Source: an optimization exercise on an open RTL-to-GDS flow (aim: small area, a short achievable clock period and few clock cycles per item). Production flows keep margins and buffers that such runs may drop. Where RTL was checked, it was by simulation tests only, not by an equivalence proof against the original. Some runs may be left out. An edit can pass the tests and still lose a function that they never use. Only the layout flow was run in runs 5 to 8; the RTL was not checked for function there.

==> config.mk <==
export PLATFORM = sky130hd
export DESIGN_NAME = vs4x400_core
export DESIGN_NICKNAME = vs4x400_core
export VERILOG_FILES = /design/flow/design.v
export SDC_FILE = /design/flow/constraint.sdc
export NUM_CORES = 4
export LEC_CHECK = 0
export CAP_MARGIN = 20
export CORE_MARGIN = 2
export CORE_UTILIZATION = 40
export SLEW_MARGIN = 20
==> constraint.sdc <==
create_clock -name core_clock -period 16.0 [get_ports {clk}]
set_input_delay 3.2000 -clock core_clock [delete_from_list [all_inputs] [get_ports {clk}]]
set_output_delay 3.2000 -clock core_clock [all_outputs]
set_load 0.01 [all_outputs]
==> design.v <==
module vs4x400_core (
    input clk, input reset,
    input start_search,
    input [9:0] vector_count,
    input [7:0] dim_size,
    output reg [11:0] mem_addr,
    input signed [63:0] mem_data,
    output [31:0] max_score,
    output reg [7:0] winner_id,
    output reg busy
);
    reg fetch;             
    reg first;             
    reg [4:0] krem;        
    reg [8:0] vrem;        
    wire last_word = (krem == 5'd1);
    wire last_vec = (vrem == 9'd1);
    always @(posedge clk or posedge reset) begin
        if (reset) begin
            fetch <= 1'b0;
            mem_addr <= 12'd0;
        end else begin
            fetch <= start_search | (fetch & ~(last_word & last_vec));
            mem_addr <= fetch ? mem_addr + 12'd1 : 12'd0;
        end
    end
    always @(posedge clk) begin
        krem <= (~fetch | last_word) ? dim_size[7:3] : krem - 5'd1;
        vrem <= ~fetch ? vector_count[8:0] : (last_word ? vrem - 9'd1 : vrem);
        first <= ~fetch | last_word;
    end
    reg [63:0] d1;
    reg f1;                
    reg l1;                
    reg e1;                
    reg [21:0] acc_s, acc_c;
    wire [21:0] as_q = f1 ? 22'd0 : acc_s;
    wire [21:0] ac_q = f1 ? 22'd0 : acc_c;
    wire pp1;
    wire pp2;
    wire pp3;
    wire pp4;
    wire pp5;
    wire pp6;
    wire pp7;
    wire pp8;
    wire nb9;
    wire pp10;
    wire pp11;
    wire pp12;
    wire pp13;
    wire pp14;
    wire pp15;
    wire pp16;
    wire pp17;
    wire nb18;
    wire pp19;
    wire pp20;
    wire pp21;
    wire pp22;
    wire pp23;
    wire pp24;
    wire pp25;
    wire pp26;
    wire nb27;
    wire pp28;
    wire pp29;
    wire pp30;
    wire pp31;
    wire pp32;
    wire pp33;
    wire pp34;
    wire pp35;
    wire nb36;
    wire pp37;
    wire pp38;
    wire pp39;
    wire pp40;
    wire pp41;
    wire pp42;
    wire pp43;
    wire pp44;
    wire nb45;
    wire pp46;
    wire pp47;
    wire pp48;
    wire pp49;
    wire pp50;
    wire pp51;
    wire pp52;
    wire pp53;
    wire nb54;
    wire pp55;
    wire pp56;
    wire pp57;
    wire pp58;
    wire pp59;
    wire pp60;
    wire pp61;
    wire pp62;
    wire nb63;
    wire pp64;
    wire nb65;
    wire pp66;
    wire nb67;
    wire pp68;
    wire nb69;
    wire pp70;
    wire nb71;
    wire pp72;
    wire nb73;
    wire pp74;
    wire nb75;
    wire pp76;
    wire nb77;
    wire pp78;
    wire pp79;
    wire pp80;
    wire pp81;
    wire pp82;
    wire pp83;
    wire pp84;
    wire pp85;
    wire pp86;
    wire nb87;
    wire pp88;
    wire pp89;
    wire pp90;
    wire pp91;
    wire pp92;
    wire pp93;
    wire pp94;
    wire pp95;
    wire nb96;
    wire pp97;
    wire pp98;
    wire pp99;
    wire pp100;
    wire pp101;
    wire pp102;
    wire pp103;
    wire pp104;
    wire nb105;
    wire pp106;
    wire pp107;
    wire pp108;
    wire pp109;
    wire pp110;
    wire pp111;
    wire pp112;
    wire pp113;
    wire nb114;
    wire pp115;
    wire pp116;
    wire pp117;
    wire pp118;
    wire pp119;
    wire pp120;
    wire pp121;
    wire pp122;
    wire nb123;
    wire pp124;
    wire pp125;
    wire pp126;
    wire pp127;
    wire pp128;
    wire pp129;
    wire pp130;
    wire pp131;
    wire nb132;
    wire pp133;
    wire pp134;
    wire pp135;
    wire pp136;
    wire pp137;
    wire pp138;
    wire pp139;
    wire pp140;
    wire nb141;
    wire pp142;
    wire nb143;
    wire pp144;
    wire nb145;
    wire pp146;
    wire nb147;
    wire pp148;
    wire nb149;
    wire pp150;
    wire nb151;
    wire pp152;
    wire nb153;
    wire pp154;
    wire nb155;
    wire pp156;
    wire pp157;
    wire pp158;
    wire pp159;
    wire pp160;
    wire pp161;
    wire pp162;
    wire pp163;
    wire pp164;
    wire nb165;
    wire pp166;
    wire pp167;
    wire pp168;
    wire pp169;
    wire pp170;
    wire pp171;
    wire pp172;
    wire pp173;
    wire nb174;
    wire pp175;
    wire pp176;
    wire pp177;
    wire pp178;
    wire pp179;
    wire pp180;
    wire pp181;
    wire pp182;
    wire nb183;
    wire pp184;
    wire pp185;
    wire pp186;
    wire pp187;
    wire pp188;
    wire pp189;
    wire pp190;
    wire pp191;
    wire nb192;
    wire pp193;
    wire pp194;
    wire pp195;
    wire pp196;
    wire pp197;
    wire pp198;
    wire pp199;
    wire pp200;
    wire nb201;
    wire pp202;
    wire pp203;
    wire pp204;
    wire pp205;
    wire pp206;
    wire pp207;
    wire pp208;
    wire pp209;
    wire nb210;
    wire pp211;
    wire pp212;
    wire pp213;
    wire pp214;
    wire pp215;
    wire pp216;
    wire pp217;
    wire pp218;
    wire nb219;
    wire pp220;
    wire nb221;
    wire pp222;
    wire nb223;
    wire pp224;
    wire nb225;
    wire pp226;
    wire nb227;
    wire pp228;
    wire nb229;
    wire pp230;
    wire nb231;
    wire pp232;
    wire nb233;
    wire pp234;
    wire pp235;
    wire pp236;
    wire pp237;
    wire pp238;
    wire pp239;
    wire pp240;
    wire pp241;
    wire pp242;
    wire nb243;
    wire pp244;
    wire pp245;
    wire pp246;
    wire pp247;
    wire pp248;
    wire pp249;
    wire pp250;
    wire pp251;
    wire nb252;
    wire pp253;
    wire pp254;
    wire pp255;
    wire pp256;
    wire pp257;
    wire pp258;
    wire pp259;
    wire pp260;
    wire nb261;
    wire pp262;
    wire pp263;
    wire pp264;
    wire pp265;
    wire pp266;
    wire pp267;
    wire pp268;
    wire pp269;
    wire nb270;
    wire pp271;
    wire pp272;
    wire pp273;
    wire pp274;
    wire pp275;
    wire pp276;
    wire pp277;
    wire pp278;
    wire nb279;
    wire pp280;
    wire pp281;
    wire pp282;
    wire pp283;
    wire pp284;
    wire pp285;
    wire pp286;
    wire pp287;
    wire nb288;
    wire pp289;
    wire pp290;
    wire pp291;
    wire pp292;
    wire pp293;
    wire pp294;
    wire pp295;
    wire pp296;
    wire nb297;
    wire pp298;
    wire nb299;
    wire pp300;
    wire nb301;
    wire pp302;
    wire nb303;
    wire pp304;
    wire nb305;
    wire pp306;
    wire nb307;
    wire pp308;
    wire nb309;
    wire pp310;
    wire nb311;
    wire pp312;
    wire s1;
    wire c1;
    wire s2;
    wire c2;
    wire s3;
    wire c3;
    wire s4;
    wire c4;
    wire s5;
    wire c5;
    wire s6;
    wire c6;
    wire s7;
    wire c7;
    wire s8;
    wire c8;
    wire s9;
    wire c9;
    wire s10;
    wire c10;
    wire s11;
    wire c11;
    wire s12;
    wire c12;
    wire s13;
    wire c13;
    wire s14;
    wire c14;
    wire s15;
    wire c15;
    wire s16;
    wire c16;
    wire s17;
    wire c17;
    wire s18;
    wire c18;
    wire s19;
    wire c19;
    wire s20;
    wire c20;
    wire s21;
    wire c21;
    wire s22;
    wire c22;
    wire s23;
    wire c23;
    wire s24;
    wire c24;
    wire s25;
    wire c25;
    wire s26;
    wire c26;
    wire s27;
    wire c27;
    wire s28;
    wire c28;
    wire s29;
    wire c29;
    wire s30;
    wire c30;
    wire s31;
    wire c31;
    wire s32;
    wire c32;
    wire s33;
    wire c33;
    wire s34;
    wire c34;
    wire s35;
    wire c35;
    wire s36;
    wire c36;
    wire s37;
    wire c37;
    wire s38;
    wire c38;
    wire s39;
    wire c39;
    wire s40;
    wire c40;
    wire s41;
    wire c41;
    wire s42;
    wire c42;
    wire s43;
    wire c43;
    wire s44;
    wire c44;
    wire s45;
    wire c45;
    wire s46;
    wire c46;
    wire s47;
    wire c47;
    wire s48;
    wire c48;
    wire s49;
    wire c49;
    wire s50;
    wire c50;
    wire s51;
    wire c51;
    wire s52;
    wire c52;
    wire s53;
    wire c53;
    wire s54;
    wire c54;
    wire s55;
    wire c55;
    wire s56;
    wire c56;
    wire s57;
    wire c57;
    wire s58;
    wire c58;
    wire s59;
    wire c59;
    wire s60;
    wire c60;
    wire s61;
    wire c61;
    wire s62;
    wire c62;
    wire s63;
    wire c63;
    wire s64;
    wire c64;
    wire s65;
    wire c65;
    wire s66;
    wire c66;
    wire s67;
    wire c67;
    wire s68;
    wire c68;
    wire s69;
    wire c69;
    wire s70;
    wire c70;
    wire s71;
    wire c71;
    wire s72;
    wire c72;
    wire s73;
    wire c73;
    wire s74;
    wire c74;
    wire s75;
    wire c75;
    wire s76;
    wire c76;
    wire s77;
    wire c77;
    wire s78;
    wire c78;
    wire s79;
    wire c79;
    wire s80;
    wire c80;
    wire s81;
    wire c81;
    wire s82;
    wire c82;
    wire s83;
    wire c83;
    wire s84;
    wire c84;
    wire s85;
    wire c85;
    wire s86;
    wire c86;
    wire s87;
    wire c87;
    wire s88;
    wire c88;
    wire s89;
    wire c89;
    wire s90;
    wire c90;
    wire s91;
    wire c91;
    wire s92;
    wire c92;
    wire s93;
    wire c93;
    wire s94;
    wire c94;
    wire s95;
    wire c95;
    wire s96;
    wire c96;
    wire s97;
    wire c97;
    wire s98;
    wire c98;
    wire s99;
    wire c99;
    wire s100;
    wire c100;
    wire s101;
    wire c101;
    wire s102;
    wire c102;
    wire s103;
    wire c103;
    wire s104;
    wire c104;
    wire s105;
    wire c105;
    wire s106;
    wire c106;
    wire s107;
    wire c107;
    wire s108;
    wire c108;
    wire s109;
    wire c109;
    wire s110;
    wire c110;
    wire s111;
    wire c111;
    wire s112;
    wire c112;
    wire s113;
    wire c113;
    wire s114;
    wire c114;
    wire s115;
    wire c115;
    wire s116;
    wire c116;
    wire s117;
    wire c117;
    wire s118;
    wire c118;
    wire s119;
    wire c119;
    wire s120;
    wire c120;
    wire s121;
    wire c121;
    wire s122;
    wire c122;
    wire s123;
    wire c123;
    wire s124;
    wire c124;
    wire s125;
    wire c125;
    wire s126;
    wire c126;
    wire s127;
    wire c127;
    wire s128;
    wire c128;
    wire s129;
    wire c129;
    wire s130;
    wire c130;
    wire s131;
    wire c131;
    wire s132;
    wire c132;
    wire s133;
    wire c133;
    wire s134;
    wire c134;
    wire s135;
    wire c135;
    wire s136;
    wire c136;
    wire s137;
    wire c137;
    wire s138;
    wire c138;
    wire s139;
    wire c139;
    wire s140;
    wire c140;
    wire s141;
    wire c141;
    wire s142;
    wire c142;
    wire s143;
    wire c143;
    wire s144;
    wire c144;
    wire s145;
    wire c145;
    wire s146;
    wire c146;
    wire s147;
    wire c147;
    wire s148;
    wire c148;
    wire s149;
    wire c149;
    wire s150;
    wire c150;
    wire s151;
    wire c151;
    wire s152;
    wire c152;
    wire s153;
    wire c153;
    wire s154;
    wire c154;
    wire s155;
    wire c155;
    wire s156;
    wire c156;
    wire s157;
    wire c157;
    wire s158;
    wire c158;
    wire s159;
    wire c159;
    wire s160;
    wire c160;
    wire s161;
    wire c161;
    wire s162;
    wire c162;
    wire s163;
    wire c163;
    wire s164;
    wire c164;
    wire s165;
    wire c165;
    wire s166;
    wire c166;
    wire s167;
    wire c167;
    wire s168;
    wire c168;
    wire s169;
    wire c169;
    wire s170;
    wire c170;
    wire s171;
    wire c171;
    wire s172;
    wire c172;
    wire s173;
    wire c173;
    wire s174;
    wire c174;
    wire s175;
    wire c175;
    wire s176;
    wire c176;
    wire s177;
    wire c177;
    wire s178;
    wire c178;
    wire s179;
    wire c179;
    wire s180;
    wire c180;
    wire s181;
    wire c181;
    wire s182;
    wire c182;
    wire s183;
    wire c183;
    wire s184;
    wire c184;
    wire s185;
    wire c185;
    wire s186;
    wire c186;
    wire s187;
    wire c187;
    wire s188;
    wire c188;
    wire s189;
    wire c189;
    wire s190;
    wire c190;
    wire s191;
    wire c191;
    wire s192;
    wire c192;
    wire s193;
    wire c193;
    wire s194;
    wire c194;
    wire s195;
    wire c195;
    wire s196;
    wire c196;
    wire s197;
    wire c197;
    wire s198;
    wire c198;
    wire s199;
    wire c199;
    wire s200;
    wire c200;
    wire s201;
    wire c201;
    wire s202;
    wire c202;
    wire s203;
    wire c203;
    wire s204;
    wire c204;
    wire s205;
    wire c205;
    wire s206;
    wire c206;
    wire s207;
    wire c207;
    wire s208;
    wire c208;
    wire s209;
    wire c209;
    wire s210;
    wire c210;
    wire s211;
    wire c211;
    wire s212;
    wire c212;
    wire s213;
    wire c213;
    wire s214;
    wire c214;
    wire s215;
    wire c215;
    wire s216;
    wire c216;
    wire s217;
    wire c217;
    wire s218;
    wire c218;
    wire s219;
    wire c219;
    wire s220;
    wire c220;
    wire s221;
    wire c221;
    wire s222;
    wire c222;
    wire s223;
    wire c223;
    wire s224;
    wire c224;
    wire s225;
    wire c225;
    wire s226;
    wire c226;
    wire s227;
    wire c227;
    wire s228;
    wire c228;
    wire s229;
    wire c229;
    wire s230;
    wire c230;
    wire s231;
    wire c231;
    wire s232;
    wire c232;
    wire s233;
    wire c233;
    wire s234;
    wire c234;
    wire s235;
    wire c235;
    wire s236;
    wire c236;
    wire s237;
    wire c237;
    wire s238;
    wire c238;
    wire s239;
    wire c239;
    wire s240;
    wire c240;
    wire s241;
    wire c241;
    wire s242;
    wire c242;
    wire s243;
    wire c243;
    wire s244;
    wire c244;
    wire s245;
    wire c245;
    wire s246;
    wire c246;
    wire s247;
    wire c247;
    wire s248;
    wire c248;
    wire s249;
    wire c249;
    wire s250;
    wire c250;
    wire s251;
    wire c251;
    wire s252;
    wire c252;
    wire s253;
    wire c253;
    wire s254;
    wire c254;
    wire s255;
    wire c255;
    wire s256;
    wire c256;
    wire s257;
    wire c257;
    wire s258;
    wire c258;
    wire s259;
    wire c259;
    wire s260;
    wire c260;
    wire s261;
    wire c261;
    wire s262;
    wire c262;
    wire s263;
    wire c263;
    wire s264;
    wire c264;
    wire s265;
    wire c265;
    wire s266;
    wire c266;
    wire s267;
    wire c267;
    wire s268;
    wire c268;
    wire s269;
    wire c269;
    wire s270;
    wire c270;
    wire s271;
    wire c271;
    wire s272;
    wire c272;
    wire s273;
    wire c273;
    assign pp1 = d1[0] & d1[8];
    assign pp2 = d1[0] & d1[9];
    assign pp3 = d1[0] & d1[10];
    assign pp4 = d1[0] & d1[11];
    assign pp5 = d1[0] & d1[12];
    assign pp6 = d1[0] & d1[13];
    assign pp7 = d1[0] & d1[14];
    assign pp8 = d1[0] & d1[15];
    assign nb9 = ~pp8;
    assign pp10 = d1[1] & d1[8];
    assign pp11 = d1[1] & d1[9];
    assign pp12 = d1[1] & d1[10];
    assign pp13 = d1[1] & d1[11];
    assign pp14 = d1[1] & d1[12];
    assign pp15 = d1[1] & d1[13];
    assign pp16 = d1[1] & d1[14];
    assign pp17 = d1[1] & d1[15];
    assign nb18 = ~pp17;
    assign pp19 = d1[2] & d1[8];
    assign pp20 = d1[2] & d1[9];
    assign pp21 = d1[2] & d1[10];
    assign pp22 = d1[2] & d1[11];
    assign pp23 = d1[2] & d1[12];
    assign pp24 = d1[2] & d1[13];
    assign pp25 = d1[2] & d1[14];
    assign pp26 = d1[2] & d1[15];
    assign nb27 = ~pp26;
    assign pp28 = d1[3] & d1[8];
    assign pp29 = d1[3] & d1[9];
    assign pp30 = d1[3] & d1[10];
    assign pp31 = d1[3] & d1[11];
    assign pp32 = d1[3] & d1[12];
    assign pp33 = d1[3] & d1[13];
    assign pp34 = d1[3] & d1[14];
    assign pp35 = d1[3] & d1[15];
    assign nb36 = ~pp35;
    assign pp37 = d1[4] & d1[8];
    assign pp38 = d1[4] & d1[9];
    assign pp39 = d1[4] & d1[10];
    assign pp40 = d1[4] & d1[11];
    assign pp41 = d1[4] & d1[12];
    assign pp42 = d1[4] & d1[13];
    assign pp43 = d1[4] & d1[14];
    assign pp44 = d1[4] & d1[15];
    assign nb45 = ~pp44;
    assign pp46 = d1[5] & d1[8];
    assign pp47 = d1[5] & d1[9];
    assign pp48 = d1[5] & d1[10];
    assign pp49 = d1[5] & d1[11];
    assign pp50 = d1[5] & d1[12];
    assign pp51 = d1[5] & d1[13];
    assign pp52 = d1[5] & d1[14];
    assign pp53 = d1[5] & d1[15];
    assign nb54 = ~pp53;
    assign pp55 = d1[6] & d1[8];
    assign pp56 = d1[6] & d1[9];
    assign pp57 = d1[6] & d1[10];
    assign pp58 = d1[6] & d1[11];
    assign pp59 = d1[6] & d1[12];
    assign pp60 = d1[6] & d1[13];
    assign pp61 = d1[6] & d1[14];
    assign pp62 = d1[6] & d1[15];
    assign nb63 = ~pp62;
    assign pp64 = d1[7] & d1[8];
    assign nb65 = ~pp64;
    assign pp66 = d1[7] & d1[9];
    assign nb67 = ~pp66;
    assign pp68 = d1[7] & d1[10];
    assign nb69 = ~pp68;
    assign pp70 = d1[7] & d1[11];
    assign nb71 = ~pp70;
    assign pp72 = d1[7] & d1[12];
    assign nb73 = ~pp72;
    assign pp74 = d1[7] & d1[13];
    assign nb75 = ~pp74;
    assign pp76 = d1[7] & d1[14];
    assign nb77 = ~pp76;
    assign pp78 = d1[7] & d1[15];
    assign pp79 = d1[16] & d1[24];
    assign pp80 = d1[16] & d1[25];
    assign pp81 = d1[16] & d1[26];
    assign pp82 = d1[16] & d1[27];
    assign pp83 = d1[16] & d1[28];
    assign pp84 = d1[16] & d1[29];
    assign pp85 = d1[16] & d1[30];
    assign pp86 = d1[16] & d1[31];
    assign nb87 = ~pp86;
    assign pp88 = d1[17] & d1[24];
    assign pp89 = d1[17] & d1[25];
    assign pp90 = d1[17] & d1[26];
    assign pp91 = d1[17] & d1[27];
    assign pp92 = d1[17] & d1[28];
    assign pp93 = d1[17] & d1[29];
    assign pp94 = d1[17] & d1[30];
    assign pp95 = d1[17] & d1[31];
    assign nb96 = ~pp95;
    assign pp97 = d1[18] & d1[24];
    assign pp98 = d1[18] & d1[25];
    assign pp99 = d1[18] & d1[26];
    assign pp100 = d1[18] & d1[27];
    assign pp101 = d1[18] & d1[28];
    assign pp102 = d1[18] & d1[29];
    assign pp103 = d1[18] & d1[30];
    assign pp104 = d1[18] & d1[31];
    assign nb105 = ~pp104;
    assign pp106 = d1[19] & d1[24];
    assign pp107 = d1[19] & d1[25];
    assign pp108 = d1[19] & d1[26];
    assign pp109 = d1[19] & d1[27];
    assign pp110 = d1[19] & d1[28];
    assign pp111 = d1[19] & d1[29];
    assign pp112 = d1[19] & d1[30];
    assign pp113 = d1[19] & d1[31];
    assign nb114 = ~pp113;
    assign pp115 = d1[20] & d1[24];
    assign pp116 = d1[20] & d1[25];
    assign pp117 = d1[20] & d1[26];
    assign pp118 = d1[20] & d1[27];
    assign pp119 = d1[20] & d1[28];
    assign pp120 = d1[20] & d1[29];
    assign pp121 = d1[20] & d1[30];
    assign pp122 = d1[20] & d1[31];
    assign nb123 = ~pp122;
    assign pp124 = d1[21] & d1[24];
    assign pp125 = d1[21] & d1[25];
    assign pp126 = d1[21] & d1[26];
    assign pp127 = d1[21] & d1[27];
    assign pp128 = d1[21] & d1[28];
    assign pp129 = d1[21] & d1[29];
    assign pp130 = d1[21] & d1[30];
    assign pp131 = d1[21] & d1[31];
    assign nb132 = ~pp131;
    assign pp133 = d1[22] & d1[24];
    assign pp134 = d1[22] & d1[25];
    assign pp135 = d1[22] & d1[26];
    assign pp136 = d1[22] & d1[27];
    assign pp137 = d1[22] & d1[28];
    assign pp138 = d1[22] & d1[29];
    assign pp139 = d1[22] & d1[30];
    assign pp140 = d1[22] & d1[31];
    assign nb141 = ~pp140;
    assign pp142 = d1[23] & d1[24];
    assign nb143 = ~pp142;
    assign pp144 = d1[23] & d1[25];
    assign nb145 = ~pp144;
    assign pp146 = d1[23] & d1[26];
    assign nb147 = ~pp146;
    assign pp148 = d1[23] & d1[27];
    assign nb149 = ~pp148;
    assign pp150 = d1[23] & d1[28];
    assign nb151 = ~pp150;
    assign pp152 = d1[23] & d1[29];
    assign nb153 = ~pp152;
    assign pp154 = d1[23] & d1[30];
    assign nb155 = ~pp154;
    assign pp156 = d1[23] & d1[31];
    assign pp157 = d1[32] & d1[40];
    assign pp158 = d1[32] & d1[41];
    assign pp159 = d1[32] & d1[42];
    assign pp160 = d1[32] & d1[43];
    assign pp161 = d1[32] & d1[44];
    assign pp162 = d1[32] & d1[45];
    assign pp163 = d1[32] & d1[46];
    assign pp164 = d1[32] & d1[47];
    assign nb165 = ~pp164;
    assign pp166 = d1[33] & d1[40];
    assign pp167 = d1[33] & d1[41];
    assign pp168 = d1[33] & d1[42];
    assign pp169 = d1[33] & d1[43];
    assign pp170 = d1[33] & d1[44];
    assign pp171 = d1[33] & d1[45];
    assign pp172 = d1[33] & d1[46];
    assign pp173 = d1[33] & d1[47];
    assign nb174 = ~pp173;
    assign pp175 = d1[34] & d1[40];
    assign pp176 = d1[34] & d1[41];
    assign pp177 = d1[34] & d1[42];
    assign pp178 = d1[34] & d1[43];
    assign pp179 = d1[34] & d1[44];
    assign pp180 = d1[34] & d1[45];
    assign pp181 = d1[34] & d1[46];
    assign pp182 = d1[34] & d1[47];
    assign nb183 = ~pp182;
    assign pp184 = d1[35] & d1[40];
    assign pp185 = d1[35] & d1[41];
    assign pp186 = d1[35] & d1[42];
    assign pp187 = d1[35] & d1[43];
    assign pp188 = d1[35] & d1[44];
    assign pp189 = d1[35] & d1[45];
    assign pp190 = d1[35] & d1[46];
    assign pp191 = d1[35] & d1[47];
    assign nb192 = ~pp191;
    assign pp193 = d1[36] & d1[40];
    assign pp194 = d1[36] & d1[41];
    assign pp195 = d1[36] & d1[42];
    assign pp196 = d1[36] & d1[43];
    assign pp197 = d1[36] & d1[44];
    assign pp198 = d1[36] & d1[45];
    assign pp199 = d1[36] & d1[46];
    assign pp200 = d1[36] & d1[47];
    assign nb201 = ~pp200;
    assign pp202 = d1[37] & d1[40];
    assign pp203 = d1[37] & d1[41];
    assign pp204 = d1[37] & d1[42];
    assign pp205 = d1[37] & d1[43];
    assign pp206 = d1[37] & d1[44];
    assign pp207 = d1[37] & d1[45];
    assign pp208 = d1[37] & d1[46];
    assign pp209 = d1[37] & d1[47];
    assign nb210 = ~pp209;
    assign pp211 = d1[38] & d1[40];
    assign pp212 = d1[38] & d1[41];
    assign pp213 = d1[38] & d1[42];
    assign pp214 = d1[38] & d1[43];
    assign pp215 = d1[38] & d1[44];
    assign pp216 = d1[38] & d1[45];
    assign pp217 = d1[38] & d1[46];
    assign pp218 = d1[38] & d1[47];
    assign nb219 = ~pp218;
    assign pp220 = d1[39] & d1[40];
    assign nb221 = ~pp220;
    assign pp222 = d1[39] & d1[41];
    assign nb223 = ~pp222;
    assign pp224 = d1[39] & d1[42];
    assign nb225 = ~pp224;
    assign pp226 = d1[39] & d1[43];
    assign nb227 = ~pp226;
    assign pp228 = d1[39] & d1[44];
    assign nb229 = ~pp228;
    assign pp230 = d1[39] & d1[45];
    assign nb231 = ~pp230;
    assign pp232 = d1[39] & d1[46];
    assign nb233 = ~pp232;
    assign pp234 = d1[39] & d1[47];
    assign pp235 = d1[48] & d1[56];
    assign pp236 = d1[48] & d1[57];
    assign pp237 = d1[48] & d1[58];
    assign pp238 = d1[48] & d1[59];
    assign pp239 = d1[48] & d1[60];
    assign pp240 = d1[48] & d1[61];
    assign pp241 = d1[48] & d1[62];
    assign pp242 = d1[48] & d1[63];
    assign nb243 = ~pp242;
    assign pp244 = d1[49] & d1[56];
    assign pp245 = d1[49] & d1[57];
    assign pp246 = d1[49] & d1[58];
    assign pp247 = d1[49] & d1[59];
    assign pp248 = d1[49] & d1[60];
    assign pp249 = d1[49] & d1[61];
    assign pp250 = d1[49] & d1[62];
    assign pp251 = d1[49] & d1[63];
    assign nb252 = ~pp251;
    assign pp253 = d1[50] & d1[56];
    assign pp254 = d1[50] & d1[57];
    assign pp255 = d1[50] & d1[58];
    assign pp256 = d1[50] & d1[59];
    assign pp257 = d1[50] & d1[60];
    assign pp258 = d1[50] & d1[61];
    assign pp259 = d1[50] & d1[62];
    assign pp260 = d1[50] & d1[63];
    assign nb261 = ~pp260;
    assign pp262 = d1[51] & d1[56];
    assign pp263 = d1[51] & d1[57];
    assign pp264 = d1[51] & d1[58];
    assign pp265 = d1[51] & d1[59];
    assign pp266 = d1[51] & d1[60];
    assign pp267 = d1[51] & d1[61];
    assign pp268 = d1[51] & d1[62];
    assign pp269 = d1[51] & d1[63];
    assign nb270 = ~pp269;
    assign pp271 = d1[52] & d1[56];
    assign pp272 = d1[52] & d1[57];
    assign pp273 = d1[52] & d1[58];
    assign pp274 = d1[52] & d1[59];
    assign pp275 = d1[52] & d1[60];
    assign pp276 = d1[52] & d1[61];
    assign pp277 = d1[52] & d1[62];
    assign pp278 = d1[52] & d1[63];
    assign nb279 = ~pp278;
    assign pp280 = d1[53] & d1[56];
    assign pp281 = d1[53] & d1[57];
    assign pp282 = d1[53] & d1[58];
    assign pp283 = d1[53] & d1[59];
    assign pp284 = d1[53] & d1[60];
    assign pp285 = d1[53] & d1[61];
    assign pp286 = d1[53] & d1[62];
    assign pp287 = d1[53] & d1[63];
    assign nb288 = ~pp287;
    assign pp289 = d1[54] & d1[56];
    assign pp290 = d1[54] & d1[57];
    assign pp291 = d1[54] & d1[58];
    assign pp292 = d1[54] & d1[59];
    assign pp293 = d1[54] & d1[60];
    assign pp294 = d1[54] & d1[61];
    assign pp295 = d1[54] & d1[62];
    assign pp296 = d1[54] & d1[63];
    assign nb297 = ~pp296;
    assign pp298 = d1[55] & d1[56];
    assign nb299 = ~pp298;
    assign pp300 = d1[55] & d1[57];
    assign nb301 = ~pp300;
    assign pp302 = d1[55] & d1[58];
    assign nb303 = ~pp302;
    assign pp304 = d1[55] & d1[59];
    assign nb305 = ~pp304;
    assign pp306 = d1[55] & d1[60];
    assign nb307 = ~pp306;
    assign pp308 = d1[55] & d1[61];
    assign nb309 = ~pp308;
    assign pp310 = d1[55] & d1[62];
    assign nb311 = ~pp310;
    assign pp312 = d1[55] & d1[63];
    assign s1 = as_q[0] ^ ac_q[0] ^ pp1;
    assign c1 = (as_q[0] & ac_q[0]) | (pp1 & (as_q[0] ^ ac_q[0]));
    assign s2 = pp79 ^ pp157 ^ pp235;
    assign c2 = (pp79 & pp157) | (pp235 & (pp79 ^ pp157));
    assign s3 = as_q[1] ^ ac_q[1] ^ pp2;
    assign c3 = (as_q[1] & ac_q[1]) | (pp2 & (as_q[1] ^ ac_q[1]));
    assign s4 = pp10 ^ pp80 ^ pp88;
    assign c4 = (pp10 & pp80) | (pp88 & (pp10 ^ pp80));
    assign s5 = pp158 ^ pp166 ^ pp236;
    assign c5 = (pp158 & pp166) | (pp236 & (pp158 ^ pp166));
    assign s6 = pp244 ^ c1 ^ c2;
    assign c6 = (pp244 & c1) | (c2 & (pp244 ^ c1));
    assign s7 = s3 ^ s4 ^ s5;
    assign c7 = (s3 & s4) | (s5 & (s3 ^ s4));
    assign s8 = as_q[2] ^ ac_q[2] ^ pp3;
    assign c8 = (as_q[2] & ac_q[2]) | (pp3 & (as_q[2] ^ ac_q[2]));
    assign s9 = pp11 ^ pp19 ^ pp81;
    assign c9 = (pp11 & pp19) | (pp81 & (pp11 ^ pp19));
    assign s10 = pp89 ^ pp97 ^ pp159;
    assign c10 = (pp89 & pp97) | (pp159 & (pp89 ^ pp97));
    assign s11 = pp167 ^ pp175 ^ pp237;
    assign c11 = (pp167 & pp175) | (pp237 & (pp167 ^ pp175));
    assign s12 = pp245 ^ pp253 ^ c3;
    assign c12 = (pp245 & pp253) | (c3 & (pp245 ^ pp253));
    assign s13 = c4 ^ c5 ^ s8;
    assign c13 = (c4 & c5) | (s8 & (c4 ^ c5));
    assign s14 = s9 ^ s10 ^ s11;
    assign c14 = (s9 & s10) | (s11 & (s9 ^ s10));
    assign s15 = c6 ^ c7 ^ s12;
    assign c15 = (c6 & c7) | (s12 & (c6 ^ c7));
    assign s16 = s13 ^ s14 ^ s15;
    assign c16 = (s13 & s14) | (s15 & (s13 ^ s14));
    assign s17 = as_q[3] ^ ac_q[3] ^ pp4;
    assign c17 = (as_q[3] & ac_q[3]) | (pp4 & (as_q[3] ^ ac_q[3]));
    assign s18 = pp12 ^ pp20 ^ pp28;
    assign c18 = (pp12 & pp20) | (pp28 & (pp12 ^ pp20));
    assign s19 = pp82 ^ pp90 ^ pp98;
    assign c19 = (pp82 & pp90) | (pp98 & (pp82 ^ pp90));
    assign s20 = pp106 ^ pp160 ^ pp168;
    assign c20 = (pp106 & pp160) | (pp168 & (pp106 ^ pp160));
    assign s21 = pp176 ^ pp184 ^ pp238;
    assign c21 = (pp176 & pp184) | (pp238 & (pp176 ^ pp184));
    assign s22 = pp246 ^ pp254 ^ pp262;
    assign c22 = (pp246 & pp254) | (pp262 & (pp246 ^ pp254));
    assign s23 = c8 ^ c9 ^ c10;
    assign c23 = (c8 & c9) | (c10 & (c8 ^ c9));
    assign s24 = c11 ^ s17 ^ s18;
    assign c24 = (c11 & s17) | (s18 & (c11 ^ s17));
    assign s25 = s19 ^ s20 ^ s21;
    assign c25 = (s19 & s20) | (s21 & (s19 ^ s20));
    assign s26 = s22 ^ c12 ^ c13;
    assign c26 = (s22 & c12) | (c13 & (s22 ^ c12));
    assign s27 = c14 ^ s23 ^ s24;
    assign c27 = (c14 & s23) | (s24 & (c14 ^ s23));
    assign s28 = s25 ^ c15 ^ s26;
    assign c28 = (s25 & c15) | (s26 & (s25 ^ c15));
    assign s29 = s27 ^ c16 ^ s28;
    assign c29 = (s27 & c16) | (s28 & (s27 ^ c16));
    assign s30 = as_q[4] ^ ac_q[4] ^ pp5;
    assign c30 = (as_q[4] & ac_q[4]) | (pp5 & (as_q[4] ^ ac_q[4]));
    assign s31 = pp13 ^ pp21 ^ pp29;
    assign c31 = (pp13 & pp21) | (pp29 & (pp13 ^ pp21));
    assign s32 = pp37 ^ pp83 ^ pp91;
    assign c32 = (pp37 & pp83) | (pp91 & (pp37 ^ pp83));
    assign s33 = pp99 ^ pp107 ^ pp115;
    assign c33 = (pp99 & pp107) | (pp115 & (pp99 ^ pp107));
    assign s34 = pp161 ^ pp169 ^ pp177;
    assign c34 = (pp161 & pp169) | (pp177 & (pp161 ^ pp169));
    assign s35 = pp185 ^ pp193 ^ pp239;
    assign c35 = (pp185 & pp193) | (pp239 & (pp185 ^ pp193));
    assign s36 = pp247 ^ pp255 ^ pp263;
    assign c36 = (pp247 & pp255) | (pp263 & (pp247 ^ pp255));
    assign s37 = pp271 ^ c17 ^ c18;
    assign c37 = (pp271 & c17) | (c18 & (pp271 ^ c17));
    assign s38 = c19 ^ c20 ^ c21;
    assign c38 = (c19 & c20) | (c21 & (c19 ^ c20));
    assign s39 = c22 ^ s30 ^ s31;
    assign c39 = (c22 & s30) | (s31 & (c22 ^ s30));
    assign s40 = s32 ^ s33 ^ s34;
    assign c40 = (s32 & s33) | (s34 & (s32 ^ s33));
    assign s41 = s35 ^ s36 ^ c23;
    assign c41 = (s35 & s36) | (c23 & (s35 ^ s36));
    assign s42 = c24 ^ c25 ^ s37;
    assign c42 = (c24 & c25) | (s37 & (c24 ^ c25));
    assign s43 = s38 ^ s39 ^ s40;
    assign c43 = (s38 & s39) | (s40 & (s38 ^ s39));
    assign s44 = c26 ^ c27 ^ s41;
    assign c44 = (c26 & c27) | (s41 & (c26 ^ c27));
    assign s45 = s42 ^ s43 ^ c28;
    assign c45 = (s42 & s43) | (c28 & (s42 ^ s43));
    assign s46 = s44 ^ c29 ^ s45;
    assign c46 = (s44 & c29) | (s45 & (s44 ^ c29));
    assign s47 = as_q[5] ^ ac_q[5] ^ pp6;
    assign c47 = (as_q[5] & ac_q[5]) | (pp6 & (as_q[5] ^ ac_q[5]));
    assign s48 = pp14 ^ pp22 ^ pp30;
    assign c48 = (pp14 & pp22) | (pp30 & (pp14 ^ pp22));
    assign s49 = pp38 ^ pp46 ^ pp84;
    assign c49 = (pp38 & pp46) | (pp84 & (pp38 ^ pp46));
    assign s50 = pp92 ^ pp100 ^ pp108;
    assign c50 = (pp92 & pp100) | (pp108 & (pp92 ^ pp100));
    assign s51 = pp116 ^ pp124 ^ pp162;
    assign c51 = (pp116 & pp124) | (pp162 & (pp116 ^ pp124));
    assign s52 = pp170 ^ pp178 ^ pp186;
    assign c52 = (pp170 & pp178) | (pp186 & (pp170 ^ pp178));
    assign s53 = pp194 ^ pp202 ^ pp240;
    assign c53 = (pp194 & pp202) | (pp240 & (pp194 ^ pp202));
    assign s54 = pp248 ^ pp256 ^ pp264;
    assign c54 = (pp248 & pp256) | (pp264 & (pp248 ^ pp256));
    assign s55 = pp272 ^ pp280 ^ c30;
    assign c55 = (pp272 & pp280) | (c30 & (pp272 ^ pp280));
    assign s56 = c31 ^ c32 ^ c33;
    assign c56 = (c31 & c32) | (c33 & (c31 ^ c32));
    assign s57 = c34 ^ c35 ^ c36;
    assign c57 = (c34 & c35) | (c36 & (c34 ^ c35));
    assign s58 = s47 ^ s48 ^ s49;
    assign c58 = (s47 & s48) | (s49 & (s47 ^ s48));
    assign s59 = s50 ^ s51 ^ s52;
    assign c59 = (s50 & s51) | (s52 & (s50 ^ s51));
    assign s60 = s53 ^ s54 ^ c37;
    assign c60 = (s53 & s54) | (c37 & (s53 ^ s54));
    assign s61 = c38 ^ c39 ^ c40;
    assign c61 = (c38 & c39) | (c40 & (c38 ^ c39));
    assign s62 = s55 ^ s56 ^ s57;
    assign c62 = (s55 & s56) | (s57 & (s55 ^ s56));
    assign s63 = s58 ^ s59 ^ c41;
    assign c63 = (s58 & s59) | (c41 & (s58 ^ s59));
    assign s64 = c42 ^ c43 ^ s60;
    assign c64 = (c42 & c43) | (s60 & (c42 ^ c43));
    assign s65 = s61 ^ s62 ^ c44;
    assign c65 = (s61 & s62) | (c44 & (s61 ^ s62));
    assign s66 = s63 ^ s64 ^ c45;
    assign c66 = (s63 & s64) | (c45 & (s63 ^ s64));
    assign s67 = s65 ^ c46 ^ s66;
    assign c67 = (s65 & c46) | (s66 & (s65 ^ c46));
    assign s68 = as_q[6] ^ ac_q[6] ^ pp7;
    assign c68 = (as_q[6] & ac_q[6]) | (pp7 & (as_q[6] ^ ac_q[6]));
    assign s69 = pp15 ^ pp23 ^ pp31;
    assign c69 = (pp15 & pp23) | (pp31 & (pp15 ^ pp23));
    assign s70 = pp39 ^ pp47 ^ pp55;
    assign c70 = (pp39 & pp47) | (pp55 & (pp39 ^ pp47));
    assign s71 = pp85 ^ pp93 ^ pp101;
    assign c71 = (pp85 & pp93) | (pp101 & (pp85 ^ pp93));
    assign s72 = pp109 ^ pp117 ^ pp125;
    assign c72 = (pp109 & pp117) | (pp125 & (pp109 ^ pp117));
    assign s73 = pp133 ^ pp163 ^ pp171;
    assign c73 = (pp133 & pp163) | (pp171 & (pp133 ^ pp163));
    assign s74 = pp179 ^ pp187 ^ pp195;
    assign c74 = (pp179 & pp187) | (pp195 & (pp179 ^ pp187));
    assign s75 = pp203 ^ pp211 ^ pp241;
    assign c75 = (pp203 & pp211) | (pp241 & (pp203 ^ pp211));
    assign s76 = pp249 ^ pp257 ^ pp265;
    assign c76 = (pp249 & pp257) | (pp265 & (pp249 ^ pp257));
    assign s77 = pp273 ^ pp281 ^ pp289;
    assign c77 = (pp273 & pp281) | (pp289 & (pp273 ^ pp281));
    assign s78 = c47 ^ c48 ^ c49;
    assign c78 = (c47 & c48) | (c49 & (c47 ^ c48));
    assign s79 = c50 ^ c51 ^ c52;
    assign c79 = (c50 & c51) | (c52 & (c50 ^ c51));
    assign s80 = c53 ^ c54 ^ s68;
    assign c80 = (c53 & c54) | (s68 & (c53 ^ c54));
    assign s81 = s69 ^ s70 ^ s71;
    assign c81 = (s69 & s70) | (s71 & (s69 ^ s70));
    assign s82 = s72 ^ s73 ^ s74;
    assign c82 = (s72 & s73) | (s74 & (s72 ^ s73));
    assign s83 = s75 ^ s76 ^ s77;
    assign c83 = (s75 & s76) | (s77 & (s75 ^ s76));
    assign s84 = c55 ^ c56 ^ c57;
    assign c84 = (c55 & c56) | (c57 & (c55 ^ c56));
    assign s85 = c58 ^ c59 ^ s78;
    assign c85 = (c58 & c59) | (s78 & (c58 ^ c59));
    assign s86 = s79 ^ s80 ^ s81;
    assign c86 = (s79 & s80) | (s81 & (s79 ^ s80));
    assign s87 = s82 ^ s83 ^ c60;
    assign c87 = (s82 & s83) | (c60 & (s82 ^ s83));
    assign s88 = c61 ^ c62 ^ s84;
    assign c88 = (c61 & c62) | (s84 & (c61 ^ c62));
    assign s89 = s85 ^ s86 ^ c63;
    assign c89 = (s85 & s86) | (c63 & (s85 ^ s86));
    assign s90 = c64 ^ s87 ^ s88;
    assign c90 = (c64 & s87) | (s88 & (c64 ^ s87));
    assign s91 = c65 ^ s89 ^ s90;
    assign c91 = (c65 & s89) | (s90 & (c65 ^ s89));
    assign s92 = c66 ^ s91 ^ c67;
    assign c92 = (c66 & s91) | (c67 & (c66 ^ s91));
    assign s93 = as_q[7] ^ ac_q[7] ^ nb9;
    assign c93 = (as_q[7] & ac_q[7]) | (nb9 & (as_q[7] ^ ac_q[7]));
    assign s94 = pp16 ^ pp24 ^ pp32;
    assign c94 = (pp16 & pp24) | (pp32 & (pp16 ^ pp24));
    assign s95 = pp40 ^ pp48 ^ pp56;
    assign c95 = (pp40 & pp48) | (pp56 & (pp40 ^ pp48));
    assign s96 = nb65 ^ nb87 ^ pp94;
    assign c96 = (nb65 & nb87) | (pp94 & (nb65 ^ nb87));
    assign s97 = pp102 ^ pp110 ^ pp118;
    assign c97 = (pp102 & pp110) | (pp118 & (pp102 ^ pp110));
    assign s98 = pp126 ^ pp134 ^ nb143;
    assign c98 = (pp126 & pp134) | (nb143 & (pp126 ^ pp134));
    assign s99 = nb165 ^ pp172 ^ pp180;
    assign c99 = (nb165 & pp172) | (pp180 & (nb165 ^ pp172));
    assign s100 = pp188 ^ pp196 ^ pp204;
    assign c100 = (pp188 & pp196) | (pp204 & (pp188 ^ pp196));
    assign s101 = pp212 ^ nb221 ^ nb243;
    assign c101 = (pp212 & nb221) | (nb243 & (pp212 ^ nb221));
    assign s102 = pp250 ^ pp258 ^ pp266;
    assign c102 = (pp250 & pp258) | (pp266 & (pp250 ^ pp258));
    assign s103 = pp274 ^ pp282 ^ pp290;
    assign c103 = (pp274 & pp282) | (pp290 & (pp274 ^ pp282));
    assign s104 = nb299 ^ c68 ^ c69;
    assign c104 = (nb299 & c68) | (c69 & (nb299 ^ c68));
    assign s105 = c70 ^ c71 ^ c72;
    assign c105 = (c70 & c71) | (c72 & (c70 ^ c71));
    assign s106 = c73 ^ c74 ^ c75;
    assign c106 = (c73 & c74) | (c75 & (c73 ^ c74));
    assign s107 = c76 ^ c77 ^ s93;
    assign c107 = (c76 & c77) | (s93 & (c76 ^ c77));
    assign s108 = s94 ^ s95 ^ s96;
    assign c108 = (s94 & s95) | (s96 & (s94 ^ s95));
    assign s109 = s97 ^ s98 ^ s99;
    assign c109 = (s97 & s98) | (s99 & (s97 ^ s98));
    assign s110 = s100 ^ s101 ^ s102;
    assign c110 = (s100 & s101) | (s102 & (s100 ^ s101));
    assign s111 = s103 ^ c78 ^ c79;
    assign c111 = (s103 & c78) | (c79 & (s103 ^ c78));
    assign s112 = c80 ^ c81 ^ c82;
    assign c112 = (c80 & c81) | (c82 & (c80 ^ c81));
    assign s113 = c83 ^ s104 ^ s105;
    assign c113 = (c83 & s104) | (s105 & (c83 ^ s104));
    assign s114 = s106 ^ s107 ^ s108;
    assign c114 = (s106 & s107) | (s108 & (s106 ^ s107));
    assign s115 = s109 ^ s110 ^ c84;
    assign c115 = (s109 & s110) | (c84 & (s109 ^ s110));
    assign s116 = c85 ^ c86 ^ s111;
    assign c116 = (c85 & c86) | (s111 & (c85 ^ c86));
    assign s117 = s112 ^ s113 ^ s114;
    assign c117 = (s112 & s113) | (s114 & (s112 ^ s113));
    assign s118 = c87 ^ c88 ^ s115;
    assign c118 = (c87 & c88) | (s115 & (c87 ^ c88));
    assign s119 = s116 ^ s117 ^ c89;
    assign c119 = (s116 & s117) | (c89 & (s116 ^ s117));
    assign s120 = c90 ^ s118 ^ c91;
    assign c120 = (c90 & s118) | (c91 & (c90 ^ s118));
    assign s121 = s119 ^ s120;
    assign c121 = s119 & s120;
    assign s122 = as_q[8] ^ ac_q[8] ^ nb18;
    assign c122 = (as_q[8] & ac_q[8]) | (nb18 & (as_q[8] ^ ac_q[8]));
    assign s123 = pp25 ^ pp33 ^ pp41;
    assign c123 = (pp25 & pp33) | (pp41 & (pp25 ^ pp33));
    assign s124 = pp49 ^ pp57 ^ nb67;
    assign c124 = (pp49 & pp57) | (nb67 & (pp49 ^ pp57));
    assign s125 = nb96 ^ pp103 ^ pp111;
    assign c125 = (nb96 & pp103) | (pp111 & (nb96 ^ pp103));
    assign s126 = pp119 ^ pp127 ^ pp135;
    assign c126 = (pp119 & pp127) | (pp135 & (pp119 ^ pp127));
    assign s127 = nb145 ^ nb174 ^ pp181;
    assign c127 = (nb145 & nb174) | (pp181 & (nb145 ^ nb174));
    assign s128 = pp189 ^ pp197 ^ pp205;
    assign c128 = (pp189 & pp197) | (pp205 & (pp189 ^ pp197));
    assign s129 = pp213 ^ nb223 ^ nb252;
    assign c129 = (pp213 & nb223) | (nb252 & (pp213 ^ nb223));
    assign s130 = pp259 ^ pp267 ^ pp275;
    assign c130 = (pp259 & pp267) | (pp275 & (pp259 ^ pp267));
    assign s131 = pp283 ^ pp291 ^ nb301;
    assign c131 = (pp283 & pp291) | (nb301 & (pp283 ^ pp291));
    assign s132 = c93 ^ c94 ^ c95;
    assign c132 = (c93 & c94) | (c95 & (c93 ^ c94));
    assign s133 = c96 ^ c97 ^ c98;
    assign c133 = (c96 & c97) | (c98 & (c96 ^ c97));
    assign s134 = c99 ^ c100 ^ c101;
    assign c134 = (c99 & c100) | (c101 & (c99 ^ c100));
    assign s135 = c102 ^ c103 ^ s122;
    assign c135 = (c102 & c103) | (s122 & (c102 ^ c103));
    assign s136 = s123 ^ s124 ^ s125;
    assign c136 = (s123 & s124) | (s125 & (s123 ^ s124));
    assign s137 = s126 ^ s127 ^ s128;
    assign c137 = (s126 & s127) | (s128 & (s126 ^ s127));
    assign s138 = s129 ^ s130 ^ s131;
    assign c138 = (s129 & s130) | (s131 & (s129 ^ s130));
    assign s139 = c104 ^ c105 ^ c106;
    assign c139 = (c104 & c105) | (c106 & (c104 ^ c105));
    assign s140 = c107 ^ c108 ^ c109;
    assign c140 = (c107 & c108) | (c109 & (c107 ^ c108));
    assign s141 = c110 ^ s132 ^ s133;
    assign c141 = (c110 & s132) | (s133 & (c110 ^ s132));
    assign s142 = s134 ^ s135 ^ s136;
    assign c142 = (s134 & s135) | (s136 & (s134 ^ s135));
    assign s143 = s137 ^ s138 ^ c111;
    assign c143 = (s137 & s138) | (c111 & (s137 ^ s138));
    assign s144 = c112 ^ c113 ^ c114;
    assign c144 = (c112 & c113) | (c114 & (c112 ^ c113));
    assign s145 = s139 ^ s140 ^ s141;
    assign c145 = (s139 & s140) | (s141 & (s139 ^ s140));
    assign s146 = s142 ^ c115 ^ c116;
    assign c146 = (s142 & c115) | (c116 & (s142 ^ c115));
    assign s147 = c117 ^ s143 ^ s144;
    assign c147 = (c117 & s143) | (s144 & (c117 ^ s143));
    assign s148 = s145 ^ c118 ^ s146;
    assign c148 = (s145 & c118) | (s146 & (s145 ^ c118));
    assign s149 = s147 ^ c119 ^ s148;
    assign c149 = (s147 & c119) | (s148 & (s147 ^ c119));
    assign s150 = c120 ^ s149;
    assign c150 = c120 & s149;
    assign s151 = as_q[9] ^ ac_q[9] ^ nb27;
    assign c151 = (as_q[9] & ac_q[9]) | (nb27 & (as_q[9] ^ ac_q[9]));
    assign s152 = pp34 ^ pp42 ^ pp50;
    assign c152 = (pp34 & pp42) | (pp50 & (pp34 ^ pp42));
    assign s153 = pp58 ^ nb69 ^ nb105;
    assign c153 = (pp58 & nb69) | (nb105 & (pp58 ^ nb69));
    assign s154 = pp112 ^ pp120 ^ pp128;
    assign c154 = (pp112 & pp120) | (pp128 & (pp112 ^ pp120));
    assign s155 = pp136 ^ nb147 ^ nb183;
    assign c155 = (pp136 & nb147) | (nb183 & (pp136 ^ nb147));
    assign s156 = pp190 ^ pp198 ^ pp206;
    assign c156 = (pp190 & pp198) | (pp206 & (pp190 ^ pp198));
    assign s157 = pp214 ^ nb225 ^ nb261;
    assign c157 = (pp214 & nb225) | (nb261 & (pp214 ^ nb225));
    assign s158 = pp268 ^ pp276 ^ pp284;
    assign c158 = (pp268 & pp276) | (pp284 & (pp268 ^ pp276));
    assign s159 = pp292 ^ nb303 ^ c122;
    assign c159 = (pp292 & nb303) | (c122 & (pp292 ^ nb303));
    assign s160 = c123 ^ c124 ^ c125;
    assign c160 = (c123 & c124) | (c125 & (c123 ^ c124));
    assign s161 = c126 ^ c127 ^ c128;
    assign c161 = (c126 & c127) | (c128 & (c126 ^ c127));
    assign s162 = c129 ^ c130 ^ c131;
    assign c162 = (c129 & c130) | (c131 & (c129 ^ c130));
    assign s163 = s151 ^ s152 ^ s153;
    assign c163 = (s151 & s152) | (s153 & (s151 ^ s152));
    assign s164 = s154 ^ s155 ^ s156;
    assign c164 = (s154 & s155) | (s156 & (s154 ^ s155));
    assign s165 = s157 ^ s158 ^ c132;
    assign c165 = (s157 & s158) | (c132 & (s157 ^ s158));
    assign s166 = c133 ^ c134 ^ c135;
    assign c166 = (c133 & c134) | (c135 & (c133 ^ c134));
    assign s167 = c136 ^ c137 ^ c138;
    assign c167 = (c136 & c137) | (c138 & (c136 ^ c137));
    assign s168 = s159 ^ s160 ^ s161;
    assign c168 = (s159 & s160) | (s161 & (s159 ^ s160));
    assign s169 = s162 ^ s163 ^ s164;
    assign c169 = (s162 & s163) | (s164 & (s162 ^ s163));
    assign s170 = c139 ^ c140 ^ c141;
    assign c170 = (c139 & c140) | (c141 & (c139 ^ c140));
    assign s171 = c142 ^ s165 ^ s166;
    assign c171 = (c142 & s165) | (s166 & (c142 ^ s165));
    assign s172 = s167 ^ s168 ^ s169;
    assign c172 = (s167 & s168) | (s169 & (s167 ^ s168));
    assign s173 = c143 ^ c144 ^ c145;
    assign c173 = (c143 & c144) | (c145 & (c143 ^ c144));
    assign s174 = s170 ^ s171 ^ s172;
    assign c174 = (s170 & s171) | (s172 & (s170 ^ s171));
    assign s175 = c146 ^ c147 ^ s173;
    assign c175 = (c146 & c147) | (s173 & (c146 ^ c147));
    assign s176 = s174 ^ c148 ^ s175;
    assign c176 = (s174 & c148) | (s175 & (s174 ^ c148));
    assign s177 = c149 ^ s176;
    assign c177 = c149 & s176;
    assign s178 = 1'b1 ^ as_q[10] ^ ac_q[10];
    assign c178 = (1'b1 & as_q[10]) | (ac_q[10] & (1'b1 ^ as_q[10]));
    assign s179 = nb36 ^ pp43 ^ pp51;
    assign c179 = (nb36 & pp43) | (pp51 & (nb36 ^ pp43));
    assign s180 = pp59 ^ nb71 ^ nb114;
    assign c180 = (pp59 & nb71) | (nb114 & (pp59 ^ nb71));
    assign s181 = pp121 ^ pp129 ^ pp137;
    assign c181 = (pp121 & pp129) | (pp137 & (pp121 ^ pp129));
    assign s182 = nb149 ^ nb192 ^ pp199;
    assign c182 = (nb149 & nb192) | (pp199 & (nb149 ^ nb192));
    assign s183 = pp207 ^ pp215 ^ nb227;
    assign c183 = (pp207 & pp215) | (nb227 & (pp207 ^ pp215));
    assign s184 = nb270 ^ pp277 ^ pp285;
    assign c184 = (nb270 & pp277) | (pp285 & (nb270 ^ pp277));
    assign s185 = pp293 ^ nb305 ^ s178;
    assign c185 = (pp293 & nb305) | (s178 & (pp293 ^ nb305));
    assign s186 = c151 ^ c152 ^ c153;
    assign c186 = (c151 & c152) | (c153 & (c151 ^ c152));
    assign s187 = c154 ^ c155 ^ c156;
    assign c187 = (c154 & c155) | (c156 & (c154 ^ c155));
    assign s188 = c157 ^ c158 ^ s179;
    assign c188 = (c157 & c158) | (s179 & (c157 ^ c158));
    assign s189 = s180 ^ s181 ^ s182;
    assign c189 = (s180 & s181) | (s182 & (s180 ^ s181));
    assign s190 = s183 ^ s184 ^ s185;
    assign c190 = (s183 & s184) | (s185 & (s183 ^ s184));
    assign s191 = c159 ^ c160 ^ c161;
    assign c191 = (c159 & c160) | (c161 & (c159 ^ c160));
    assign s192 = c162 ^ c163 ^ c164;
    assign c192 = (c162 & c163) | (c164 & (c162 ^ c163));
    assign s193 = s186 ^ s187 ^ s188;
    assign c193 = (s186 & s187) | (s188 & (s186 ^ s187));
    assign s194 = s189 ^ s190 ^ c165;
    assign c194 = (s189 & s190) | (c165 & (s189 ^ s190));
    assign s195 = c166 ^ c167 ^ c168;
    assign c195 = (c166 & c167) | (c168 & (c166 ^ c167));
    assign s196 = c169 ^ s191 ^ s192;
    assign c196 = (c169 & s191) | (s192 & (c169 ^ s191));
    assign s197 = s193 ^ c170 ^ c171;
    assign c197 = (s193 & c170) | (c171 & (s193 ^ c170));
    assign s198 = c172 ^ s194 ^ s195;
    assign c198 = (c172 & s194) | (s195 & (c172 ^ s194));
    assign s199 = s196 ^ c173 ^ c174;
    assign c199 = (s196 & c173) | (c174 & (s196 ^ c173));
    assign s200 = s197 ^ s198 ^ c175;
    assign c200 = (s197 & s198) | (c175 & (s197 ^ s198));
    assign s201 = s199 ^ c176 ^ s200;
    assign c201 = (s199 & c176) | (s200 & (s199 ^ c176));
    assign s202 = as_q[11] ^ ac_q[11] ^ nb45;
    assign c202 = (as_q[11] & ac_q[11]) | (nb45 & (as_q[11] ^ ac_q[11]));
    assign s203 = pp52 ^ pp60 ^ nb73;
    assign c203 = (pp52 & pp60) | (nb73 & (pp52 ^ pp60));
    assign s204 = nb123 ^ pp130 ^ pp138;
    assign c204 = (nb123 & pp130) | (pp138 & (nb123 ^ pp130));
    assign s205 = nb151 ^ nb201 ^ pp208;
    assign c205 = (nb151 & nb201) | (pp208 & (nb151 ^ nb201));
    assign s206 = pp216 ^ nb229 ^ nb279;
    assign c206 = (pp216 & nb229) | (nb279 & (pp216 ^ nb229));
    assign s207 = pp286 ^ pp294 ^ nb307;
    assign c207 = (pp286 & pp294) | (nb307 & (pp286 ^ pp294));
    assign s208 = c178 ^ c179 ^ c180;
    assign c208 = (c178 & c179) | (c180 & (c178 ^ c179));
    assign s209 = c181 ^ c182 ^ c183;
    assign c209 = (c181 & c182) | (c183 & (c181 ^ c182));
    assign s210 = c184 ^ c185 ^ s202;
    assign c210 = (c184 & c185) | (s202 & (c184 ^ c185));
    assign s211 = s203 ^ s204 ^ s205;
    assign c211 = (s203 & s204) | (s205 & (s203 ^ s204));
    assign s212 = s206 ^ s207 ^ c186;
    assign c212 = (s206 & s207) | (c186 & (s206 ^ s207));
    assign s213 = c187 ^ c188 ^ c189;
    assign c213 = (c187 & c188) | (c189 & (c187 ^ c188));
    assign s214 = c190 ^ s208 ^ s209;
    assign c214 = (c190 & s208) | (s209 & (c190 ^ s208));
    assign s215 = s210 ^ s211 ^ c191;
    assign c215 = (s210 & s211) | (c191 & (s210 ^ s211));
    assign s216 = c192 ^ c193 ^ s212;
    assign c216 = (c192 & c193) | (s212 & (c192 ^ c193));
    assign s217 = s213 ^ s214 ^ c194;
    assign c217 = (s213 & s214) | (c194 & (s213 ^ s214));
    assign s218 = c195 ^ c196 ^ s215;
    assign c218 = (c195 & c196) | (s215 & (c195 ^ c196));
    assign s219 = s216 ^ c197 ^ c198;
    assign c219 = (s216 & c197) | (c198 & (s216 ^ c197));
    assign s220 = s217 ^ s218 ^ c199;
    assign c220 = (s217 & s218) | (c199 & (s217 ^ s218));
    assign s221 = s219 ^ c200 ^ s220;
    assign c221 = (s219 & c200) | (s220 & (s219 ^ c200));
    assign s222 = as_q[12] ^ ac_q[12] ^ nb54;
    assign c222 = (as_q[12] & ac_q[12]) | (nb54 & (as_q[12] ^ ac_q[12]));
    assign s223 = pp61 ^ nb75 ^ nb132;
    assign c223 = (pp61 & nb75) | (nb132 & (pp61 ^ nb75));
    assign s224 = pp139 ^ nb153 ^ nb210;
    assign c224 = (pp139 & nb153) | (nb210 & (pp139 ^ nb153));
    assign s225 = pp217 ^ nb231 ^ nb288;
    assign c225 = (pp217 & nb231) | (nb288 & (pp217 ^ nb231));
    assign s226 = pp295 ^ nb309 ^ c202;
    assign c226 = (pp295 & nb309) | (c202 & (pp295 ^ nb309));
    assign s227 = c203 ^ c204 ^ c205;
    assign c227 = (c203 & c204) | (c205 & (c203 ^ c204));
    assign s228 = c206 ^ c207 ^ s222;
    assign c228 = (c206 & c207) | (s222 & (c206 ^ c207));
    assign s229 = s223 ^ s224 ^ s225;
    assign c229 = (s223 & s224) | (s225 & (s223 ^ s224));
    assign s230 = c208 ^ c209 ^ c210;
    assign c230 = (c208 & c209) | (c210 & (c208 ^ c209));
    assign s231 = c211 ^ s226 ^ s227;
    assign c231 = (c211 & s226) | (s227 & (c211 ^ s226));
    assign s232 = s228 ^ s229 ^ c212;
    assign c232 = (s228 & s229) | (c212 & (s228 ^ s229));
    assign s233 = c213 ^ c214 ^ s230;
    assign c233 = (c213 & c214) | (s230 & (c213 ^ c214));
    assign s234 = s231 ^ c215 ^ c216;
    assign c234 = (s231 & c215) | (c216 & (s231 ^ c215));
    assign s235 = s232 ^ s233 ^ c217;
    assign c235 = (s232 & s233) | (c217 & (s232 ^ s233));
    assign s236 = c218 ^ s234 ^ c219;
    assign c236 = (c218 & s234) | (c219 & (c218 ^ s234));
    assign s237 = s235 ^ c220 ^ s236;
    assign c237 = (s235 & c220) | (s236 & (s235 ^ c220));
    assign s238 = as_q[13] ^ ac_q[13] ^ nb63;
    assign c238 = (as_q[13] & ac_q[13]) | (nb63 & (as_q[13] ^ ac_q[13]));
    assign s239 = nb77 ^ nb141 ^ nb155;
    assign c239 = (nb77 & nb141) | (nb155 & (nb77 ^ nb141));
    assign s240 = nb219 ^ nb233 ^ nb297;
    assign c240 = (nb219 & nb233) | (nb297 & (nb219 ^ nb233));
    assign s241 = nb311 ^ c222 ^ c223;
    assign c241 = (nb311 & c222) | (c223 & (nb311 ^ c222));
    assign s242 = c224 ^ c225 ^ s238;
    assign c242 = (c224 & c225) | (s238 & (c224 ^ c225));
    assign s243 = s239 ^ s240 ^ c226;
    assign c243 = (s239 & s240) | (c226 & (s239 ^ s240));
    assign s244 = c227 ^ c228 ^ c229;
    assign c244 = (c227 & c228) | (c229 & (c227 ^ c228));
    assign s245 = s241 ^ s242 ^ c230;
    assign c245 = (s241 & s242) | (c230 & (s241 ^ s242));
    assign s246 = c231 ^ s243 ^ s244;
    assign c246 = (c231 & s243) | (s244 & (c231 ^ s243));
    assign s247 = c232 ^ c233 ^ s245;
    assign c247 = (c232 & c233) | (s245 & (c232 ^ c233));
    assign s248 = s246 ^ c234 ^ s247;
    assign c248 = (s246 & c234) | (s247 & (s246 ^ c234));
    assign s249 = c235 ^ s248 ^ c236;
    assign c249 = (c235 & s248) | (c236 & (c235 ^ s248));
    assign s250 = as_q[14] ^ ac_q[14] ^ pp78;
    assign c250 = (as_q[14] & ac_q[14]) | (pp78 & (as_q[14] ^ ac_q[14]));
    assign s251 = pp156 ^ pp234 ^ pp312;
    assign c251 = (pp156 & pp234) | (pp312 & (pp156 ^ pp234));
    assign s252 = c238 ^ c239 ^ c240;
    assign c252 = (c238 & c239) | (c240 & (c238 ^ c239));
    assign s253 = s250 ^ s251 ^ c241;
    assign c253 = (s250 & s251) | (c241 & (s250 ^ s251));
    assign s254 = c242 ^ s252 ^ c243;
    assign c254 = (c242 & s252) | (c243 & (c242 ^ s252));
    assign s255 = c244 ^ s253 ^ c245;
    assign c255 = (c244 & s253) | (c245 & (c244 ^ s253));
    assign s256 = c246 ^ s254 ^ c247;
    assign c256 = (c246 & s254) | (c247 & (c246 ^ s254));
    assign s257 = s255 ^ c248 ^ s256;
    assign c257 = (s255 & c248) | (s256 & (s255 ^ c248));
    assign s258 = as_q[15] ^ ac_q[15] ^ c250;
    assign c258 = (as_q[15] & ac_q[15]) | (c250 & (as_q[15] ^ ac_q[15]));
    assign s259 = c251 ^ c252 ^ s258;
    assign c259 = (c251 & c252) | (s258 & (c251 ^ c252));
    assign s260 = c253 ^ s259 ^ c254;
    assign c260 = (c253 & s259) | (c254 & (c253 ^ s259));
    assign s261 = c255 ^ s260 ^ c256;
    assign c261 = (c255 & s260) | (c256 & (c255 ^ s260));
    assign s262 = as_q[16] ^ ac_q[16] ^ c258;
    assign c262 = (as_q[16] & ac_q[16]) | (c258 & (as_q[16] ^ ac_q[16]));
    assign s263 = c259 ^ s262 ^ c260;
    assign c263 = (c259 & s262) | (c260 & (c259 ^ s262));
    assign s264 = 1'b1 ^ as_q[17] ^ ac_q[17];
    assign c264 = (1'b1 & as_q[17]) | (ac_q[17] & (1'b1 ^ as_q[17]));
    assign s265 = s264 ^ c262 ^ c263;
    assign c265 = (s264 & c262) | (c263 & (s264 ^ c262));
    assign s266 = 1'b1 ^ as_q[18] ^ ac_q[18];
    assign c266 = (1'b1 & as_q[18]) | (ac_q[18] & (1'b1 ^ as_q[18]));
    assign s267 = c264 ^ s266 ^ c265;
    assign c267 = (c264 & s266) | (c265 & (c264 ^ s266));
    assign s268 = 1'b1 ^ as_q[19] ^ ac_q[19];
    assign c268 = (1'b1 & as_q[19]) | (ac_q[19] & (1'b1 ^ as_q[19]));
    assign s269 = c266 ^ s268;
    assign c269 = c266 & s268;
    assign s270 = 1'b1 ^ as_q[20] ^ ac_q[20];
    assign c270 = (1'b1 & as_q[20]) | (ac_q[20] & (1'b1 ^ as_q[20]));
    assign s271 = c268 ^ s270 ^ c269;
    assign c271 = (c268 & s270) | (c269 & (c268 ^ s270));
    assign s272 = 1'b1 ^ as_q[21] ^ ac_q[21];
    assign c272 = (1'b1 & as_q[21]) | (ac_q[21] & (1'b1 ^ as_q[21]));
    assign s273 = c270 ^ s272 ^ c271;
    assign c273 = (c270 & s272) | (c271 & (c270 ^ s272));
    wire [21:0] acc_s_d = {s273, s271, s269, s267, s265, s263, c257, s257, c237, c221, c201, c177, c150, c121, c92, s92, s67, s46, s29, s16, s6, s1};
    wire [21:0] acc_c_d = {1'b0, 1'b0, c267, 1'b0, 1'b0, c261, s261, c249, s249, s237, s221, s201, s177, s150, s121, 1'b0, 1'b0, 1'b0, 1'b0, 1'b0, s7, s2};
    always @(posedge clk or posedge reset) begin
        if (reset) begin
            l1 <= 1'b0;
            e1 <= 1'b0;
        end else begin
            l1 <= fetch & last_word;
            e1 <= fetch & last_word & last_vec;
        end
    end
    always @(posedge clk) begin
        d1 <= mem_data;
        f1 <= first;
        acc_s <= acc_s_d;
        acc_c <= acc_c_d;
    end
    reg d2;                
    reg e2;                
    reg firstv;            
    reg [7:0] vid;         
    reg [21:0] best;
    reg best31;
    wire signed [21:0] score = acc_s + acc_c;
    wire take = d2 & (firstv | (score > $signed(best)));
    always @(posedge clk or posedge reset) begin
        if (reset) begin
            d2 <= 1'b0;
            e2 <= 1'b0;
            busy <= 1'b0;
            best <= 22'd1;
            best31 <= 1'b1;
            winner_id <= 8'hFF;
        end else begin
            d2 <= l1;
            e2 <= e1;
            busy <= start_search | (busy & ~e2);
            if (take) begin
                best <= score;
                best31 <= score[21];
                winner_id <= vid;
            end
        end
    end
    always @(posedge clk) begin
        firstv <= ~busy | (firstv & ~d2);
        vid <= ~busy ? 8'd0 : vid + {7'd0, d2};
    end
    assign max_score = {best31, {9{best[21]}}, best};
endmodule
==> flow/run.sh <==
#!/bin/bash
# The standard layout (standard synthesis unchanged), with two changes to how the layout is
# made: every port still gets a buffer, but outputs get buf_4 and inputs buf_1 instead of the
# delay buffer buffer_ports picks by default; and the resizer's repair aims for setup slack
# below the clock period. Each tool's output is in orfs/logs; make's output in standard.log.
set -euo pipefail
here=$(pwd)
bash standard.sh \
  PRE_GLOBAL_PLACE_TCL="$here/flow/ports.tcl" \
  BUFFER_PORTS_ARGS="-inputs -buffer_cell sky130_fd_sc_hd__buf_1" \
  SETUP_SLACK_MARGIN=11.7 \
  finish > standard.log 2>&1
==> flow/ports.tcl <==
# Sourced before global placement (PRE_GLOBAL_PLACE_TCL): buffer the outputs with buf_4;
# the flow's own buffer_ports call (BUFFER_PORTS_ARGS) then buffers the inputs with buf_1.
buffer_ports -outputs -buffer_cell sky130_fd_sc_hd__buf_4
==> standard.sh <==
#!/bin/bash
# synth_recipe.tcl (not shown) runs the flow's synth.tcl, then flattens the netlist and writes it again
# the make line also repeats each setting of config.mk as NAME=value (left out here)
make -C /OpenROAD-flow-scripts/flow DESIGN_CONFIG=/design/flow/config.mk WORK_HOME=/design/flow/orfs CLKGATE_MAP_FILE= SYNTH_SCRIPT=/design/flow/synth_recipe.tcl "${@:-finish}"
==> results.tsv, run 1 <==
metric	value	unit
initial core utilization	40.68	%
Synth area leader	fa_1	
most frequent cells in the layout	fa_1 (214), inv_1 (205), nand2_1 (155)	
Yosys reg bits	173	
nets	1806	
Final Cycle Share	27.21	%
final max-slew violation count	0	
placed cell area	14760	um2
DP Worst Slack	11.29	ns
WHS	0.3259	ns
via/cell ratio	4.928	
CP delay by family, top	adder cells	
Cell variety after synth	59	
placed cells	1823	
synth top area cells	fa_1 (37%), dfxtp_1 (16%), dfrtp_1 (6.9%)	
most common cell after layout, fill and taps aside	fa_1	
Detail Placement HPWL	27.37	mm
Layout area overhead	13.39	%
core area	34540	um2
maximum operating frequency	229.7	MHz
# IOs	138	
R2R cell count	13	
synth cell count leaders	fa_1 (258), inv_1 (210), nand2_1 (157)	
outcome	timing/DRC/antenna clean	
Hold Path End	f1	
Worst Hold Depth	0	
CP endpoint	acc_c[11]	
sequential fraction of the synthesis area	27.12	%
DR DRC count	0	
1st-iter DRT viols	537	
data arrival at the endpoint of the critical path	4.69	ns
Crit path top cell by count	fa_1	
Setup crit end kind	register	
Clock Latency Late Sink	0.46	ns
Buf+Inv Stages, Crit Path	4	
total gr overflow	0	
Top Registers	d1 x64, acc_s x22, best x22	
met1 Usage GRT	26.52	%
Crit. path cell count	13	
reg2reg end	acc_c[11]	
vias in the first global route	10030	
Final Critical Period	4.354	ns
hold crit path type	register to register	
Post-synth top flop	dfxtp_1	
max reg flops	64	
Synth Net Count	1709	
GRT Max-Usage Layer	met2	
number of synthesized flops with an enable pin	9	
clock buffer depth	2	
Ant. Diodes	0	
number of routed nets with antenna violations	0	
RSZ-0062 raised after global routing	true	
Post-CTS Hold Fix Bufs	0	
Final TNS setup	0	ns
CTS clk-pin slew, worst paths	0.08	ns
post-route insts no fill	1878	
Fin. Hold Viols	0	
Port Buffers	133	
ys async rst share	28.32	%
Max-slew headroom	32.47	%
initial antenna violation count	0	
Critical Path Fanout Max	8	
CP Launch Point	d1[14]	
Fin Clk Skew	0.01076	ns
Largest Register	d1	
largest net degree at the start of global routing	50	
syn_area_per_cell	10.70	um2
Synth top area share	36.76	%
reg-to-reg startpoint	d1[14]	
Slowest Stage Delay on Critical Path	0.59	ns
Testbench counts for the RTL of run 1, summed over its fixed seeds: cycles 76,099, words 75,811.
-- run 1: logic make-up after synthesis --
kind of cell	after synthesis	synth area share [%]
flip-flops	173	27.12
XOR/XNOR	36	2.244
adder cells (fa/ha/maj)	311	41.47
buffers and inverters	235	6.829
multiplexers	15	1.496
AND/OR/NAND/NOR	434	15.92
AO/OA/AOI/OAI	109	4.915
-- run 1: area by class of cell --
class | instances | area [um2]
repair buffers | 102 | 521.8
fillers | 3277 | 18610
clock buffers | 17 | 425.4
multi-input cells | 906 | 9455
inverters | 210 | 792.0
flip-flops and latches | 173 | 4003
clock inverters | 15 | 167.7
well taps | 455 | 569.3
-- run 1: what timing repair did --
| item | 4_1_cts | 5_1_grt |
|---|---|---|
| resized for setup | 128 | 38 |
| cloned | 1 | 0 |
| buffers inserted | 6 | 15 |
| setup endpoints to repair | 37 | 53 |
| pin swaps | 8 | 9 |
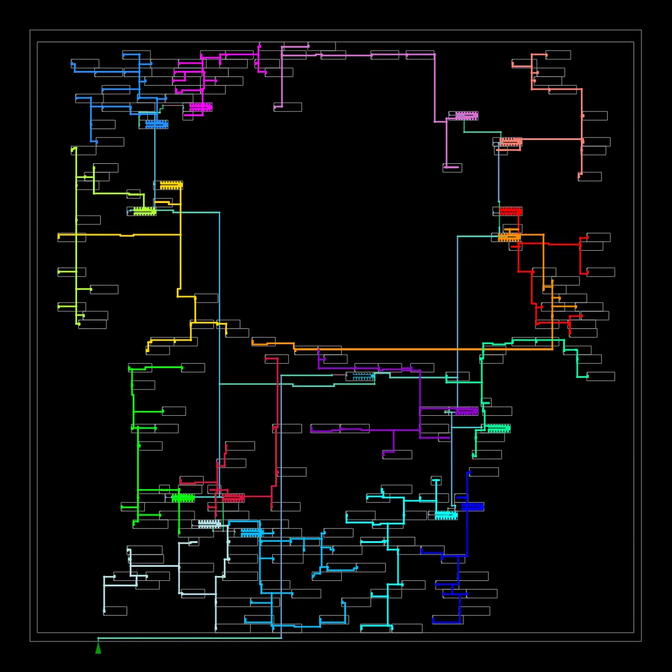
Fig. 1. CTS result over the die (run 1).
CTS root buf: clkbuf_16
clk sinks: 173
CTS Buf Count: 17
seq_cells: 173
H-tree levels: 4

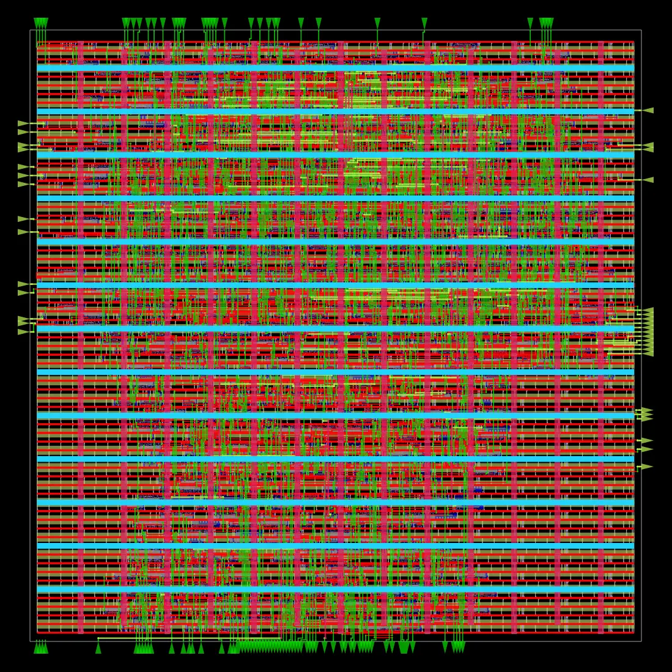
Fig. 2. Finished layout with every layer on (run 1).
post-route cell area: 15930 um2
Die Wd: 191.4 um
DRT Wirelength: 34.07 mm
Util after Layout: 46.13%

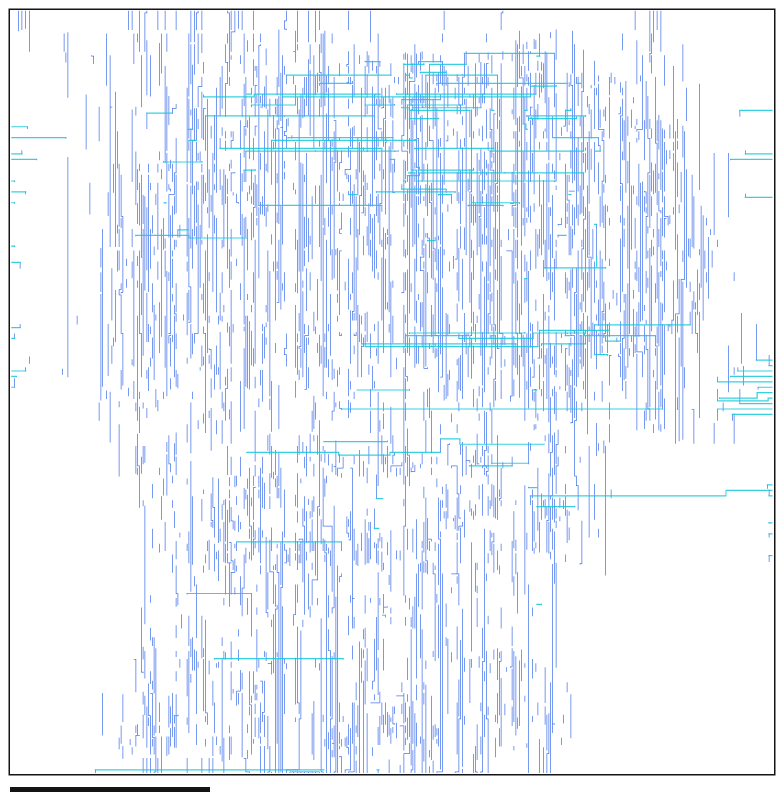
Fig. 3. Metal layers overlaid (run 1).
Scale bar: 50 um. Two of the layers only.
legend:
  blue:
    layer: met2
    wire_length: 16800 um
  cyan:
    layer: met3
    wire_length: 1740 um
drt wl/cell: 18.14 um
Total GRT Usage: 19.75%

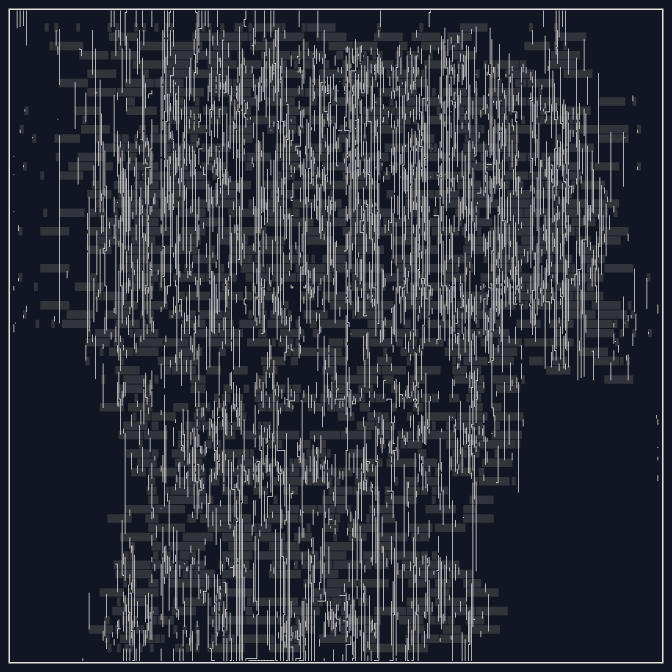
Fig. 4. The metal 2 layer (run 1).
wire length on this layer: 16800 um
nets with wire on the layer: 1585
longest straight run: 57.6 um
share of all routed wire: 49%
via count: 9255
grt met2 use: 32.24%

--- run 2 (diff from run 1) ---
--- a/config.mk
+++ b/config.mk
@@ -9,3 +9,3 @@
 export CORE_MARGIN = 2
-export CORE_UTILIZATION = 40
+export CORE_UTILIZATION = 60
 export SLEW_MARGIN = 20
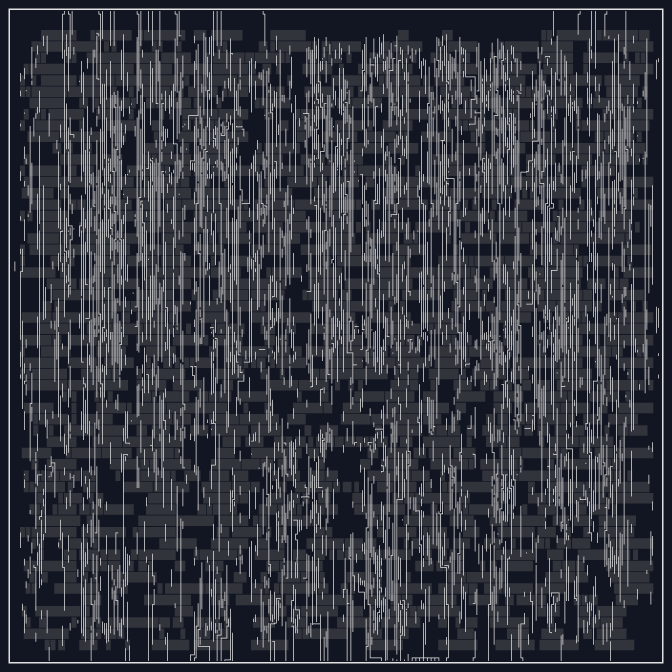
Fig. 5. The metal 2 layer (run 2).
DRT Wirelength: 32.39 mm
grt met2 use: 45.18%
via count: 9405

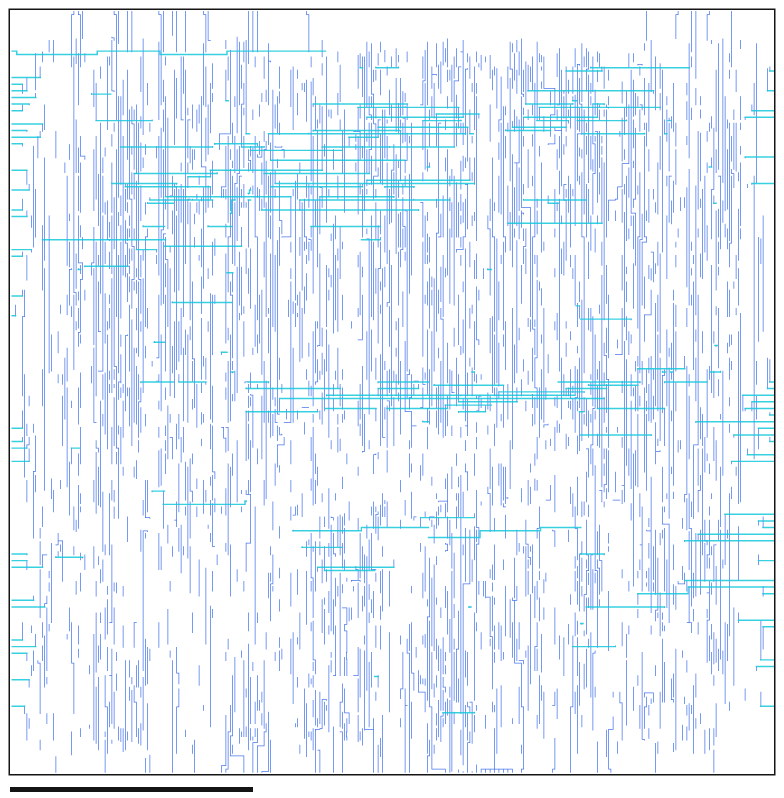
Fig. 6. Metal layers overlaid (run 2).
Scale bar: 50 um. Two of the layers only.
Total GRT Usage: 28.28%
drt wl/cell: 18.65 um

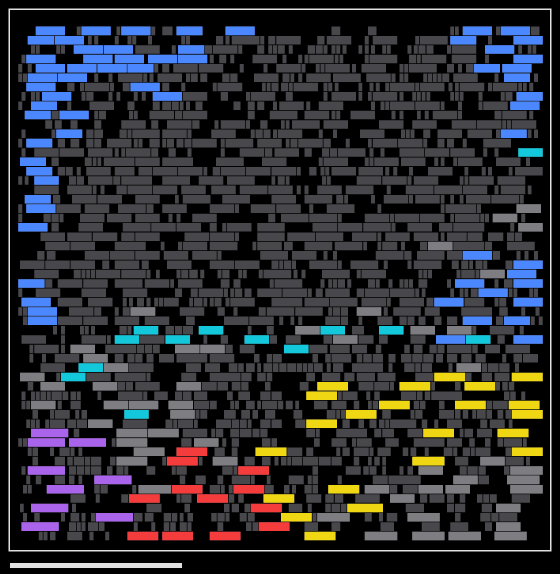
Fig. 7. Sequential cells grouped by signal name (run 2).
Scale bar: 50 um. Other sequential cells in the stronger grey, the rest of the logic in the fainter grey.
legend:
  yellow:
    netlist_name: best
    placed_flops: 22
  purple:
    netlist_name: vrem
    placed_flops: 9
    where: lower left
  cyan:
    netlist_name: acc_c
    placed_flops: 13
  blue:
    netlist_name: d1
    placed_flops: 64
  red:
    netlist_name: mem_addr
    placed_flops: 12
Seq area share: 25.44%
FF/Latch Area: 4011 um2

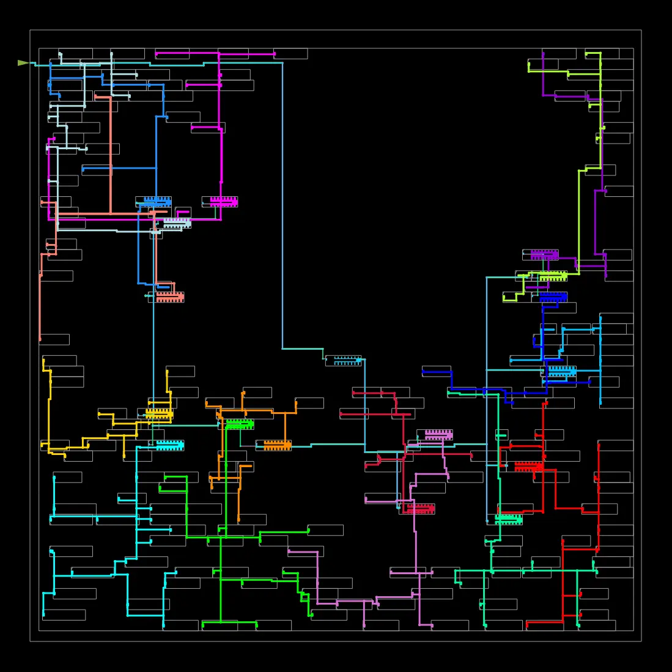
Fig. 8. CTS result over the die (run 2).

==> results.tsv, run 2 <==
metric	value	unit	change
placed cell area	14590	um2	-1.2%
Layout area overhead	12.22	%	
CP delay by family, top	adder cells		
vias in the first global route	9804		-2.3%
Fin Clk Skew	0.01599	ns	+0.005237 ns
Post-Synth Simple-Gate Area	15.92	%	unchanged
total gr overflow	0		unchanged
number of synthesized flops with an enable pin	9		unchanged
largest net degree at the start of global routing	50		unchanged
post-cts resize count	123		-3.9%
CTS root buf	clkbuf_16		
outcome	timing/DRC/antenna clean		
Critical Path Fanout Max	8		unchanged
H-tree levels	4		unchanged
Synth top area share	36.76	%	unchanged
Final TNS setup	0	ns	unchanged
Crit path top cell by count	fa_1		
data arrival at the endpoint of the critical path	4.68	ns	about the same
Final Cycle Share	27.32	%	+0.11 points
Hold Path End	f1		
Top Registers	d1 x64, acc_s x22, best x22		
synth top area cells	fa_1 (37%), dfxtp_1 (16%), dfrtp_1 (6.9%)		
maximum operating frequency	228.8	MHz	-0.41%
Die Wd	157.0	um	-18%
R2R cell count	13		unchanged
Post-synth top flop	dfxtp_1		
reg2reg end	acc_c[11]		
Post-CTS Hold Fix Bufs	0		unchanged
most frequent cells in the layout	inv_1 (206), fa_1 (206), nand2_1 (154)		
largest family of logic cells by synthesized area	adder cells		
final max-slew violation count	0		unchanged
Fin. Hold Viols	0		unchanged
ys async rst share	28.32	%	unchanged
CTS clk-pin slew, worst paths	0.08	ns	about the same
nets	1807		+0.055%
Ant. Diodes	0		unchanged
core area	22850	um2	-34%
clock buffer depth	2		unchanged
initial antenna violation count	1		+1
total setup buffers inserted after CTS	8		+2
Clock Latency Late Sink	0.45	ns	about the same
clk sinks	173		unchanged
Max-slew headroom	55.00	%	+23 points
Slowest Stage Delay on Critical Path	0.53	ns	-0.06 ns
RSZ-0062 raised after global routing	true		
Setup crit end kind	register		
Synth Net Count	1709		unchanged
post-route cell area	15770	um2	-1.0%
# IOs	138		unchanged
syn_area_per_cell	10.70	um2	unchanged
number of routed nets with antenna violations	0		unchanged
XOR/XNOR Fraction of Synth Area	2.244	%	unchanged
Largest Register	d1		
Port Buffers	133		unchanged
Worst Hold Depth	0		unchanged
hold crit path type	register to register		
DR DRC count	0		unchanged
## run 2: stage by stage
step / util [%] / hold WS (ns) / instances / worst slack (ns)
2_1_floorplan: - / 0.3095 / 1313 / 11.67
3_3_place_gp: 63.87 / 0.3112 / 1682 / 11.33
3_5_place_dp: 63.87 / 0.3253 / 1682 / 11.31
4_1_cts: 67.83 / 0.3258 / 1723 / 11.61
5_1_grt: 69.02 / 0.3318 / 1737 / 11.55
6_report: 69.02 / 0.3230 / 1737 / 11.63
## run 2: worst register-to-register path, cell delays in order, from the launching register on
cell     delay (ns)
dfxtp_4        0.39
and2_4         0.17
fa_1           0.53
inv_1          0.06
fa_1           0.52
fa_1           0.52
fa_2           0.44
fa_2           0.34
inv_1          0.08
fa_2           0.19
inv_2          0.03
fa_1           0.48
inv_1          0.05
fa_1           0.42
## run 2: final cells by class
| cell class | instances | area [um2] | area share [%] |
|---|---|---|---|
| sequential | 173 | 4011 | 25.44 |
| tap | 313 | 391.6 | 2.484 |
| timing repair buffer | 103 | 489.2 | 3.102 |
| clock buffer | 17 | 425.4 | 2.698 |
| multi-input combinational | 906 | 9492 | 60.19 |
| inverter | 210 | 792.0 | 5.023 |
| clock inverter | 15 | 167.7 | 1.063 |
--- run 3 (diff from run 2) ---
--- a/flow/run.sh
+++ b/flow/run.sh
@@ -10,3 +10,2 @@
   BUFFER_PORTS_ARGS="-inputs -buffer_cell sky130_fd_sc_hd__buf_1" \
-  SETUP_SLACK_MARGIN=11.7 \
   finish > standard.log 2>&1
--- a/config.mk
+++ b/config.mk
@@ -9,3 +9,3 @@
 export CORE_MARGIN = 2
-export CORE_UTILIZATION = 60
+export CORE_UTILIZATION = 40
 export SLEW_MARGIN = 20
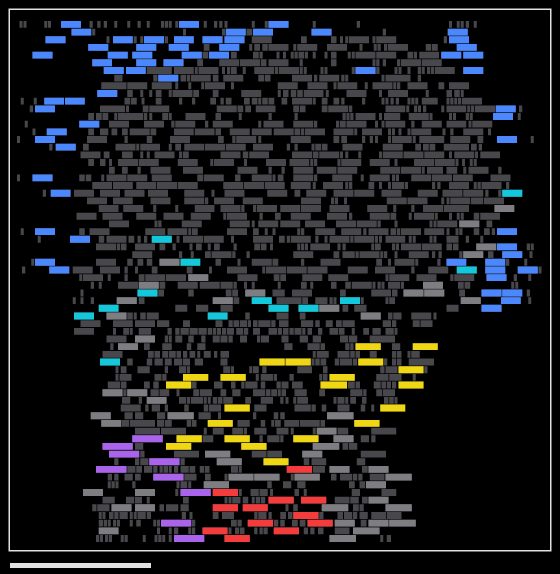
Fig. 9. Sequential cells grouped by signal name (run 3).
Scale bar: 50 um. Other sequential cells in the stronger grey, the rest of the logic in the fainter grey.
legend:
  blue:
    netlist_name: d1
    placed_flops: 64
  yellow:
    netlist_name: best
    placed_flops: 22
  purple:
    netlist_name: vrem
    placed_flops: 9
  red:
    netlist_name: mem_addr
    placed_flops: 12
    where: bottom centre
  cyan:
    netlist_name: acc_c
    placed_flops: 13
not coloured: 53

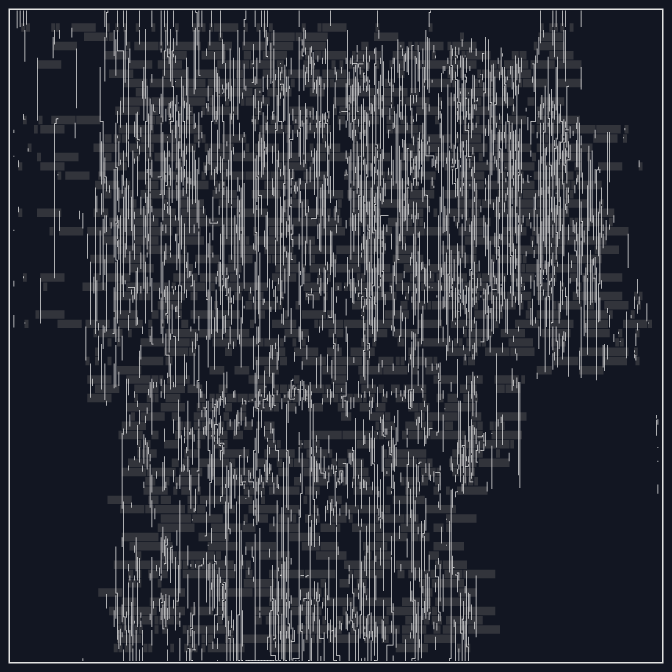
Fig. 10. The metal 2 layer (run 3).
main direction: vertical
longest straight run: 70.0 um
nets with wire on the layer: 1539
share of all routed wire: 49%
wire length on this layer: 16100 um

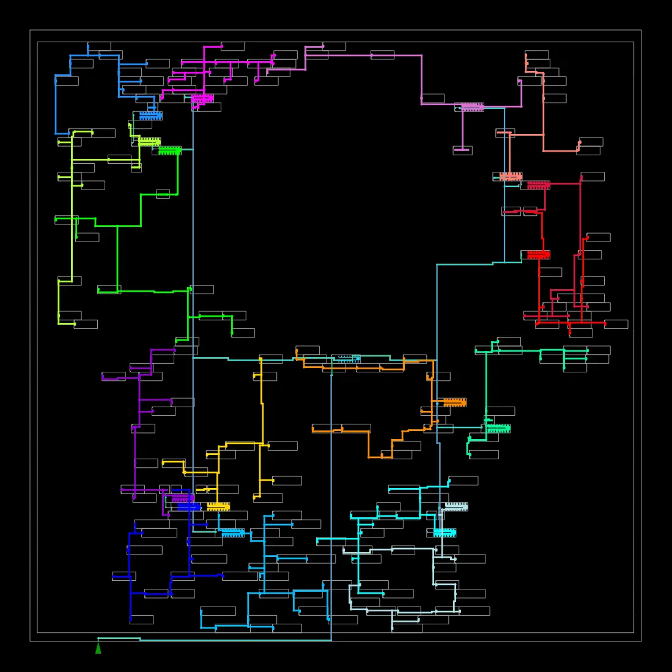
Fig. 11. CTS result over the die (run 3).

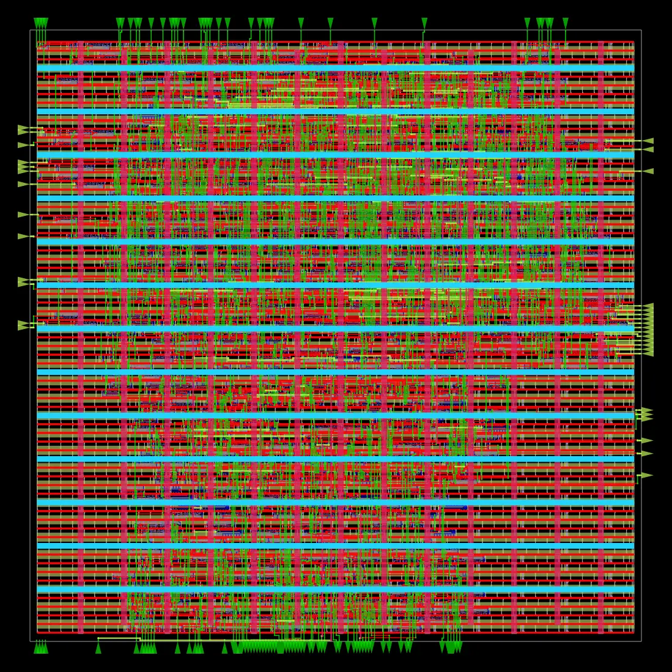
Fig. 12. Finished layout with every layer on (run 3).
DRT Wirelength: 33.11 mm
num rows: 68
# IOs: 138
overall die height: 191.4 um
die area: 36650 um2

==> results.tsv, run 3 <==
metric	value	unit	change
Max-slew headroom	34.07	%	-21 points
Synth top area share	36.76	%	unchanged
clk sinks	173		unchanged
post-route insts no fill	1856		+6.9%
critical-path cell list	nand2_1, fa_1, fa_1, fa_1, fa_1, fa_1, fa_1, fa_1, fa_1, inv_1		
most common cell in the synthesized netlist	fa_1		
Largest Register	d1		
placed cell area	14760	um2	+1.1%
placed cells	1824		+8.4%
total setup buffers inserted after CTS	0		-8
ys async rst share	28.32	%	unchanged
syn_area_per_cell	10.70	um2	unchanged
core area	34540	um2	+51%
clock buffer depth	2		unchanged
most frequent cells in the layout	fa_1 (258), inv_1 (209), nand2_1 (157)		
RSZ-0062 raised after global routing	false		
Crit path top cell by count	fa_1		
Critical Path Fanout Max	8		unchanged
Util after Layout	44.39	%	-25 points
largest family of logic cells by synthesized area	adder cells		
Fin Clk Skew	0.01258	ns	-0.003411 ns
total gr overflow	0		unchanged
Final Cycle Share	29.70	%	+2.4 points
number of synthesized flops with an enable pin	9		unchanged
final max-slew violation count	0		unchanged
CP delay by family, top	adder cells		
post-route cell area	15330	um2	-2.8%
Total GRT Usage	19.55	%	-8.7 points
WHS	0.3295	ns	+0.006528 ns
Top Registers	d1 x64, acc_s x22, best x22		
Synth Net Count	1709		unchanged
Post-CTS Hold Fix Bufs	0		unchanged
H-tree levels	4		unchanged
Ant. Diodes	0		unchanged
post-cts resize count	0		-100%
Post-Synth Simple-Gate Area	15.92	%	unchanged
CTS clk-pin slew, worst paths	0.08	ns	about the same
vias in the first global route	9902		+1.0%
initial antenna violation count	0		-1
number of routed nets with antenna violations	0		unchanged
final worst slack	11.25	ns	-0.3808 ns
Port Buffers	133		unchanged
via count	9124		-3.0%
DR DRC count	0		unchanged
nets	1784		-1.3%
reg2reg end	acc_c[10]		
Die Wd	191.4	um	+22%
maximum operating frequency	210.4	MHz	-8.0%
Slowest Stage Delay on Critical Path	0.65	ns	+0.12 ns
Fin. Hold Viols	0		unchanged
hold crit path type	register to register		
largest net degree at the start of global routing	50		unchanged
DP Worst Slack	11.25	ns	-0.06200 ns
XOR/XNOR Fraction of Synth Area	2.244	%	unchanged
drt wl/cell	17.84	um	-4.3%
outcome	timing/DRC/antenna clean		
R2R cell count	10		-3
Clock Latency Late Sink	0.46	ns	about the same
==> run 3: cell counts after synthesis <==
Identical to the previous run, type by type.
==> run 3: how the worst min path moves through the flow <==
stage | start | endpoint | slack, ns | depth (start not counted)
6_report | first | f1 | 0.33 | 0
2_1_floorplan | first | f1 | 0.31 | 0
4_1_cts | first | f1 | 0.33 | 0
5_1_grt | first | f1 | 0.35 | 0
3_3_place_gp | first | f1 | 0.32 | 0
3_5_place_dp | first | f1 | 0.32 | 0
==> run 3: final cells by class <==
class,count,area [um2],area share (%)
timing repair buffer,81,307.8,2.007
multi-input combinational,905,9281,60.53
inverter,210,789.5,5.148
sequential,173,3811,24.85
clock buffer,17,425.4,2.774
tap,455,569.3,3.712
clock inverter,15,150.1,0.9791
==> run 3: worst reg2reg max path, stage by stage, from the launching register on <==
cell and delay [ns]:
dfxtp_1 0.65, nand2_1 0.15, fa_1 0.51, fa_1 0.50, fa_1 0.48, fa_1 0.48
fa_1 0.47, fa_1 0.49, fa_1 0.40, fa_1 0.51, inv_1 0.04
==> run 3: per-layer routing <==
layer	vias up	track usage, %	share of wire (%)
met1	4656	26.86	44
met3	52	2.754	4.5
li1	4195	-	-
met5	-	0	0
met2	221	31.46	49
met4	0	7.367	2.7
--- run 4 (diff from run 3) ---
--- a/flow/run.sh
+++ b/flow/run.sh
@@ -10,2 +10,3 @@
   BUFFER_PORTS_ARGS="-inputs -buffer_cell sky130_fd_sc_hd__buf_1" \
+  SETUP_SLACK_MARGIN=11.7 \
   finish > standard.log 2>&1
--- a/config.mk
+++ b/config.mk
@@ -10,2 +10,4 @@
 export CORE_UTILIZATION = 40
+export CTS_BUF_LIST = sky130_fd_sc_hd__clkbuf_8
+export CTS_CLUSTER_SIZE = 25
 export SLEW_MARGIN = 20
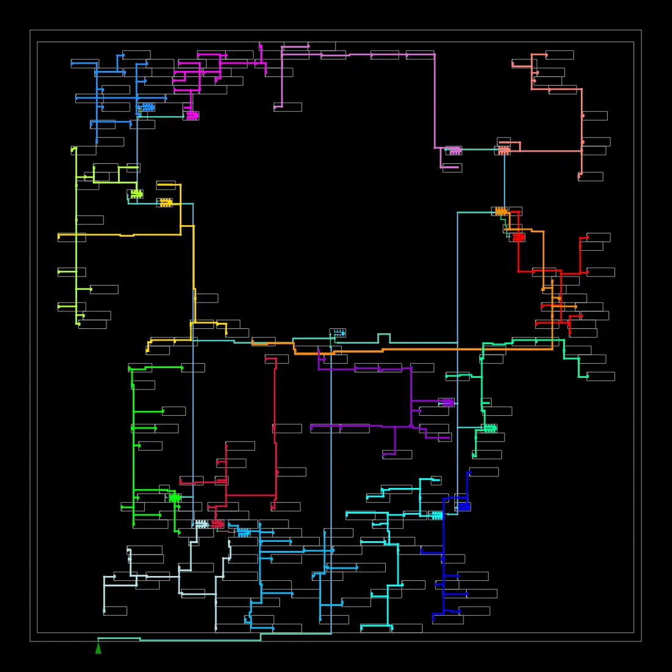
Fig. 13. CTS result over the die (run 4).
CTS root buf: clkbuf_8

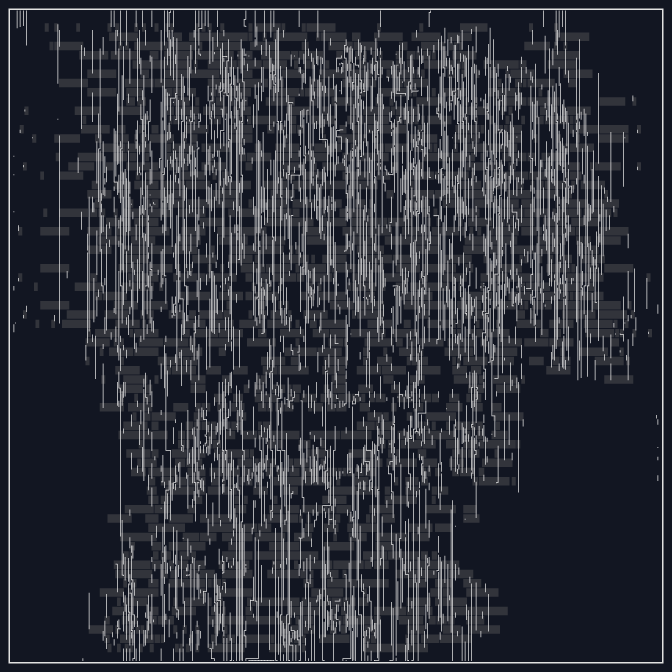
Fig. 14. The metal 2 layer (run 4).
DRT Wirelength: 34.22 mm
via count: 9301
grt met2 use: 32.77%

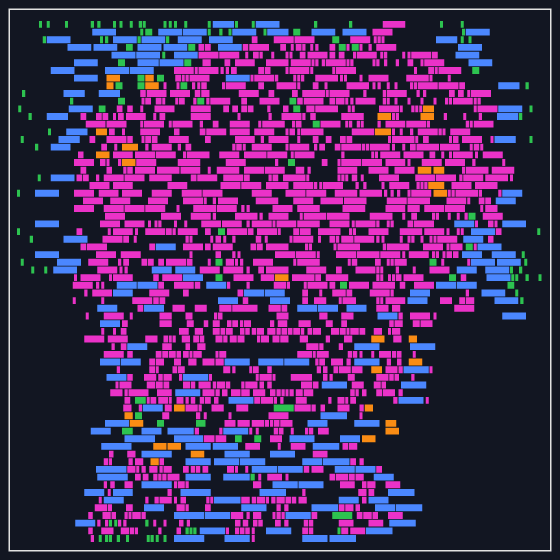
Fig. 15. Cells coloured by class (run 4).
legend:
  orange:
    class: clock drivers and dummy loads
    cells: 32
  blue:
    class: flip-flops
    cells: 173
  green:
    class: other buffers and delay cells
    cells: 121
  magenta:
    class: all other logic
    cells: 1116

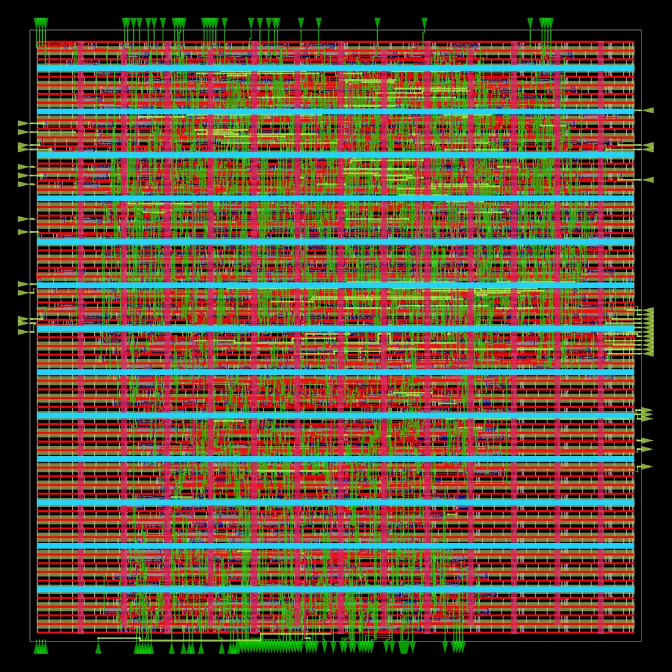
Fig. 16. Finished layout with every layer on (run 4).
Util after Layout: 46.18%
post-route cell area: 15950 um2
post-route insts no fill: 1897

==> results.tsv, run 4 <==
metric	value	unit	change
outcome	timing/DRC/antenna clean		
R2R cell count	13		+3
Worst Hold Depth	0		unchanged
most common cell in the synthesized netlist	fa_1		
Post-Synthesis Cells	1313		
DR DRC count	0		unchanged
CTS tree	built		
top sig layer	met4		
CP Launch Point	best[21]		
die area	36650	um2	unchanged
Fin. Hold Viols	0		unchanged
RSZ-0062 raised after global routing	true		
Die Wd	191.4	um	unchanged
Cell variety after synth	59		
Critical Path Fanout Max	11		+3
Largest Register	d1		
max reg flops	64		
CTS Buf Count	17		
# IOs	138		unchanged
nets	1825		+2.3%
placed cell area	14760	um2	about the same
1st-iter DRT viols	525		
via/cell ratio	4.903		
core area	34540	um2	unchanged
clk sinks	173		unchanged
Port Buffers	133		unchanged
worst path required time	12.80	ns	
Synth Cell Area	14050	um2	
Metal-1 WL	14.73	mm	+1.0%
Synth top area share	36.76	%	unchanged
placed cells	1823		-0.055%
Post-CTS Hold Fix Bufs	0		unchanged
Yosys reg bits	173		
H-tree levels	4		unchanged
num rows	68		unchanged
Ys Warns	1		
fill count	3293		
metal2 WL	17.01	mm	+5.3%
Detail Placement HPWL	27.37	mm	
sequential fraction of the synthesis area	27.12	%	
clock buffer depth	2		unchanged
Finish-stage setup viols	0		
hold crit path type	register to register		
Setup crit end kind	primary output		
drt pass-1 iters	5		
worst-margin pin slew	1.058	ns	
routing usage on met3	3.158	%	+0.40 points
Final Cycle Share	27.14	%	-2.6 points
critical path class	register to primary output		
synth cell count leaders	fa_1 (258), inv_1 (210), nand2_1 (157)		
max cap viols	0		
Layout area overhead	13.52	%	
setup slack, reg-to-reg	11.66	ns	
number of synthesized flops with an enable pin	9		unchanged
GP Congestion	0.8742		
Synth Net Count	1709		unchanged
final max-slew violation count	0		unchanged
Final Critical Period	4.342	ns	
initial antenna violation count	0		unchanged
largest net degree at the start of global routing	50		unchanged
most common cell after layout, fill and taps aside	fa_1		
reg-to-reg startpoint	d1[14]		
most frequent cells in the layout	fa_1 (206), inv_1 (200), nand2_1 (155)		
reg2reg end	acc_c[11]		
data arrival at the endpoint of the critical path	1.14	ns	
WHS	0.3305	ns	+0.001016 ns
CTS clk-pin slew, worst paths	0.10	ns	+0.02 ns
first-pass GRT wire length	54.40	mm	
GRT Max-Usage Layer	met2		
Max-slew headroom	29.37	%	-4.7 points
Post-synth top flop	dfxtp_1		
met3 WL	1.683	mm	+14%
number of routed nets with antenna violations	0		unchanged
Fin Clk Skew	0.01837	ns	+0.005790 ns
total gr overflow	0		unchanged
Total GRT Usage	19.86	%	+0.31 points
share of cells above drive strength 1	17.75	%	
Synth area leader	fa_1		
hold_sp	first		
Startpoint Class	register		
syn_area_per_cell	10.70	um2	unchanged
Final TNS setup	0	ns	
overall die height	191.4	um	unchanged
met1 Usage GRT	26.67	%	-0.18 points
vias in the first global route	10010		+1.1%
synth top area cells	fa_1 (37%), dfxtp_1 (16%), dfrtp_1 (6.9%)		
Ant. Diodes	0		unchanged
Hold Path End	f1		
Clock Latency Late Sink	0.51	ns	+0.05 ns
ys async rst share	28.32	%	unchanged
drt wl/cell	18.04	um	+1.1%
initial core utilization	40.68	%	
Crit. path cell count	0		
maximum operating frequency	230.3	MHz	+9.5%
Top Registers	d1 x64, acc_s x22, best x22		
CP endpoint	max_score[23]		
[run 4: repair_timing]
| action | in CTS | in global routing |
|---|---|---|
| pin swaps | 11 | 23 |
| cloned | 1 | 0 |
| setup endpoints to repair | 44 | 66 |
| buffers inserted | 13 | 27 |
| resized for setup | 133 | 68 |
| hold endpoints to repair | 0 | 0 |
[run 4: layout make-up]
cell class                 instances  area [um2]  share of cell area [%]
tap                              455       569.3                   3.569
timing repair buffer             121       640.6                   4.016
clock inverter                    15       167.7                   1.051
sequential                       173        4029                   25.26
multi-input combinational        906        9519                   59.68
inverter                         210       792.0                   4.965
clock buffer                      17       234.0                   1.467
[run 4: metrics by stage]
| stage | setup WS (ns) | utilization [%] |
|---|---|---|
| global placement | 11.30 | 42.74 |
| detailed placement | 11.29 | 42.74 |
| floorplan | 11.67 | - |
| global route | 11.58 | 46.18 |
| CTS | 11.61 | 45.00 |
| finish | 11.66 | 46.18 |
[run 4: cell families after synthesis]
logic type,after synthesis,share of synthesized area (%)
AOI/OAI and AO/OA,109,4.915
adders and majority gates,311,41.47
xor gates and xnor gates,36,2.244
muxes,15,1.496
DFF,173,27.12
and+or+nand+nor,434,15.92
buffers and inverters,235,6.829
--- run 5 (diff from run 4) ---
--- a/design.v
+++ b/design.v
@@ -14,5 +14,4 @@
     reg [4:0] krem;        
-    reg [8:0] vrem;        
     wire last_word = (krem == 5'd1);
-    wire last_vec = (vrem == 9'd1);
+    wire done;             
     always @(posedge clk or posedge reset) begin
@@ -22,3 +21,3 @@
         end else begin
-            fetch <= start_search | (fetch & ~(last_word & last_vec));
+            fetch <= start_search | (fetch & ~done);
             mem_addr <= fetch ? mem_addr + 12'd1 : 12'd0;
@@ -28,3 +27,2 @@
         krem <= (~fetch | last_word) ? dim_size[7:3] : krem - 5'd1;
-        vrem <= ~fetch ? vector_count[8:0] : (last_word ? vrem - 9'd1 : vrem);
         first <= ~fetch | last_word;
@@ -34,3 +32,2 @@
     reg l1;                
-    reg e1;                
     reg [21:0] acc_s, acc_c;
@@ -1757,9 +1754,6 @@
     always @(posedge clk or posedge reset) begin
-        if (reset) begin
+        if (reset)
             l1 <= 1'b0;
-            e1 <= 1'b0;
-        end else begin
-            l1 <= fetch & last_word;
-            e1 <= fetch & last_word & last_vec;
-        end
+        else
+            l1 <= fetch & last_word & ~done;
     end
@@ -1772,4 +1766,2 @@
     reg d2;                
-    reg e2;                
-    reg firstv;            
     reg [7:0] vid;         
@@ -1777,4 +1769,6 @@
     reg best31;
+    wire [8:0] vid_next = {1'b0, vid} + 9'd1;
+    assign done = d2 & (vid_next == vector_count[8:0]);
     wire signed [21:0] score = acc_s + acc_c;
-    wire take = d2 & (firstv | (score > $signed(best)));
+    wire take = d2 & ((vid == 8'd0) | (score > $signed(best)));
     always @(posedge clk or posedge reset) begin
@@ -1782,3 +1776,2 @@
             d2 <= 1'b0;
-            e2 <= 1'b0;
             busy <= 1'b0;
@@ -1788,5 +1781,4 @@
         end else begin
-            d2 <= l1;
-            e2 <= e1;
-            busy <= start_search | (busy & ~e2);
+            d2 <= l1 & ~done;
+            busy <= start_search | (busy & ~done);
             if (take) begin
@@ -1799,4 +1791,3 @@
     always @(posedge clk) begin
-        firstv <= ~busy | (firstv & ~d2);
-        vid <= ~busy ? 8'd0 : vid + {7'd0, d2};
+        vid <= ~busy ? 8'd0 : (d2 ? vid_next[7:0] : vid);
     end
==> flow/run.sh (replaced) <==
#!/bin/bash
# The standard layout (standard synthesis unchanged), with two changes to how the layout is
# made: every port still gets a buffer, but outputs get buf_4 and inputs buf_1 instead of the
# delay buffer buffer_ports picks by default (flow/ports.tcl); and the resizer's repair aims for setup slack
# below the clock period. Each tool's output is in orfs/logs; make's output in standard.log.
set -euo pipefail
here=$(pwd)
bash standard.sh \
  PRE_GLOBAL_PLACE_TCL="$here/flow/ports.tcl" \
  SETUP_SLACK_MARGIN=11.7 \
  finish > standard.log 2>&1
==> flow/ports.tcl (replaced) <==
# Sourced before global placement (PRE_GLOBAL_PLACE_TCL). global_place.tcl then calls
# buffer_ports; this wraps it so that every port still gets a buffer, but inputs get buf_1 and
# outputs buf_4 instead of the delay buffer buffer_ports picks by default.
rename buffer_ports my_std_buffer_ports
proc buffer_ports {args} {
  my_std_buffer_ports -inputs -buffer_cell sky130_fd_sc_hd__buf_1
  my_std_buffer_ports -outputs -buffer_cell sky130_fd_sc_hd__buf_4
}
--- a/config.mk
+++ b/config.mk
@@ -9,5 +9,3 @@
 export CORE_MARGIN = 2
-export CORE_UTILIZATION = 40
-export CTS_BUF_LIST = sky130_fd_sc_hd__clkbuf_8
-export CTS_CLUSTER_SIZE = 25
+export CORE_UTILIZATION = 55
 export SLEW_MARGIN = 20
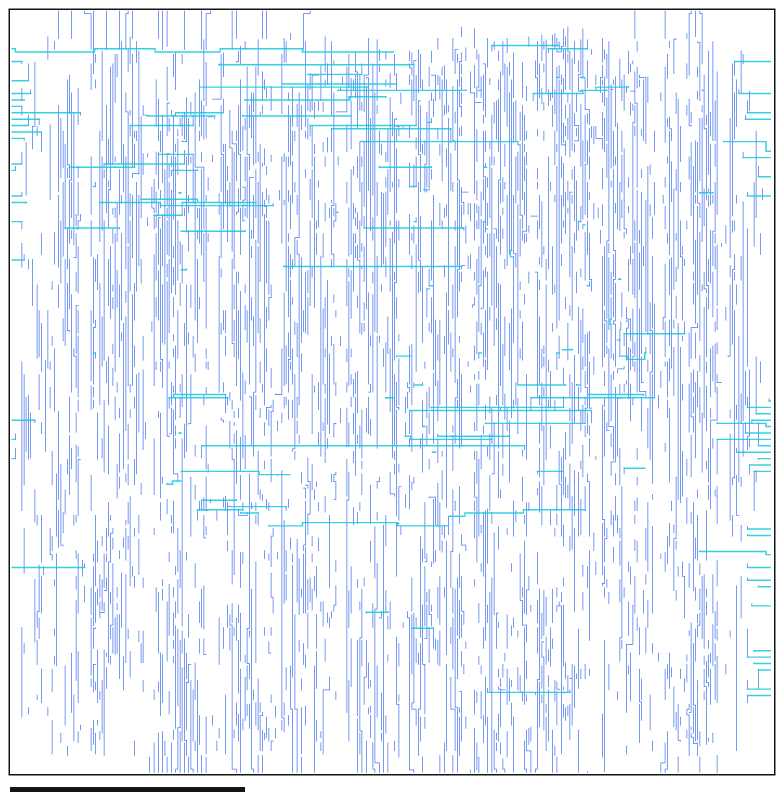
Fig. 17. Metal layers overlaid (run 5).
Scale bar: 50 um. Two of the layers only.
legend:
  cyan:
    layer: met3
    wire_length: 1380 um
  blue:
    layer: met2
    wire_length: 16600 um

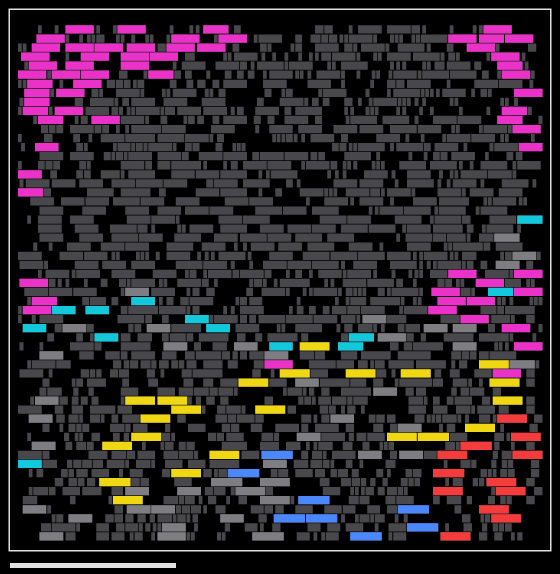
Fig. 18. Sequential cells grouped by signal name (run 5).
Scale bar: 50 um. Other sequential cells in the stronger grey, the rest of the logic in the fainter grey.
legend:
  cyan:
    netlist_name: acc_c
    placed_flops: 13
  red:
    netlist_name: mem_addr
    placed_flops: 12
    where: lower right
  magenta:
    netlist_name: d1
    placed_flops: 64
  blue:
    netlist_name: winner_id
    placed_flops: 8
    where: bottom centre
  yellow:
    netlist_name: best
    placed_flops: 22
not coloured: 42

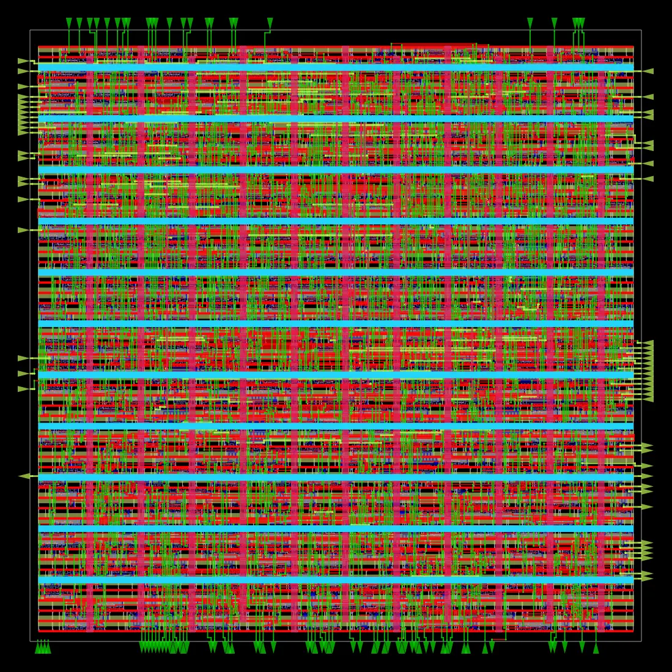
Fig. 19. Finished layout with every layer on (run 5).
Util after Layout: 67.40%
num rows: 57
post-route cell area: 16490 um2
DRT Wirelength: 33.26 mm
post-route insts no fill: 1786

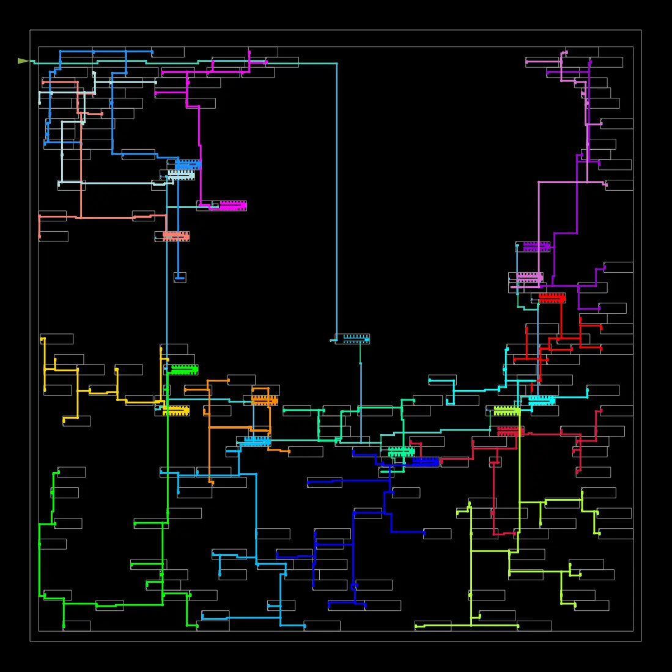
Fig. 20. CTS result over the die (run 5).
CTS root buf: clkbuf_16
seq_cells: 161
clk sinks: 161

==> results.tsv, run 5 <==
metric	value	unit	change
largest family of logic cells by synthesized area	adder cells		
mux contribution to synthesized area	3.461	%	+2.0 points
1st-iter DRT viols	474		-9.7%
most common cell in the synthesized netlist	fa_1		
Critical Path Fanout Max	8		-3
WHS	0.3415	ns	+0.01098 ns
most frequent cells in the layout	inv_1 (203), fa_1 (188), nand2_1 (157)		
Cell variety after synth	58		-1.7%
GRT Max-Usage Layer	met2		
Synth Net Count	1665		-2.6%
die area	26320	um2	-28%
number of synthesized flops with an enable pin	0		-9
Synth Area in Adders	42.13	%	+0.66 points
Finish-stage setup viols	0		unchanged
Die Wd	162.2	um	-15%
clock buffer depth	2		unchanged
hold crit path type	register to register		
met1 Usage GRT	38.17	%	+11 points
Port Buffers	133		unchanged
# IOs	138		unchanged
Metal-1 WL	14.60	mm	-0.88%
share of cells above drive strength 1	25.85	%	+8.1 points
Post-synth top flop	dfxtp_1		
Setup crit end kind	register		
Fin. Hold Viols	0		unchanged
Total GRT Usage	27.16	%	+7.3 points
Final Critical Period	4.377	ns	+0.03480 ns
max cap viols	0		unchanged
Final TNS setup	0	ns	unchanged
Detail Placement HPWL	25.80	mm	-5.7%
met3 WL	1.381	mm	-18%
Fin Clk Skew	0.01656	ns	-0.001810 ns
outcome	timing/DRC/antenna clean		
Ys Warns	1		unchanged
CTS Buf Count	17		unchanged
via count	9208		-1.0%
reg-to-reg startpoint	d1[0]		
initial antenna violation count	0		unchanged
final max-slew violation count	0		unchanged
largest net degree at the start of global routing	48		-4.0%
total gr overflow	0		unchanged
Largest Register	d1		
routing usage on met3	3.447	%	+0.29 points
initial core utilization	56.30	%	+16 points
Yosys reg bits	161		-6.9%
drt wl/cell	18.62	um	+3.2%
Post-CTS Hold Fix Bufs	0		unchanged
most common cell after layout, fill and taps aside	inv_1		
Top Registers	d1 x64, acc_s x22, best x22		
grt met2 use	44.70	%	+12 points
hold_sp	first		
XOR/XNOR Fraction of Synth Area	2.862	%	+0.62 points
synth cell count leaders	fa_1 (258), inv_1 (214), nand2_1 (161)		
Synth area leader	fa_1		
post-synthesis compound-gate area fraction	4.261	%	-0.65 points
vias in the first global route	10000		-0.050%
[run 5: path summary, 6_finish.rpt]
kind,cells after the start,slack (ns),endpoint
worst max-delay path,10,11.62,acc_c[10]
worst min-delay path,0,0.34,f1
worst max register to register,10,11.62,acc_c[10]
worst min register to register,0,0.34,f1
max in group asynchronous,2,12.55,busy
min in group asynchronous,2,2.88,mem_addr[10]
[run 5: layout make-up]
cell class,instances,area [um2]
Tap cell,324,405.4
Fill cell,1978,7974
Inverter,214,804.5
Multi-Input combinational cell,870,9789
Clock buffer,17,425.4
Clock inverter,15,166.4
Timing Repair Buffer,185,1210
Sequential cell,161,3687
[run 5: timing repair]
action	4_1_cts	5_1_grt
pin swaps	18	59
gates resized for setup	153	112
endpoints found under the setup margin	70	68
buffers inserted	28	23
## Run 6: files that changed since run 5, shown whole
removed: flow/run.sh
removed: flow/ports.tcl
removed: standard.sh
==> design.v <==
module vs4x400_core (
    input clk, input reset,
    input start_search,
    input [9:0] vector_count,
    input [7:0] dim_size,
    output reg [11:0] mem_addr,
    input signed [63:0] mem_data,
    output [31:0] max_score,
    output reg [7:0] winner_id,
    output reg busy
);
    reg fetch;             
    reg first;             
    reg [4:0] krem;        
    reg [8:0] vrem;        
    wire last_word = (krem == 5'd1);
    wire last_vec = (vrem == 9'd1);
    always @(posedge clk or posedge reset) begin
        if (reset) begin
            fetch <= 1'b0;
            mem_addr <= 12'd0;
        end else begin
            fetch <= start_search | (fetch & ~(last_word & last_vec));
            mem_addr <= fetch ? mem_addr + 12'd1 : 12'd0;
        end
    end
    always @(posedge clk) begin
        krem <= (~fetch | last_word) ? dim_size[7:3] : krem - 5'd1;
        vrem <= ~fetch ? vector_count[8:0] : (last_word ? vrem - 9'd1 : vrem);
        first <= ~fetch | last_word;
    end
    reg [63:0] d1;
    reg f1;                
    reg l1;                
    reg e1;                
    reg [21:0] acc_s, acc_c;
    wire [21:0] as_q = f1 ? 22'd0 : acc_s;
    wire [21:0] ac_q = f1 ? 22'd0 : acc_c;
    wire pp1;
    wire pp2;
    wire pp3;
    wire pp4;
    wire pp5;
    wire pp6;
    wire pp7;
    wire pp8;
    wire nb9;
    wire pp10;
    wire pp11;
    wire pp12;
    wire pp13;
    wire pp14;
    wire pp15;
    wire pp16;
    wire pp17;
    wire nb18;
    wire pp19;
    wire pp20;
    wire pp21;
    wire pp22;
    wire pp23;
    wire pp24;
    wire pp25;
    wire pp26;
    wire nb27;
    wire pp28;
    wire pp29;
    wire pp30;
    wire pp31;
    wire pp32;
    wire pp33;
    wire pp34;
    wire pp35;
    wire nb36;
    wire pp37;
    wire pp38;
    wire pp39;
    wire pp40;
    wire pp41;
    wire pp42;
    wire pp43;
    wire pp44;
    wire nb45;
    wire pp46;
    wire pp47;
    wire pp48;
    wire pp49;
    wire pp50;
    wire pp51;
    wire pp52;
    wire pp53;
    wire nb54;
    wire pp55;
    wire pp56;
    wire pp57;
    wire pp58;
    wire pp59;
    wire pp60;
    wire pp61;
    wire pp62;
    wire nb63;
    wire pp64;
    wire nb65;
    wire pp66;
    wire nb67;
    wire pp68;
    wire nb69;
    wire pp70;
    wire nb71;
    wire pp72;
    wire nb73;
    wire pp74;
    wire nb75;
    wire pp76;
    wire nb77;
    wire pp78;
    wire pp79;
    wire pp80;
    wire pp81;
    wire pp82;
    wire pp83;
    wire pp84;
    wire pp85;
    wire pp86;
    wire nb87;
    wire pp88;
    wire pp89;
    wire pp90;
    wire pp91;
    wire pp92;
    wire pp93;
    wire pp94;
    wire pp95;
    wire nb96;
    wire pp97;
    wire pp98;
    wire pp99;
    wire pp100;
    wire pp101;
    wire pp102;
    wire pp103;
    wire pp104;
    wire nb105;
    wire pp106;
    wire pp107;
    wire pp108;
    wire pp109;
    wire pp110;
    wire pp111;
    wire pp112;
    wire pp113;
    wire nb114;
    wire pp115;
    wire pp116;
    wire pp117;
    wire pp118;
    wire pp119;
    wire pp120;
    wire pp121;
    wire pp122;
    wire nb123;
    wire pp124;
    wire pp125;
    wire pp126;
    wire pp127;
    wire pp128;
    wire pp129;
    wire pp130;
    wire pp131;
    wire nb132;
    wire pp133;
    wire pp134;
    wire pp135;
    wire pp136;
    wire pp137;
    wire pp138;
    wire pp139;
    wire pp140;
    wire nb141;
    wire pp142;
    wire nb143;
    wire pp144;
    wire nb145;
    wire pp146;
    wire nb147;
    wire pp148;
    wire nb149;
    wire pp150;
    wire nb151;
    wire pp152;
    wire nb153;
    wire pp154;
    wire nb155;
    wire pp156;
    wire pp157;
    wire pp158;
    wire pp159;
    wire pp160;
    wire pp161;
    wire pp162;
    wire pp163;
    wire pp164;
    wire nb165;
    wire pp166;
    wire pp167;
    wire pp168;
    wire pp169;
    wire pp170;
    wire pp171;
    wire pp172;
    wire pp173;
    wire nb174;
    wire pp175;
    wire pp176;
    wire pp177;
    wire pp178;
    wire pp179;
    wire pp180;
    wire pp181;
    wire pp182;
    wire nb183;
    wire pp184;
    wire pp185;
    wire pp186;
    wire pp187;
    wire pp188;
    wire pp189;
    wire pp190;
    wire pp191;
    wire nb192;
    wire pp193;
    wire pp194;
    wire pp195;
    wire pp196;
    wire pp197;
    wire pp198;
    wire pp199;
    wire pp200;
    wire nb201;
    wire pp202;
    wire pp203;
    wire pp204;
    wire pp205;
    wire pp206;
    wire pp207;
    wire pp208;
    wire pp209;
    wire nb210;
    wire pp211;
    wire pp212;
    wire pp213;
    wire pp214;
    wire pp215;
    wire pp216;
    wire pp217;
    wire pp218;
    wire nb219;
    wire pp220;
    wire nb221;
    wire pp222;
    wire nb223;
    wire pp224;
    wire nb225;
    wire pp226;
    wire nb227;
    wire pp228;
    wire nb229;
    wire pp230;
    wire nb231;
    wire pp232;
    wire nb233;
    wire pp234;
    wire pp235;
    wire pp236;
    wire pp237;
    wire pp238;
    wire pp239;
    wire pp240;
    wire pp241;
    wire pp242;
    wire nb243;
    wire pp244;
    wire pp245;
    wire pp246;
    wire pp247;
    wire pp248;
    wire pp249;
    wire pp250;
    wire pp251;
    wire nb252;
    wire pp253;
    wire pp254;
    wire pp255;
    wire pp256;
    wire pp257;
    wire pp258;
    wire pp259;
    wire pp260;
    wire nb261;
    wire pp262;
    wire pp263;
    wire pp264;
    wire pp265;
    wire pp266;
    wire pp267;
    wire pp268;
    wire pp269;
    wire nb270;
    wire pp271;
    wire pp272;
    wire pp273;
    wire pp274;
    wire pp275;
    wire pp276;
    wire pp277;
    wire pp278;
    wire nb279;
    wire pp280;
    wire pp281;
    wire pp282;
    wire pp283;
    wire pp284;
    wire pp285;
    wire pp286;
    wire pp287;
    wire nb288;
    wire pp289;
    wire pp290;
    wire pp291;
    wire pp292;
    wire pp293;
    wire pp294;
    wire pp295;
    wire pp296;
    wire nb297;
    wire pp298;
    wire nb299;
    wire pp300;
    wire nb301;
    wire pp302;
    wire nb303;
    wire pp304;
    wire nb305;
    wire pp306;
    wire nb307;
    wire pp308;
    wire nb309;
    wire pp310;
    wire nb311;
    wire pp312;
    wire s1;
    wire c1;
    wire s2;
    wire c2;
    wire s3;
    wire c3;
    wire s4;
    wire c4;
    wire s5;
    wire c5;
    wire s6;
    wire c6;
    wire s7;
    wire c7;
    wire s8;
    wire c8;
    wire s9;
    wire c9;
    wire s10;
    wire c10;
    wire s11;
    wire c11;
    wire s12;
    wire c12;
    wire s13;
    wire c13;
    wire s14;
    wire c14;
    wire s15;
    wire c15;
    wire s16;
    wire c16;
    wire s17;
    wire c17;
    wire s18;
    wire c18;
    wire s19;
    wire c19;
    wire s20;
    wire c20;
    wire s21;
    wire c21;
    wire s22;
    wire c22;
    wire s23;
    wire c23;
    wire s24;
    wire c24;
    wire s25;
    wire c25;
    wire s26;
    wire c26;
    wire s27;
    wire c27;
    wire s28;
    wire c28;
    wire s29;
    wire c29;
    wire s30;
    wire c30;
    wire s31;
    wire c31;
    wire s32;
    wire c32;
    wire s33;
    wire c33;
    wire s34;
    wire c34;
    wire s35;
    wire c35;
    wire s36;
    wire c36;
    wire s37;
    wire c37;
    wire s38;
    wire c38;
    wire s39;
    wire c39;
    wire s40;
    wire c40;
    wire s41;
    wire c41;
    wire s42;
    wire c42;
    wire s43;
    wire c43;
    wire s44;
    wire c44;
    wire s45;
    wire c45;
    wire s46;
    wire c46;
    wire s47;
    wire c47;
    wire s48;
    wire c48;
    wire s49;
    wire c49;
    wire s50;
    wire c50;
    wire s51;
    wire c51;
    wire s52;
    wire c52;
    wire s53;
    wire c53;
    wire s54;
    wire c54;
    wire s55;
    wire c55;
    wire s56;
    wire c56;
    wire s57;
    wire c57;
    wire s58;
    wire c58;
    wire s59;
    wire c59;
    wire s60;
    wire c60;
    wire s61;
    wire c61;
    wire s62;
    wire c62;
    wire s63;
    wire c63;
    wire s64;
    wire c64;
    wire s65;
    wire c65;
    wire s66;
    wire c66;
    wire s67;
    wire c67;
    wire s68;
    wire c68;
    wire s69;
    wire c69;
    wire s70;
    wire c70;
    wire s71;
    wire c71;
    wire s72;
    wire c72;
    wire s73;
    wire c73;
    wire s74;
    wire c74;
    wire s75;
    wire c75;
    wire s76;
    wire c76;
    wire s77;
    wire c77;
    wire s78;
    wire c78;
    wire s79;
    wire c79;
    wire s80;
    wire c80;
    wire s81;
    wire c81;
    wire s82;
    wire c82;
    wire s83;
    wire c83;
    wire s84;
    wire c84;
    wire s85;
    wire c85;
    wire s86;
    wire c86;
    wire s87;
    wire c87;
    wire s88;
    wire c88;
    wire s89;
    wire c89;
    wire s90;
    wire c90;
    wire s91;
    wire c91;
    wire s92;
    wire c92;
    wire s93;
    wire c93;
    wire s94;
    wire c94;
    wire s95;
    wire c95;
    wire s96;
    wire c96;
    wire s97;
    wire c97;
    wire s98;
    wire c98;
    wire s99;
    wire c99;
    wire s100;
    wire c100;
    wire s101;
    wire c101;
    wire s102;
    wire c102;
    wire s103;
    wire c103;
    wire s104;
    wire c104;
    wire s105;
    wire c105;
    wire s106;
    wire c106;
    wire s107;
    wire c107;
    wire s108;
    wire c108;
    wire s109;
    wire c109;
    wire s110;
    wire c110;
    wire s111;
    wire c111;
    wire s112;
    wire c112;
    wire s113;
    wire c113;
    wire s114;
    wire c114;
    wire s115;
    wire c115;
    wire s116;
    wire c116;
    wire s117;
    wire c117;
    wire s118;
    wire c118;
    wire s119;
    wire c119;
    wire s120;
    wire c120;
    wire s121;
    wire c121;
    wire s122;
    wire c122;
    wire s123;
    wire c123;
    wire s124;
    wire c124;
    wire s125;
    wire c125;
    wire s126;
    wire c126;
    wire s127;
    wire c127;
    wire s128;
    wire c128;
    wire s129;
    wire c129;
    wire s130;
    wire c130;
    wire s131;
    wire c131;
    wire s132;
    wire c132;
    wire s133;
    wire c133;
    wire s134;
    wire c134;
    wire s135;
    wire c135;
    wire s136;
    wire c136;
    wire s137;
    wire c137;
    wire s138;
    wire c138;
    wire s139;
    wire c139;
    wire s140;
    wire c140;
    wire s141;
    wire c141;
    wire s142;
    wire c142;
    wire s143;
    wire c143;
    wire s144;
    wire c144;
    wire s145;
    wire c145;
    wire s146;
    wire c146;
    wire s147;
    wire c147;
    wire s148;
    wire c148;
    wire s149;
    wire c149;
    wire s150;
    wire c150;
    wire s151;
    wire c151;
    wire s152;
    wire c152;
    wire s153;
    wire c153;
    wire s154;
    wire c154;
    wire s155;
    wire c155;
    wire s156;
    wire c156;
    wire s157;
    wire c157;
    wire s158;
    wire c158;
    wire s159;
    wire c159;
    wire s160;
    wire c160;
    wire s161;
    wire c161;
    wire s162;
    wire c162;
    wire s163;
    wire c163;
    wire s164;
    wire c164;
    wire s165;
    wire c165;
    wire s166;
    wire c166;
    wire s167;
    wire c167;
    wire s168;
    wire c168;
    wire s169;
    wire c169;
    wire s170;
    wire c170;
    wire s171;
    wire c171;
    wire s172;
    wire c172;
    wire s173;
    wire c173;
    wire s174;
    wire c174;
    wire s175;
    wire c175;
    wire s176;
    wire c176;
    wire s177;
    wire c177;
    wire s178;
    wire c178;
    wire s179;
    wire c179;
    wire s180;
    wire c180;
    wire s181;
    wire c181;
    wire s182;
    wire c182;
    wire s183;
    wire c183;
    wire s184;
    wire c184;
    wire s185;
    wire c185;
    wire s186;
    wire c186;
    wire s187;
    wire c187;
    wire s188;
    wire c188;
    wire s189;
    wire c189;
    wire s190;
    wire c190;
    wire s191;
    wire c191;
    wire s192;
    wire c192;
    wire s193;
    wire c193;
    wire s194;
    wire c194;
    wire s195;
    wire c195;
    wire s196;
    wire c196;
    wire s197;
    wire c197;
    wire s198;
    wire c198;
    wire s199;
    wire c199;
    wire s200;
    wire c200;
    wire s201;
    wire c201;
    wire s202;
    wire c202;
    wire s203;
    wire c203;
    wire s204;
    wire c204;
    wire s205;
    wire c205;
    wire s206;
    wire c206;
    wire s207;
    wire c207;
    wire s208;
    wire c208;
    wire s209;
    wire c209;
    wire s210;
    wire c210;
    wire s211;
    wire c211;
    wire s212;
    wire c212;
    wire s213;
    wire c213;
    wire s214;
    wire c214;
    wire s215;
    wire c215;
    wire s216;
    wire c216;
    wire s217;
    wire c217;
    wire s218;
    wire c218;
    wire s219;
    wire c219;
    wire s220;
    wire c220;
    wire s221;
    wire c221;
    wire s222;
    wire c222;
    wire s223;
    wire c223;
    wire s224;
    wire c224;
    wire s225;
    wire c225;
    wire s226;
    wire c226;
    wire s227;
    wire c227;
    wire s228;
    wire c228;
    wire s229;
    wire c229;
    wire s230;
    wire c230;
    wire s231;
    wire c231;
    wire s232;
    wire c232;
    wire s233;
    wire c233;
    wire s234;
    wire c234;
    wire s235;
    wire c235;
    wire s236;
    wire c236;
    wire s237;
    wire c237;
    wire s238;
    wire c238;
    wire s239;
    wire c239;
    wire s240;
    wire c240;
    wire s241;
    wire c241;
    wire s242;
    wire c242;
    wire s243;
    wire c243;
    wire s244;
    wire c244;
    wire s245;
    wire c245;
    wire s246;
    wire c246;
    wire s247;
    wire c247;
    wire s248;
    wire c248;
    wire s249;
    wire c249;
    wire s250;
    wire c250;
    wire s251;
    wire c251;
    wire s252;
    wire c252;
    wire s253;
    wire c253;
    wire s254;
    wire c254;
    wire s255;
    wire c255;
    wire s256;
    wire c256;
    wire s257;
    wire c257;
    wire s258;
    wire c258;
    wire s259;
    wire c259;
    wire s260;
    wire c260;
    wire s261;
    wire c261;
    wire s262;
    wire c262;
    wire s263;
    wire c263;
    wire s264;
    wire c264;
    wire s265;
    wire c265;
    wire s266;
    wire c266;
    wire s267;
    wire c267;
    wire s268;
    wire c268;
    wire s269;
    wire c269;
    wire s270;
    wire c270;
    wire s271;
    wire c271;
    wire s272;
    wire c272;
    wire s273;
    wire c273;
    assign pp1 = d1[0] & d1[8];
    assign pp2 = d1[0] & d1[9];
    assign pp3 = d1[0] & d1[10];
    assign pp4 = d1[0] & d1[11];
    assign pp5 = d1[0] & d1[12];
    assign pp6 = d1[0] & d1[13];
    assign pp7 = d1[0] & d1[14];
    assign pp8 = d1[0] & d1[15];
    assign nb9 = ~pp8;
    assign pp10 = d1[1] & d1[8];
    assign pp11 = d1[1] & d1[9];
    assign pp12 = d1[1] & d1[10];
    assign pp13 = d1[1] & d1[11];
    assign pp14 = d1[1] & d1[12];
    assign pp15 = d1[1] & d1[13];
    assign pp16 = d1[1] & d1[14];
    assign pp17 = d1[1] & d1[15];
    assign nb18 = ~pp17;
    assign pp19 = d1[2] & d1[8];
    assign pp20 = d1[2] & d1[9];
    assign pp21 = d1[2] & d1[10];
    assign pp22 = d1[2] & d1[11];
    assign pp23 = d1[2] & d1[12];
    assign pp24 = d1[2] & d1[13];
    assign pp25 = d1[2] & d1[14];
    assign pp26 = d1[2] & d1[15];
    assign nb27 = ~pp26;
    assign pp28 = d1[3] & d1[8];
    assign pp29 = d1[3] & d1[9];
    assign pp30 = d1[3] & d1[10];
    assign pp31 = d1[3] & d1[11];
    assign pp32 = d1[3] & d1[12];
    assign pp33 = d1[3] & d1[13];
    assign pp34 = d1[3] & d1[14];
    assign pp35 = d1[3] & d1[15];
    assign nb36 = ~pp35;
    assign pp37 = d1[4] & d1[8];
    assign pp38 = d1[4] & d1[9];
    assign pp39 = d1[4] & d1[10];
    assign pp40 = d1[4] & d1[11];
    assign pp41 = d1[4] & d1[12];
    assign pp42 = d1[4] & d1[13];
    assign pp43 = d1[4] & d1[14];
    assign pp44 = d1[4] & d1[15];
    assign nb45 = ~pp44;
    assign pp46 = d1[5] & d1[8];
    assign pp47 = d1[5] & d1[9];
    assign pp48 = d1[5] & d1[10];
    assign pp49 = d1[5] & d1[11];
    assign pp50 = d1[5] & d1[12];
    assign pp51 = d1[5] & d1[13];
    assign pp52 = d1[5] & d1[14];
    assign pp53 = d1[5] & d1[15];
    assign nb54 = ~pp53;
    assign pp55 = d1[6] & d1[8];
    assign pp56 = d1[6] & d1[9];
    assign pp57 = d1[6] & d1[10];
    assign pp58 = d1[6] & d1[11];
    assign pp59 = d1[6] & d1[12];
    assign pp60 = d1[6] & d1[13];
    assign pp61 = d1[6] & d1[14];
    assign pp62 = d1[6] & d1[15];
    assign nb63 = ~pp62;
    assign pp64 = d1[7] & d1[8];
    assign nb65 = ~pp64;
    assign pp66 = d1[7] & d1[9];
    assign nb67 = ~pp66;
    assign pp68 = d1[7] & d1[10];
    assign nb69 = ~pp68;
    assign pp70 = d1[7] & d1[11];
    assign nb71 = ~pp70;
    assign pp72 = d1[7] & d1[12];
    assign nb73 = ~pp72;
    assign pp74 = d1[7] & d1[13];
    assign nb75 = ~pp74;
    assign pp76 = d1[7] & d1[14];
    assign nb77 = ~pp76;
    assign pp78 = d1[7] & d1[15];
    assign pp79 = d1[16] & d1[24];
    assign pp80 = d1[16] & d1[25];
    assign pp81 = d1[16] & d1[26];
    assign pp82 = d1[16] & d1[27];
    assign pp83 = d1[16] & d1[28];
    assign pp84 = d1[16] & d1[29];
    assign pp85 = d1[16] & d1[30];
    assign pp86 = d1[16] & d1[31];
    assign nb87 = ~pp86;
    assign pp88 = d1[17] & d1[24];
    assign pp89 = d1[17] & d1[25];
    assign pp90 = d1[17] & d1[26];
    assign pp91 = d1[17] & d1[27];
    assign pp92 = d1[17] & d1[28];
    assign pp93 = d1[17] & d1[29];
    assign pp94 = d1[17] & d1[30];
    assign pp95 = d1[17] & d1[31];
    assign nb96 = ~pp95;
    assign pp97 = d1[18] & d1[24];
    assign pp98 = d1[18] & d1[25];
    assign pp99 = d1[18] & d1[26];
    assign pp100 = d1[18] & d1[27];
    assign pp101 = d1[18] & d1[28];
    assign pp102 = d1[18] & d1[29];
    assign pp103 = d1[18] & d1[30];
    assign pp104 = d1[18] & d1[31];
    assign nb105 = ~pp104;
    assign pp106 = d1[19] & d1[24];
    assign pp107 = d1[19] & d1[25];
    assign pp108 = d1[19] & d1[26];
    assign pp109 = d1[19] & d1[27];
    assign pp110 = d1[19] & d1[28];
    assign pp111 = d1[19] & d1[29];
    assign pp112 = d1[19] & d1[30];
    assign pp113 = d1[19] & d1[31];
    assign nb114 = ~pp113;
    assign pp115 = d1[20] & d1[24];
    assign pp116 = d1[20] & d1[25];
    assign pp117 = d1[20] & d1[26];
    assign pp118 = d1[20] & d1[27];
    assign pp119 = d1[20] & d1[28];
    assign pp120 = d1[20] & d1[29];
    assign pp121 = d1[20] & d1[30];
    assign pp122 = d1[20] & d1[31];
    assign nb123 = ~pp122;
    assign pp124 = d1[21] & d1[24];
    assign pp125 = d1[21] & d1[25];
    assign pp126 = d1[21] & d1[26];
    assign pp127 = d1[21] & d1[27];
    assign pp128 = d1[21] & d1[28];
    assign pp129 = d1[21] & d1[29];
    assign pp130 = d1[21] & d1[30];
    assign pp131 = d1[21] & d1[31];
    assign nb132 = ~pp131;
    assign pp133 = d1[22] & d1[24];
    assign pp134 = d1[22] & d1[25];
    assign pp135 = d1[22] & d1[26];
    assign pp136 = d1[22] & d1[27];
    assign pp137 = d1[22] & d1[28];
    assign pp138 = d1[22] & d1[29];
    assign pp139 = d1[22] & d1[30];
    assign pp140 = d1[22] & d1[31];
    assign nb141 = ~pp140;
    assign pp142 = d1[23] & d1[24];
    assign nb143 = ~pp142;
    assign pp144 = d1[23] & d1[25];
    assign nb145 = ~pp144;
    assign pp146 = d1[23] & d1[26];
    assign nb147 = ~pp146;
    assign pp148 = d1[23] & d1[27];
    assign nb149 = ~pp148;
    assign pp150 = d1[23] & d1[28];
    assign nb151 = ~pp150;
    assign pp152 = d1[23] & d1[29];
    assign nb153 = ~pp152;
    assign pp154 = d1[23] & d1[30];
    assign nb155 = ~pp154;
    assign pp156 = d1[23] & d1[31];
    assign pp157 = d1[32] & d1[40];
    assign pp158 = d1[32] & d1[41];
    assign pp159 = d1[32] & d1[42];
    assign pp160 = d1[32] & d1[43];
    assign pp161 = d1[32] & d1[44];
    assign pp162 = d1[32] & d1[45];
    assign pp163 = d1[32] & d1[46];
    assign pp164 = d1[32] & d1[47];
    assign nb165 = ~pp164;
    assign pp166 = d1[33] & d1[40];
    assign pp167 = d1[33] & d1[41];
    assign pp168 = d1[33] & d1[42];
    assign pp169 = d1[33] & d1[43];
    assign pp170 = d1[33] & d1[44];
    assign pp171 = d1[33] & d1[45];
    assign pp172 = d1[33] & d1[46];
    assign pp173 = d1[33] & d1[47];
    assign nb174 = ~pp173;
    assign pp175 = d1[34] & d1[40];
    assign pp176 = d1[34] & d1[41];
    assign pp177 = d1[34] & d1[42];
    assign pp178 = d1[34] & d1[43];
    assign pp179 = d1[34] & d1[44];
    assign pp180 = d1[34] & d1[45];
    assign pp181 = d1[34] & d1[46];
    assign pp182 = d1[34] & d1[47];
    assign nb183 = ~pp182;
    assign pp184 = d1[35] & d1[40];
    assign pp185 = d1[35] & d1[41];
    assign pp186 = d1[35] & d1[42];
    assign pp187 = d1[35] & d1[43];
    assign pp188 = d1[35] & d1[44];
    assign pp189 = d1[35] & d1[45];
    assign pp190 = d1[35] & d1[46];
    assign pp191 = d1[35] & d1[47];
    assign nb192 = ~pp191;
    assign pp193 = d1[36] & d1[40];
    assign pp194 = d1[36] & d1[41];
    assign pp195 = d1[36] & d1[42];
    assign pp196 = d1[36] & d1[43];
    assign pp197 = d1[36] & d1[44];
    assign pp198 = d1[36] & d1[45];
    assign pp199 = d1[36] & d1[46];
    assign pp200 = d1[36] & d1[47];
    assign nb201 = ~pp200;
    assign pp202 = d1[37] & d1[40];
    assign pp203 = d1[37] & d1[41];
    assign pp204 = d1[37] & d1[42];
    assign pp205 = d1[37] & d1[43];
    assign pp206 = d1[37] & d1[44];
    assign pp207 = d1[37] & d1[45];
    assign pp208 = d1[37] & d1[46];
    assign pp209 = d1[37] & d1[47];
    assign nb210 = ~pp209;
    assign pp211 = d1[38] & d1[40];
    assign pp212 = d1[38] & d1[41];
    assign pp213 = d1[38] & d1[42];
    assign pp214 = d1[38] & d1[43];
    assign pp215 = d1[38] & d1[44];
    assign pp216 = d1[38] & d1[45];
    assign pp217 = d1[38] & d1[46];
    assign pp218 = d1[38] & d1[47];
    assign nb219 = ~pp218;
    assign pp220 = d1[39] & d1[40];
    assign nb221 = ~pp220;
    assign pp222 = d1[39] & d1[41];
    assign nb223 = ~pp222;
    assign pp224 = d1[39] & d1[42];
    assign nb225 = ~pp224;
    assign pp226 = d1[39] & d1[43];
    assign nb227 = ~pp226;
    assign pp228 = d1[39] & d1[44];
    assign nb229 = ~pp228;
    assign pp230 = d1[39] & d1[45];
    assign nb231 = ~pp230;
    assign pp232 = d1[39] & d1[46];
    assign nb233 = ~pp232;
    assign pp234 = d1[39] & d1[47];
    assign pp235 = d1[48] & d1[56];
    assign pp236 = d1[48] & d1[57];
    assign pp237 = d1[48] & d1[58];
    assign pp238 = d1[48] & d1[59];
    assign pp239 = d1[48] & d1[60];
    assign pp240 = d1[48] & d1[61];
    assign pp241 = d1[48] & d1[62];
    assign pp242 = d1[48] & d1[63];
    assign nb243 = ~pp242;
    assign pp244 = d1[49] & d1[56];
    assign pp245 = d1[49] & d1[57];
    assign pp246 = d1[49] & d1[58];
    assign pp247 = d1[49] & d1[59];
    assign pp248 = d1[49] & d1[60];
    assign pp249 = d1[49] & d1[61];
    assign pp250 = d1[49] & d1[62];
    assign pp251 = d1[49] & d1[63];
    assign nb252 = ~pp251;
    assign pp253 = d1[50] & d1[56];
    assign pp254 = d1[50] & d1[57];
    assign pp255 = d1[50] & d1[58];
    assign pp256 = d1[50] & d1[59];
    assign pp257 = d1[50] & d1[60];
    assign pp258 = d1[50] & d1[61];
    assign pp259 = d1[50] & d1[62];
    assign pp260 = d1[50] & d1[63];
    assign nb261 = ~pp260;
    assign pp262 = d1[51] & d1[56];
    assign pp263 = d1[51] & d1[57];
    assign pp264 = d1[51] & d1[58];
    assign pp265 = d1[51] & d1[59];
    assign pp266 = d1[51] & d1[60];
    assign pp267 = d1[51] & d1[61];
    assign pp268 = d1[51] & d1[62];
    assign pp269 = d1[51] & d1[63];
    assign nb270 = ~pp269;
    assign pp271 = d1[52] & d1[56];
    assign pp272 = d1[52] & d1[57];
    assign pp273 = d1[52] & d1[58];
    assign pp274 = d1[52] & d1[59];
    assign pp275 = d1[52] & d1[60];
    assign pp276 = d1[52] & d1[61];
    assign pp277 = d1[52] & d1[62];
    assign pp278 = d1[52] & d1[63];
    assign nb279 = ~pp278;
    assign pp280 = d1[53] & d1[56];
    assign pp281 = d1[53] & d1[57];
    assign pp282 = d1[53] & d1[58];
    assign pp283 = d1[53] & d1[59];
    assign pp284 = d1[53] & d1[60];
    assign pp285 = d1[53] & d1[61];
    assign pp286 = d1[53] & d1[62];
    assign pp287 = d1[53] & d1[63];
    assign nb288 = ~pp287;
    assign pp289 = d1[54] & d1[56];
    assign pp290 = d1[54] & d1[57];
    assign pp291 = d1[54] & d1[58];
    assign pp292 = d1[54] & d1[59];
    assign pp293 = d1[54] & d1[60];
    assign pp294 = d1[54] & d1[61];
    assign pp295 = d1[54] & d1[62];
    assign pp296 = d1[54] & d1[63];
    assign nb297 = ~pp296;
    assign pp298 = d1[55] & d1[56];
    assign nb299 = ~pp298;
    assign pp300 = d1[55] & d1[57];
    assign nb301 = ~pp300;
    assign pp302 = d1[55] & d1[58];
    assign nb303 = ~pp302;
    assign pp304 = d1[55] & d1[59];
    assign nb305 = ~pp304;
    assign pp306 = d1[55] & d1[60];
    assign nb307 = ~pp306;
    assign pp308 = d1[55] & d1[61];
    assign nb309 = ~pp308;
    assign pp310 = d1[55] & d1[62];
    assign nb311 = ~pp310;
    assign pp312 = d1[55] & d1[63];
    assign s1 = as_q[0] ^ ac_q[0] ^ pp1;
    assign c1 = (as_q[0] & ac_q[0]) | ((as_q[0] | ac_q[0]) & pp1);
    assign s2 = pp79 ^ pp157 ^ pp235;
    assign c2 = (pp79 & pp157) | ((pp79 | pp157) & pp235);
    assign s3 = as_q[1] ^ ac_q[1] ^ pp2;
    assign c3 = (as_q[1] & ac_q[1]) | ((as_q[1] | ac_q[1]) & pp2);
    assign s4 = pp10 ^ pp80 ^ pp88;
    assign c4 = (pp10 & pp80) | ((pp10 | pp80) & pp88);
    assign s5 = pp158 ^ pp166 ^ pp236;
    assign c5 = (pp158 & pp166) | ((pp158 | pp166) & pp236);
    assign s6 = pp244 ^ c1 ^ c2;
    assign c6 = (pp244 & c1) | ((pp244 | c1) & c2);
    assign s7 = s3 ^ s4 ^ s5;
    assign c7 = (s3 & s4) | ((s3 | s4) & s5);
    assign s8 = as_q[2] ^ ac_q[2] ^ pp3;
    assign c8 = (as_q[2] & ac_q[2]) | ((as_q[2] | ac_q[2]) & pp3);
    assign s9 = pp11 ^ pp19 ^ pp81;
    assign c9 = (pp11 & pp19) | ((pp11 | pp19) & pp81);
    assign s10 = pp89 ^ pp97 ^ pp159;
    assign c10 = (pp89 & pp97) | ((pp89 | pp97) & pp159);
    assign s11 = pp167 ^ pp175 ^ pp237;
    assign c11 = (pp167 & pp175) | ((pp167 | pp175) & pp237);
    assign s12 = pp245 ^ pp253 ^ c3;
    assign c12 = (pp245 & pp253) | ((pp245 | pp253) & c3);
    assign s13 = c4 ^ c5 ^ s8;
    assign c13 = (c4 & c5) | ((c4 | c5) & s8);
    assign s14 = s9 ^ s10 ^ s11;
    assign c14 = (s9 & s10) | ((s9 | s10) & s11);
    assign s15 = c6 ^ c7 ^ s12;
    assign c15 = (c6 & c7) | ((c6 | c7) & s12);
    assign s16 = s13 ^ s14 ^ s15;
    assign c16 = (s13 & s14) | ((s13 | s14) & s15);
    assign s17 = as_q[3] ^ ac_q[3] ^ pp4;
    assign c17 = (as_q[3] & ac_q[3]) | ((as_q[3] | ac_q[3]) & pp4);
    assign s18 = pp12 ^ pp20 ^ pp28;
    assign c18 = (pp12 & pp20) | ((pp12 | pp20) & pp28);
    assign s19 = pp82 ^ pp90 ^ pp98;
    assign c19 = (pp82 & pp90) | ((pp82 | pp90) & pp98);
    assign s20 = pp106 ^ pp160 ^ pp168;
    assign c20 = (pp106 & pp160) | ((pp106 | pp160) & pp168);
    assign s21 = pp176 ^ pp184 ^ pp238;
    assign c21 = (pp176 & pp184) | ((pp176 | pp184) & pp238);
    assign s22 = pp246 ^ pp254 ^ pp262;
    assign c22 = (pp246 & pp254) | ((pp246 | pp254) & pp262);
    assign s23 = c8 ^ c9 ^ c10;
    assign c23 = (c8 & c9) | ((c8 | c9) & c10);
    assign s24 = c11 ^ s17 ^ s18;
    assign c24 = (c11 & s17) | ((c11 | s17) & s18);
    assign s25 = s19 ^ s20 ^ s21;
    assign c25 = (s19 & s20) | ((s19 | s20) & s21);
    assign s26 = s22 ^ c12 ^ c13;
    assign c26 = (s22 & c12) | ((s22 | c12) & c13);
    assign s27 = c14 ^ s23 ^ s24;
    assign c27 = (c14 & s23) | ((c14 | s23) & s24);
    assign s28 = s25 ^ c15 ^ s26;
    assign c28 = (s25 & c15) | ((s25 | c15) & s26);
    assign s29 = s27 ^ c16 ^ s28;
    assign c29 = (s27 & c16) | ((s27 | c16) & s28);
    assign s30 = as_q[4] ^ ac_q[4] ^ pp5;
    assign c30 = (as_q[4] & ac_q[4]) | ((as_q[4] | ac_q[4]) & pp5);
    assign s31 = pp13 ^ pp21 ^ pp29;
    assign c31 = (pp13 & pp21) | ((pp13 | pp21) & pp29);
    assign s32 = pp37 ^ pp83 ^ pp91;
    assign c32 = (pp37 & pp83) | ((pp37 | pp83) & pp91);
    assign s33 = pp99 ^ pp107 ^ pp115;
    assign c33 = (pp99 & pp107) | ((pp99 | pp107) & pp115);
    assign s34 = pp161 ^ pp169 ^ pp177;
    assign c34 = (pp161 & pp169) | ((pp161 | pp169) & pp177);
    assign s35 = pp185 ^ pp193 ^ pp239;
    assign c35 = (pp185 & pp193) | ((pp185 | pp193) & pp239);
    assign s36 = pp247 ^ pp255 ^ pp263;
    assign c36 = (pp247 & pp255) | ((pp247 | pp255) & pp263);
    assign s37 = pp271 ^ c17 ^ c18;
    assign c37 = (pp271 & c17) | ((pp271 | c17) & c18);
    assign s38 = c19 ^ c20 ^ c21;
    assign c38 = (c19 & c20) | ((c19 | c20) & c21);
    assign s39 = c22 ^ s30 ^ s31;
    assign c39 = (c22 & s30) | ((c22 | s30) & s31);
    assign s40 = s32 ^ s33 ^ s34;
    assign c40 = (s32 & s33) | ((s32 | s33) & s34);
    assign s41 = s35 ^ s36 ^ c23;
    assign c41 = (s35 & s36) | ((s35 | s36) & c23);
    assign s42 = c24 ^ c25 ^ s37;
    assign c42 = (c24 & c25) | ((c24 | c25) & s37);
    assign s43 = s38 ^ s39 ^ s40;
    assign c43 = (s38 & s39) | ((s38 | s39) & s40);
    assign s44 = c26 ^ c27 ^ s41;
    assign c44 = (c26 & c27) | ((c26 | c27) & s41);
    assign s45 = s42 ^ s43 ^ c28;
    assign c45 = (s42 & s43) | ((s42 | s43) & c28);
    assign s46 = s44 ^ c29 ^ s45;
    assign c46 = (s44 & c29) | ((s44 | c29) & s45);
    assign s47 = as_q[5] ^ ac_q[5] ^ pp6;
    assign c47 = (as_q[5] & ac_q[5]) | ((as_q[5] | ac_q[5]) & pp6);
    assign s48 = pp14 ^ pp22 ^ pp30;
    assign c48 = (pp14 & pp22) | ((pp14 | pp22) & pp30);
    assign s49 = pp38 ^ pp46 ^ pp84;
    assign c49 = (pp38 & pp46) | ((pp38 | pp46) & pp84);
    assign s50 = pp92 ^ pp100 ^ pp108;
    assign c50 = (pp92 & pp100) | ((pp92 | pp100) & pp108);
    assign s51 = pp116 ^ pp124 ^ pp162;
    assign c51 = (pp116 & pp124) | ((pp116 | pp124) & pp162);
    assign s52 = pp170 ^ pp178 ^ pp186;
    assign c52 = (pp170 & pp178) | ((pp170 | pp178) & pp186);
    assign s53 = pp194 ^ pp202 ^ pp240;
    assign c53 = (pp194 & pp202) | ((pp194 | pp202) & pp240);
    assign s54 = pp248 ^ pp256 ^ pp264;
    assign c54 = (pp248 & pp256) | ((pp248 | pp256) & pp264);
    assign s55 = pp272 ^ pp280 ^ c30;
    assign c55 = (pp272 & pp280) | ((pp272 | pp280) & c30);
    assign s56 = c31 ^ c32 ^ c33;
    assign c56 = (c31 & c32) | ((c31 | c32) & c33);
    assign s57 = c34 ^ c35 ^ c36;
    assign c57 = (c34 & c35) | ((c34 | c35) & c36);
    assign s58 = s47 ^ s48 ^ s49;
    assign c58 = (s47 & s48) | ((s47 | s48) & s49);
    assign s59 = s50 ^ s51 ^ s52;
    assign c59 = (s50 & s51) | ((s50 | s51) & s52);
    assign s60 = s53 ^ s54 ^ c37;
    assign c60 = (s53 & s54) | ((s53 | s54) & c37);
    assign s61 = c38 ^ c39 ^ c40;
    assign c61 = (c38 & c39) | ((c38 | c39) & c40);
    assign s62 = s55 ^ s56 ^ s57;
    assign c62 = (s55 & s56) | ((s55 | s56) & s57);
    assign s63 = s58 ^ s59 ^ c41;
    assign c63 = (s58 & s59) | ((s58 | s59) & c41);
    assign s64 = c42 ^ c43 ^ s60;
    assign c64 = (c42 & c43) | ((c42 | c43) & s60);
    assign s65 = s61 ^ s62 ^ c44;
    assign c65 = (s61 & s62) | ((s61 | s62) & c44);
    assign s66 = s63 ^ s64 ^ c45;
    assign c66 = (s63 & s64) | ((s63 | s64) & c45);
    assign s67 = s65 ^ c46 ^ s66;
    assign c67 = (s65 & c46) | ((s65 | c46) & s66);
    assign s68 = as_q[6] ^ ac_q[6] ^ pp7;
    assign c68 = (as_q[6] & ac_q[6]) | ((as_q[6] | ac_q[6]) & pp7);
    assign s69 = pp15 ^ pp23 ^ pp31;
    assign c69 = (pp15 & pp23) | ((pp15 | pp23) & pp31);
    assign s70 = pp39 ^ pp47 ^ pp55;
    assign c70 = (pp39 & pp47) | ((pp39 | pp47) & pp55);
    assign s71 = pp85 ^ pp93 ^ pp101;
    assign c71 = (pp85 & pp93) | ((pp85 | pp93) & pp101);
    assign s72 = pp109 ^ pp117 ^ pp125;
    assign c72 = (pp109 & pp117) | ((pp109 | pp117) & pp125);
    assign s73 = pp133 ^ pp163 ^ pp171;
    assign c73 = (pp133 & pp163) | ((pp133 | pp163) & pp171);
    assign s74 = pp179 ^ pp187 ^ pp195;
    assign c74 = (pp179 & pp187) | ((pp179 | pp187) & pp195);
    assign s75 = pp203 ^ pp211 ^ pp241;
    assign c75 = (pp203 & pp211) | ((pp203 | pp211) & pp241);
    assign s76 = pp249 ^ pp257 ^ pp265;
    assign c76 = (pp249 & pp257) | ((pp249 | pp257) & pp265);
    assign s77 = pp273 ^ pp281 ^ pp289;
    assign c77 = (pp273 & pp281) | ((pp273 | pp281) & pp289);
    assign s78 = c47 ^ c48 ^ c49;
    assign c78 = (c47 & c48) | ((c47 | c48) & c49);
    assign s79 = c50 ^ c51 ^ c52;
    assign c79 = (c50 & c51) | ((c50 | c51) & c52);
    assign s80 = c53 ^ c54 ^ s68;
    assign c80 = (c53 & c54) | ((c53 | c54) & s68);
    assign s81 = s69 ^ s70 ^ s71;
    assign c81 = (s69 & s70) | ((s69 | s70) & s71);
    assign s82 = s72 ^ s73 ^ s74;
    assign c82 = (s72 & s73) | ((s72 | s73) & s74);
    assign s83 = s75 ^ s76 ^ s77;
    assign c83 = (s75 & s76) | ((s75 | s76) & s77);
    assign s84 = c55 ^ c56 ^ c57;
    assign c84 = (c55 & c56) | ((c55 | c56) & c57);
    assign s85 = c58 ^ c59 ^ s78;
    assign c85 = (c58 & c59) | ((c58 | c59) & s78);
    assign s86 = s79 ^ s80 ^ s81;
    assign c86 = (s79 & s80) | ((s79 | s80) & s81);
    assign s87 = s82 ^ s83 ^ c60;
    assign c87 = (s82 & s83) | ((s82 | s83) & c60);
    assign s88 = c61 ^ c62 ^ s84;
    assign c88 = (c61 & c62) | ((c61 | c62) & s84);
    assign s89 = s85 ^ s86 ^ c63;
    assign c89 = (s85 & s86) | ((s85 | s86) & c63);
    assign s90 = c64 ^ s87 ^ s88;
    assign c90 = (c64 & s87) | ((c64 | s87) & s88);
    assign s91 = c65 ^ s89 ^ s90;
    assign c91 = (c65 & s89) | ((c65 | s89) & s90);
    assign s92 = c66 ^ s91 ^ c67;
    assign c92 = (c66 & s91) | ((c66 | s91) & c67);
    assign s93 = as_q[7] ^ ac_q[7] ^ nb9;
    assign c93 = (as_q[7] & ac_q[7]) | ((as_q[7] | ac_q[7]) & nb9);
    assign s94 = pp16 ^ pp24 ^ pp32;
    assign c94 = (pp16 & pp24) | ((pp16 | pp24) & pp32);
    assign s95 = pp40 ^ pp48 ^ pp56;
    assign c95 = (pp40 & pp48) | ((pp40 | pp48) & pp56);
    assign s96 = nb65 ^ nb87 ^ pp94;
    assign c96 = (nb65 & nb87) | ((nb65 | nb87) & pp94);
    assign s97 = pp102 ^ pp110 ^ pp118;
    assign c97 = (pp102 & pp110) | ((pp102 | pp110) & pp118);
    assign s98 = pp126 ^ pp134 ^ nb143;
    assign c98 = (pp126 & pp134) | ((pp126 | pp134) & nb143);
    assign s99 = nb165 ^ pp172 ^ pp180;
    assign c99 = (nb165 & pp172) | ((nb165 | pp172) & pp180);
    assign s100 = pp188 ^ pp196 ^ pp204;
    assign c100 = (pp188 & pp196) | ((pp188 | pp196) & pp204);
    assign s101 = pp212 ^ nb221 ^ nb243;
    assign c101 = (pp212 & nb221) | ((pp212 | nb221) & nb243);
    assign s102 = pp250 ^ pp258 ^ pp266;
    assign c102 = (pp250 & pp258) | ((pp250 | pp258) & pp266);
    assign s103 = pp274 ^ pp282 ^ pp290;
    assign c103 = (pp274 & pp282) | ((pp274 | pp282) & pp290);
    assign s104 = nb299 ^ c68 ^ c69;
    assign c104 = (nb299 & c68) | ((nb299 | c68) & c69);
    assign s105 = c70 ^ c71 ^ c72;
    assign c105 = (c70 & c71) | ((c70 | c71) & c72);
    assign s106 = c73 ^ c74 ^ c75;
    assign c106 = (c73 & c74) | ((c73 | c74) & c75);
    assign s107 = c76 ^ c77 ^ s93;
    assign c107 = (c76 & c77) | ((c76 | c77) & s93);
    assign s108 = s94 ^ s95 ^ s96;
    assign c108 = (s94 & s95) | ((s94 | s95) & s96);
    assign s109 = s97 ^ s98 ^ s99;
    assign c109 = (s97 & s98) | ((s97 | s98) & s99);
    assign s110 = s100 ^ s101 ^ s102;
    assign c110 = (s100 & s101) | ((s100 | s101) & s102);
    assign s111 = s103 ^ c78 ^ c79;
    assign c111 = (s103 & c78) | ((s103 | c78) & c79);
    assign s112 = c80 ^ c81 ^ c82;
    assign c112 = (c80 & c81) | ((c80 | c81) & c82);
    assign s113 = c83 ^ s104 ^ s105;
    assign c113 = (c83 & s104) | ((c83 | s104) & s105);
    assign s114 = s106 ^ s107 ^ s108;
    assign c114 = (s106 & s107) | ((s106 | s107) & s108);
    assign s115 = s109 ^ s110 ^ c84;
    assign c115 = (s109 & s110) | ((s109 | s110) & c84);
    assign s116 = c85 ^ c86 ^ s111;
    assign c116 = (c85 & c86) | ((c85 | c86) & s111);
    assign s117 = s112 ^ s113 ^ s114;
    assign c117 = (s112 & s113) | ((s112 | s113) & s114);
    assign s118 = c87 ^ c88 ^ s115;
    assign c118 = (c87 & c88) | ((c87 | c88) & s115);
    assign s119 = s116 ^ s117 ^ c89;
    assign c119 = (s116 & s117) | ((s116 | s117) & c89);
    assign s120 = c90 ^ s118 ^ c91;
    assign c120 = (c90 & s118) | ((c90 | s118) & c91);
    assign s121 = s119 ^ s120;
    assign c121 = s119 & s120;
    assign s122 = as_q[8] ^ ac_q[8] ^ nb18;
    assign c122 = (as_q[8] & ac_q[8]) | ((as_q[8] | ac_q[8]) & nb18);
    assign s123 = pp25 ^ pp33 ^ pp41;
    assign c123 = (pp25 & pp33) | ((pp25 | pp33) & pp41);
    assign s124 = pp49 ^ pp57 ^ nb67;
    assign c124 = (pp49 & pp57) | ((pp49 | pp57) & nb67);
    assign s125 = nb96 ^ pp103 ^ pp111;
    assign c125 = (nb96 & pp103) | ((nb96 | pp103) & pp111);
    assign s126 = pp119 ^ pp127 ^ pp135;
    assign c126 = (pp119 & pp127) | ((pp119 | pp127) & pp135);
    assign s127 = nb145 ^ nb174 ^ pp181;
    assign c127 = (nb145 & nb174) | ((nb145 | nb174) & pp181);
    assign s128 = pp189 ^ pp197 ^ pp205;
    assign c128 = (pp189 & pp197) | ((pp189 | pp197) & pp205);
    assign s129 = pp213 ^ nb223 ^ nb252;
    assign c129 = (pp213 & nb223) | ((pp213 | nb223) & nb252);
    assign s130 = pp259 ^ pp267 ^ pp275;
    assign c130 = (pp259 & pp267) | ((pp259 | pp267) & pp275);
    assign s131 = pp283 ^ pp291 ^ nb301;
    assign c131 = (pp283 & pp291) | ((pp283 | pp291) & nb301);
    assign s132 = c93 ^ c94 ^ c95;
    assign c132 = (c93 & c94) | ((c93 | c94) & c95);
    assign s133 = c96 ^ c97 ^ c98;
    assign c133 = (c96 & c97) | ((c96 | c97) & c98);
    assign s134 = c99 ^ c100 ^ c101;
    assign c134 = (c99 & c100) | ((c99 | c100) & c101);
    assign s135 = c102 ^ c103 ^ s122;
    assign c135 = (c102 & c103) | ((c102 | c103) & s122);
    assign s136 = s123 ^ s124 ^ s125;
    assign c136 = (s123 & s124) | ((s123 | s124) & s125);
    assign s137 = s126 ^ s127 ^ s128;
    assign c137 = (s126 & s127) | ((s126 | s127) & s128);
    assign s138 = s129 ^ s130 ^ s131;
    assign c138 = (s129 & s130) | ((s129 | s130) & s131);
    assign s139 = c104 ^ c105 ^ c106;
    assign c139 = (c104 & c105) | ((c104 | c105) & c106);
    assign s140 = c107 ^ c108 ^ c109;
    assign c140 = (c107 & c108) | ((c107 | c108) & c109);
    assign s141 = c110 ^ s132 ^ s133;
    assign c141 = (c110 & s132) | ((c110 | s132) & s133);
    assign s142 = s134 ^ s135 ^ s136;
    assign c142 = (s134 & s135) | ((s134 | s135) & s136);
    assign s143 = s137 ^ s138 ^ c111;
    assign c143 = (s137 & s138) | ((s137 | s138) & c111);
    assign s144 = c112 ^ c113 ^ c114;
    assign c144 = (c112 & c113) | ((c112 | c113) & c114);
    assign s145 = s139 ^ s140 ^ s141;
    assign c145 = (s139 & s140) | ((s139 | s140) & s141);
    assign s146 = s142 ^ c115 ^ c116;
    assign c146 = (s142 & c115) | ((s142 | c115) & c116);
    assign s147 = c117 ^ s143 ^ s144;
    assign c147 = (c117 & s143) | ((c117 | s143) & s144);
    assign s148 = s145 ^ c118 ^ s146;
    assign c148 = (s145 & c118) | ((s145 | c118) & s146);
    assign s149 = s147 ^ c119 ^ s148;
    assign c149 = (s147 & c119) | ((s147 | c119) & s148);
    assign s150 = c120 ^ s149;
    assign c150 = c120 & s149;
    assign s151 = as_q[9] ^ ac_q[9] ^ nb27;
    assign c151 = (as_q[9] & ac_q[9]) | ((as_q[9] | ac_q[9]) & nb27);
    assign s152 = pp34 ^ pp42 ^ pp50;
    assign c152 = (pp34 & pp42) | ((pp34 | pp42) & pp50);
    assign s153 = pp58 ^ nb69 ^ nb105;
    assign c153 = (pp58 & nb69) | ((pp58 | nb69) & nb105);
    assign s154 = pp112 ^ pp120 ^ pp128;
    assign c154 = (pp112 & pp120) | ((pp112 | pp120) & pp128);
    assign s155 = pp136 ^ nb147 ^ nb183;
    assign c155 = (pp136 & nb147) | ((pp136 | nb147) & nb183);
    assign s156 = pp190 ^ pp198 ^ pp206;
    assign c156 = (pp190 & pp198) | ((pp190 | pp198) & pp206);
    assign s157 = pp214 ^ nb225 ^ nb261;
    assign c157 = (pp214 & nb225) | ((pp214 | nb225) & nb261);
    assign s158 = pp268 ^ pp276 ^ pp284;
    assign c158 = (pp268 & pp276) | ((pp268 | pp276) & pp284);
    assign s159 = pp292 ^ nb303 ^ c122;
    assign c159 = (pp292 & nb303) | ((pp292 | nb303) & c122);
    assign s160 = c123 ^ c124 ^ c125;
    assign c160 = (c123 & c124) | ((c123 | c124) & c125);
    assign s161 = c126 ^ c127 ^ c128;
    assign c161 = (c126 & c127) | ((c126 | c127) & c128);
    assign s162 = c129 ^ c130 ^ c131;
    assign c162 = (c129 & c130) | ((c129 | c130) & c131);
    assign s163 = s151 ^ s152 ^ s153;
    assign c163 = (s151 & s152) | ((s151 | s152) & s153);
    assign s164 = s154 ^ s155 ^ s156;
    assign c164 = (s154 & s155) | ((s154 | s155) & s156);
    assign s165 = s157 ^ s158 ^ c132;
    assign c165 = (s157 & s158) | ((s157 | s158) & c132);
    assign s166 = c133 ^ c134 ^ c135;
    assign c166 = (c133 & c134) | ((c133 | c134) & c135);
    assign s167 = c136 ^ c137 ^ c138;
    assign c167 = (c136 & c137) | ((c136 | c137) & c138);
    assign s168 = s159 ^ s160 ^ s161;
    assign c168 = (s159 & s160) | ((s159 | s160) & s161);
    assign s169 = s162 ^ s163 ^ s164;
    assign c169 = (s162 & s163) | ((s162 | s163) & s164);
    assign s170 = c139 ^ c140 ^ c141;
    assign c170 = (c139 & c140) | ((c139 | c140) & c141);
    assign s171 = c142 ^ s165 ^ s166;
    assign c171 = (c142 & s165) | ((c142 | s165) & s166);
    assign s172 = s167 ^ s168 ^ s169;
    assign c172 = (s167 & s168) | ((s167 | s168) & s169);
    assign s173 = c143 ^ c144 ^ c145;
    assign c173 = (c143 & c144) | ((c143 | c144) & c145);
    assign s174 = s170 ^ s171 ^ s172;
    assign c174 = (s170 & s171) | ((s170 | s171) & s172);
    assign s175 = c146 ^ c147 ^ s173;
    assign c175 = (c146 & c147) | ((c146 | c147) & s173);
    assign s176 = s174 ^ c148 ^ s175;
    assign c176 = (s174 & c148) | ((s174 | c148) & s175);
    assign s177 = c149 ^ s176;
    assign c177 = c149 & s176;
    assign s178 = 1'b1 ^ as_q[10] ^ ac_q[10];
    assign c178 = (1'b1 & as_q[10]) | ((1'b1 | as_q[10]) & ac_q[10]);
    assign s179 = nb36 ^ pp43 ^ pp51;
    assign c179 = (nb36 & pp43) | ((nb36 | pp43) & pp51);
    assign s180 = pp59 ^ nb71 ^ nb114;
    assign c180 = (pp59 & nb71) | ((pp59 | nb71) & nb114);
    assign s181 = pp121 ^ pp129 ^ pp137;
    assign c181 = (pp121 & pp129) | ((pp121 | pp129) & pp137);
    assign s182 = nb149 ^ nb192 ^ pp199;
    assign c182 = (nb149 & nb192) | ((nb149 | nb192) & pp199);
    assign s183 = pp207 ^ pp215 ^ nb227;
    assign c183 = (pp207 & pp215) | ((pp207 | pp215) & nb227);
    assign s184 = nb270 ^ pp277 ^ pp285;
    assign c184 = (nb270 & pp277) | ((nb270 | pp277) & pp285);
    assign s185 = pp293 ^ nb305 ^ s178;
    assign c185 = (pp293 & nb305) | ((pp293 | nb305) & s178);
    assign s186 = c151 ^ c152 ^ c153;
    assign c186 = (c151 & c152) | ((c151 | c152) & c153);
    assign s187 = c154 ^ c155 ^ c156;
    assign c187 = (c154 & c155) | ((c154 | c155) & c156);
    assign s188 = c157 ^ c158 ^ s179;
    assign c188 = (c157 & c158) | ((c157 | c158) & s179);
    assign s189 = s180 ^ s181 ^ s182;
    assign c189 = (s180 & s181) | ((s180 | s181) & s182);
    assign s190 = s183 ^ s184 ^ s185;
    assign c190 = (s183 & s184) | ((s183 | s184) & s185);
    assign s191 = c159 ^ c160 ^ c161;
    assign c191 = (c159 & c160) | ((c159 | c160) & c161);
    assign s192 = c162 ^ c163 ^ c164;
    assign c192 = (c162 & c163) | ((c162 | c163) & c164);
    assign s193 = s186 ^ s187 ^ s188;
    assign c193 = (s186 & s187) | ((s186 | s187) & s188);
    assign s194 = s189 ^ s190 ^ c165;
    assign c194 = (s189 & s190) | ((s189 | s190) & c165);
    assign s195 = c166 ^ c167 ^ c168;
    assign c195 = (c166 & c167) | ((c166 | c167) & c168);
    assign s196 = c169 ^ s191 ^ s192;
    assign c196 = (c169 & s191) | ((c169 | s191) & s192);
    assign s197 = s193 ^ c170 ^ c171;
    assign c197 = (s193 & c170) | ((s193 | c170) & c171);
    assign s198 = c172 ^ s194 ^ s195;
    assign c198 = (c172 & s194) | ((c172 | s194) & s195);
    assign s199 = s196 ^ c173 ^ c174;
    assign c199 = (s196 & c173) | ((s196 | c173) & c174);
    assign s200 = s197 ^ s198 ^ c175;
    assign c200 = (s197 & s198) | ((s197 | s198) & c175);
    assign s201 = s199 ^ c176 ^ s200;
    assign c201 = (s199 & c176) | ((s199 | c176) & s200);
    assign s202 = as_q[11] ^ ac_q[11] ^ nb45;
    assign c202 = (as_q[11] & ac_q[11]) | ((as_q[11] | ac_q[11]) & nb45);
    assign s203 = pp52 ^ pp60 ^ nb73;
    assign c203 = (pp52 & pp60) | ((pp52 | pp60) & nb73);
    assign s204 = nb123 ^ pp130 ^ pp138;
    assign c204 = (nb123 & pp130) | ((nb123 | pp130) & pp138);
    assign s205 = nb151 ^ nb201 ^ pp208;
    assign c205 = (nb151 & nb201) | ((nb151 | nb201) & pp208);
    assign s206 = pp216 ^ nb229 ^ nb279;
    assign c206 = (pp216 & nb229) | ((pp216 | nb229) & nb279);
    assign s207 = pp286 ^ pp294 ^ nb307;
    assign c207 = (pp286 & pp294) | ((pp286 | pp294) & nb307);
    assign s208 = c178 ^ c179 ^ c180;
    assign c208 = (c178 & c179) | ((c178 | c179) & c180);
    assign s209 = c181 ^ c182 ^ c183;
    assign c209 = (c181 & c182) | ((c181 | c182) & c183);
    assign s210 = c184 ^ c185 ^ s202;
    assign c210 = (c184 & c185) | ((c184 | c185) & s202);
    assign s211 = s203 ^ s204 ^ s205;
    assign c211 = (s203 & s204) | ((s203 | s204) & s205);
    assign s212 = s206 ^ s207 ^ c186;
    assign c212 = (s206 & s207) | ((s206 | s207) & c186);
    assign s213 = c187 ^ c188 ^ c189;
    assign c213 = (c187 & c188) | ((c187 | c188) & c189);
    assign s214 = c190 ^ s208 ^ s209;
    assign c214 = (c190 & s208) | ((c190 | s208) & s209);
    assign s215 = s210 ^ s211 ^ c191;
    assign c215 = (s210 & s211) | ((s210 | s211) & c191);
    assign s216 = c192 ^ c193 ^ s212;
    assign c216 = (c192 & c193) | ((c192 | c193) & s212);
    assign s217 = s213 ^ s214 ^ c194;
    assign c217 = (s213 & s214) | ((s213 | s214) & c194);
    assign s218 = c195 ^ c196 ^ s215;
    assign c218 = (c195 & c196) | ((c195 | c196) & s215);
    assign s219 = s216 ^ c197 ^ c198;
    assign c219 = (s216 & c197) | ((s216 | c197) & c198);
    assign s220 = s217 ^ s218 ^ c199;
    assign c220 = (s217 & s218) | ((s217 | s218) & c199);
    assign s221 = s219 ^ c200 ^ s220;
    assign c221 = (s219 & c200) | ((s219 | c200) & s220);
    assign s222 = as_q[12] ^ ac_q[12] ^ nb54;
    assign c222 = (as_q[12] & ac_q[12]) | ((as_q[12] | ac_q[12]) & nb54);
    assign s223 = pp61 ^ nb75 ^ nb132;
    assign c223 = (pp61 & nb75) | ((pp61 | nb75) & nb132);
    assign s224 = pp139 ^ nb153 ^ nb210;
    assign c224 = (pp139 & nb153) | ((pp139 | nb153) & nb210);
    assign s225 = pp217 ^ nb231 ^ nb288;
    assign c225 = (pp217 & nb231) | ((pp217 | nb231) & nb288);
    assign s226 = pp295 ^ nb309 ^ c202;
    assign c226 = (pp295 & nb309) | ((pp295 | nb309) & c202);
    assign s227 = c203 ^ c204 ^ c205;
    assign c227 = (c203 & c204) | ((c203 | c204) & c205);
    assign s228 = c206 ^ c207 ^ s222;
    assign c228 = (c206 & c207) | ((c206 | c207) & s222);
    assign s229 = s223 ^ s224 ^ s225;
    assign c229 = (s223 & s224) | ((s223 | s224) & s225);
    assign s230 = c208 ^ c209 ^ c210;
    assign c230 = (c208 & c209) | ((c208 | c209) & c210);
    assign s231 = c211 ^ s226 ^ s227;
    assign c231 = (c211 & s226) | ((c211 | s226) & s227);
    assign s232 = s228 ^ s229 ^ c212;
    assign c232 = (s228 & s229) | ((s228 | s229) & c212);
    assign s233 = c213 ^ c214 ^ s230;
    assign c233 = (c213 & c214) | ((c213 | c214) & s230);
    assign s234 = s231 ^ c215 ^ c216;
    assign c234 = (s231 & c215) | ((s231 | c215) & c216);
    assign s235 = s232 ^ s233 ^ c217;
    assign c235 = (s232 & s233) | ((s232 | s233) & c217);
    assign s236 = c218 ^ s234 ^ c219;
    assign c236 = (c218 & s234) | ((c218 | s234) & c219);
    assign s237 = s235 ^ c220 ^ s236;
    assign c237 = (s235 & c220) | ((s235 | c220) & s236);
    assign s238 = as_q[13] ^ ac_q[13] ^ nb63;
    assign c238 = (as_q[13] & ac_q[13]) | ((as_q[13] | ac_q[13]) & nb63);
    assign s239 = nb77 ^ nb141 ^ nb155;
    assign c239 = (nb77 & nb141) | ((nb77 | nb141) & nb155);
    assign s240 = nb219 ^ nb233 ^ nb297;
    assign c240 = (nb219 & nb233) | ((nb219 | nb233) & nb297);
    assign s241 = nb311 ^ c222 ^ c223;
    assign c241 = (nb311 & c222) | ((nb311 | c222) & c223);
    assign s242 = c224 ^ c225 ^ s238;
    assign c242 = (c224 & c225) | ((c224 | c225) & s238);
    assign s243 = s239 ^ s240 ^ c226;
    assign c243 = (s239 & s240) | ((s239 | s240) & c226);
    assign s244 = c227 ^ c228 ^ c229;
    assign c244 = (c227 & c228) | ((c227 | c228) & c229);
    assign s245 = s241 ^ s242 ^ c230;
    assign c245 = (s241 & s242) | ((s241 | s242) & c230);
    assign s246 = c231 ^ s243 ^ s244;
    assign c246 = (c231 & s243) | ((c231 | s243) & s244);
    assign s247 = c232 ^ c233 ^ s245;
    assign c247 = (c232 & c233) | ((c232 | c233) & s245);
    assign s248 = s246 ^ c234 ^ s247;
    assign c248 = (s246 & c234) | ((s246 | c234) & s247);
    assign s249 = c235 ^ s248 ^ c236;
    assign c249 = (c235 & s248) | ((c235 | s248) & c236);
    assign s250 = as_q[14] ^ ac_q[14] ^ pp78;
    assign c250 = (as_q[14] & ac_q[14]) | ((as_q[14] | ac_q[14]) & pp78);
    assign s251 = pp156 ^ pp234 ^ pp312;
    assign c251 = (pp156 & pp234) | ((pp156 | pp234) & pp312);
    assign s252 = c238 ^ c239 ^ c240;
    assign c252 = (c238 & c239) | ((c238 | c239) & c240);
    assign s253 = s250 ^ s251 ^ c241;
    assign c253 = (s250 & s251) | ((s250 | s251) & c241);
    assign s254 = c242 ^ s252 ^ c243;
    assign c254 = (c242 & s252) | ((c242 | s252) & c243);
    assign s255 = c244 ^ s253 ^ c245;
    assign c255 = (c244 & s253) | ((c244 | s253) & c245);
    assign s256 = c246 ^ s254 ^ c247;
    assign c256 = (c246 & s254) | ((c246 | s254) & c247);
    assign s257 = s255 ^ c248 ^ s256;
    assign c257 = (s255 & c248) | ((s255 | c248) & s256);
    assign s258 = as_q[15] ^ ac_q[15] ^ c250;
    assign c258 = (as_q[15] & ac_q[15]) | ((as_q[15] | ac_q[15]) & c250);
    assign s259 = c251 ^ c252 ^ s258;
    assign c259 = (c251 & c252) | ((c251 | c252) & s258);
    assign s260 = c253 ^ s259 ^ c254;
    assign c260 = (c253 & s259) | ((c253 | s259) & c254);
    assign s261 = c255 ^ s260 ^ c256;
    assign c261 = (c255 & s260) | ((c255 | s260) & c256);
    assign s262 = as_q[16] ^ ac_q[16] ^ c258;
    assign c262 = (as_q[16] & ac_q[16]) | ((as_q[16] | ac_q[16]) & c258);
    assign s263 = c259 ^ s262 ^ c260;
    assign c263 = (c259 & s262) | ((c259 | s262) & c260);
    assign s264 = 1'b1 ^ as_q[17] ^ ac_q[17];
    assign c264 = (1'b1 & as_q[17]) | ((1'b1 | as_q[17]) & ac_q[17]);
    assign s265 = s264 ^ c262 ^ c263;
    assign c265 = (s264 & c262) | ((s264 | c262) & c263);
    assign s266 = 1'b1 ^ as_q[18] ^ ac_q[18];
    assign c266 = (1'b1 & as_q[18]) | ((1'b1 | as_q[18]) & ac_q[18]);
    assign s267 = c264 ^ s266 ^ c265;
    assign c267 = (c264 & s266) | ((c264 | s266) & c265);
    assign s268 = 1'b1 ^ as_q[19] ^ ac_q[19];
    assign c268 = (1'b1 & as_q[19]) | ((1'b1 | as_q[19]) & ac_q[19]);
    assign s269 = c266 ^ s268;
    assign c269 = c266 & s268;
    assign s270 = 1'b1 ^ as_q[20] ^ ac_q[20];
    assign c270 = (1'b1 & as_q[20]) | ((1'b1 | as_q[20]) & ac_q[20]);
    assign s271 = c268 ^ s270 ^ c269;
    assign c271 = (c268 & s270) | ((c268 | s270) & c269);
    assign s272 = 1'b1 ^ as_q[21] ^ ac_q[21];
    assign c272 = (1'b1 & as_q[21]) | ((1'b1 | as_q[21]) & ac_q[21]);
    assign s273 = c270 ^ s272 ^ c271;
    assign c273 = (c270 & s272) | ((c270 | s272) & c271);
    wire [21:0] acc_s_d = {s273, s271, s269, s267, s265, s263, c257, s257, c237, c221, c201, c177, c150, c121, c92, s92, s67, s46, s29, s16, s6, s1};
    wire [21:0] acc_c_d = {1'b0, 1'b0, c267, 1'b0, 1'b0, c261, s261, c249, s249, s237, s221, s201, s177, s150, s121, 1'b0, 1'b0, 1'b0, 1'b0, 1'b0, s7, s2};
    always @(posedge clk or posedge reset) begin
        if (reset) begin
            l1 <= 1'b0;
            e1 <= 1'b0;
        end else begin
            l1 <= fetch & last_word;
            e1 <= fetch & last_word & last_vec;
        end
    end
    always @(posedge clk) begin
        d1 <= mem_data;
        f1 <= first;
        acc_s <= acc_s_d;
        acc_c <= acc_c_d;
    end
    reg d2;                
    reg e2;                
    reg firstv;            
    reg [7:0] vid;         
    reg [21:0] best;
    reg best31;
    wire signed [21:0] score = acc_s + acc_c;
    wire take = d2 & (firstv | (score > $signed(best)));
    always @(posedge clk or posedge reset) begin
        if (reset) begin
            d2 <= 1'b0;
            e2 <= 1'b0;
            busy <= 1'b0;
            best <= 22'd1;
            best31 <= 1'b1;
            winner_id <= 8'hFF;
        end else begin
            d2 <= l1;
            e2 <= e1;
            busy <= start_search | (busy & ~e2);
            if (take) begin
                best <= score;
                best31 <= score[21];
                winner_id <= vid;
            end
        end
    end
    always @(posedge clk) begin
        firstv <= ~busy | (firstv & ~d2);
        vid <= ~busy ? 8'd0 : vid + {7'd0, d2};
    end
    assign max_score = {best31, {9{best[21]}}, best};
endmodule
==> run.sh <==
#!/bin/bash
# synth_recipe.tcl (not shown) runs the flow's synth.tcl, then flattens the netlist and writes it again
# the make line also repeats each setting of config.mk as NAME=value (left out here)
make -C /OpenROAD-flow-scripts/flow DESIGN_CONFIG=/design/flow/config.mk WORK_HOME=/design/flow/orfs CLKGATE_MAP_FILE= SYNTH_SCRIPT=/design/flow/synth_recipe.tcl finish
==> config.mk <==
export PLATFORM = sky130hd
export DESIGN_NAME = vs4x400_core
export DESIGN_NICKNAME = vs4x400_core
export VERILOG_FILES = /design/flow/design.v
export SDC_FILE = /design/flow/constraint.sdc
export NUM_CORES = 4
export LEC_CHECK = 0
export CAP_MARGIN = 20
export CORE_MARGIN = 2
export CORE_UTILIZATION = 40
export SLEW_MARGIN = 20
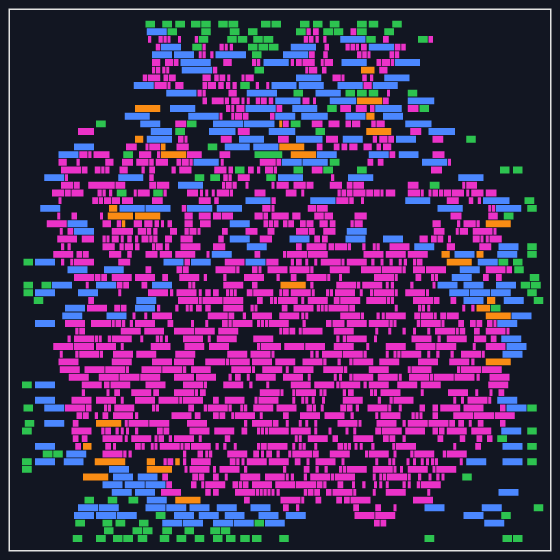
Fig. 21. Cells coloured by class (run 6).
legend:
  orange:
    class: clock drivers and dummy loads
    cells: 32
  green:
    class: other buffers and delay cells
    cells: 134
  blue:
    class: flip-flops
    cells: 173
  magenta:
    class: all other logic
    cells: 1118

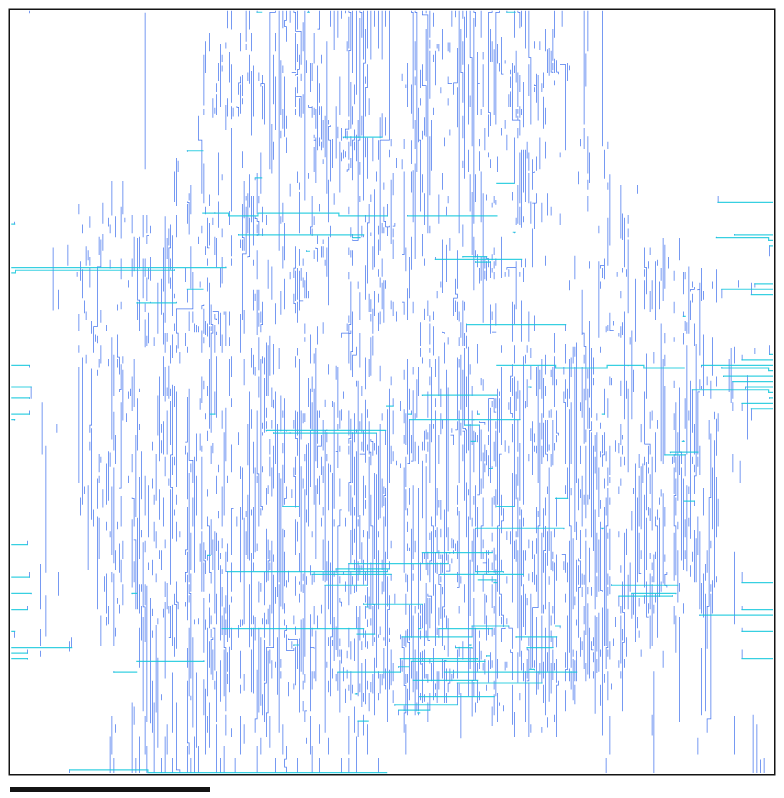
Fig. 22. Metal layers overlaid (run 6).
Scale bar: 50 um. Two of the layers only.
DRT Wirelength: 33.14 mm
Total GRT Usage: 20.18%
drt wl/cell: 17.33 um

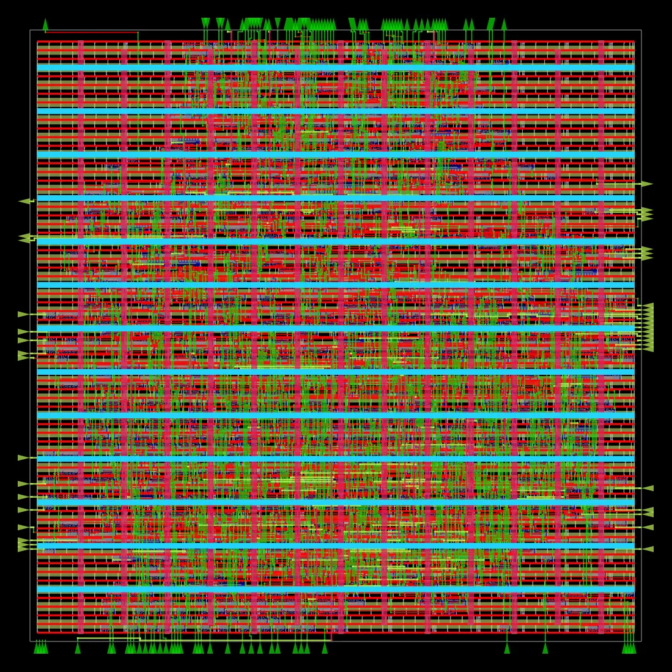
Fig. 23. Finished layout with every layer on (run 6).
Util after Layout: 47.48%
die area: 36600 um2

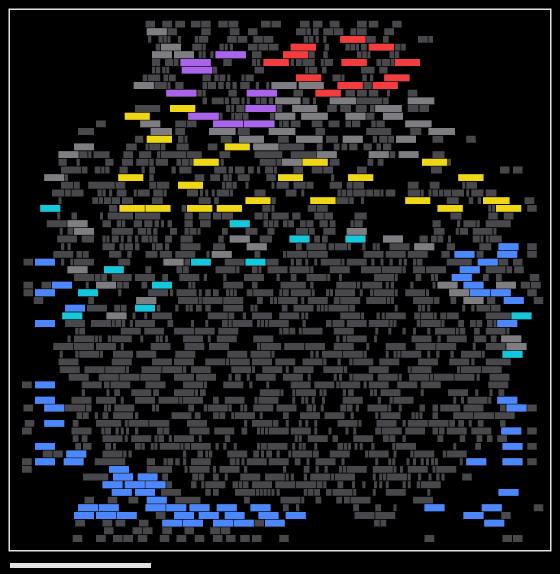
Fig. 24. Sequential cells grouped by signal name (run 6).
Scale bar: 50 um. Other sequential cells in the stronger grey, the rest of the logic in the fainter grey.
legend:
  purple:
    netlist_name: vrem
    placed_flops: 9
    where: top centre
  yellow:
    netlist_name: best
    placed_flops: 22
  cyan:
    netlist_name: acc_c
    placed_flops: 13
  blue:
    netlist_name: d1
    placed_flops: 64
  red:
    netlist_name: mem_addr
    placed_flops: 12
not coloured: 53

==> results.tsv, run 6 <==
metric	value	unit	change
outcome	timing/DRC/antenna clean		
grt met2 use	33.64	%	-11 points
setup slack, reg-to-reg	11.24	ns	-0.38 ns
Synth area leader	fa_1		
Critical Path Fanout Max	12		+4
Seq area share	23.25	%	+0.88 points
Post-CTS Hold Fix Bufs	0		unchanged
Layout clock area frac	3.471	%	-0.12 points
GRT Max-Usage Layer	met2		
1st-iter DRT viols	416		-12%
total gr overflow	0		unchanged
Cell variety after synth	55		-5.2%
num rows	68		+19%
Top Registers	d1 x64, acc_s x22, best x22		
non-clock buffer share of cell area	8.285	%	+0.95 points
share of cells above drive strength 1	6.040	%	-20 points
routing usage on met3	2.882	%	-0.57 points
Setup crit end kind	primary output		
nets	1840		
post-route insts no fill	1912		+7.1%
Fin. Hold Viols	0		unchanged
Metal-1 WL	14.61	mm	about the same
Die Wd	191.3	um	+18%
multi-input gates	871		+0.11%
post-cts resize count	0		-100%
Ys Warns	1		unchanged
inverter count	247		+15%
number of synthesized flops with an enable pin	9		+9
post-route cell area	16400	um2	-0.53%
Well-Tap Cells	455		+40%
footprint of the multi-input gates	9163	um2	-6.4%
critical-path cell list	clkdlybuf4s50_1		
FF/Latch Area	3812	um2	+3.4%
Final Critical Period	4.825	ns	+0.4478 ns
total setup buffers inserted after CTS	0		-100%
via count	9178		-0.33%
sequential fraction of the synthesis area	27.16	%	
initial core utilization	40.63	%	-16 points
# IOs	138		unchanged
hold crit path type	register to register		
fill count	3273		+65%
synth cell count leaders	fa_1 (258), inv_1 (247), nand2_1 (161)		
Finish-stage setup viols	0		unchanged
CTS root buf	clkbuf_16		
clk sinks	173		+7.5%
seq_cells	173		+7.5%
Yosys reg bits	173		+7.5%
most common cell after layout, fill and taps aside	fa_1		
vias in the first global route	10400		+4.0%
max cap viols	0		unchanged
clock buffer depth	2		unchanged
Area-dominant class	multi-input gates		
most frequent cells in the layout	fa_1 (258), inv_1 (246), nand2_1 (161)		
Largest Register	d1		
CTS Buf Count	17		unchanged
largest net degree at the start of global routing	50		+4.2%
Slowest-stage cell, CP	clkdlybuf4s50_1		
met1 Usage GRT	26.76	%	-11 points
multi-input combinational area share	55.87	%	-3.5 points
initial antenna violation count	1		+1
Port Buffers	133		unchanged
final max-slew violation count	0		unchanged
Synth Net Count	1714		+2.9%
Fin Clk Skew	0.02102	ns	+0.004454 ns
run 6: cell count changes after synthesis, moves of 4 or more:
| cell | change |
|---|---|
| nor4_1 | +4 |
| mux2_4 | -26 |
| mux2_2 | +28 |
| xnor2_1 | -5 |
| nor2b_1 | -5 |
| a21oi_1 | +10 |
| nor2_1 | +10 |
| nand3_1 | +9 |
| inv_1 | +33 |
| edfxtp_1 | +9 |
| mux2i_1 | -5 |
run 6: kinds of logic (layout without fill, tap and decap cells):
group / Yosys count / after routing / share of synthesized area, %
fa+ha+maj: 311 / 311 / 41.53
mux: 31 / 31 / 2.505
flops: 173 / 173 / 27.16
compound gates: 81 / 81 / 3.887
xor+xnor: 42 / 42 / 2.675
simple gates: 406 / 406 / 14.61
buf+inv: 274 / 413 / 7.632
run 6: worst paths after layout:
check,start,endpoint,cells past startpoint
hold / removal,first,f1,0
setup / recovery,best[21],max_score[25],1
setup reg to reg,f1,acc_c[12],10
hold reg to reg,first,f1,0
min in group asynchronous,reset,mem_addr[5],2
max in group asynchronous,reset,best[18],2
--- run 7 (diff from run 6) ---
--- a/config.mk
+++ b/config.mk
@@ -7,2 +7,3 @@
 export LEC_CHECK = 0
+export ABC_CLOCK_PERIOD_IN_PS = 4000
 export CAP_MARGIN = 20
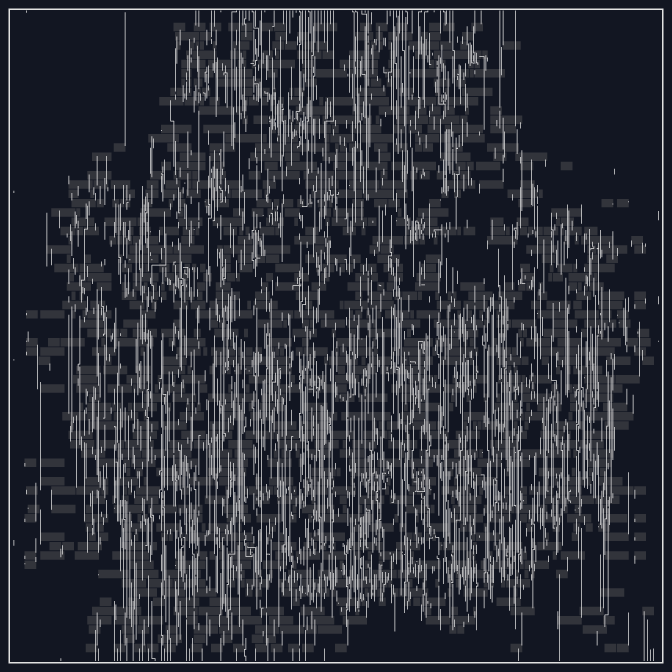
Fig. 25. The metal 2 layer (run 7).
nets with wire on the layer: 1592
main direction: vertical
wire length on this layer: 16200 um
share of all routed wire: 49%

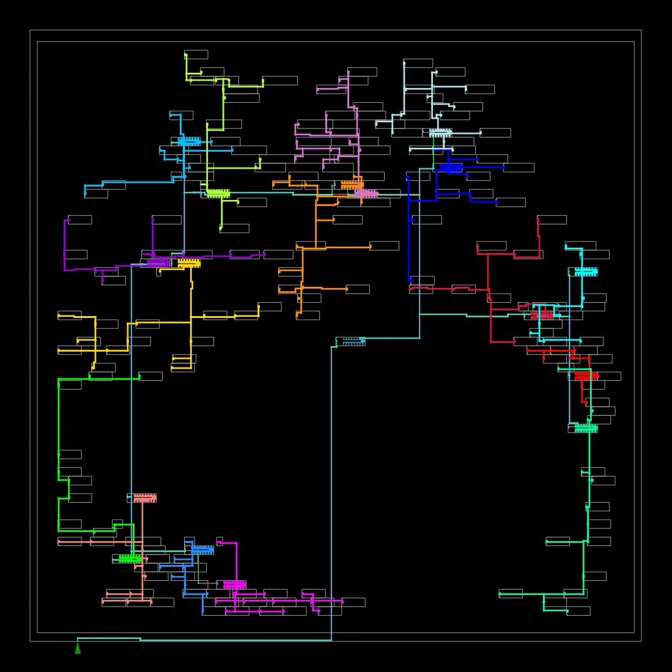
Fig. 26. CTS result over the die (run 7).
seq_cells: 173
clk sinks: 173

==> results.tsv, run 7 <==
metric	value	unit	change
outcome	timing/DRC/antenna clean		
placed cells	1879		
largest family of logic cells by synthesized area	adder cells		
drt pass-1 iters	5		
1st-iter DRT viols	416		unchanged
Synth top area share	36.80	%	
vias in the first global route	10400		unchanged
WHS	0.3285	ns	
# IOs	138		unchanged
R2R cell count	10		unchanged
DRT Wirelength	33.14	mm	unchanged
syn_area_per_cell	10.65	um2	
sequential fraction of the synthesis area	27.16	%	unchanged
Post-CTS Hold Fix Bufs	0		unchanged
Final TNS setup	0	ns	
Post-Synthesis Cells	1318		
RSZ-0062 raised after global routing	false		
H-tree levels	4		
Ys Warns	1		unchanged
reg-to-reg startpoint	f1		
Post-synth top flop	dfxtp_1		
Port Buffers	133		unchanged
Synth area leader	fa_1		
Startpoint Class	register		
Max-slew headroom	41.20	%	
CP delay by family, top	buffers and inverters		
Ant. Diodes	0		
via count	9178		unchanged
hold_sp	first		
overall die height	191.3	um	
post-route insts no fill	1912		unchanged
placed cell area	15800	um2	
synth cell count leaders	fa_1 (258), inv_1 (247), nand2_1 (161)		
XOR/XNOR Fraction of Synth Area	2.675	%	unchanged
share of cells above drive strength 1	6.040	%	unchanged
Finish-stage setup viols	0		unchanged
Slowest-stage cell, CP	clkdlybuf4s50_1		
max cap viols	0		unchanged
number of routed nets with antenna violations	0		
Synth Cell Area	14030	um2	
most frequent cells in the layout	fa_1 (258), inv_1 (246), nand2_1 (161)		
Post-Synth Simple-Gate Area	14.61	%	unchanged
Buf+Inv Stages, Crit Path	1		
CTS tree	built		
CTS clk-pin slew, worst paths	0.07	ns	
hold crit path type	register to register		
most common cell after layout, fill and taps aside	fa_1		
clock buffer depth	2		unchanged
Cell variety after synth	55		unchanged
post-cts resize count	0		unchanged
largest net degree at the start of global routing	50		unchanged
Total GRT Usage	20.18	%	unchanged
Setup crit end kind	primary output		
final max-slew violation count	0		unchanged
initial antenna violation count	1		unchanged
maximum operating frequency	207.3	MHz	
die area	36600	um2	unchanged
num rows	68		unchanged
via/cell ratio	4.800		
Util after Layout	47.48	%	unchanged
CTS Buf Count	17		unchanged
total gr overflow	0		unchanged
Crit. path cell count	1		unchanged
total setup buffers inserted after CTS	0		unchanged
Die Wd	191.3	um	unchanged
worst-margin pin slew	0.8809	ns	
CTS root buf	clkbuf_16		
Worst Hold Depth	0		unchanged
drt wl/cell	17.33	um	unchanged
nets	1840		unchanged
Detail Placement HPWL	27.18	mm	
Layout area overhead	16.87	%	
DR DRC count	0		
post-route cell area	16400	um2	unchanged
data arrival at the endpoint of the critical path	1.62	ns	
Critical Path Fanout Max	12		unchanged
initial core utilization	40.63	%	unchanged
Final Cycle Share	30.15	%	
final worst slack	11.18	ns	
max reg flops	64		
Slowest Stage Delay on Critical Path	0.62	ns	
Fin Clk Skew	0.02102	ns	unchanged
Largest Register	d1		
post-synthesis compound-gate area fraction	3.887	%	unchanged
CP Launch Point	best[21]		
Yosys reg bits	173		unchanged
fill count	3273		unchanged
synth top area cells	fa_1 (37%), dfxtp_1 (16%), dfrtp_1 (7.0%)		
critical path class	register to primary output		
mux contribution to synthesized area	2.505	%	unchanged
core area	34540	um2	
Top Registers	d1 x64, acc_s x22, best x22		
Synth Net Count	1714		unchanged
number of synthesized flops with an enable pin	9		unchanged
GP Congestion	0.8678		
critical-path cell list	clkdlybuf4s50_1		
Final Critical Period	4.825	ns	unchanged
first-pass GRT wire length	55.70	mm	
Synth Area in Adders	41.53	%	unchanged
worst path required time	12.80	ns	
ys async rst share	28.32	%	
Clock Latency Late Sink	0.45	ns	
most common cell in the synthesized netlist	fa_1		
Fin. Hold Viols	0		unchanged
DP Worst Slack	10.82	ns	
[run 7: cell counts after synthesis]
No cell type changed its count.
[run 7: routing by layer]
metal,track usage [%],vias to the layer above,part of all wire (%),wire [um]
li1,-,4231,-,-
met1,26.76,4712,44,14610
met2,33.64,185,49,16190
met3,2.882,50,4.1,1368
met4,7.426,0,2.9,962
met5,0,-,0,0
[run 7: worst paths after layout]
check	slack (ns)	to
max in group asynchronous	12.24	best[18]
worst max-delay path	11.18	max_score[25]
worst min-delay path	0.33	f1
worst max register to register	11.24	acc_c[12]
worst min register to register	0.33	f1
min in group asynchronous	3.24	mem_addr[5]
[run 7: final cells by class]
cell class | count | area, um2 | share of cell area (%)
tap | 455 | 569.3 | 3.471
timing repair buffer | 134 | 1359 | 8.285
sequential | 173 | 3812 | 23.25
inverter | 247 | 928.4 | 5.661
clock buffer | 21 | 460.4 | 2.807
multi-input combinational | 871 | 9163 | 55.87
clock inverter | 11 | 108.9 | 0.6637
[run 7: logic make-up after synthesis]
group | after synthesis
buffers and inverters | 274
muxes | 31
and+or+nand+nor | 406
adders and majority gates | 311
AOI/OAI and AO/OA | 81
xor gates and xnor gates | 42
DFF | 173
--- run 8 (diff from run 7) ---
==> flow/run.sh (new file) <==
#!/bin/bash
# Standard layout, with stronger port buffers and a repair target below the clock period.
set -euo pipefail
bash standard.sh \
  BUFFER_PORTS_ARGS="-buffer_cell sky130_fd_sc_hd__buf_4" \
  SETUP_SLACK_MARGIN=11.5 \
  finish > standard.log 2>&1
==> standard.sh (new file) <==
#!/bin/bash
# synth_recipe.tcl (not shown) runs the flow's synth.tcl, then flattens the netlist and writes it again
# the make line also repeats each setting of config.mk as NAME=value (left out here)
make -C /OpenROAD-flow-scripts/flow DESIGN_CONFIG=/design/flow/config.mk WORK_HOME=/design/flow/orfs CLKGATE_MAP_FILE= SYNTH_SCRIPT=/design/flow/synth_recipe.tcl "${@:-finish}"
--- a/config.mk
+++ b/config.mk
@@ -7,3 +7,2 @@
 export LEC_CHECK = 0
-export ABC_CLOCK_PERIOD_IN_PS = 4000
 export CAP_MARGIN = 20
removed: run.sh
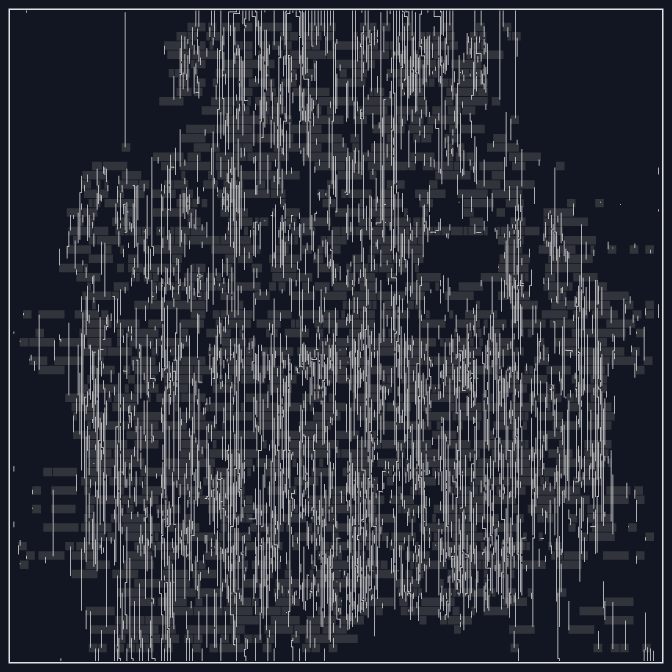
Fig. 27. The metal 2 layer (run 8).
longest straight run: 61.7 um
nets with wire on the layer: 1616
wire length on this layer: 16800 um
share of all routed wire: 50%

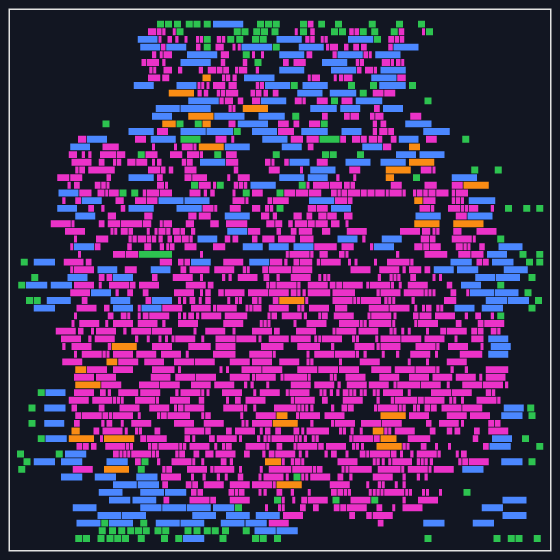
Fig. 28. Cells coloured by class (run 8).
num rows: 68
core area: 34540 um2

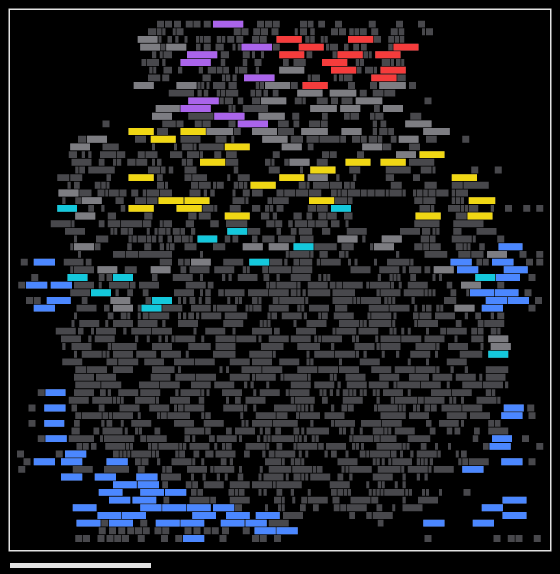
Fig. 29. Sequential cells grouped by signal name (run 8).
Scale bar: 50 um. Other sequential cells in the stronger grey, the rest of the logic in the fainter grey.
legend:
  cyan:
    netlist_name: acc_c
    placed_flops: 13
  yellow:
    netlist_name: best
    placed_flops: 22
  red:
    netlist_name: mem_addr
    placed_flops: 12
  blue:
    netlist_name: d1
    placed_flops: 64
  purple:
    netlist_name: vrem
    placed_flops: 9
    where: top centre

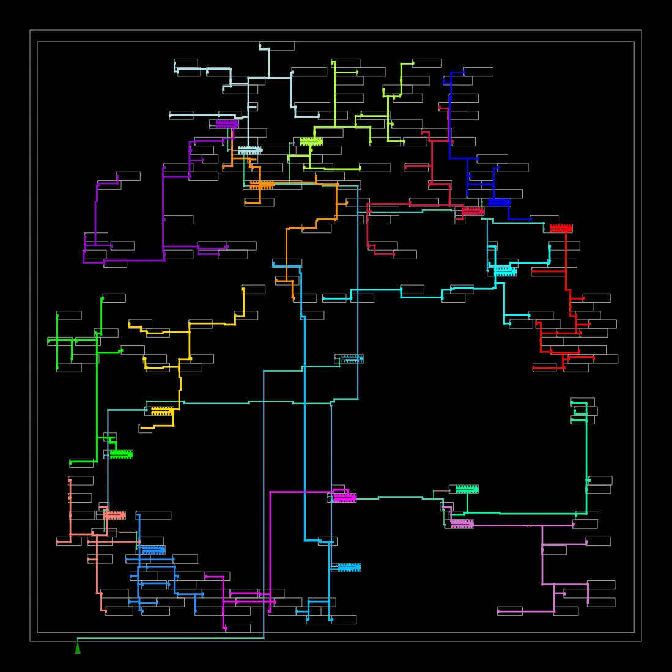
Fig. 30. CTS result over the die (run 8).

==> results.tsv, run 8 <==
metric	value	unit	change
final max-slew violation count	0		unchanged
drt pass-1 iters	4		-1
Total GRT Usage	20.21	%	+0.032 points
Final Critical Period	4.418	ns	-0.4069 ns
via/cell ratio	4.848		+0.99%
inverter count	247		unchanged
Post-CTS Hold Fix Bufs	0		unchanged
drt wl/cell	17.63	um	+1.7%
H-tree levels	4		unchanged
CP endpoint	acc_c[8]		
Clock Latency Late Sink	0.46	ns	about the same
seq_cells	173		unchanged
Yosys reg bits	173		unchanged
Die Wd	191.3	um	unchanged
Post-synth top flop	dfxtp_1		
setup slack, reg-to-reg	11.58	ns	+0.34 ns
CTS Buf Count	17		unchanged
Util after Layout	47.87	%	+0.39 points
largest net degree at the start of global routing	50		unchanged
number of synthesized flops with an enable pin	9		unchanged
Setup crit end kind	register		
hold_sp	first		
Fin Clk Skew	0.01299	ns	-0.008029 ns
Slowest-stage cell, CP	fa_2		
Crit path top cell by count	fa_2		
non-clock buffer share of cell area	6.930	%	-1.4 points
via count	9332		+1.7%
initial core utilization	40.63	%	unchanged
WHS	0.3322	ns	+0.003705 ns
Ant. Diodes	0		unchanged
most frequent cells in the layout	inv_1 (241), fa_1 (231), nand2_1 (161)		
metal2 WL	16.83	mm	+4.0%
Post-Synthesis Cells	1318		unchanged
Fin. Hold Viols	0		unchanged
DP Worst Slack	11.08	ns	+0.2596 ns
Metal-1 WL	14.41	mm	-1.4%
GP Congestion	0.8583		-1.1%
multi-input combinational area share	56.30	%	+0.43 points
Well-Tap Cells	455		unchanged
count of non-CTS buffers in the layout	146		+9.0%
CTS tree	built		
worst path required time	16.35	ns	+3.55 ns
final worst slack	11.58	ns	+0.4069 ns
Hold Path End	f1		
Synth Cell Area	14030	um2	unchanged
max reg flops	64		unchanged
met1 Usage GRT	26.62	%	-0.14 points
Synth Net Count	1714		unchanged
critical path class	register to register		
worst-margin pin slew	0.6872	ns	-0.1938 ns
multi-input gates	872		+0.11%
most common cell after layout, fill and taps aside	inv_1		
Worst Hold Depth	0		unchanged
overall die height	191.3	um	unchanged
placed cells	1881		+0.11%
Synth top area share	36.80	%	unchanged
Ys Warns	1		unchanged
nets	1853		+0.71%
1st-iter DRT viols	455		+9.4%
Top Registers	d1 x64, acc_s x22, best x22		
clk sinks	173		unchanged
DRT Wirelength	33.93	mm	+2.4%
syn_area_per_cell	10.65	um2	unchanged
hold crit path type	register to register		
grt met2 use	33.41	%	-0.24 points
CP Launch Point	d1[6]		
die area	36600	um2	unchanged
reg-to-reg startpoint	d1[6]		
share of cells above drive strength 1	23.06	%	+17 points
R2R cell count	11		+1
Max-slew headroom	54.08	%	+13 points
Final TNS setup	0	ns	unchanged
data arrival at the endpoint of the critical path	4.77	ns	+3.15 ns
synth cell count leaders	fa_1 (258), inv_1 (247), nand2_1 (161)		
reg2reg end	acc_c[8]		
Layout area overhead	17.84	%	
first-pass GRT wire length	55.67	mm	about the same
Final Cycle Share	27.61	%	-2.5 points
post-route insts no fill	1925		+0.68%
ys async rst share	28.32	%	unchanged
Startpoint Class	register		
sequential fraction of the synthesis area	27.16	%	unchanged
DR DRC count	0		unchanged
post-route cell area	16540	um2	+0.83%
post-cts resize count	61		+61
maximum operating frequency	226.4	MHz	+9.2%
routing usage on met3	3.617	%	+0.73 points
GRT Max-Usage Layer	met2		
met3 WL	1.691	mm	+24%
total setup buffers inserted after CTS	3		+3
synth top area cells	fa_1 (37%), dfxtp_1 (16%), dfrtp_1 (7.0%)		
initial antenna violation count	1		unchanged
CTS root buf	clkbuf_16		
Slowest Stage Delay on Critical Path	0.56	ns	-0.06 ns
placed cell area	15480	um2	-2.0%
top sig layer	met4		
critical-path cell list	and2_1, fa_2, inv_1, fa_1, fa_2, fa_1, fa_2, inv_1, fa_2, fa_1, ha_1		
Seq area share	23.90	%	+0.66 points
max cap viols	0		unchanged
Detail Placement HPWL	27.07	mm	-0.41%
FF/Latch Area	3953	um2	+3.7%
number of routed nets with antenna violations	0		unchanged
footprint of the multi-input gates	9310	um2	+1.6%
Largest Register	d1		
Synth area leader	fa_1		
Critical Path Fanout Max	8		-4
RSZ-0062 raised after global routing	true		
Area-dominant class	multi-input gates		
Port Buffers	133		unchanged
# IOs	138		unchanged
outcome	timing/DRC/antenna clean		
vias in the first global route	10390		-0.12%
CTS clk-pin slew, worst paths	0.08	ns	about the same
clock buffers	18		-14%
Cell variety after synth	55		unchanged
Finish-stage setup viols	0		unchanged
clock buffer depth	2		unchanged
most common cell in the synthesized netlist	fa_1		
total gr overflow	0		unchanged
fill count	3293		+0.61%
Layout clock area frac	3.821	%	+0.35 points
-- run 8: cell count changes in the layout (fill, tap and decap cells not counted), sizes merged --
cell | previous run | this run
clkinv | 7 | 5
clkdlybuf4s50 | 133 | 0
bufbuf | 0 | 1
buf | 1 | 145
inv | 249 | 254
a21oi | 35 | 36
bufinv | 1 | 2
clkinvlp | 1 | 0
clkbuf | 21 | 18
-- run 8: critical path, delay by kind of cell, from the launching register on --
kind | cells | cell delay (ns)
adder cells (fa/ha/maj) | 8 | 3.62
flip-flops | 1 | 0.38
AND/OR/NAND/NOR | 1 | 0.19
buffers and inverters | 2 | 0.10
-- run 8: logic make-up after synthesis --
| logic type | after synthesis | share of synthesized area [%] |
|---|---|---|
| and+or+nand+nor | 406 | 14.61 |
| adders and majority gates | 311 | 41.53 |
| buffers and inverters | 274 | 7.632 |
| DFF | 173 | 27.16 |
| AOI/OAI and AO/OA | 81 | 3.887 |
| xor gates and xnor gates | 42 | 2.675 |
| muxes | 31 | 2.505 |
## Run 9: large edit since run 8, in outline
design.v: 1804 -> 1163 lines; modules unchanged: 0
  vs4x400_core: edited, 1804 -> 1163 lines
==> flow/run.sh (replaced) <==
#!/bin/bash
# The standard layout (standard synthesis unchanged), with two changes to how the layout is
# made: every port still gets a buffer, but outputs get buf_4 and inputs buf_1 instead of the
# delay buffer buffer_ports picks by default; and the resizer's repair aims for setup slack
# below the clock period. Each tool's output is in orfs/logs; make's output in standard.log.
set -euo pipefail
here=$(pwd)
bash standard.sh \
  PRE_GLOBAL_PLACE_TCL="$here/flow/ports.tcl" \
  BUFFER_PORTS_ARGS="-inputs -buffer_cell sky130_fd_sc_hd__buf_1" \
  SETUP_SLACK_MARGIN=11.7 \
  finish > standard.log 2>&1
==> flow/ports.tcl (new file) <==
# Sourced before global placement (PRE_GLOBAL_PLACE_TCL): buffer the outputs with buf_4;
# the flow's own buffer_ports call (BUFFER_PORTS_ARGS) then buffers the inputs with buf_1.
buffer_ports -outputs -buffer_cell sky130_fd_sc_hd__buf_4
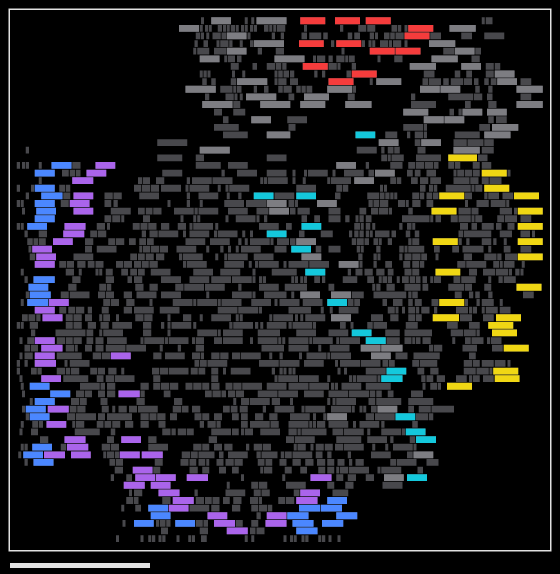
Fig. 31. Sequential cells grouped by signal name (run 9).
Scale bar: 50 um. Other sequential cells in the stronger grey, the rest of the logic in the fainter grey.
Seq area share: 26.79%
Util after Layout: 44.84%
FF/Latch Area: 4242 um2

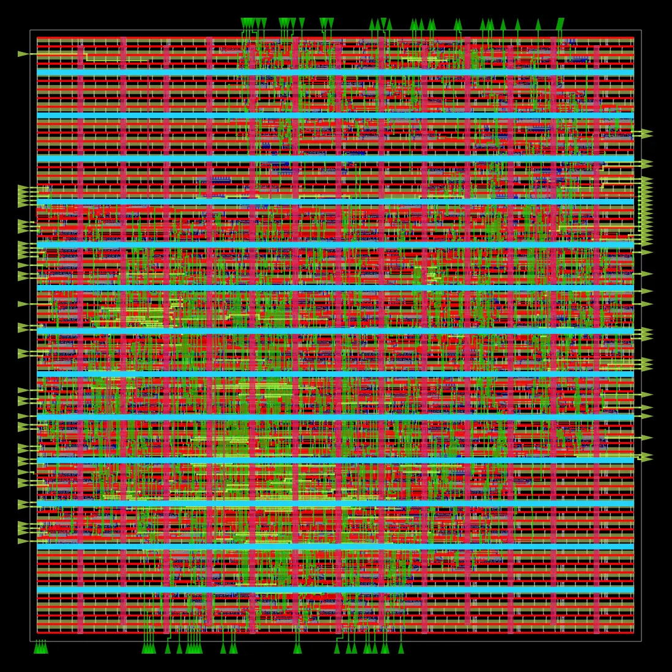
Fig. 32. Finished layout with every layer on (run 9).
num rows: 69
DRT Wirelength: 34.07 mm
post-route insts no fill: 1908
die area: 37200 um2
post-route cell area: 15830 um2

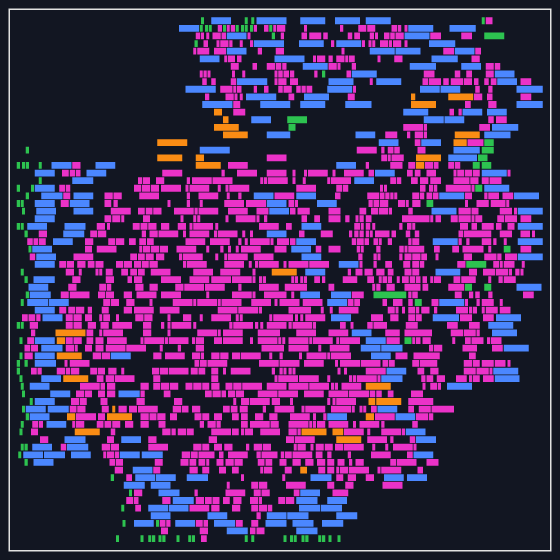
Fig. 33. Cells coloured by class (run 9).
core area: 35310 um2

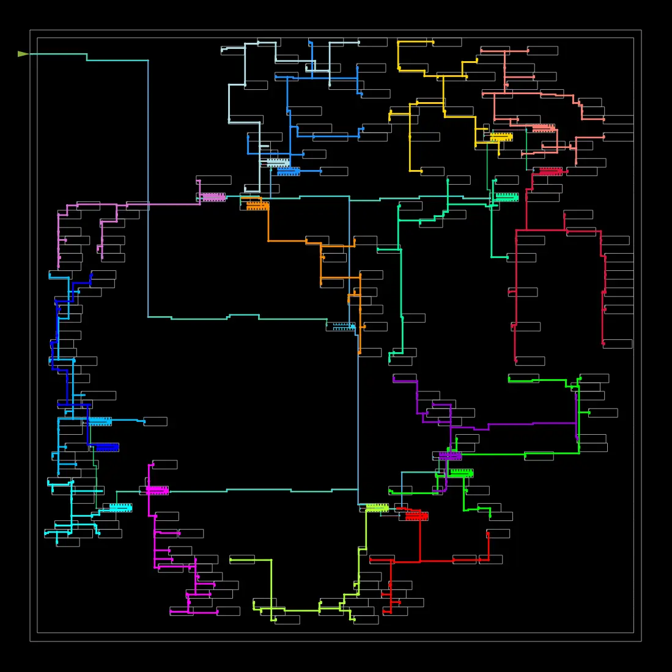
Fig. 34. CTS result over the die (run 9).
seq_cells: 192
clk sinks: 192

==> results.tsv, run 9 <==
metric	value	unit	change
met1 Usage GRT	26.46	%	-0.16 points
Worst Hold Depth	0		unchanged
Synth Cell Area	14270	um2	+1.7%
metal2 WL	15.48	mm	-8.0%
grt met2 use	29.50	%	-3.9 points
R2R cell count	11		unchanged
overall die height	192.9	um	+0.82%
max reg flops	48		-25%
Post-Synthesis Cells	1409		+6.9%
syn_area_per_cell	10.13	um2	-4.9%
Largest Register	enc1		
Max-slew headroom	49.52	%	-4.6 points
Ys Warns	1		unchanged
Post-synth top flop	dfxtp_1		
post-synthesis compound-gate area fraction	12.91	%	+9.0 points
most common cell in the synthesized netlist	inv_1		
initial core utilization	40.41	%	-0.22 points
Synth Net Count	1709		-0.29%
nets	1734		-6.4%
critical path class	register to primary output		
outcome	timing/DRC/antenna clean		
CTS root buf	clkbuf_16		
Critical Path Fanout Max	11		+3
Synth Area in Adders	27.48	%	-14 points
vias in the first global route	9702		-6.6%
Layout area overhead	10.97	%	
Hold Path End	f1		
clock buffer depth	2		unchanged
ys async rst share	25.52	%	-2.8 points
Fin. Hold Viols	0		unchanged
Clock Latency Late Sink	0.45	ns	about the same
XOR/XNOR Fraction of Synth Area	11.79	%	+9.1 points
initial antenna violation count	1		unchanged
Startpoint Class	register		
Fin Clk Skew	0.01112	ns	-0.001869 ns
drt wl/cell	17.86	um	+1.3%
Final Critical Period	4.272	ns	-0.1452 ns
Top Registers	enc1 x48, d1 x32		
number of routed nets with antenna violations	0		unchanged
Finish-stage setup viols	0		unchanged
data arrival at the endpoint of the critical path	1.07	ns	-3.70 ns
hold_sp	first		
Port Buffers	133		unchanged
total gr overflow	0		unchanged
hold crit path type	register to register		
Final TNS setup	0	ns	unchanged
DR DRC count	0		unchanged
# IOs	138		unchanged
maximum operating frequency	234.1	MHz	+3.4%
GRT Max-Usage Layer	met2		
sequential fraction of the synthesis area	29.38	%	+2.2 points
number of synthesized flops with an enable pin	9		unchanged
Detail Placement HPWL	26.98	mm	-0.32%
synth cell count leaders	inv_1 (191), fa_1 (164), dfxtp_1 (134)		
largest family of logic cells by synthesized area	adder cells		
Ant. Diodes	0		unchanged
max cap viols	0		unchanged
worst path required time	12.80	ns	-3.55 ns
share of cells above drive strength 1	11.89	%	-11 points
placed cells	1859		-1.2%
footprint of the multi-input gates	9161	um2	-1.6%
Total GRT Usage	19.02	%	-1.2 points
Cell variety after synth	61		+11%
Metal-1 WL	15.83	mm	+9.8%
worst-margin pin slew	0.7518	ns	+0.06461 ns
routing usage on met3	4.346	%	+0.73 points
final max-slew violation count	0		unchanged
via/cell ratio	5.058		+4.3%
via count	9651		+3.4%
Setup crit end kind	primary output		
drt pass-1 iters	5		+1
largest net degree at the start of global routing	50		unchanged
reg-to-reg startpoint	d1[35]		
setup slack, reg-to-reg	11.79	ns	+0.21 ns
most frequent cells in the layout	inv_1 (188), fa_1 (158), xnor2_1 (122)		
synth top area cells	fa_1 (23%), dfxtp_1 (19%), xnor2_1 (7.7%)		
RSZ-0062 raised after global routing	true		
Post-Synth Simple-Gate Area	8.506	%	-6.1 points
1st-iter DRT viols	734		+61%
most common cell after layout, fill and taps aside	inv_1		
Synth top area share	23.01	%	-14 points
CP Launch Point	best[21]		
Die Wd	192.9	um	+0.82%
CTS clk-pin slew, worst paths	0.07	ns	about the same
top sig layer	met4		
Yosys reg bits	192		+11%
CTS tree	built		
mux contribution to synthesized area	1.877	%	-0.63 points
Synth area leader	fa_1		
Post-CTS Hold Fix Bufs	0		unchanged
CTS Buf Count	17		unchanged
CP endpoint	max_score[29]		
fill count	3365		+2.2%
Crit. path cell count	0		-11
Final Cycle Share	26.70	%	-0.91 points
reg2reg end	acc_s[10]		
met3 WL	2.075	mm	+23%
first-pass GRT wire length	53.44	mm	-4.0%
H-tree levels	4		unchanged
GP Congestion	0.9610		+12%
Testbench counts for the RTL of run 9, summed over its fixed seeds: cycles 76,099, words 75,811.
[run 9: per-stage QoR]
step	area, um2	setup slack, ns	util [%]	hold slack [ns]
after floorplan	14270	11.79	-	0.3096
after global placement	14760	11.06	41.79	0.3144
after detailed placement	14760	11.06	41.79	0.3179
after CTS	15570	11.69	44.08	0.3313
after global routing	15830	11.62	44.84	0.3358
final	15830	11.73	44.84	0.3277
[run 9: repair_timing]
action | 4_1_cts | 5_1_grt
endpoints found under the setup margin | 47 | 48
gates resized for setup | 35 | 54
endpoints found under the hold margin | 0 | 0
cloned | 2 | 0
setup buffers | 6 | 8
pin swaps | 9 | 20
[run 9: cells by family after synthesis]
kind of cell               Yosys count
AOI/OAI and AO/OA                  264
adders and majority gates          215
muxes                               24
xor gates and xnor gates           192
buffers and inverters              292
and+or+nand+nor                    230
DFF                                192
[run 9: cell type report]
type	instances	area share, %
clock inverter	13	0.9482
clock buffer	19	2.797
sequential	192	26.79
tap	461	3.643
timing repair buffer	97	3.177
multi-input combinational	926	57.86
inverter	200	4.789
--- run 10 (diff from run 9) ---
==> flow/run.sh (replaced) <==
#!/bin/bash
# The standard layout (standard synthesis unchanged), with two changes to how the layout is
# made: every port still gets a buffer, but outputs get buf_4 and inputs buf_1 instead of the
# delay buffer buffer_ports picks by default (flow/ports.tcl); and the resizer's repair aims for setup slack
# below the clock period. Each tool's output is in orfs/logs; make's output in standard.log.
set -euo pipefail
here=$(pwd)
bash standard.sh \
  PRE_GLOBAL_PLACE_TCL="$here/flow/ports.tcl" \
  SETUP_SLACK_MARGIN=11.7 \
  finish > standard.log 2>&1
==> flow/ports.tcl (replaced) <==
# Sourced before global placement (PRE_GLOBAL_PLACE_TCL). global_place.tcl then calls
# buffer_ports; this wraps it so that every port still gets a buffer, but inputs get buf_1 and
# outputs buf_4 instead of the delay buffer buffer_ports picks by default. The port buffers are
# marked dont_touch so that later timing repair keeps them.
rename buffer_ports my_std_buffer_ports
proc buffer_ports {args} {
  my_std_buffer_ports -inputs -buffer_cell sky130_fd_sc_hd__buf_1
  my_std_buffer_ports -outputs -buffer_cell sky130_fd_sc_hd__buf_4
  set n 0
  foreach inst [get_cells {input* output*}] {
    set_dont_touch $inst
    incr n
  }
  puts "ports.tcl: $n port buffers marked dont_touch"
}
==> results.tsv, run 10 <==
metric	value	unit	change
Exit stage	clock tree synthesis (4_1_cts)		
num rows	69		unchanged
Synth Cell Area	14270	um2	unchanged
Post-Synthesis Cells	1409		unchanged
sequential fraction of the synthesis area	29.38	%	unchanged
First Err	[ERROR RSZ-3006] Failed to insert buffer before loads for net net95		
placed cell area	15150	um2	+2.7%
# IOs	138		unchanged
Die Wd	192.9	um	unchanged
overall die height	192.9	um	unchanged
Detail Placement HPWL	27.14	mm	+0.56%
Ys Warns	1		unchanged
Post-synth top flop	dfxtp_1		
Port Buffers	133		unchanged
synth top area cells	fa_1 (23%), dfxtp_1 (19%), xnor2_1 (7.7%)		
GP Congestion	0.9342		-2.8%
clk sinks	192		unchanged
CTS root buf	clkbuf_16		
most common cell in the synthesized netlist	inv_1		
outcome	stopped before the end		
number of synthesized flops with an enable pin	9		unchanged
Yosys reg bits	192		unchanged
CTS Buf Count	17		unchanged
Synth area leader	fa_1		
ys async rst share	25.52	%	unchanged
clock buffer depth	2		unchanged
initial core utilization	40.41	%	unchanged
Synth Net Count	1709		unchanged
H-tree levels	4		unchanged
synth cell count leaders	inv_1 (191), fa_1 (164), dfxtp_1 (134)		
Cell variety after synth	61		unchanged
placed cells	1912		+2.9%
syn_area_per_cell	10.13	um2	unchanged
Synth top area share	23.01	%	unchanged
==> run 10: worst max-delay path by stage <==
stage / cells after the start / to
2_1_floorplan: 13 / acc_s[10]
3_5_place_dp: 14 / best[6]
3_3_place_gp: 14 / best[18]
==> run 10: through the flow <==
| stage | worst slack, ns |
|---|---|
| 3_5_place_dp | 11.07 |
| 2_1_floorplan | 11.79 |
| 3_3_place_gp | 11.05 |
==> run 10: logic make-up after synthesis <==
| logic type | Yosys count | share of synthesized area (%) |
|---|---|---|
| xor+xnor | 192 | 11.79 |
| flops | 192 | 29.38 |
| buf+inv | 292 | 8.067 |
| mux | 24 | 1.877 |
| compound gates | 264 | 12.91 |
| simple gates | 230 | 8.506 |
| fa+ha+maj | 215 | 27.48 |
--- run 11 (diff from run 10) ---
==> flow/ports.tcl (replaced) <==
# Sourced before global placement (PRE_GLOBAL_PLACE_TCL). global_place.tcl then calls
# buffer_ports; this wraps it so that every port still gets a buffer, but inputs get buf_1 and
# outputs buf_4 instead of the delay buffer buffer_ports picks by default.
rename buffer_ports my_std_buffer_ports
proc buffer_ports {args} {
  my_std_buffer_ports -inputs -buffer_cell sky130_fd_sc_hd__buf_1
  my_std_buffer_ports -outputs -buffer_cell sky130_fd_sc_hd__buf_4
}
--- a/config.mk
+++ b/config.mk
@@ -10,2 +10,4 @@
 export CORE_UTILIZATION = 40
+export CTS_BUF_LIST = sky130_fd_sc_hd__clkbuf_8
+export CTS_CLUSTER_SIZE = 30
 export SLEW_MARGIN = 20
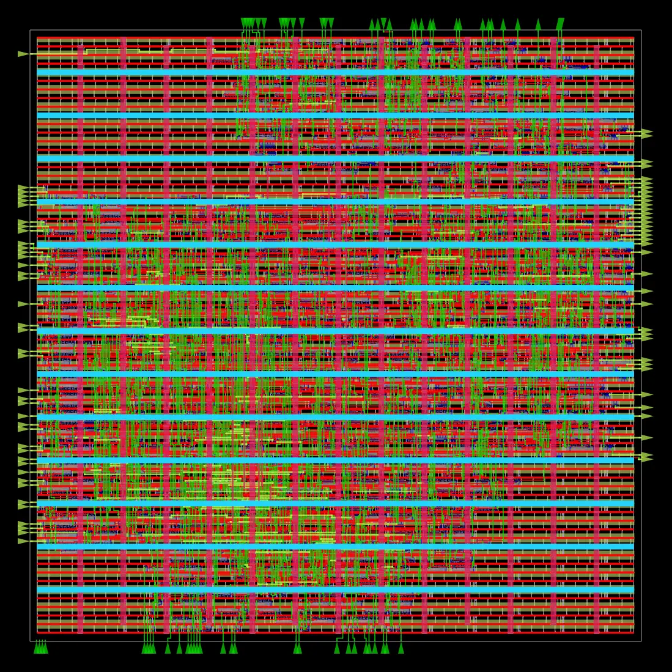
Fig. 35. Finished layout with every layer on (run 11).
DRT Wirelength: 34.42 mm
Util after Layout: 46.81%
overall die height: 192.9 um

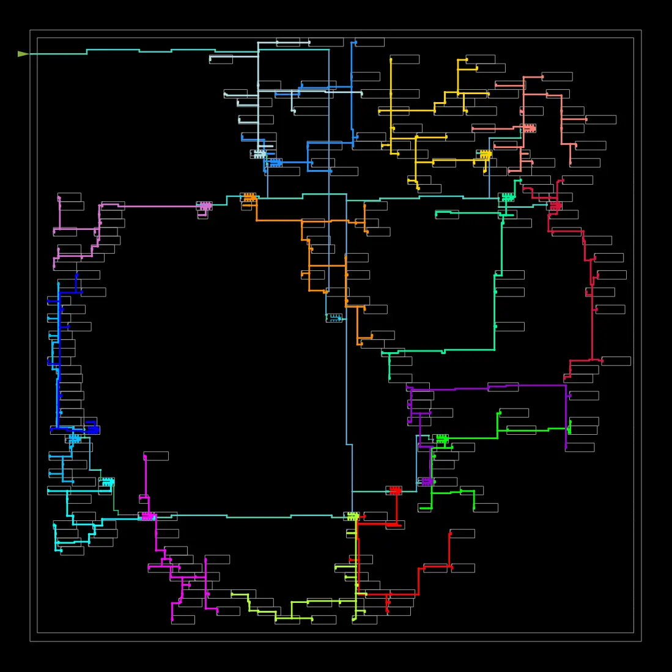
Fig. 36. CTS result over the die (run 11).
CTS root buf: clkbuf_8

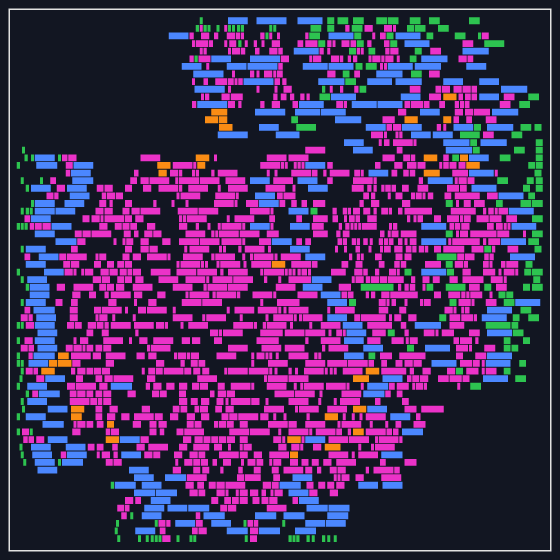
Fig. 37. Cells coloured by class (run 11).
legend:
  green:
    class: other buffers and delay cells
    cells: 189
  blue:
    class: flip-flops
    cells: 192
  magenta:
    class: all other logic
    cells: 1126
  orange:
    class: clock drivers and dummy loads
    cells: 32

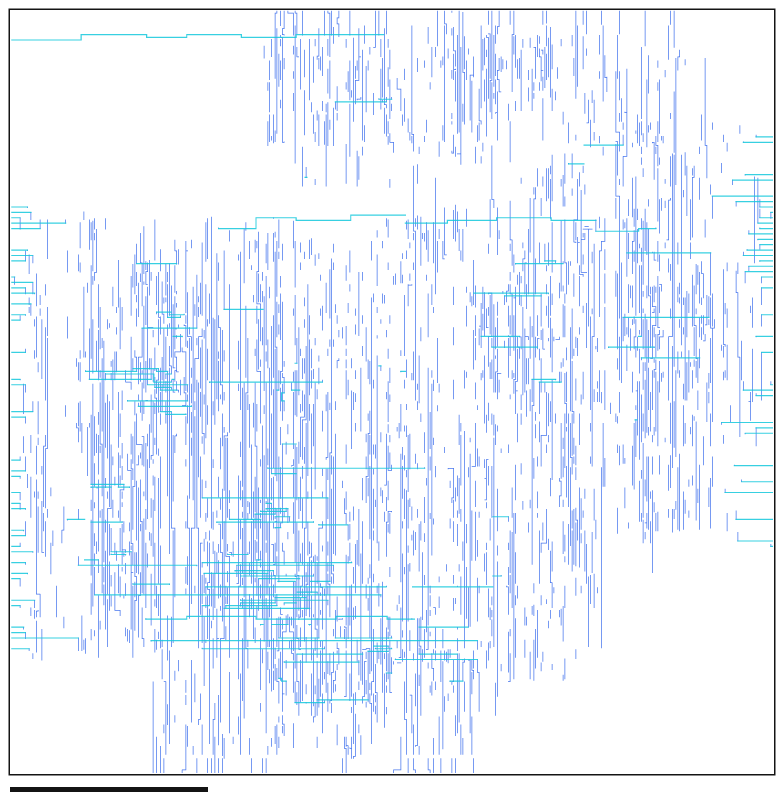
Fig. 38. Metal layers overlaid (run 11).
Scale bar: 50 um. Two of the layers only.
legend:
  blue:
    layer: met2
    wire_length: 16200 um
  cyan:
    layer: met3
    wire_length: 1870 um
drt wl/cell: 17.21 um
via count: 10010
Total GRT Usage: 19.17%

==> results.tsv, run 11 <==
metric	value	unit	change
outcome	timing/DRC/antenna clean		
final worst slack	11.63	ns	
Final TNS setup	0	ns	
Synth Net Count	1709		unchanged
# IOs	138		unchanged
data arrival at the endpoint of the critical path	1.17	ns	
drt pass-1 iters	6		
most common cell in the synthesized netlist	inv_1		
H-tree levels	4		unchanged
Fin. Hold Viols	0		
final max-slew violation count	0		
Final Cycle Share	27.30	%	
via/cell ratio	5.005		
placed cells	1912		unchanged
Fin Clk Skew	0.01348	ns	
Clock Latency Late Sink	0.50	ns	
Buf+Inv Stages, Crit Path	1		
worst path required time	12.80	ns	
post-route insts no fill	2000		
R2R cell count	16		
synth top area cells	fa_1 (23%), dfxtp_1 (19%), xnor2_1 (7.7%)		
Synth Cell Area	14270	um2	unchanged
CP delay by family, top	flip-flops		
max cap viols	0		
initial core utilization	40.41	%	unchanged
sequential fraction of the synthesis area	29.38	%	unchanged
setup slack, reg-to-reg	11.75	ns	
Top Registers	enc1 x48, d1 x32		
reg2reg end	best[12]		
Largest Register	enc1		
ys async rst share	25.52	%	unchanged
Startpoint Class	register		
reg-to-reg startpoint	acc_s[4]		
RSZ-0062 raised after global routing	true		
hold crit path type	register to register		
number of synthesized flops with an enable pin	9		unchanged
total setup buffers inserted after CTS	32		
placed cell area	15150	um2	unchanged
DR DRC count	0		
Post-synth top flop	dfxtp_1		
Synth top area share	23.01	%	unchanged
CTS tree	built		
CTS Buf Count	17		unchanged
share of cells above drive strength 1	17.35	%	
Final Critical Period	4.368	ns	
CP Launch Point	winner_id[2]		
CTS clk-pin slew, worst paths	0.12	ns	
most frequent cells in the layout	inv_1 (188), fa_1 (159), xnor2_1 (123)		
syn_area_per_cell	10.13	um2	unchanged
nets	1826		
Finish-stage setup viols	0		
Post-CTS Hold Fix Bufs	0		
initial antenna violation count	0		
Ys Warns	1		unchanged
core area	35310	um2	
post-cts resize count	54		
critical-path cell list	buf_6		
Max-slew headroom	55.20	%	
largest net degree at the start of global routing	50		
worst-margin pin slew	0.6703	ns	
num rows	69		unchanged
clk sinks	192		unchanged
post-route cell area	16530	um2	
maximum operating frequency	229.0	MHz	
first-pass GRT wire length	53.84	mm	
Die Wd	192.9	um	unchanged
Detail Placement HPWL	27.14	mm	unchanged
Synth area leader	fa_1		
Slowest Stage Delay on Critical Path	0.56	ns	
Port Buffers	133		unchanged
Ant. Diodes	0		
synth cell count leaders	inv_1 (191), fa_1 (164), dfxtp_1 (134)		
1st-iter DRT viols	606		
DP Worst Slack	11.07	ns	unchanged
Critical Path Fanout Max	2		
WHS	0.3311	ns	
CP endpoint	winner_id[2]		
GP Congestion	0.9342		unchanged
clock buffer depth	2		unchanged
Setup crit end kind	primary output		
Post-Synthesis Cells	1409		unchanged
Cell variety after synth	61		unchanged
total gr overflow	0		
Layout area overhead	15.85	%	
Crit. path cell count	1		
number of routed nets with antenna violations	0		
vias in the first global route	9945		
critical path class	register to primary output		
die area	37200	um2	
max reg flops	48		
Yosys reg bits	192		unchanged
Slowest-stage cell, CP	dfstp_2		
most common cell after layout, fill and taps aside	inv_1		
run 11: cell counts after synthesis:
Identical to the previous run, type by type.
run 11: per-layer routing:
metal,GRT usage [%],wire (um),vias to the layer above
li1,-,-,4805
met1,26.58,15810,4867
met2,31.04,16220,304
met3,3.310,1868,33
met4,4.786,523,0
met5,0,0,-
run 11: kinds of logic after synthesis:
group | Yosys count | synth area share (%)
AO/OA/AOI/OAI | 264 | 12.91
XOR/XNOR | 192 | 11.79
adder cells (fa/ha/maj) | 215 | 27.48
buffers and inverters | 292 | 8.067
flip-flops | 192 | 29.38
multiplexers | 24 | 1.877
AND/OR/NAND/NOR | 230 | 8.506
run 11: worst min path at each step:
stage               slack (ns)  to  depth (start not counted)  startpoint
finish                    0.33  f1                          0       first
floorplan                 0.31  f1                          0       first
global placement          0.31  f1                          0       first
detailed placement        0.31  f1                          0       first
CTS                       0.33  f1                          0       first
global route              0.34  f1                          0       first
run 11: cell type report:
cell class / instances / area [um2]
Clock buffer: 17 / 234.0
Clock inverter: 15 / 167.7
Fill cell: 3307 / 18780
Inverter: 200 / 758.2
Multi-Input combinational cell: 926 / 9195
Sequential cell: 192 / 4235
Tap cell: 461 / 576.8
Timing Repair Buffer: 189 / 1363
--- run 12 (diff from run 11) ---
--- a/flow/run.sh
+++ b/flow/run.sh
@@ -9,3 +9,3 @@
   PRE_GLOBAL_PLACE_TCL="$here/flow/ports.tcl" \
-  SETUP_SLACK_MARGIN=11.7 \
+  SETUP_SLACK_MARGIN=11.9 \
   finish > standard.log 2>&1
--- a/config.mk
+++ b/config.mk
@@ -10,4 +10,2 @@
 export CORE_UTILIZATION = 40
-export CTS_BUF_LIST = sky130_fd_sc_hd__clkbuf_8
-export CTS_CLUSTER_SIZE = 30
 export SLEW_MARGIN = 20
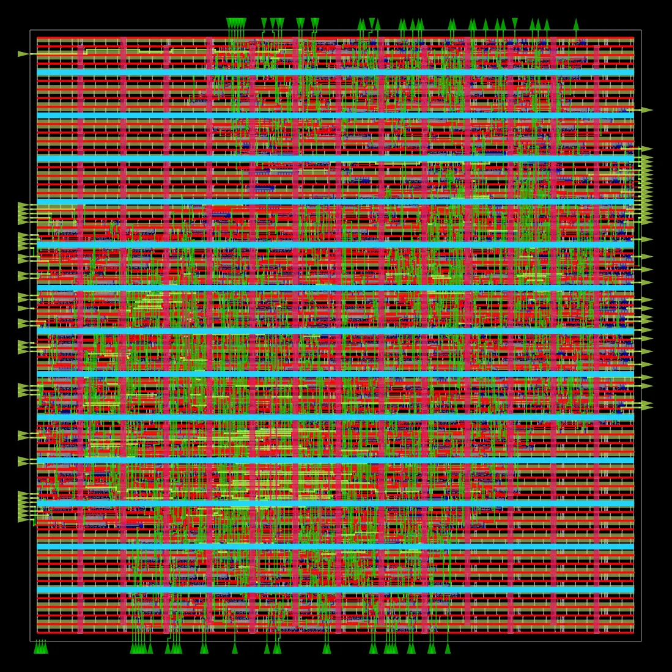
Fig. 39. Finished layout with every layer on (run 12).
Die Wd: 192.9 um
DRT Wirelength: 34.16 mm
Util after Layout: 48.53%
post-route insts no fill: 2011

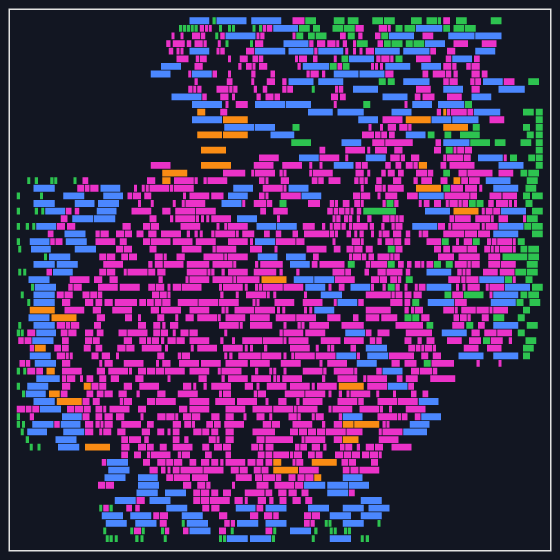
Fig. 40. Cells coloured by class (run 12).
legend:
  orange:
    class: clock drivers and dummy loads
    cells: 32
  magenta:
    class: all other logic
    cells: 1126
  blue:
    class: flip-flops
    cells: 192
  green:
    class: other buffers and delay cells
    cells: 200

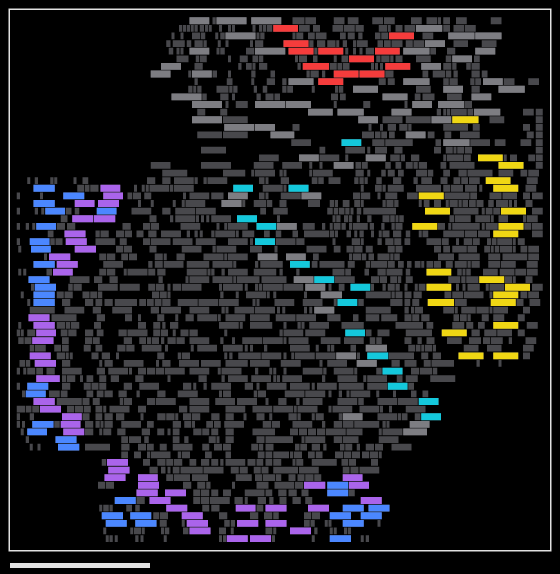
Fig. 41. Sequential cells grouped by signal name (run 12).
Scale bar: 50 um. Other sequential cells in the stronger grey, the rest of the logic in the fainter grey.
legend:
  blue:
    netlist_name: d1
    placed_flops: 32
  purple:
    netlist_name: enc1
    placed_flops: 48
  yellow:
    netlist_name: best
    placed_flops: 22
    where: middle right
  cyan:
    netlist_name: acc_c
    placed_flops: 16
  red:
    netlist_name: mem_addr
    placed_flops: 12
    where: top centre
not coloured: 62

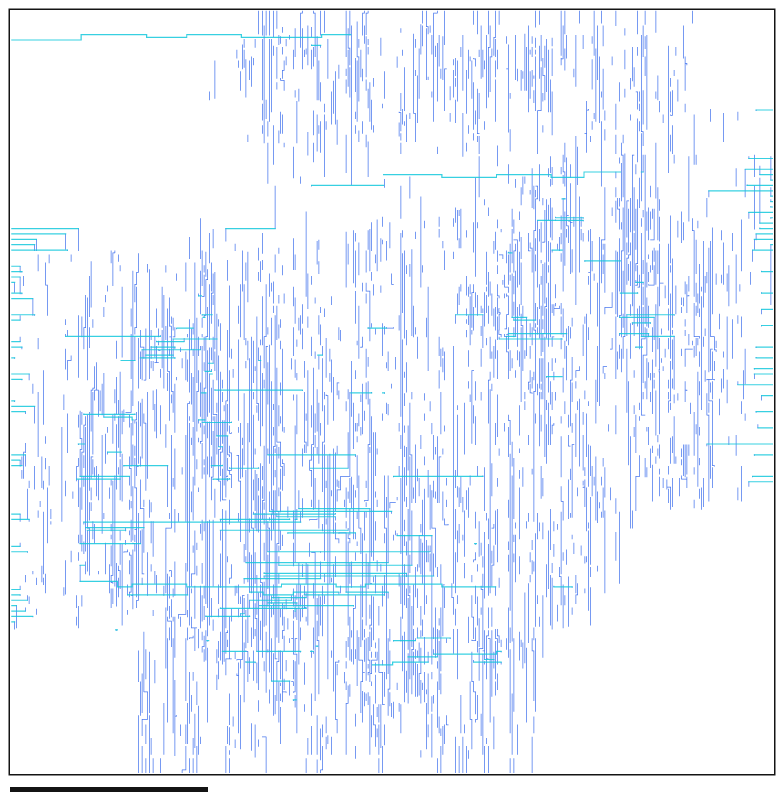
Fig. 42. Metal layers overlaid (run 12).
Scale bar: 50 um. Two of the layers only.
legend:
  blue:
    layer: met2
    wire_length: 15700 um
  cyan:
    layer: met3
    wire_length: 1700 um
Total GRT Usage: 18.99%
drt wl/cell: 16.99 um
via count: 10140

==> results.tsv, run 12 <==
metric	value	unit	change
outcome	timing/DRC/antenna clean		
Post-synth top flop	dfxtp_1		
synth cell count leaders	inv_1 (191), fa_1 (164), dfxtp_1 (134)		
syn_area_per_cell	10.13	um2	unchanged
CTS clk-pin slew, worst paths	0.08	ns	-0.04 ns
worst path required time	12.80	ns	about the same
largest net degree at the start of global routing	50		unchanged
GP Congestion	0.9000		-3.7%
Post-Synthesis Cells	1409		unchanged
Synth top area share	23.01	%	unchanged
Buf+Inv Stages, Crit Path	1		unchanged
most common cell after layout, fill and taps aside	inv_1		
Cell variety after synth	61		unchanged
Layout area overhead	20.11	%	
Final Critical Period	4.329	ns	-0.03870 ns
Top Registers	enc1 x48, d1 x32		
WHS	0.3262	ns	-0.004848 ns
grt met2 use	29.79	%	-1.3 points
Synth Area in Adders	27.48	%	unchanged
Clock Latency Late Sink	0.46	ns	-0.04 ns
met1 Usage GRT	26.74	%	+0.16 points
total setup buffers inserted after CTS	47		+47%
Metal-1 WL	15.97	mm	+0.99%
H-tree levels	4		unchanged
nets	1837		+0.60%
Fin Clk Skew	0.01341	ns	-0.00007500 ns
CTS tree	built		
data arrival at the endpoint of the critical path	1.13	ns	-0.04 ns
1st-iter DRT viols	629		+3.8%
post-synthesis compound-gate area fraction	12.91	%	unchanged
num rows	69		unchanged
post-route cell area	17140	um2	+3.7%
critical-path cell list	buf_6		
Detail Placement HPWL	26.34	mm	-2.9%
final worst slack	11.67	ns	+0.03870 ns
clk sinks	192		unchanged
mux contribution to synthesized area	1.877	%	unchanged
Setup crit end kind	primary output		
Hold Path End	f1		
share of cells above drive strength 1	22.13	%	+4.8 points
Slowest-stage cell, CP	dfstp_2		
DR DRC count	0		unchanged
Worst Hold Depth	0		unchanged
drt pass-1 iters	5		-1
Critical Path Fanout Max	3		+1
CP delay by family, top	flip-flops		
sequential fraction of the synthesis area	29.38	%	unchanged
most frequent cells in the layout	inv_1 (189), fa_1 (151), xnor2_1 (119)		
Synth Cell Area	14270	um2	unchanged
clock buffer depth	2		unchanged
GRT Max-Usage Layer	met2		
Largest Register	enc1		
metal2 WL	15.71	mm	-3.1%
Post-CTS Hold Fix Bufs	0		unchanged
largest family of logic cells by synthesized area	adder cells		
number of routed nets with antenna violations	0		unchanged
Final Cycle Share	27.06	%	-0.24 points
Synth Net Count	1709		unchanged
Finish-stage setup viols	0		unchanged
Fin. Hold Viols	0		unchanged
via/cell ratio	5.040		+0.70%
worst-margin pin slew	0.6767	ns	+0.006346 ns
# IOs	138		unchanged
reg2reg end	acc_s[10]		
maximum operating frequency	231.0	MHz	+0.89%
Final TNS setup	0	ns	unchanged
number of synthesized flops with an enable pin	9		unchanged
Synth area leader	fa_1		
first-pass GRT wire length	54.10	mm	+0.48%
CTS root buf	clkbuf_16		
initial antenna violation count	0		unchanged
Slowest Stage Delay on Critical Path	0.57	ns	about the same
Port Buffers	133		unchanged
Ant. Diodes	0		unchanged
Yosys reg bits	192		unchanged
most common cell in the synthesized netlist	inv_1		
reg-to-reg startpoint	f1		
routing usage on met3	3.237	%	-0.073 points
top sig layer	met4		
XOR/XNOR Fraction of Synth Area	11.79	%	unchanged
RSZ-0062 raised after global routing	true		
Ys Warns	1		unchanged
hold crit path type	register to register		
met3 WL	1.701	mm	-8.9%
core area	35310	um2	unchanged
setup slack, reg-to-reg	11.79	ns	+0.04 ns
placed cell area	15170	um2	about the same
vias in the first global route	10150		+2.0%
max reg flops	48		unchanged
post-cts resize count	120		+120%
R2R cell count	13		-3
critical path class	register to primary output		
DP Worst Slack	11.15	ns	+0.07800 ns
placed cells	1913		+0.052%
Max-slew headroom	54.78	%	-0.42 points
Post-Synth Simple-Gate Area	8.506	%	unchanged
final max-slew violation count	0		unchanged
synth top area cells	fa_1 (23%), dfxtp_1 (19%), xnor2_1 (7.7%)		
max cap viols	0		unchanged
ys async rst share	25.52	%	unchanged
hold_sp	first		
die area	37200	um2	unchanged
CTS Buf Count	17		unchanged
fill count	3239		-2.1%
initial core utilization	40.41	%	unchanged
Startpoint Class	register		
total gr overflow	0		unchanged
run 12: worst max path at each step:
stage / startpoint / end / slack (ns) / cells after the start
3_3_place_gp: acc_s[4] / best[18] / 11.20 / 14
2_1_floorplan: f1 / acc_s[10] / 11.90 / 13
4_1_cts: best[0] / max_score[0] / 11.64 / 1
5_1_grt: best[0] / max_score[0] / 11.63 / 1
6_report: best[0] / max_score[0] / 11.67 / 1
3_5_place_dp: acc_s[4] / best[10] / 11.15 / 14
run 12: cell type report:
class	instances	area, um2	area share, %
multi-input combinational	926	9457	55.18
sequential	192	4287	25.01
timing repair buffer	200	1455	8.491
inverter	200	762.0	4.446
tap	461	576.8	3.366
clock buffer	18	450.4	2.628
clock inverter	14	150.1	0.8761
run 12: logic make-up after synthesis:
family | count (synthesis)
AND/OR/NAND/NOR | 230
buffers and inverters | 292
XOR/XNOR | 192
adder cells (fa/ha/maj) | 215
flip-flops | 192
AO/OA/AOI/OAI | 264
multiplexers | 24
--- run 13 (diff from run 12) ---
--- a/flow/run.sh
+++ b/flow/run.sh
@@ -9,3 +9,3 @@
   PRE_GLOBAL_PLACE_TCL="$here/flow/ports.tcl" \
-  SETUP_SLACK_MARGIN=11.9 \
+  SETUP_SLACK_MARGIN=11.5 \
   finish > standard.log 2>&1
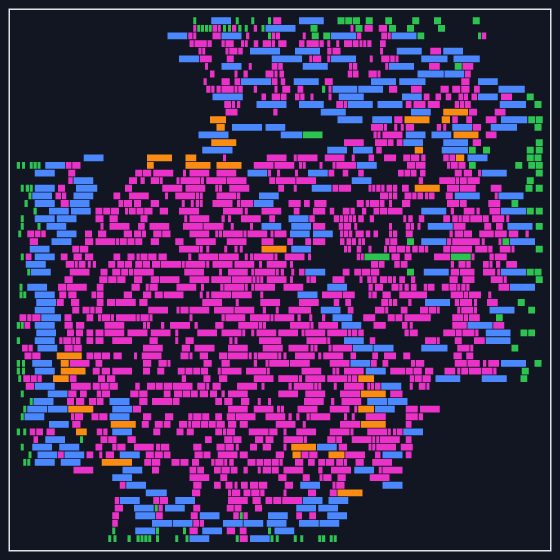
Fig. 43. Cells coloured by class (run 13).
legend:
  green:
    class: other buffers and delay cells
    cells: 140
  magenta:
    class: all other logic
    cells: 1127
  orange:
    class: clock drivers and dummy loads
    cells: 32
  blue:
    class: flip-flops
    cells: 192

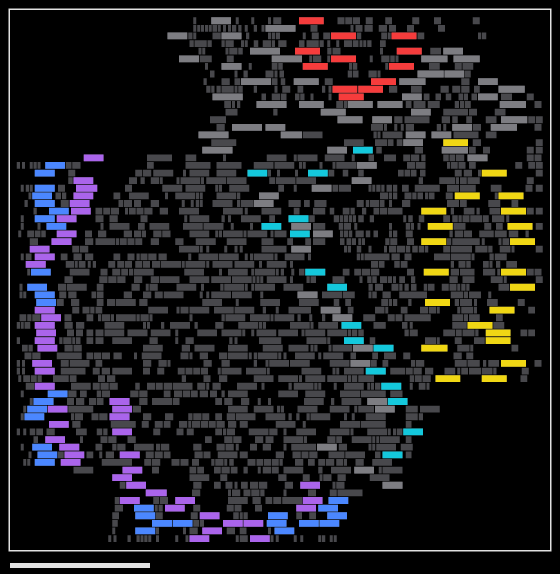
Fig. 44. Sequential cells grouped by signal name (run 13).
Scale bar: 50 um. Other sequential cells in the stronger grey, the rest of the logic in the fainter grey.
legend:
  cyan:
    netlist_name: acc_c
    placed_flops: 16
  blue:
    netlist_name: d1
    placed_flops: 32
  red:
    netlist_name: mem_addr
    placed_flops: 12
  purple:
    netlist_name: enc1
    placed_flops: 48
  yellow:
    netlist_name: best
    placed_flops: 22
    where: middle right
not coloured: 62

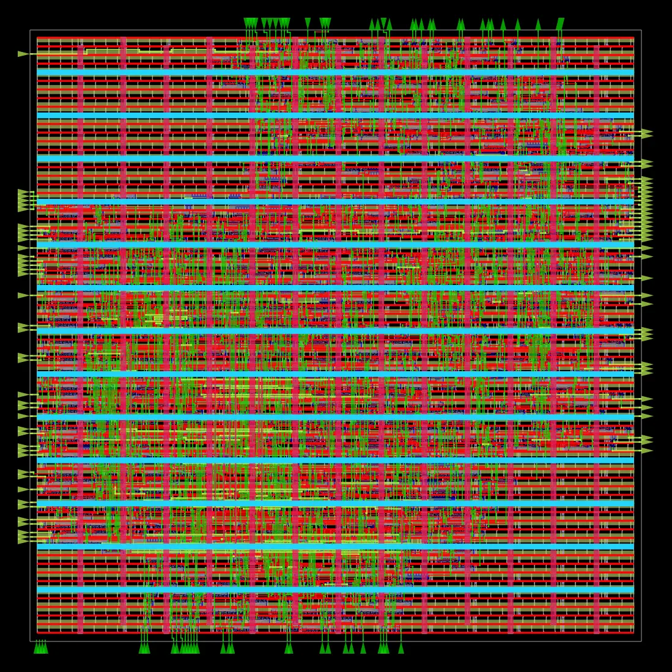
Fig. 45. Finished layout with every layer on (run 13).
Util after Layout: 45.22%
post-route insts no fill: 1952
DRT Wirelength: 33.63 mm
post-route cell area: 15970 um2

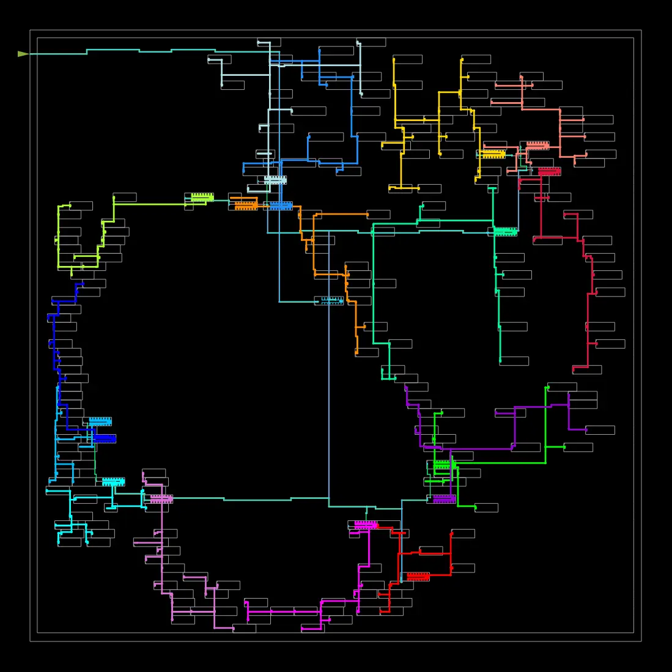
Fig. 46. CTS result over the die (run 13).
CTS root buf: clkbuf_16

==> results.tsv, run 13 <==
metric	value	unit	change
Largest Register	enc1		
outcome	timing/DRC/antenna clean		
most common cell in the synthesized netlist	inv_1		
worst path required time	12.80	ns	about the same
max reg flops	48		unchanged
clock buffer depth	2		unchanged
H-tree levels	4		unchanged
maximum operating frequency	227.1	MHz	-1.7%
post-synthesis compound-gate area fraction	12.91	%	unchanged
GP Congestion	0.9549		+6.1%
XOR/XNOR Fraction of Synth Area	11.79	%	unchanged
Finish-stage setup viols	0		unchanged
Top Registers	enc1 x48, d1 x32		
fill count	3387		+4.6%
Setup crit end kind	primary output		
mux contribution to synthesized area	1.877	%	unchanged
ys async rst share	25.52	%	unchanged
most common cell after layout, fill and taps aside	inv_1		
largest family of logic cells by synthesized area	adder cells		
Cell variety after synth	61		unchanged
most frequent cells in the layout	inv_1 (190), fa_1 (162), dfxtp_1 (131)		
hold crit path type	register to register		
critical path class	register to primary output		
Detail Placement HPWL	26.94	mm	+2.3%
Synth top area share	23.01	%	unchanged
1st-iter DRT viols	610		-3.0%
Port Buffers	133		unchanged
Buf+Inv Stages, Crit Path	1		unchanged
Synth Cell Area	14270	um2	unchanged
CP Launch Point	best[21]		
Final Critical Period	4.404	ns	+0.07510 ns
max cap viols	0		unchanged
first-pass GRT wire length	52.85	mm	-2.3%
Fin. Hold Viols	0		unchanged
number of synthesized flops with an enable pin	9		unchanged
final max-slew violation count	0		unchanged
CTS Buf Count	17		unchanged
via count	9775		-3.6%
nets	1778		-3.2%
DR DRC count	0		unchanged
clk sinks	192		unchanged
Yosys reg bits	192		unchanged
Synth area leader	fa_1		
reg-to-reg startpoint	enc1[29]		
Slowest Stage Delay on Critical Path	0.56	ns	about the same
Synth Area in Adders	27.48	%	unchanged
Layout area overhead	11.90	%	
CTS tree	built		
Ant. Diodes	0		unchanged
total gr overflow	0		unchanged
Post-Synthesis Cells	1409		unchanged
placed cells	1912		-0.052%
syn_area_per_cell	10.13	um2	unchanged
synth top area cells	fa_1 (23%), dfxtp_1 (19%), xnor2_1 (7.7%)		
Post-Synth Simple-Gate Area	8.506	%	unchanged
Slowest-stage cell, CP	dfrtp_1		
RSZ-0062 raised after global routing	false		
Startpoint Class	register		
Crit. path cell count	1		unchanged
initial core utilization	40.41	%	unchanged
Hold Path End	f1		
Max-slew headroom	40.38	%	-14 points
hold_sp	first		
num rows	69		unchanged
WHS	0.3300	ns	+0.003825 ns
R2R cell count	10		-3
DP Worst Slack	11.09	ns	-0.06200 ns
drt wl/cell	17.23	um	+1.4%
Ys Warns	1		unchanged
setup slack, reg-to-reg	11.60	ns	-0.19 ns
Die Wd	192.9	um	unchanged
via/cell ratio	5.008		-0.64%
number of routed nets with antenna violations	0		unchanged
final worst slack	11.60	ns	-0.07510 ns
Clock Latency Late Sink	0.45	ns	about the same
Fin Clk Skew	0.009575	ns	-0.003833 ns
vias in the first global route	9695		-4.4%
reg2reg end	acc_s[10]		
data arrival at the endpoint of the critical path	1.20	ns	+0.07 ns
die area	37200	um2	unchanged
Synth Net Count	1709		unchanged
worst-margin pin slew	0.8932	ns	+0.2165 ns
[run 13: cell counts after synthesis]
Identical to the previous run, type by type.
[run 13: layer usage]
layer	routed length, um	GRT usage (%)	up-vias
li1	-	-	4715
met1	15480	25.79	4782
met2	15510	29.53	240
met3	1823	3.873	38
met4	813	6.224	0
met5	0	0	-
[run 13: what timing repair did]
item	4_1_cts	5_1_grt
hold buffers	0	0
gates resized for setup	5	19
pin swaps	4	7
setup buffers	3	2
endpoints found under the setup margin	32	32
gates cloned	1	2
[run 13: layout make-up]
type | instances | area (um2) | area share [%]
multi-input cells | 927 | 9029 | 56.55
flip-flops and latches | 192 | 4195 | 26.28
repair buffers | 140 | 793.3 | 4.968
inverters | 200 | 753.2 | 4.717
well taps | 461 | 576.8 | 3.613
clock buffers | 17 | 425.4 | 2.664
clock inverters | 15 | 193.9 | 1.215

## Gallery

The metal 2 layer.
shot_01.png
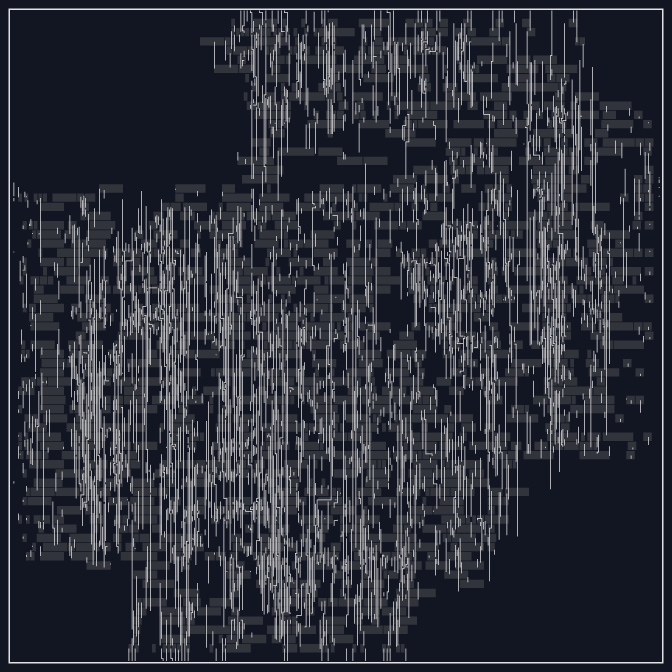
shot_02.png
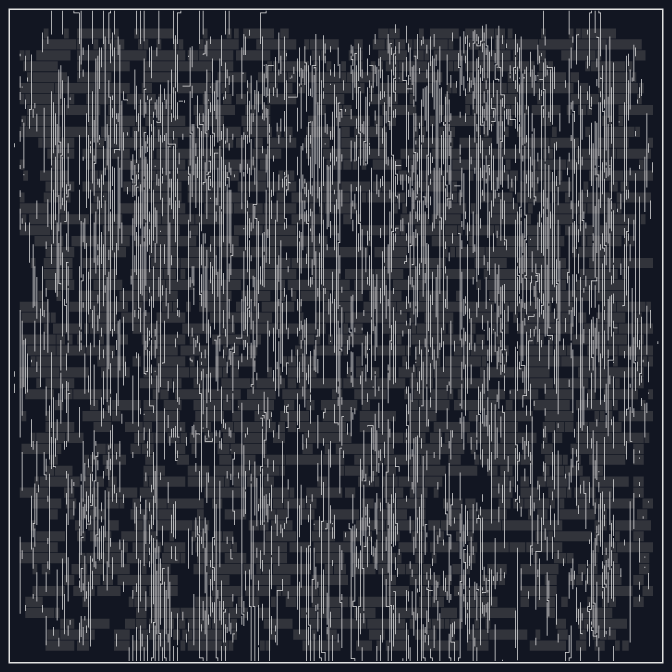
shot_02.png is run 5.
shot_01.png is run 13.

-- port drivers added, routing unchanged --
The results above use ideal ports. As a check the final layouts listed here were re-extracted and re-timed, cells and wires unchanged.
Step 1 sets driving cells, clkbuf_16 on the clock port and buf_2 on the other inputs (assumed; they add their load-dependent delay and slew).
Step 2 times the ports against the registers' clock, not the clock port: input delays grow and output delays shrink by t, the midpoint of the rising clock arrivals with the driver on.
Three values: no drivers, after step 1, after step 2; two values: the first two.
run	t (ns)	setup slack, ns	hold slack, ns	worst setup path at the end	worst data-port slew with drivers (ns)
run 1	0.499	11.646 / 11.646 / 11.646	0.326 / 0.326 / 0.326	register to register	0.04
run 2	0.486	11.628 / 11.628 / 11.628	0.323 / 0.323 / 0.323	register to register	0.04
run 3	0.495	11.248 / 11.248 / 11.248	0.330 / 0.330 / 0.330	register to register	0.04
run 4	0.544	11.658 / 11.613 / 11.661	0.331 / 0.331 / 0.331	register to register	0.04
run 5	0.480	11.623 / 11.588 / 11.423	0.342 / 0.342 / 0.342	input to register	0.05
run 6	0.489	11.176 / 11.128 / 11.243	0.328 / 0.328 / 0.328	register to register	0.05
run 7	0.489	11.176 / 11.128 / 11.243	0.328 / 0.328 / 0.328	register to register	0.05
run 8	0.504	11.582 / 11.544 / 11.582	0.332 / 0.332 / 0.332	register to register	0.05
run 9	0.493	11.728 / 11.676 / 11.790	0.328 / 0.328 / 0.328	register to register	0.04
run 11	0.542	11.632 / 11.587 / 11.751	0.331 / 0.331 / 0.331	register to register	0.05
run 12	0.506	11.671 / 11.618 / 11.785	0.326 / 0.326 / 0.326	register to register	0.04
run 13	0.494	11.596 / 11.548 / 11.600	0.330 / 0.330 / 0.330	register to register	0.04
After both steps every run listed still meets setup and hold. For run 5, which loses most, drivers alone change the setup slack by -0.035 ns; drivers and shift together by -0.200 ns.
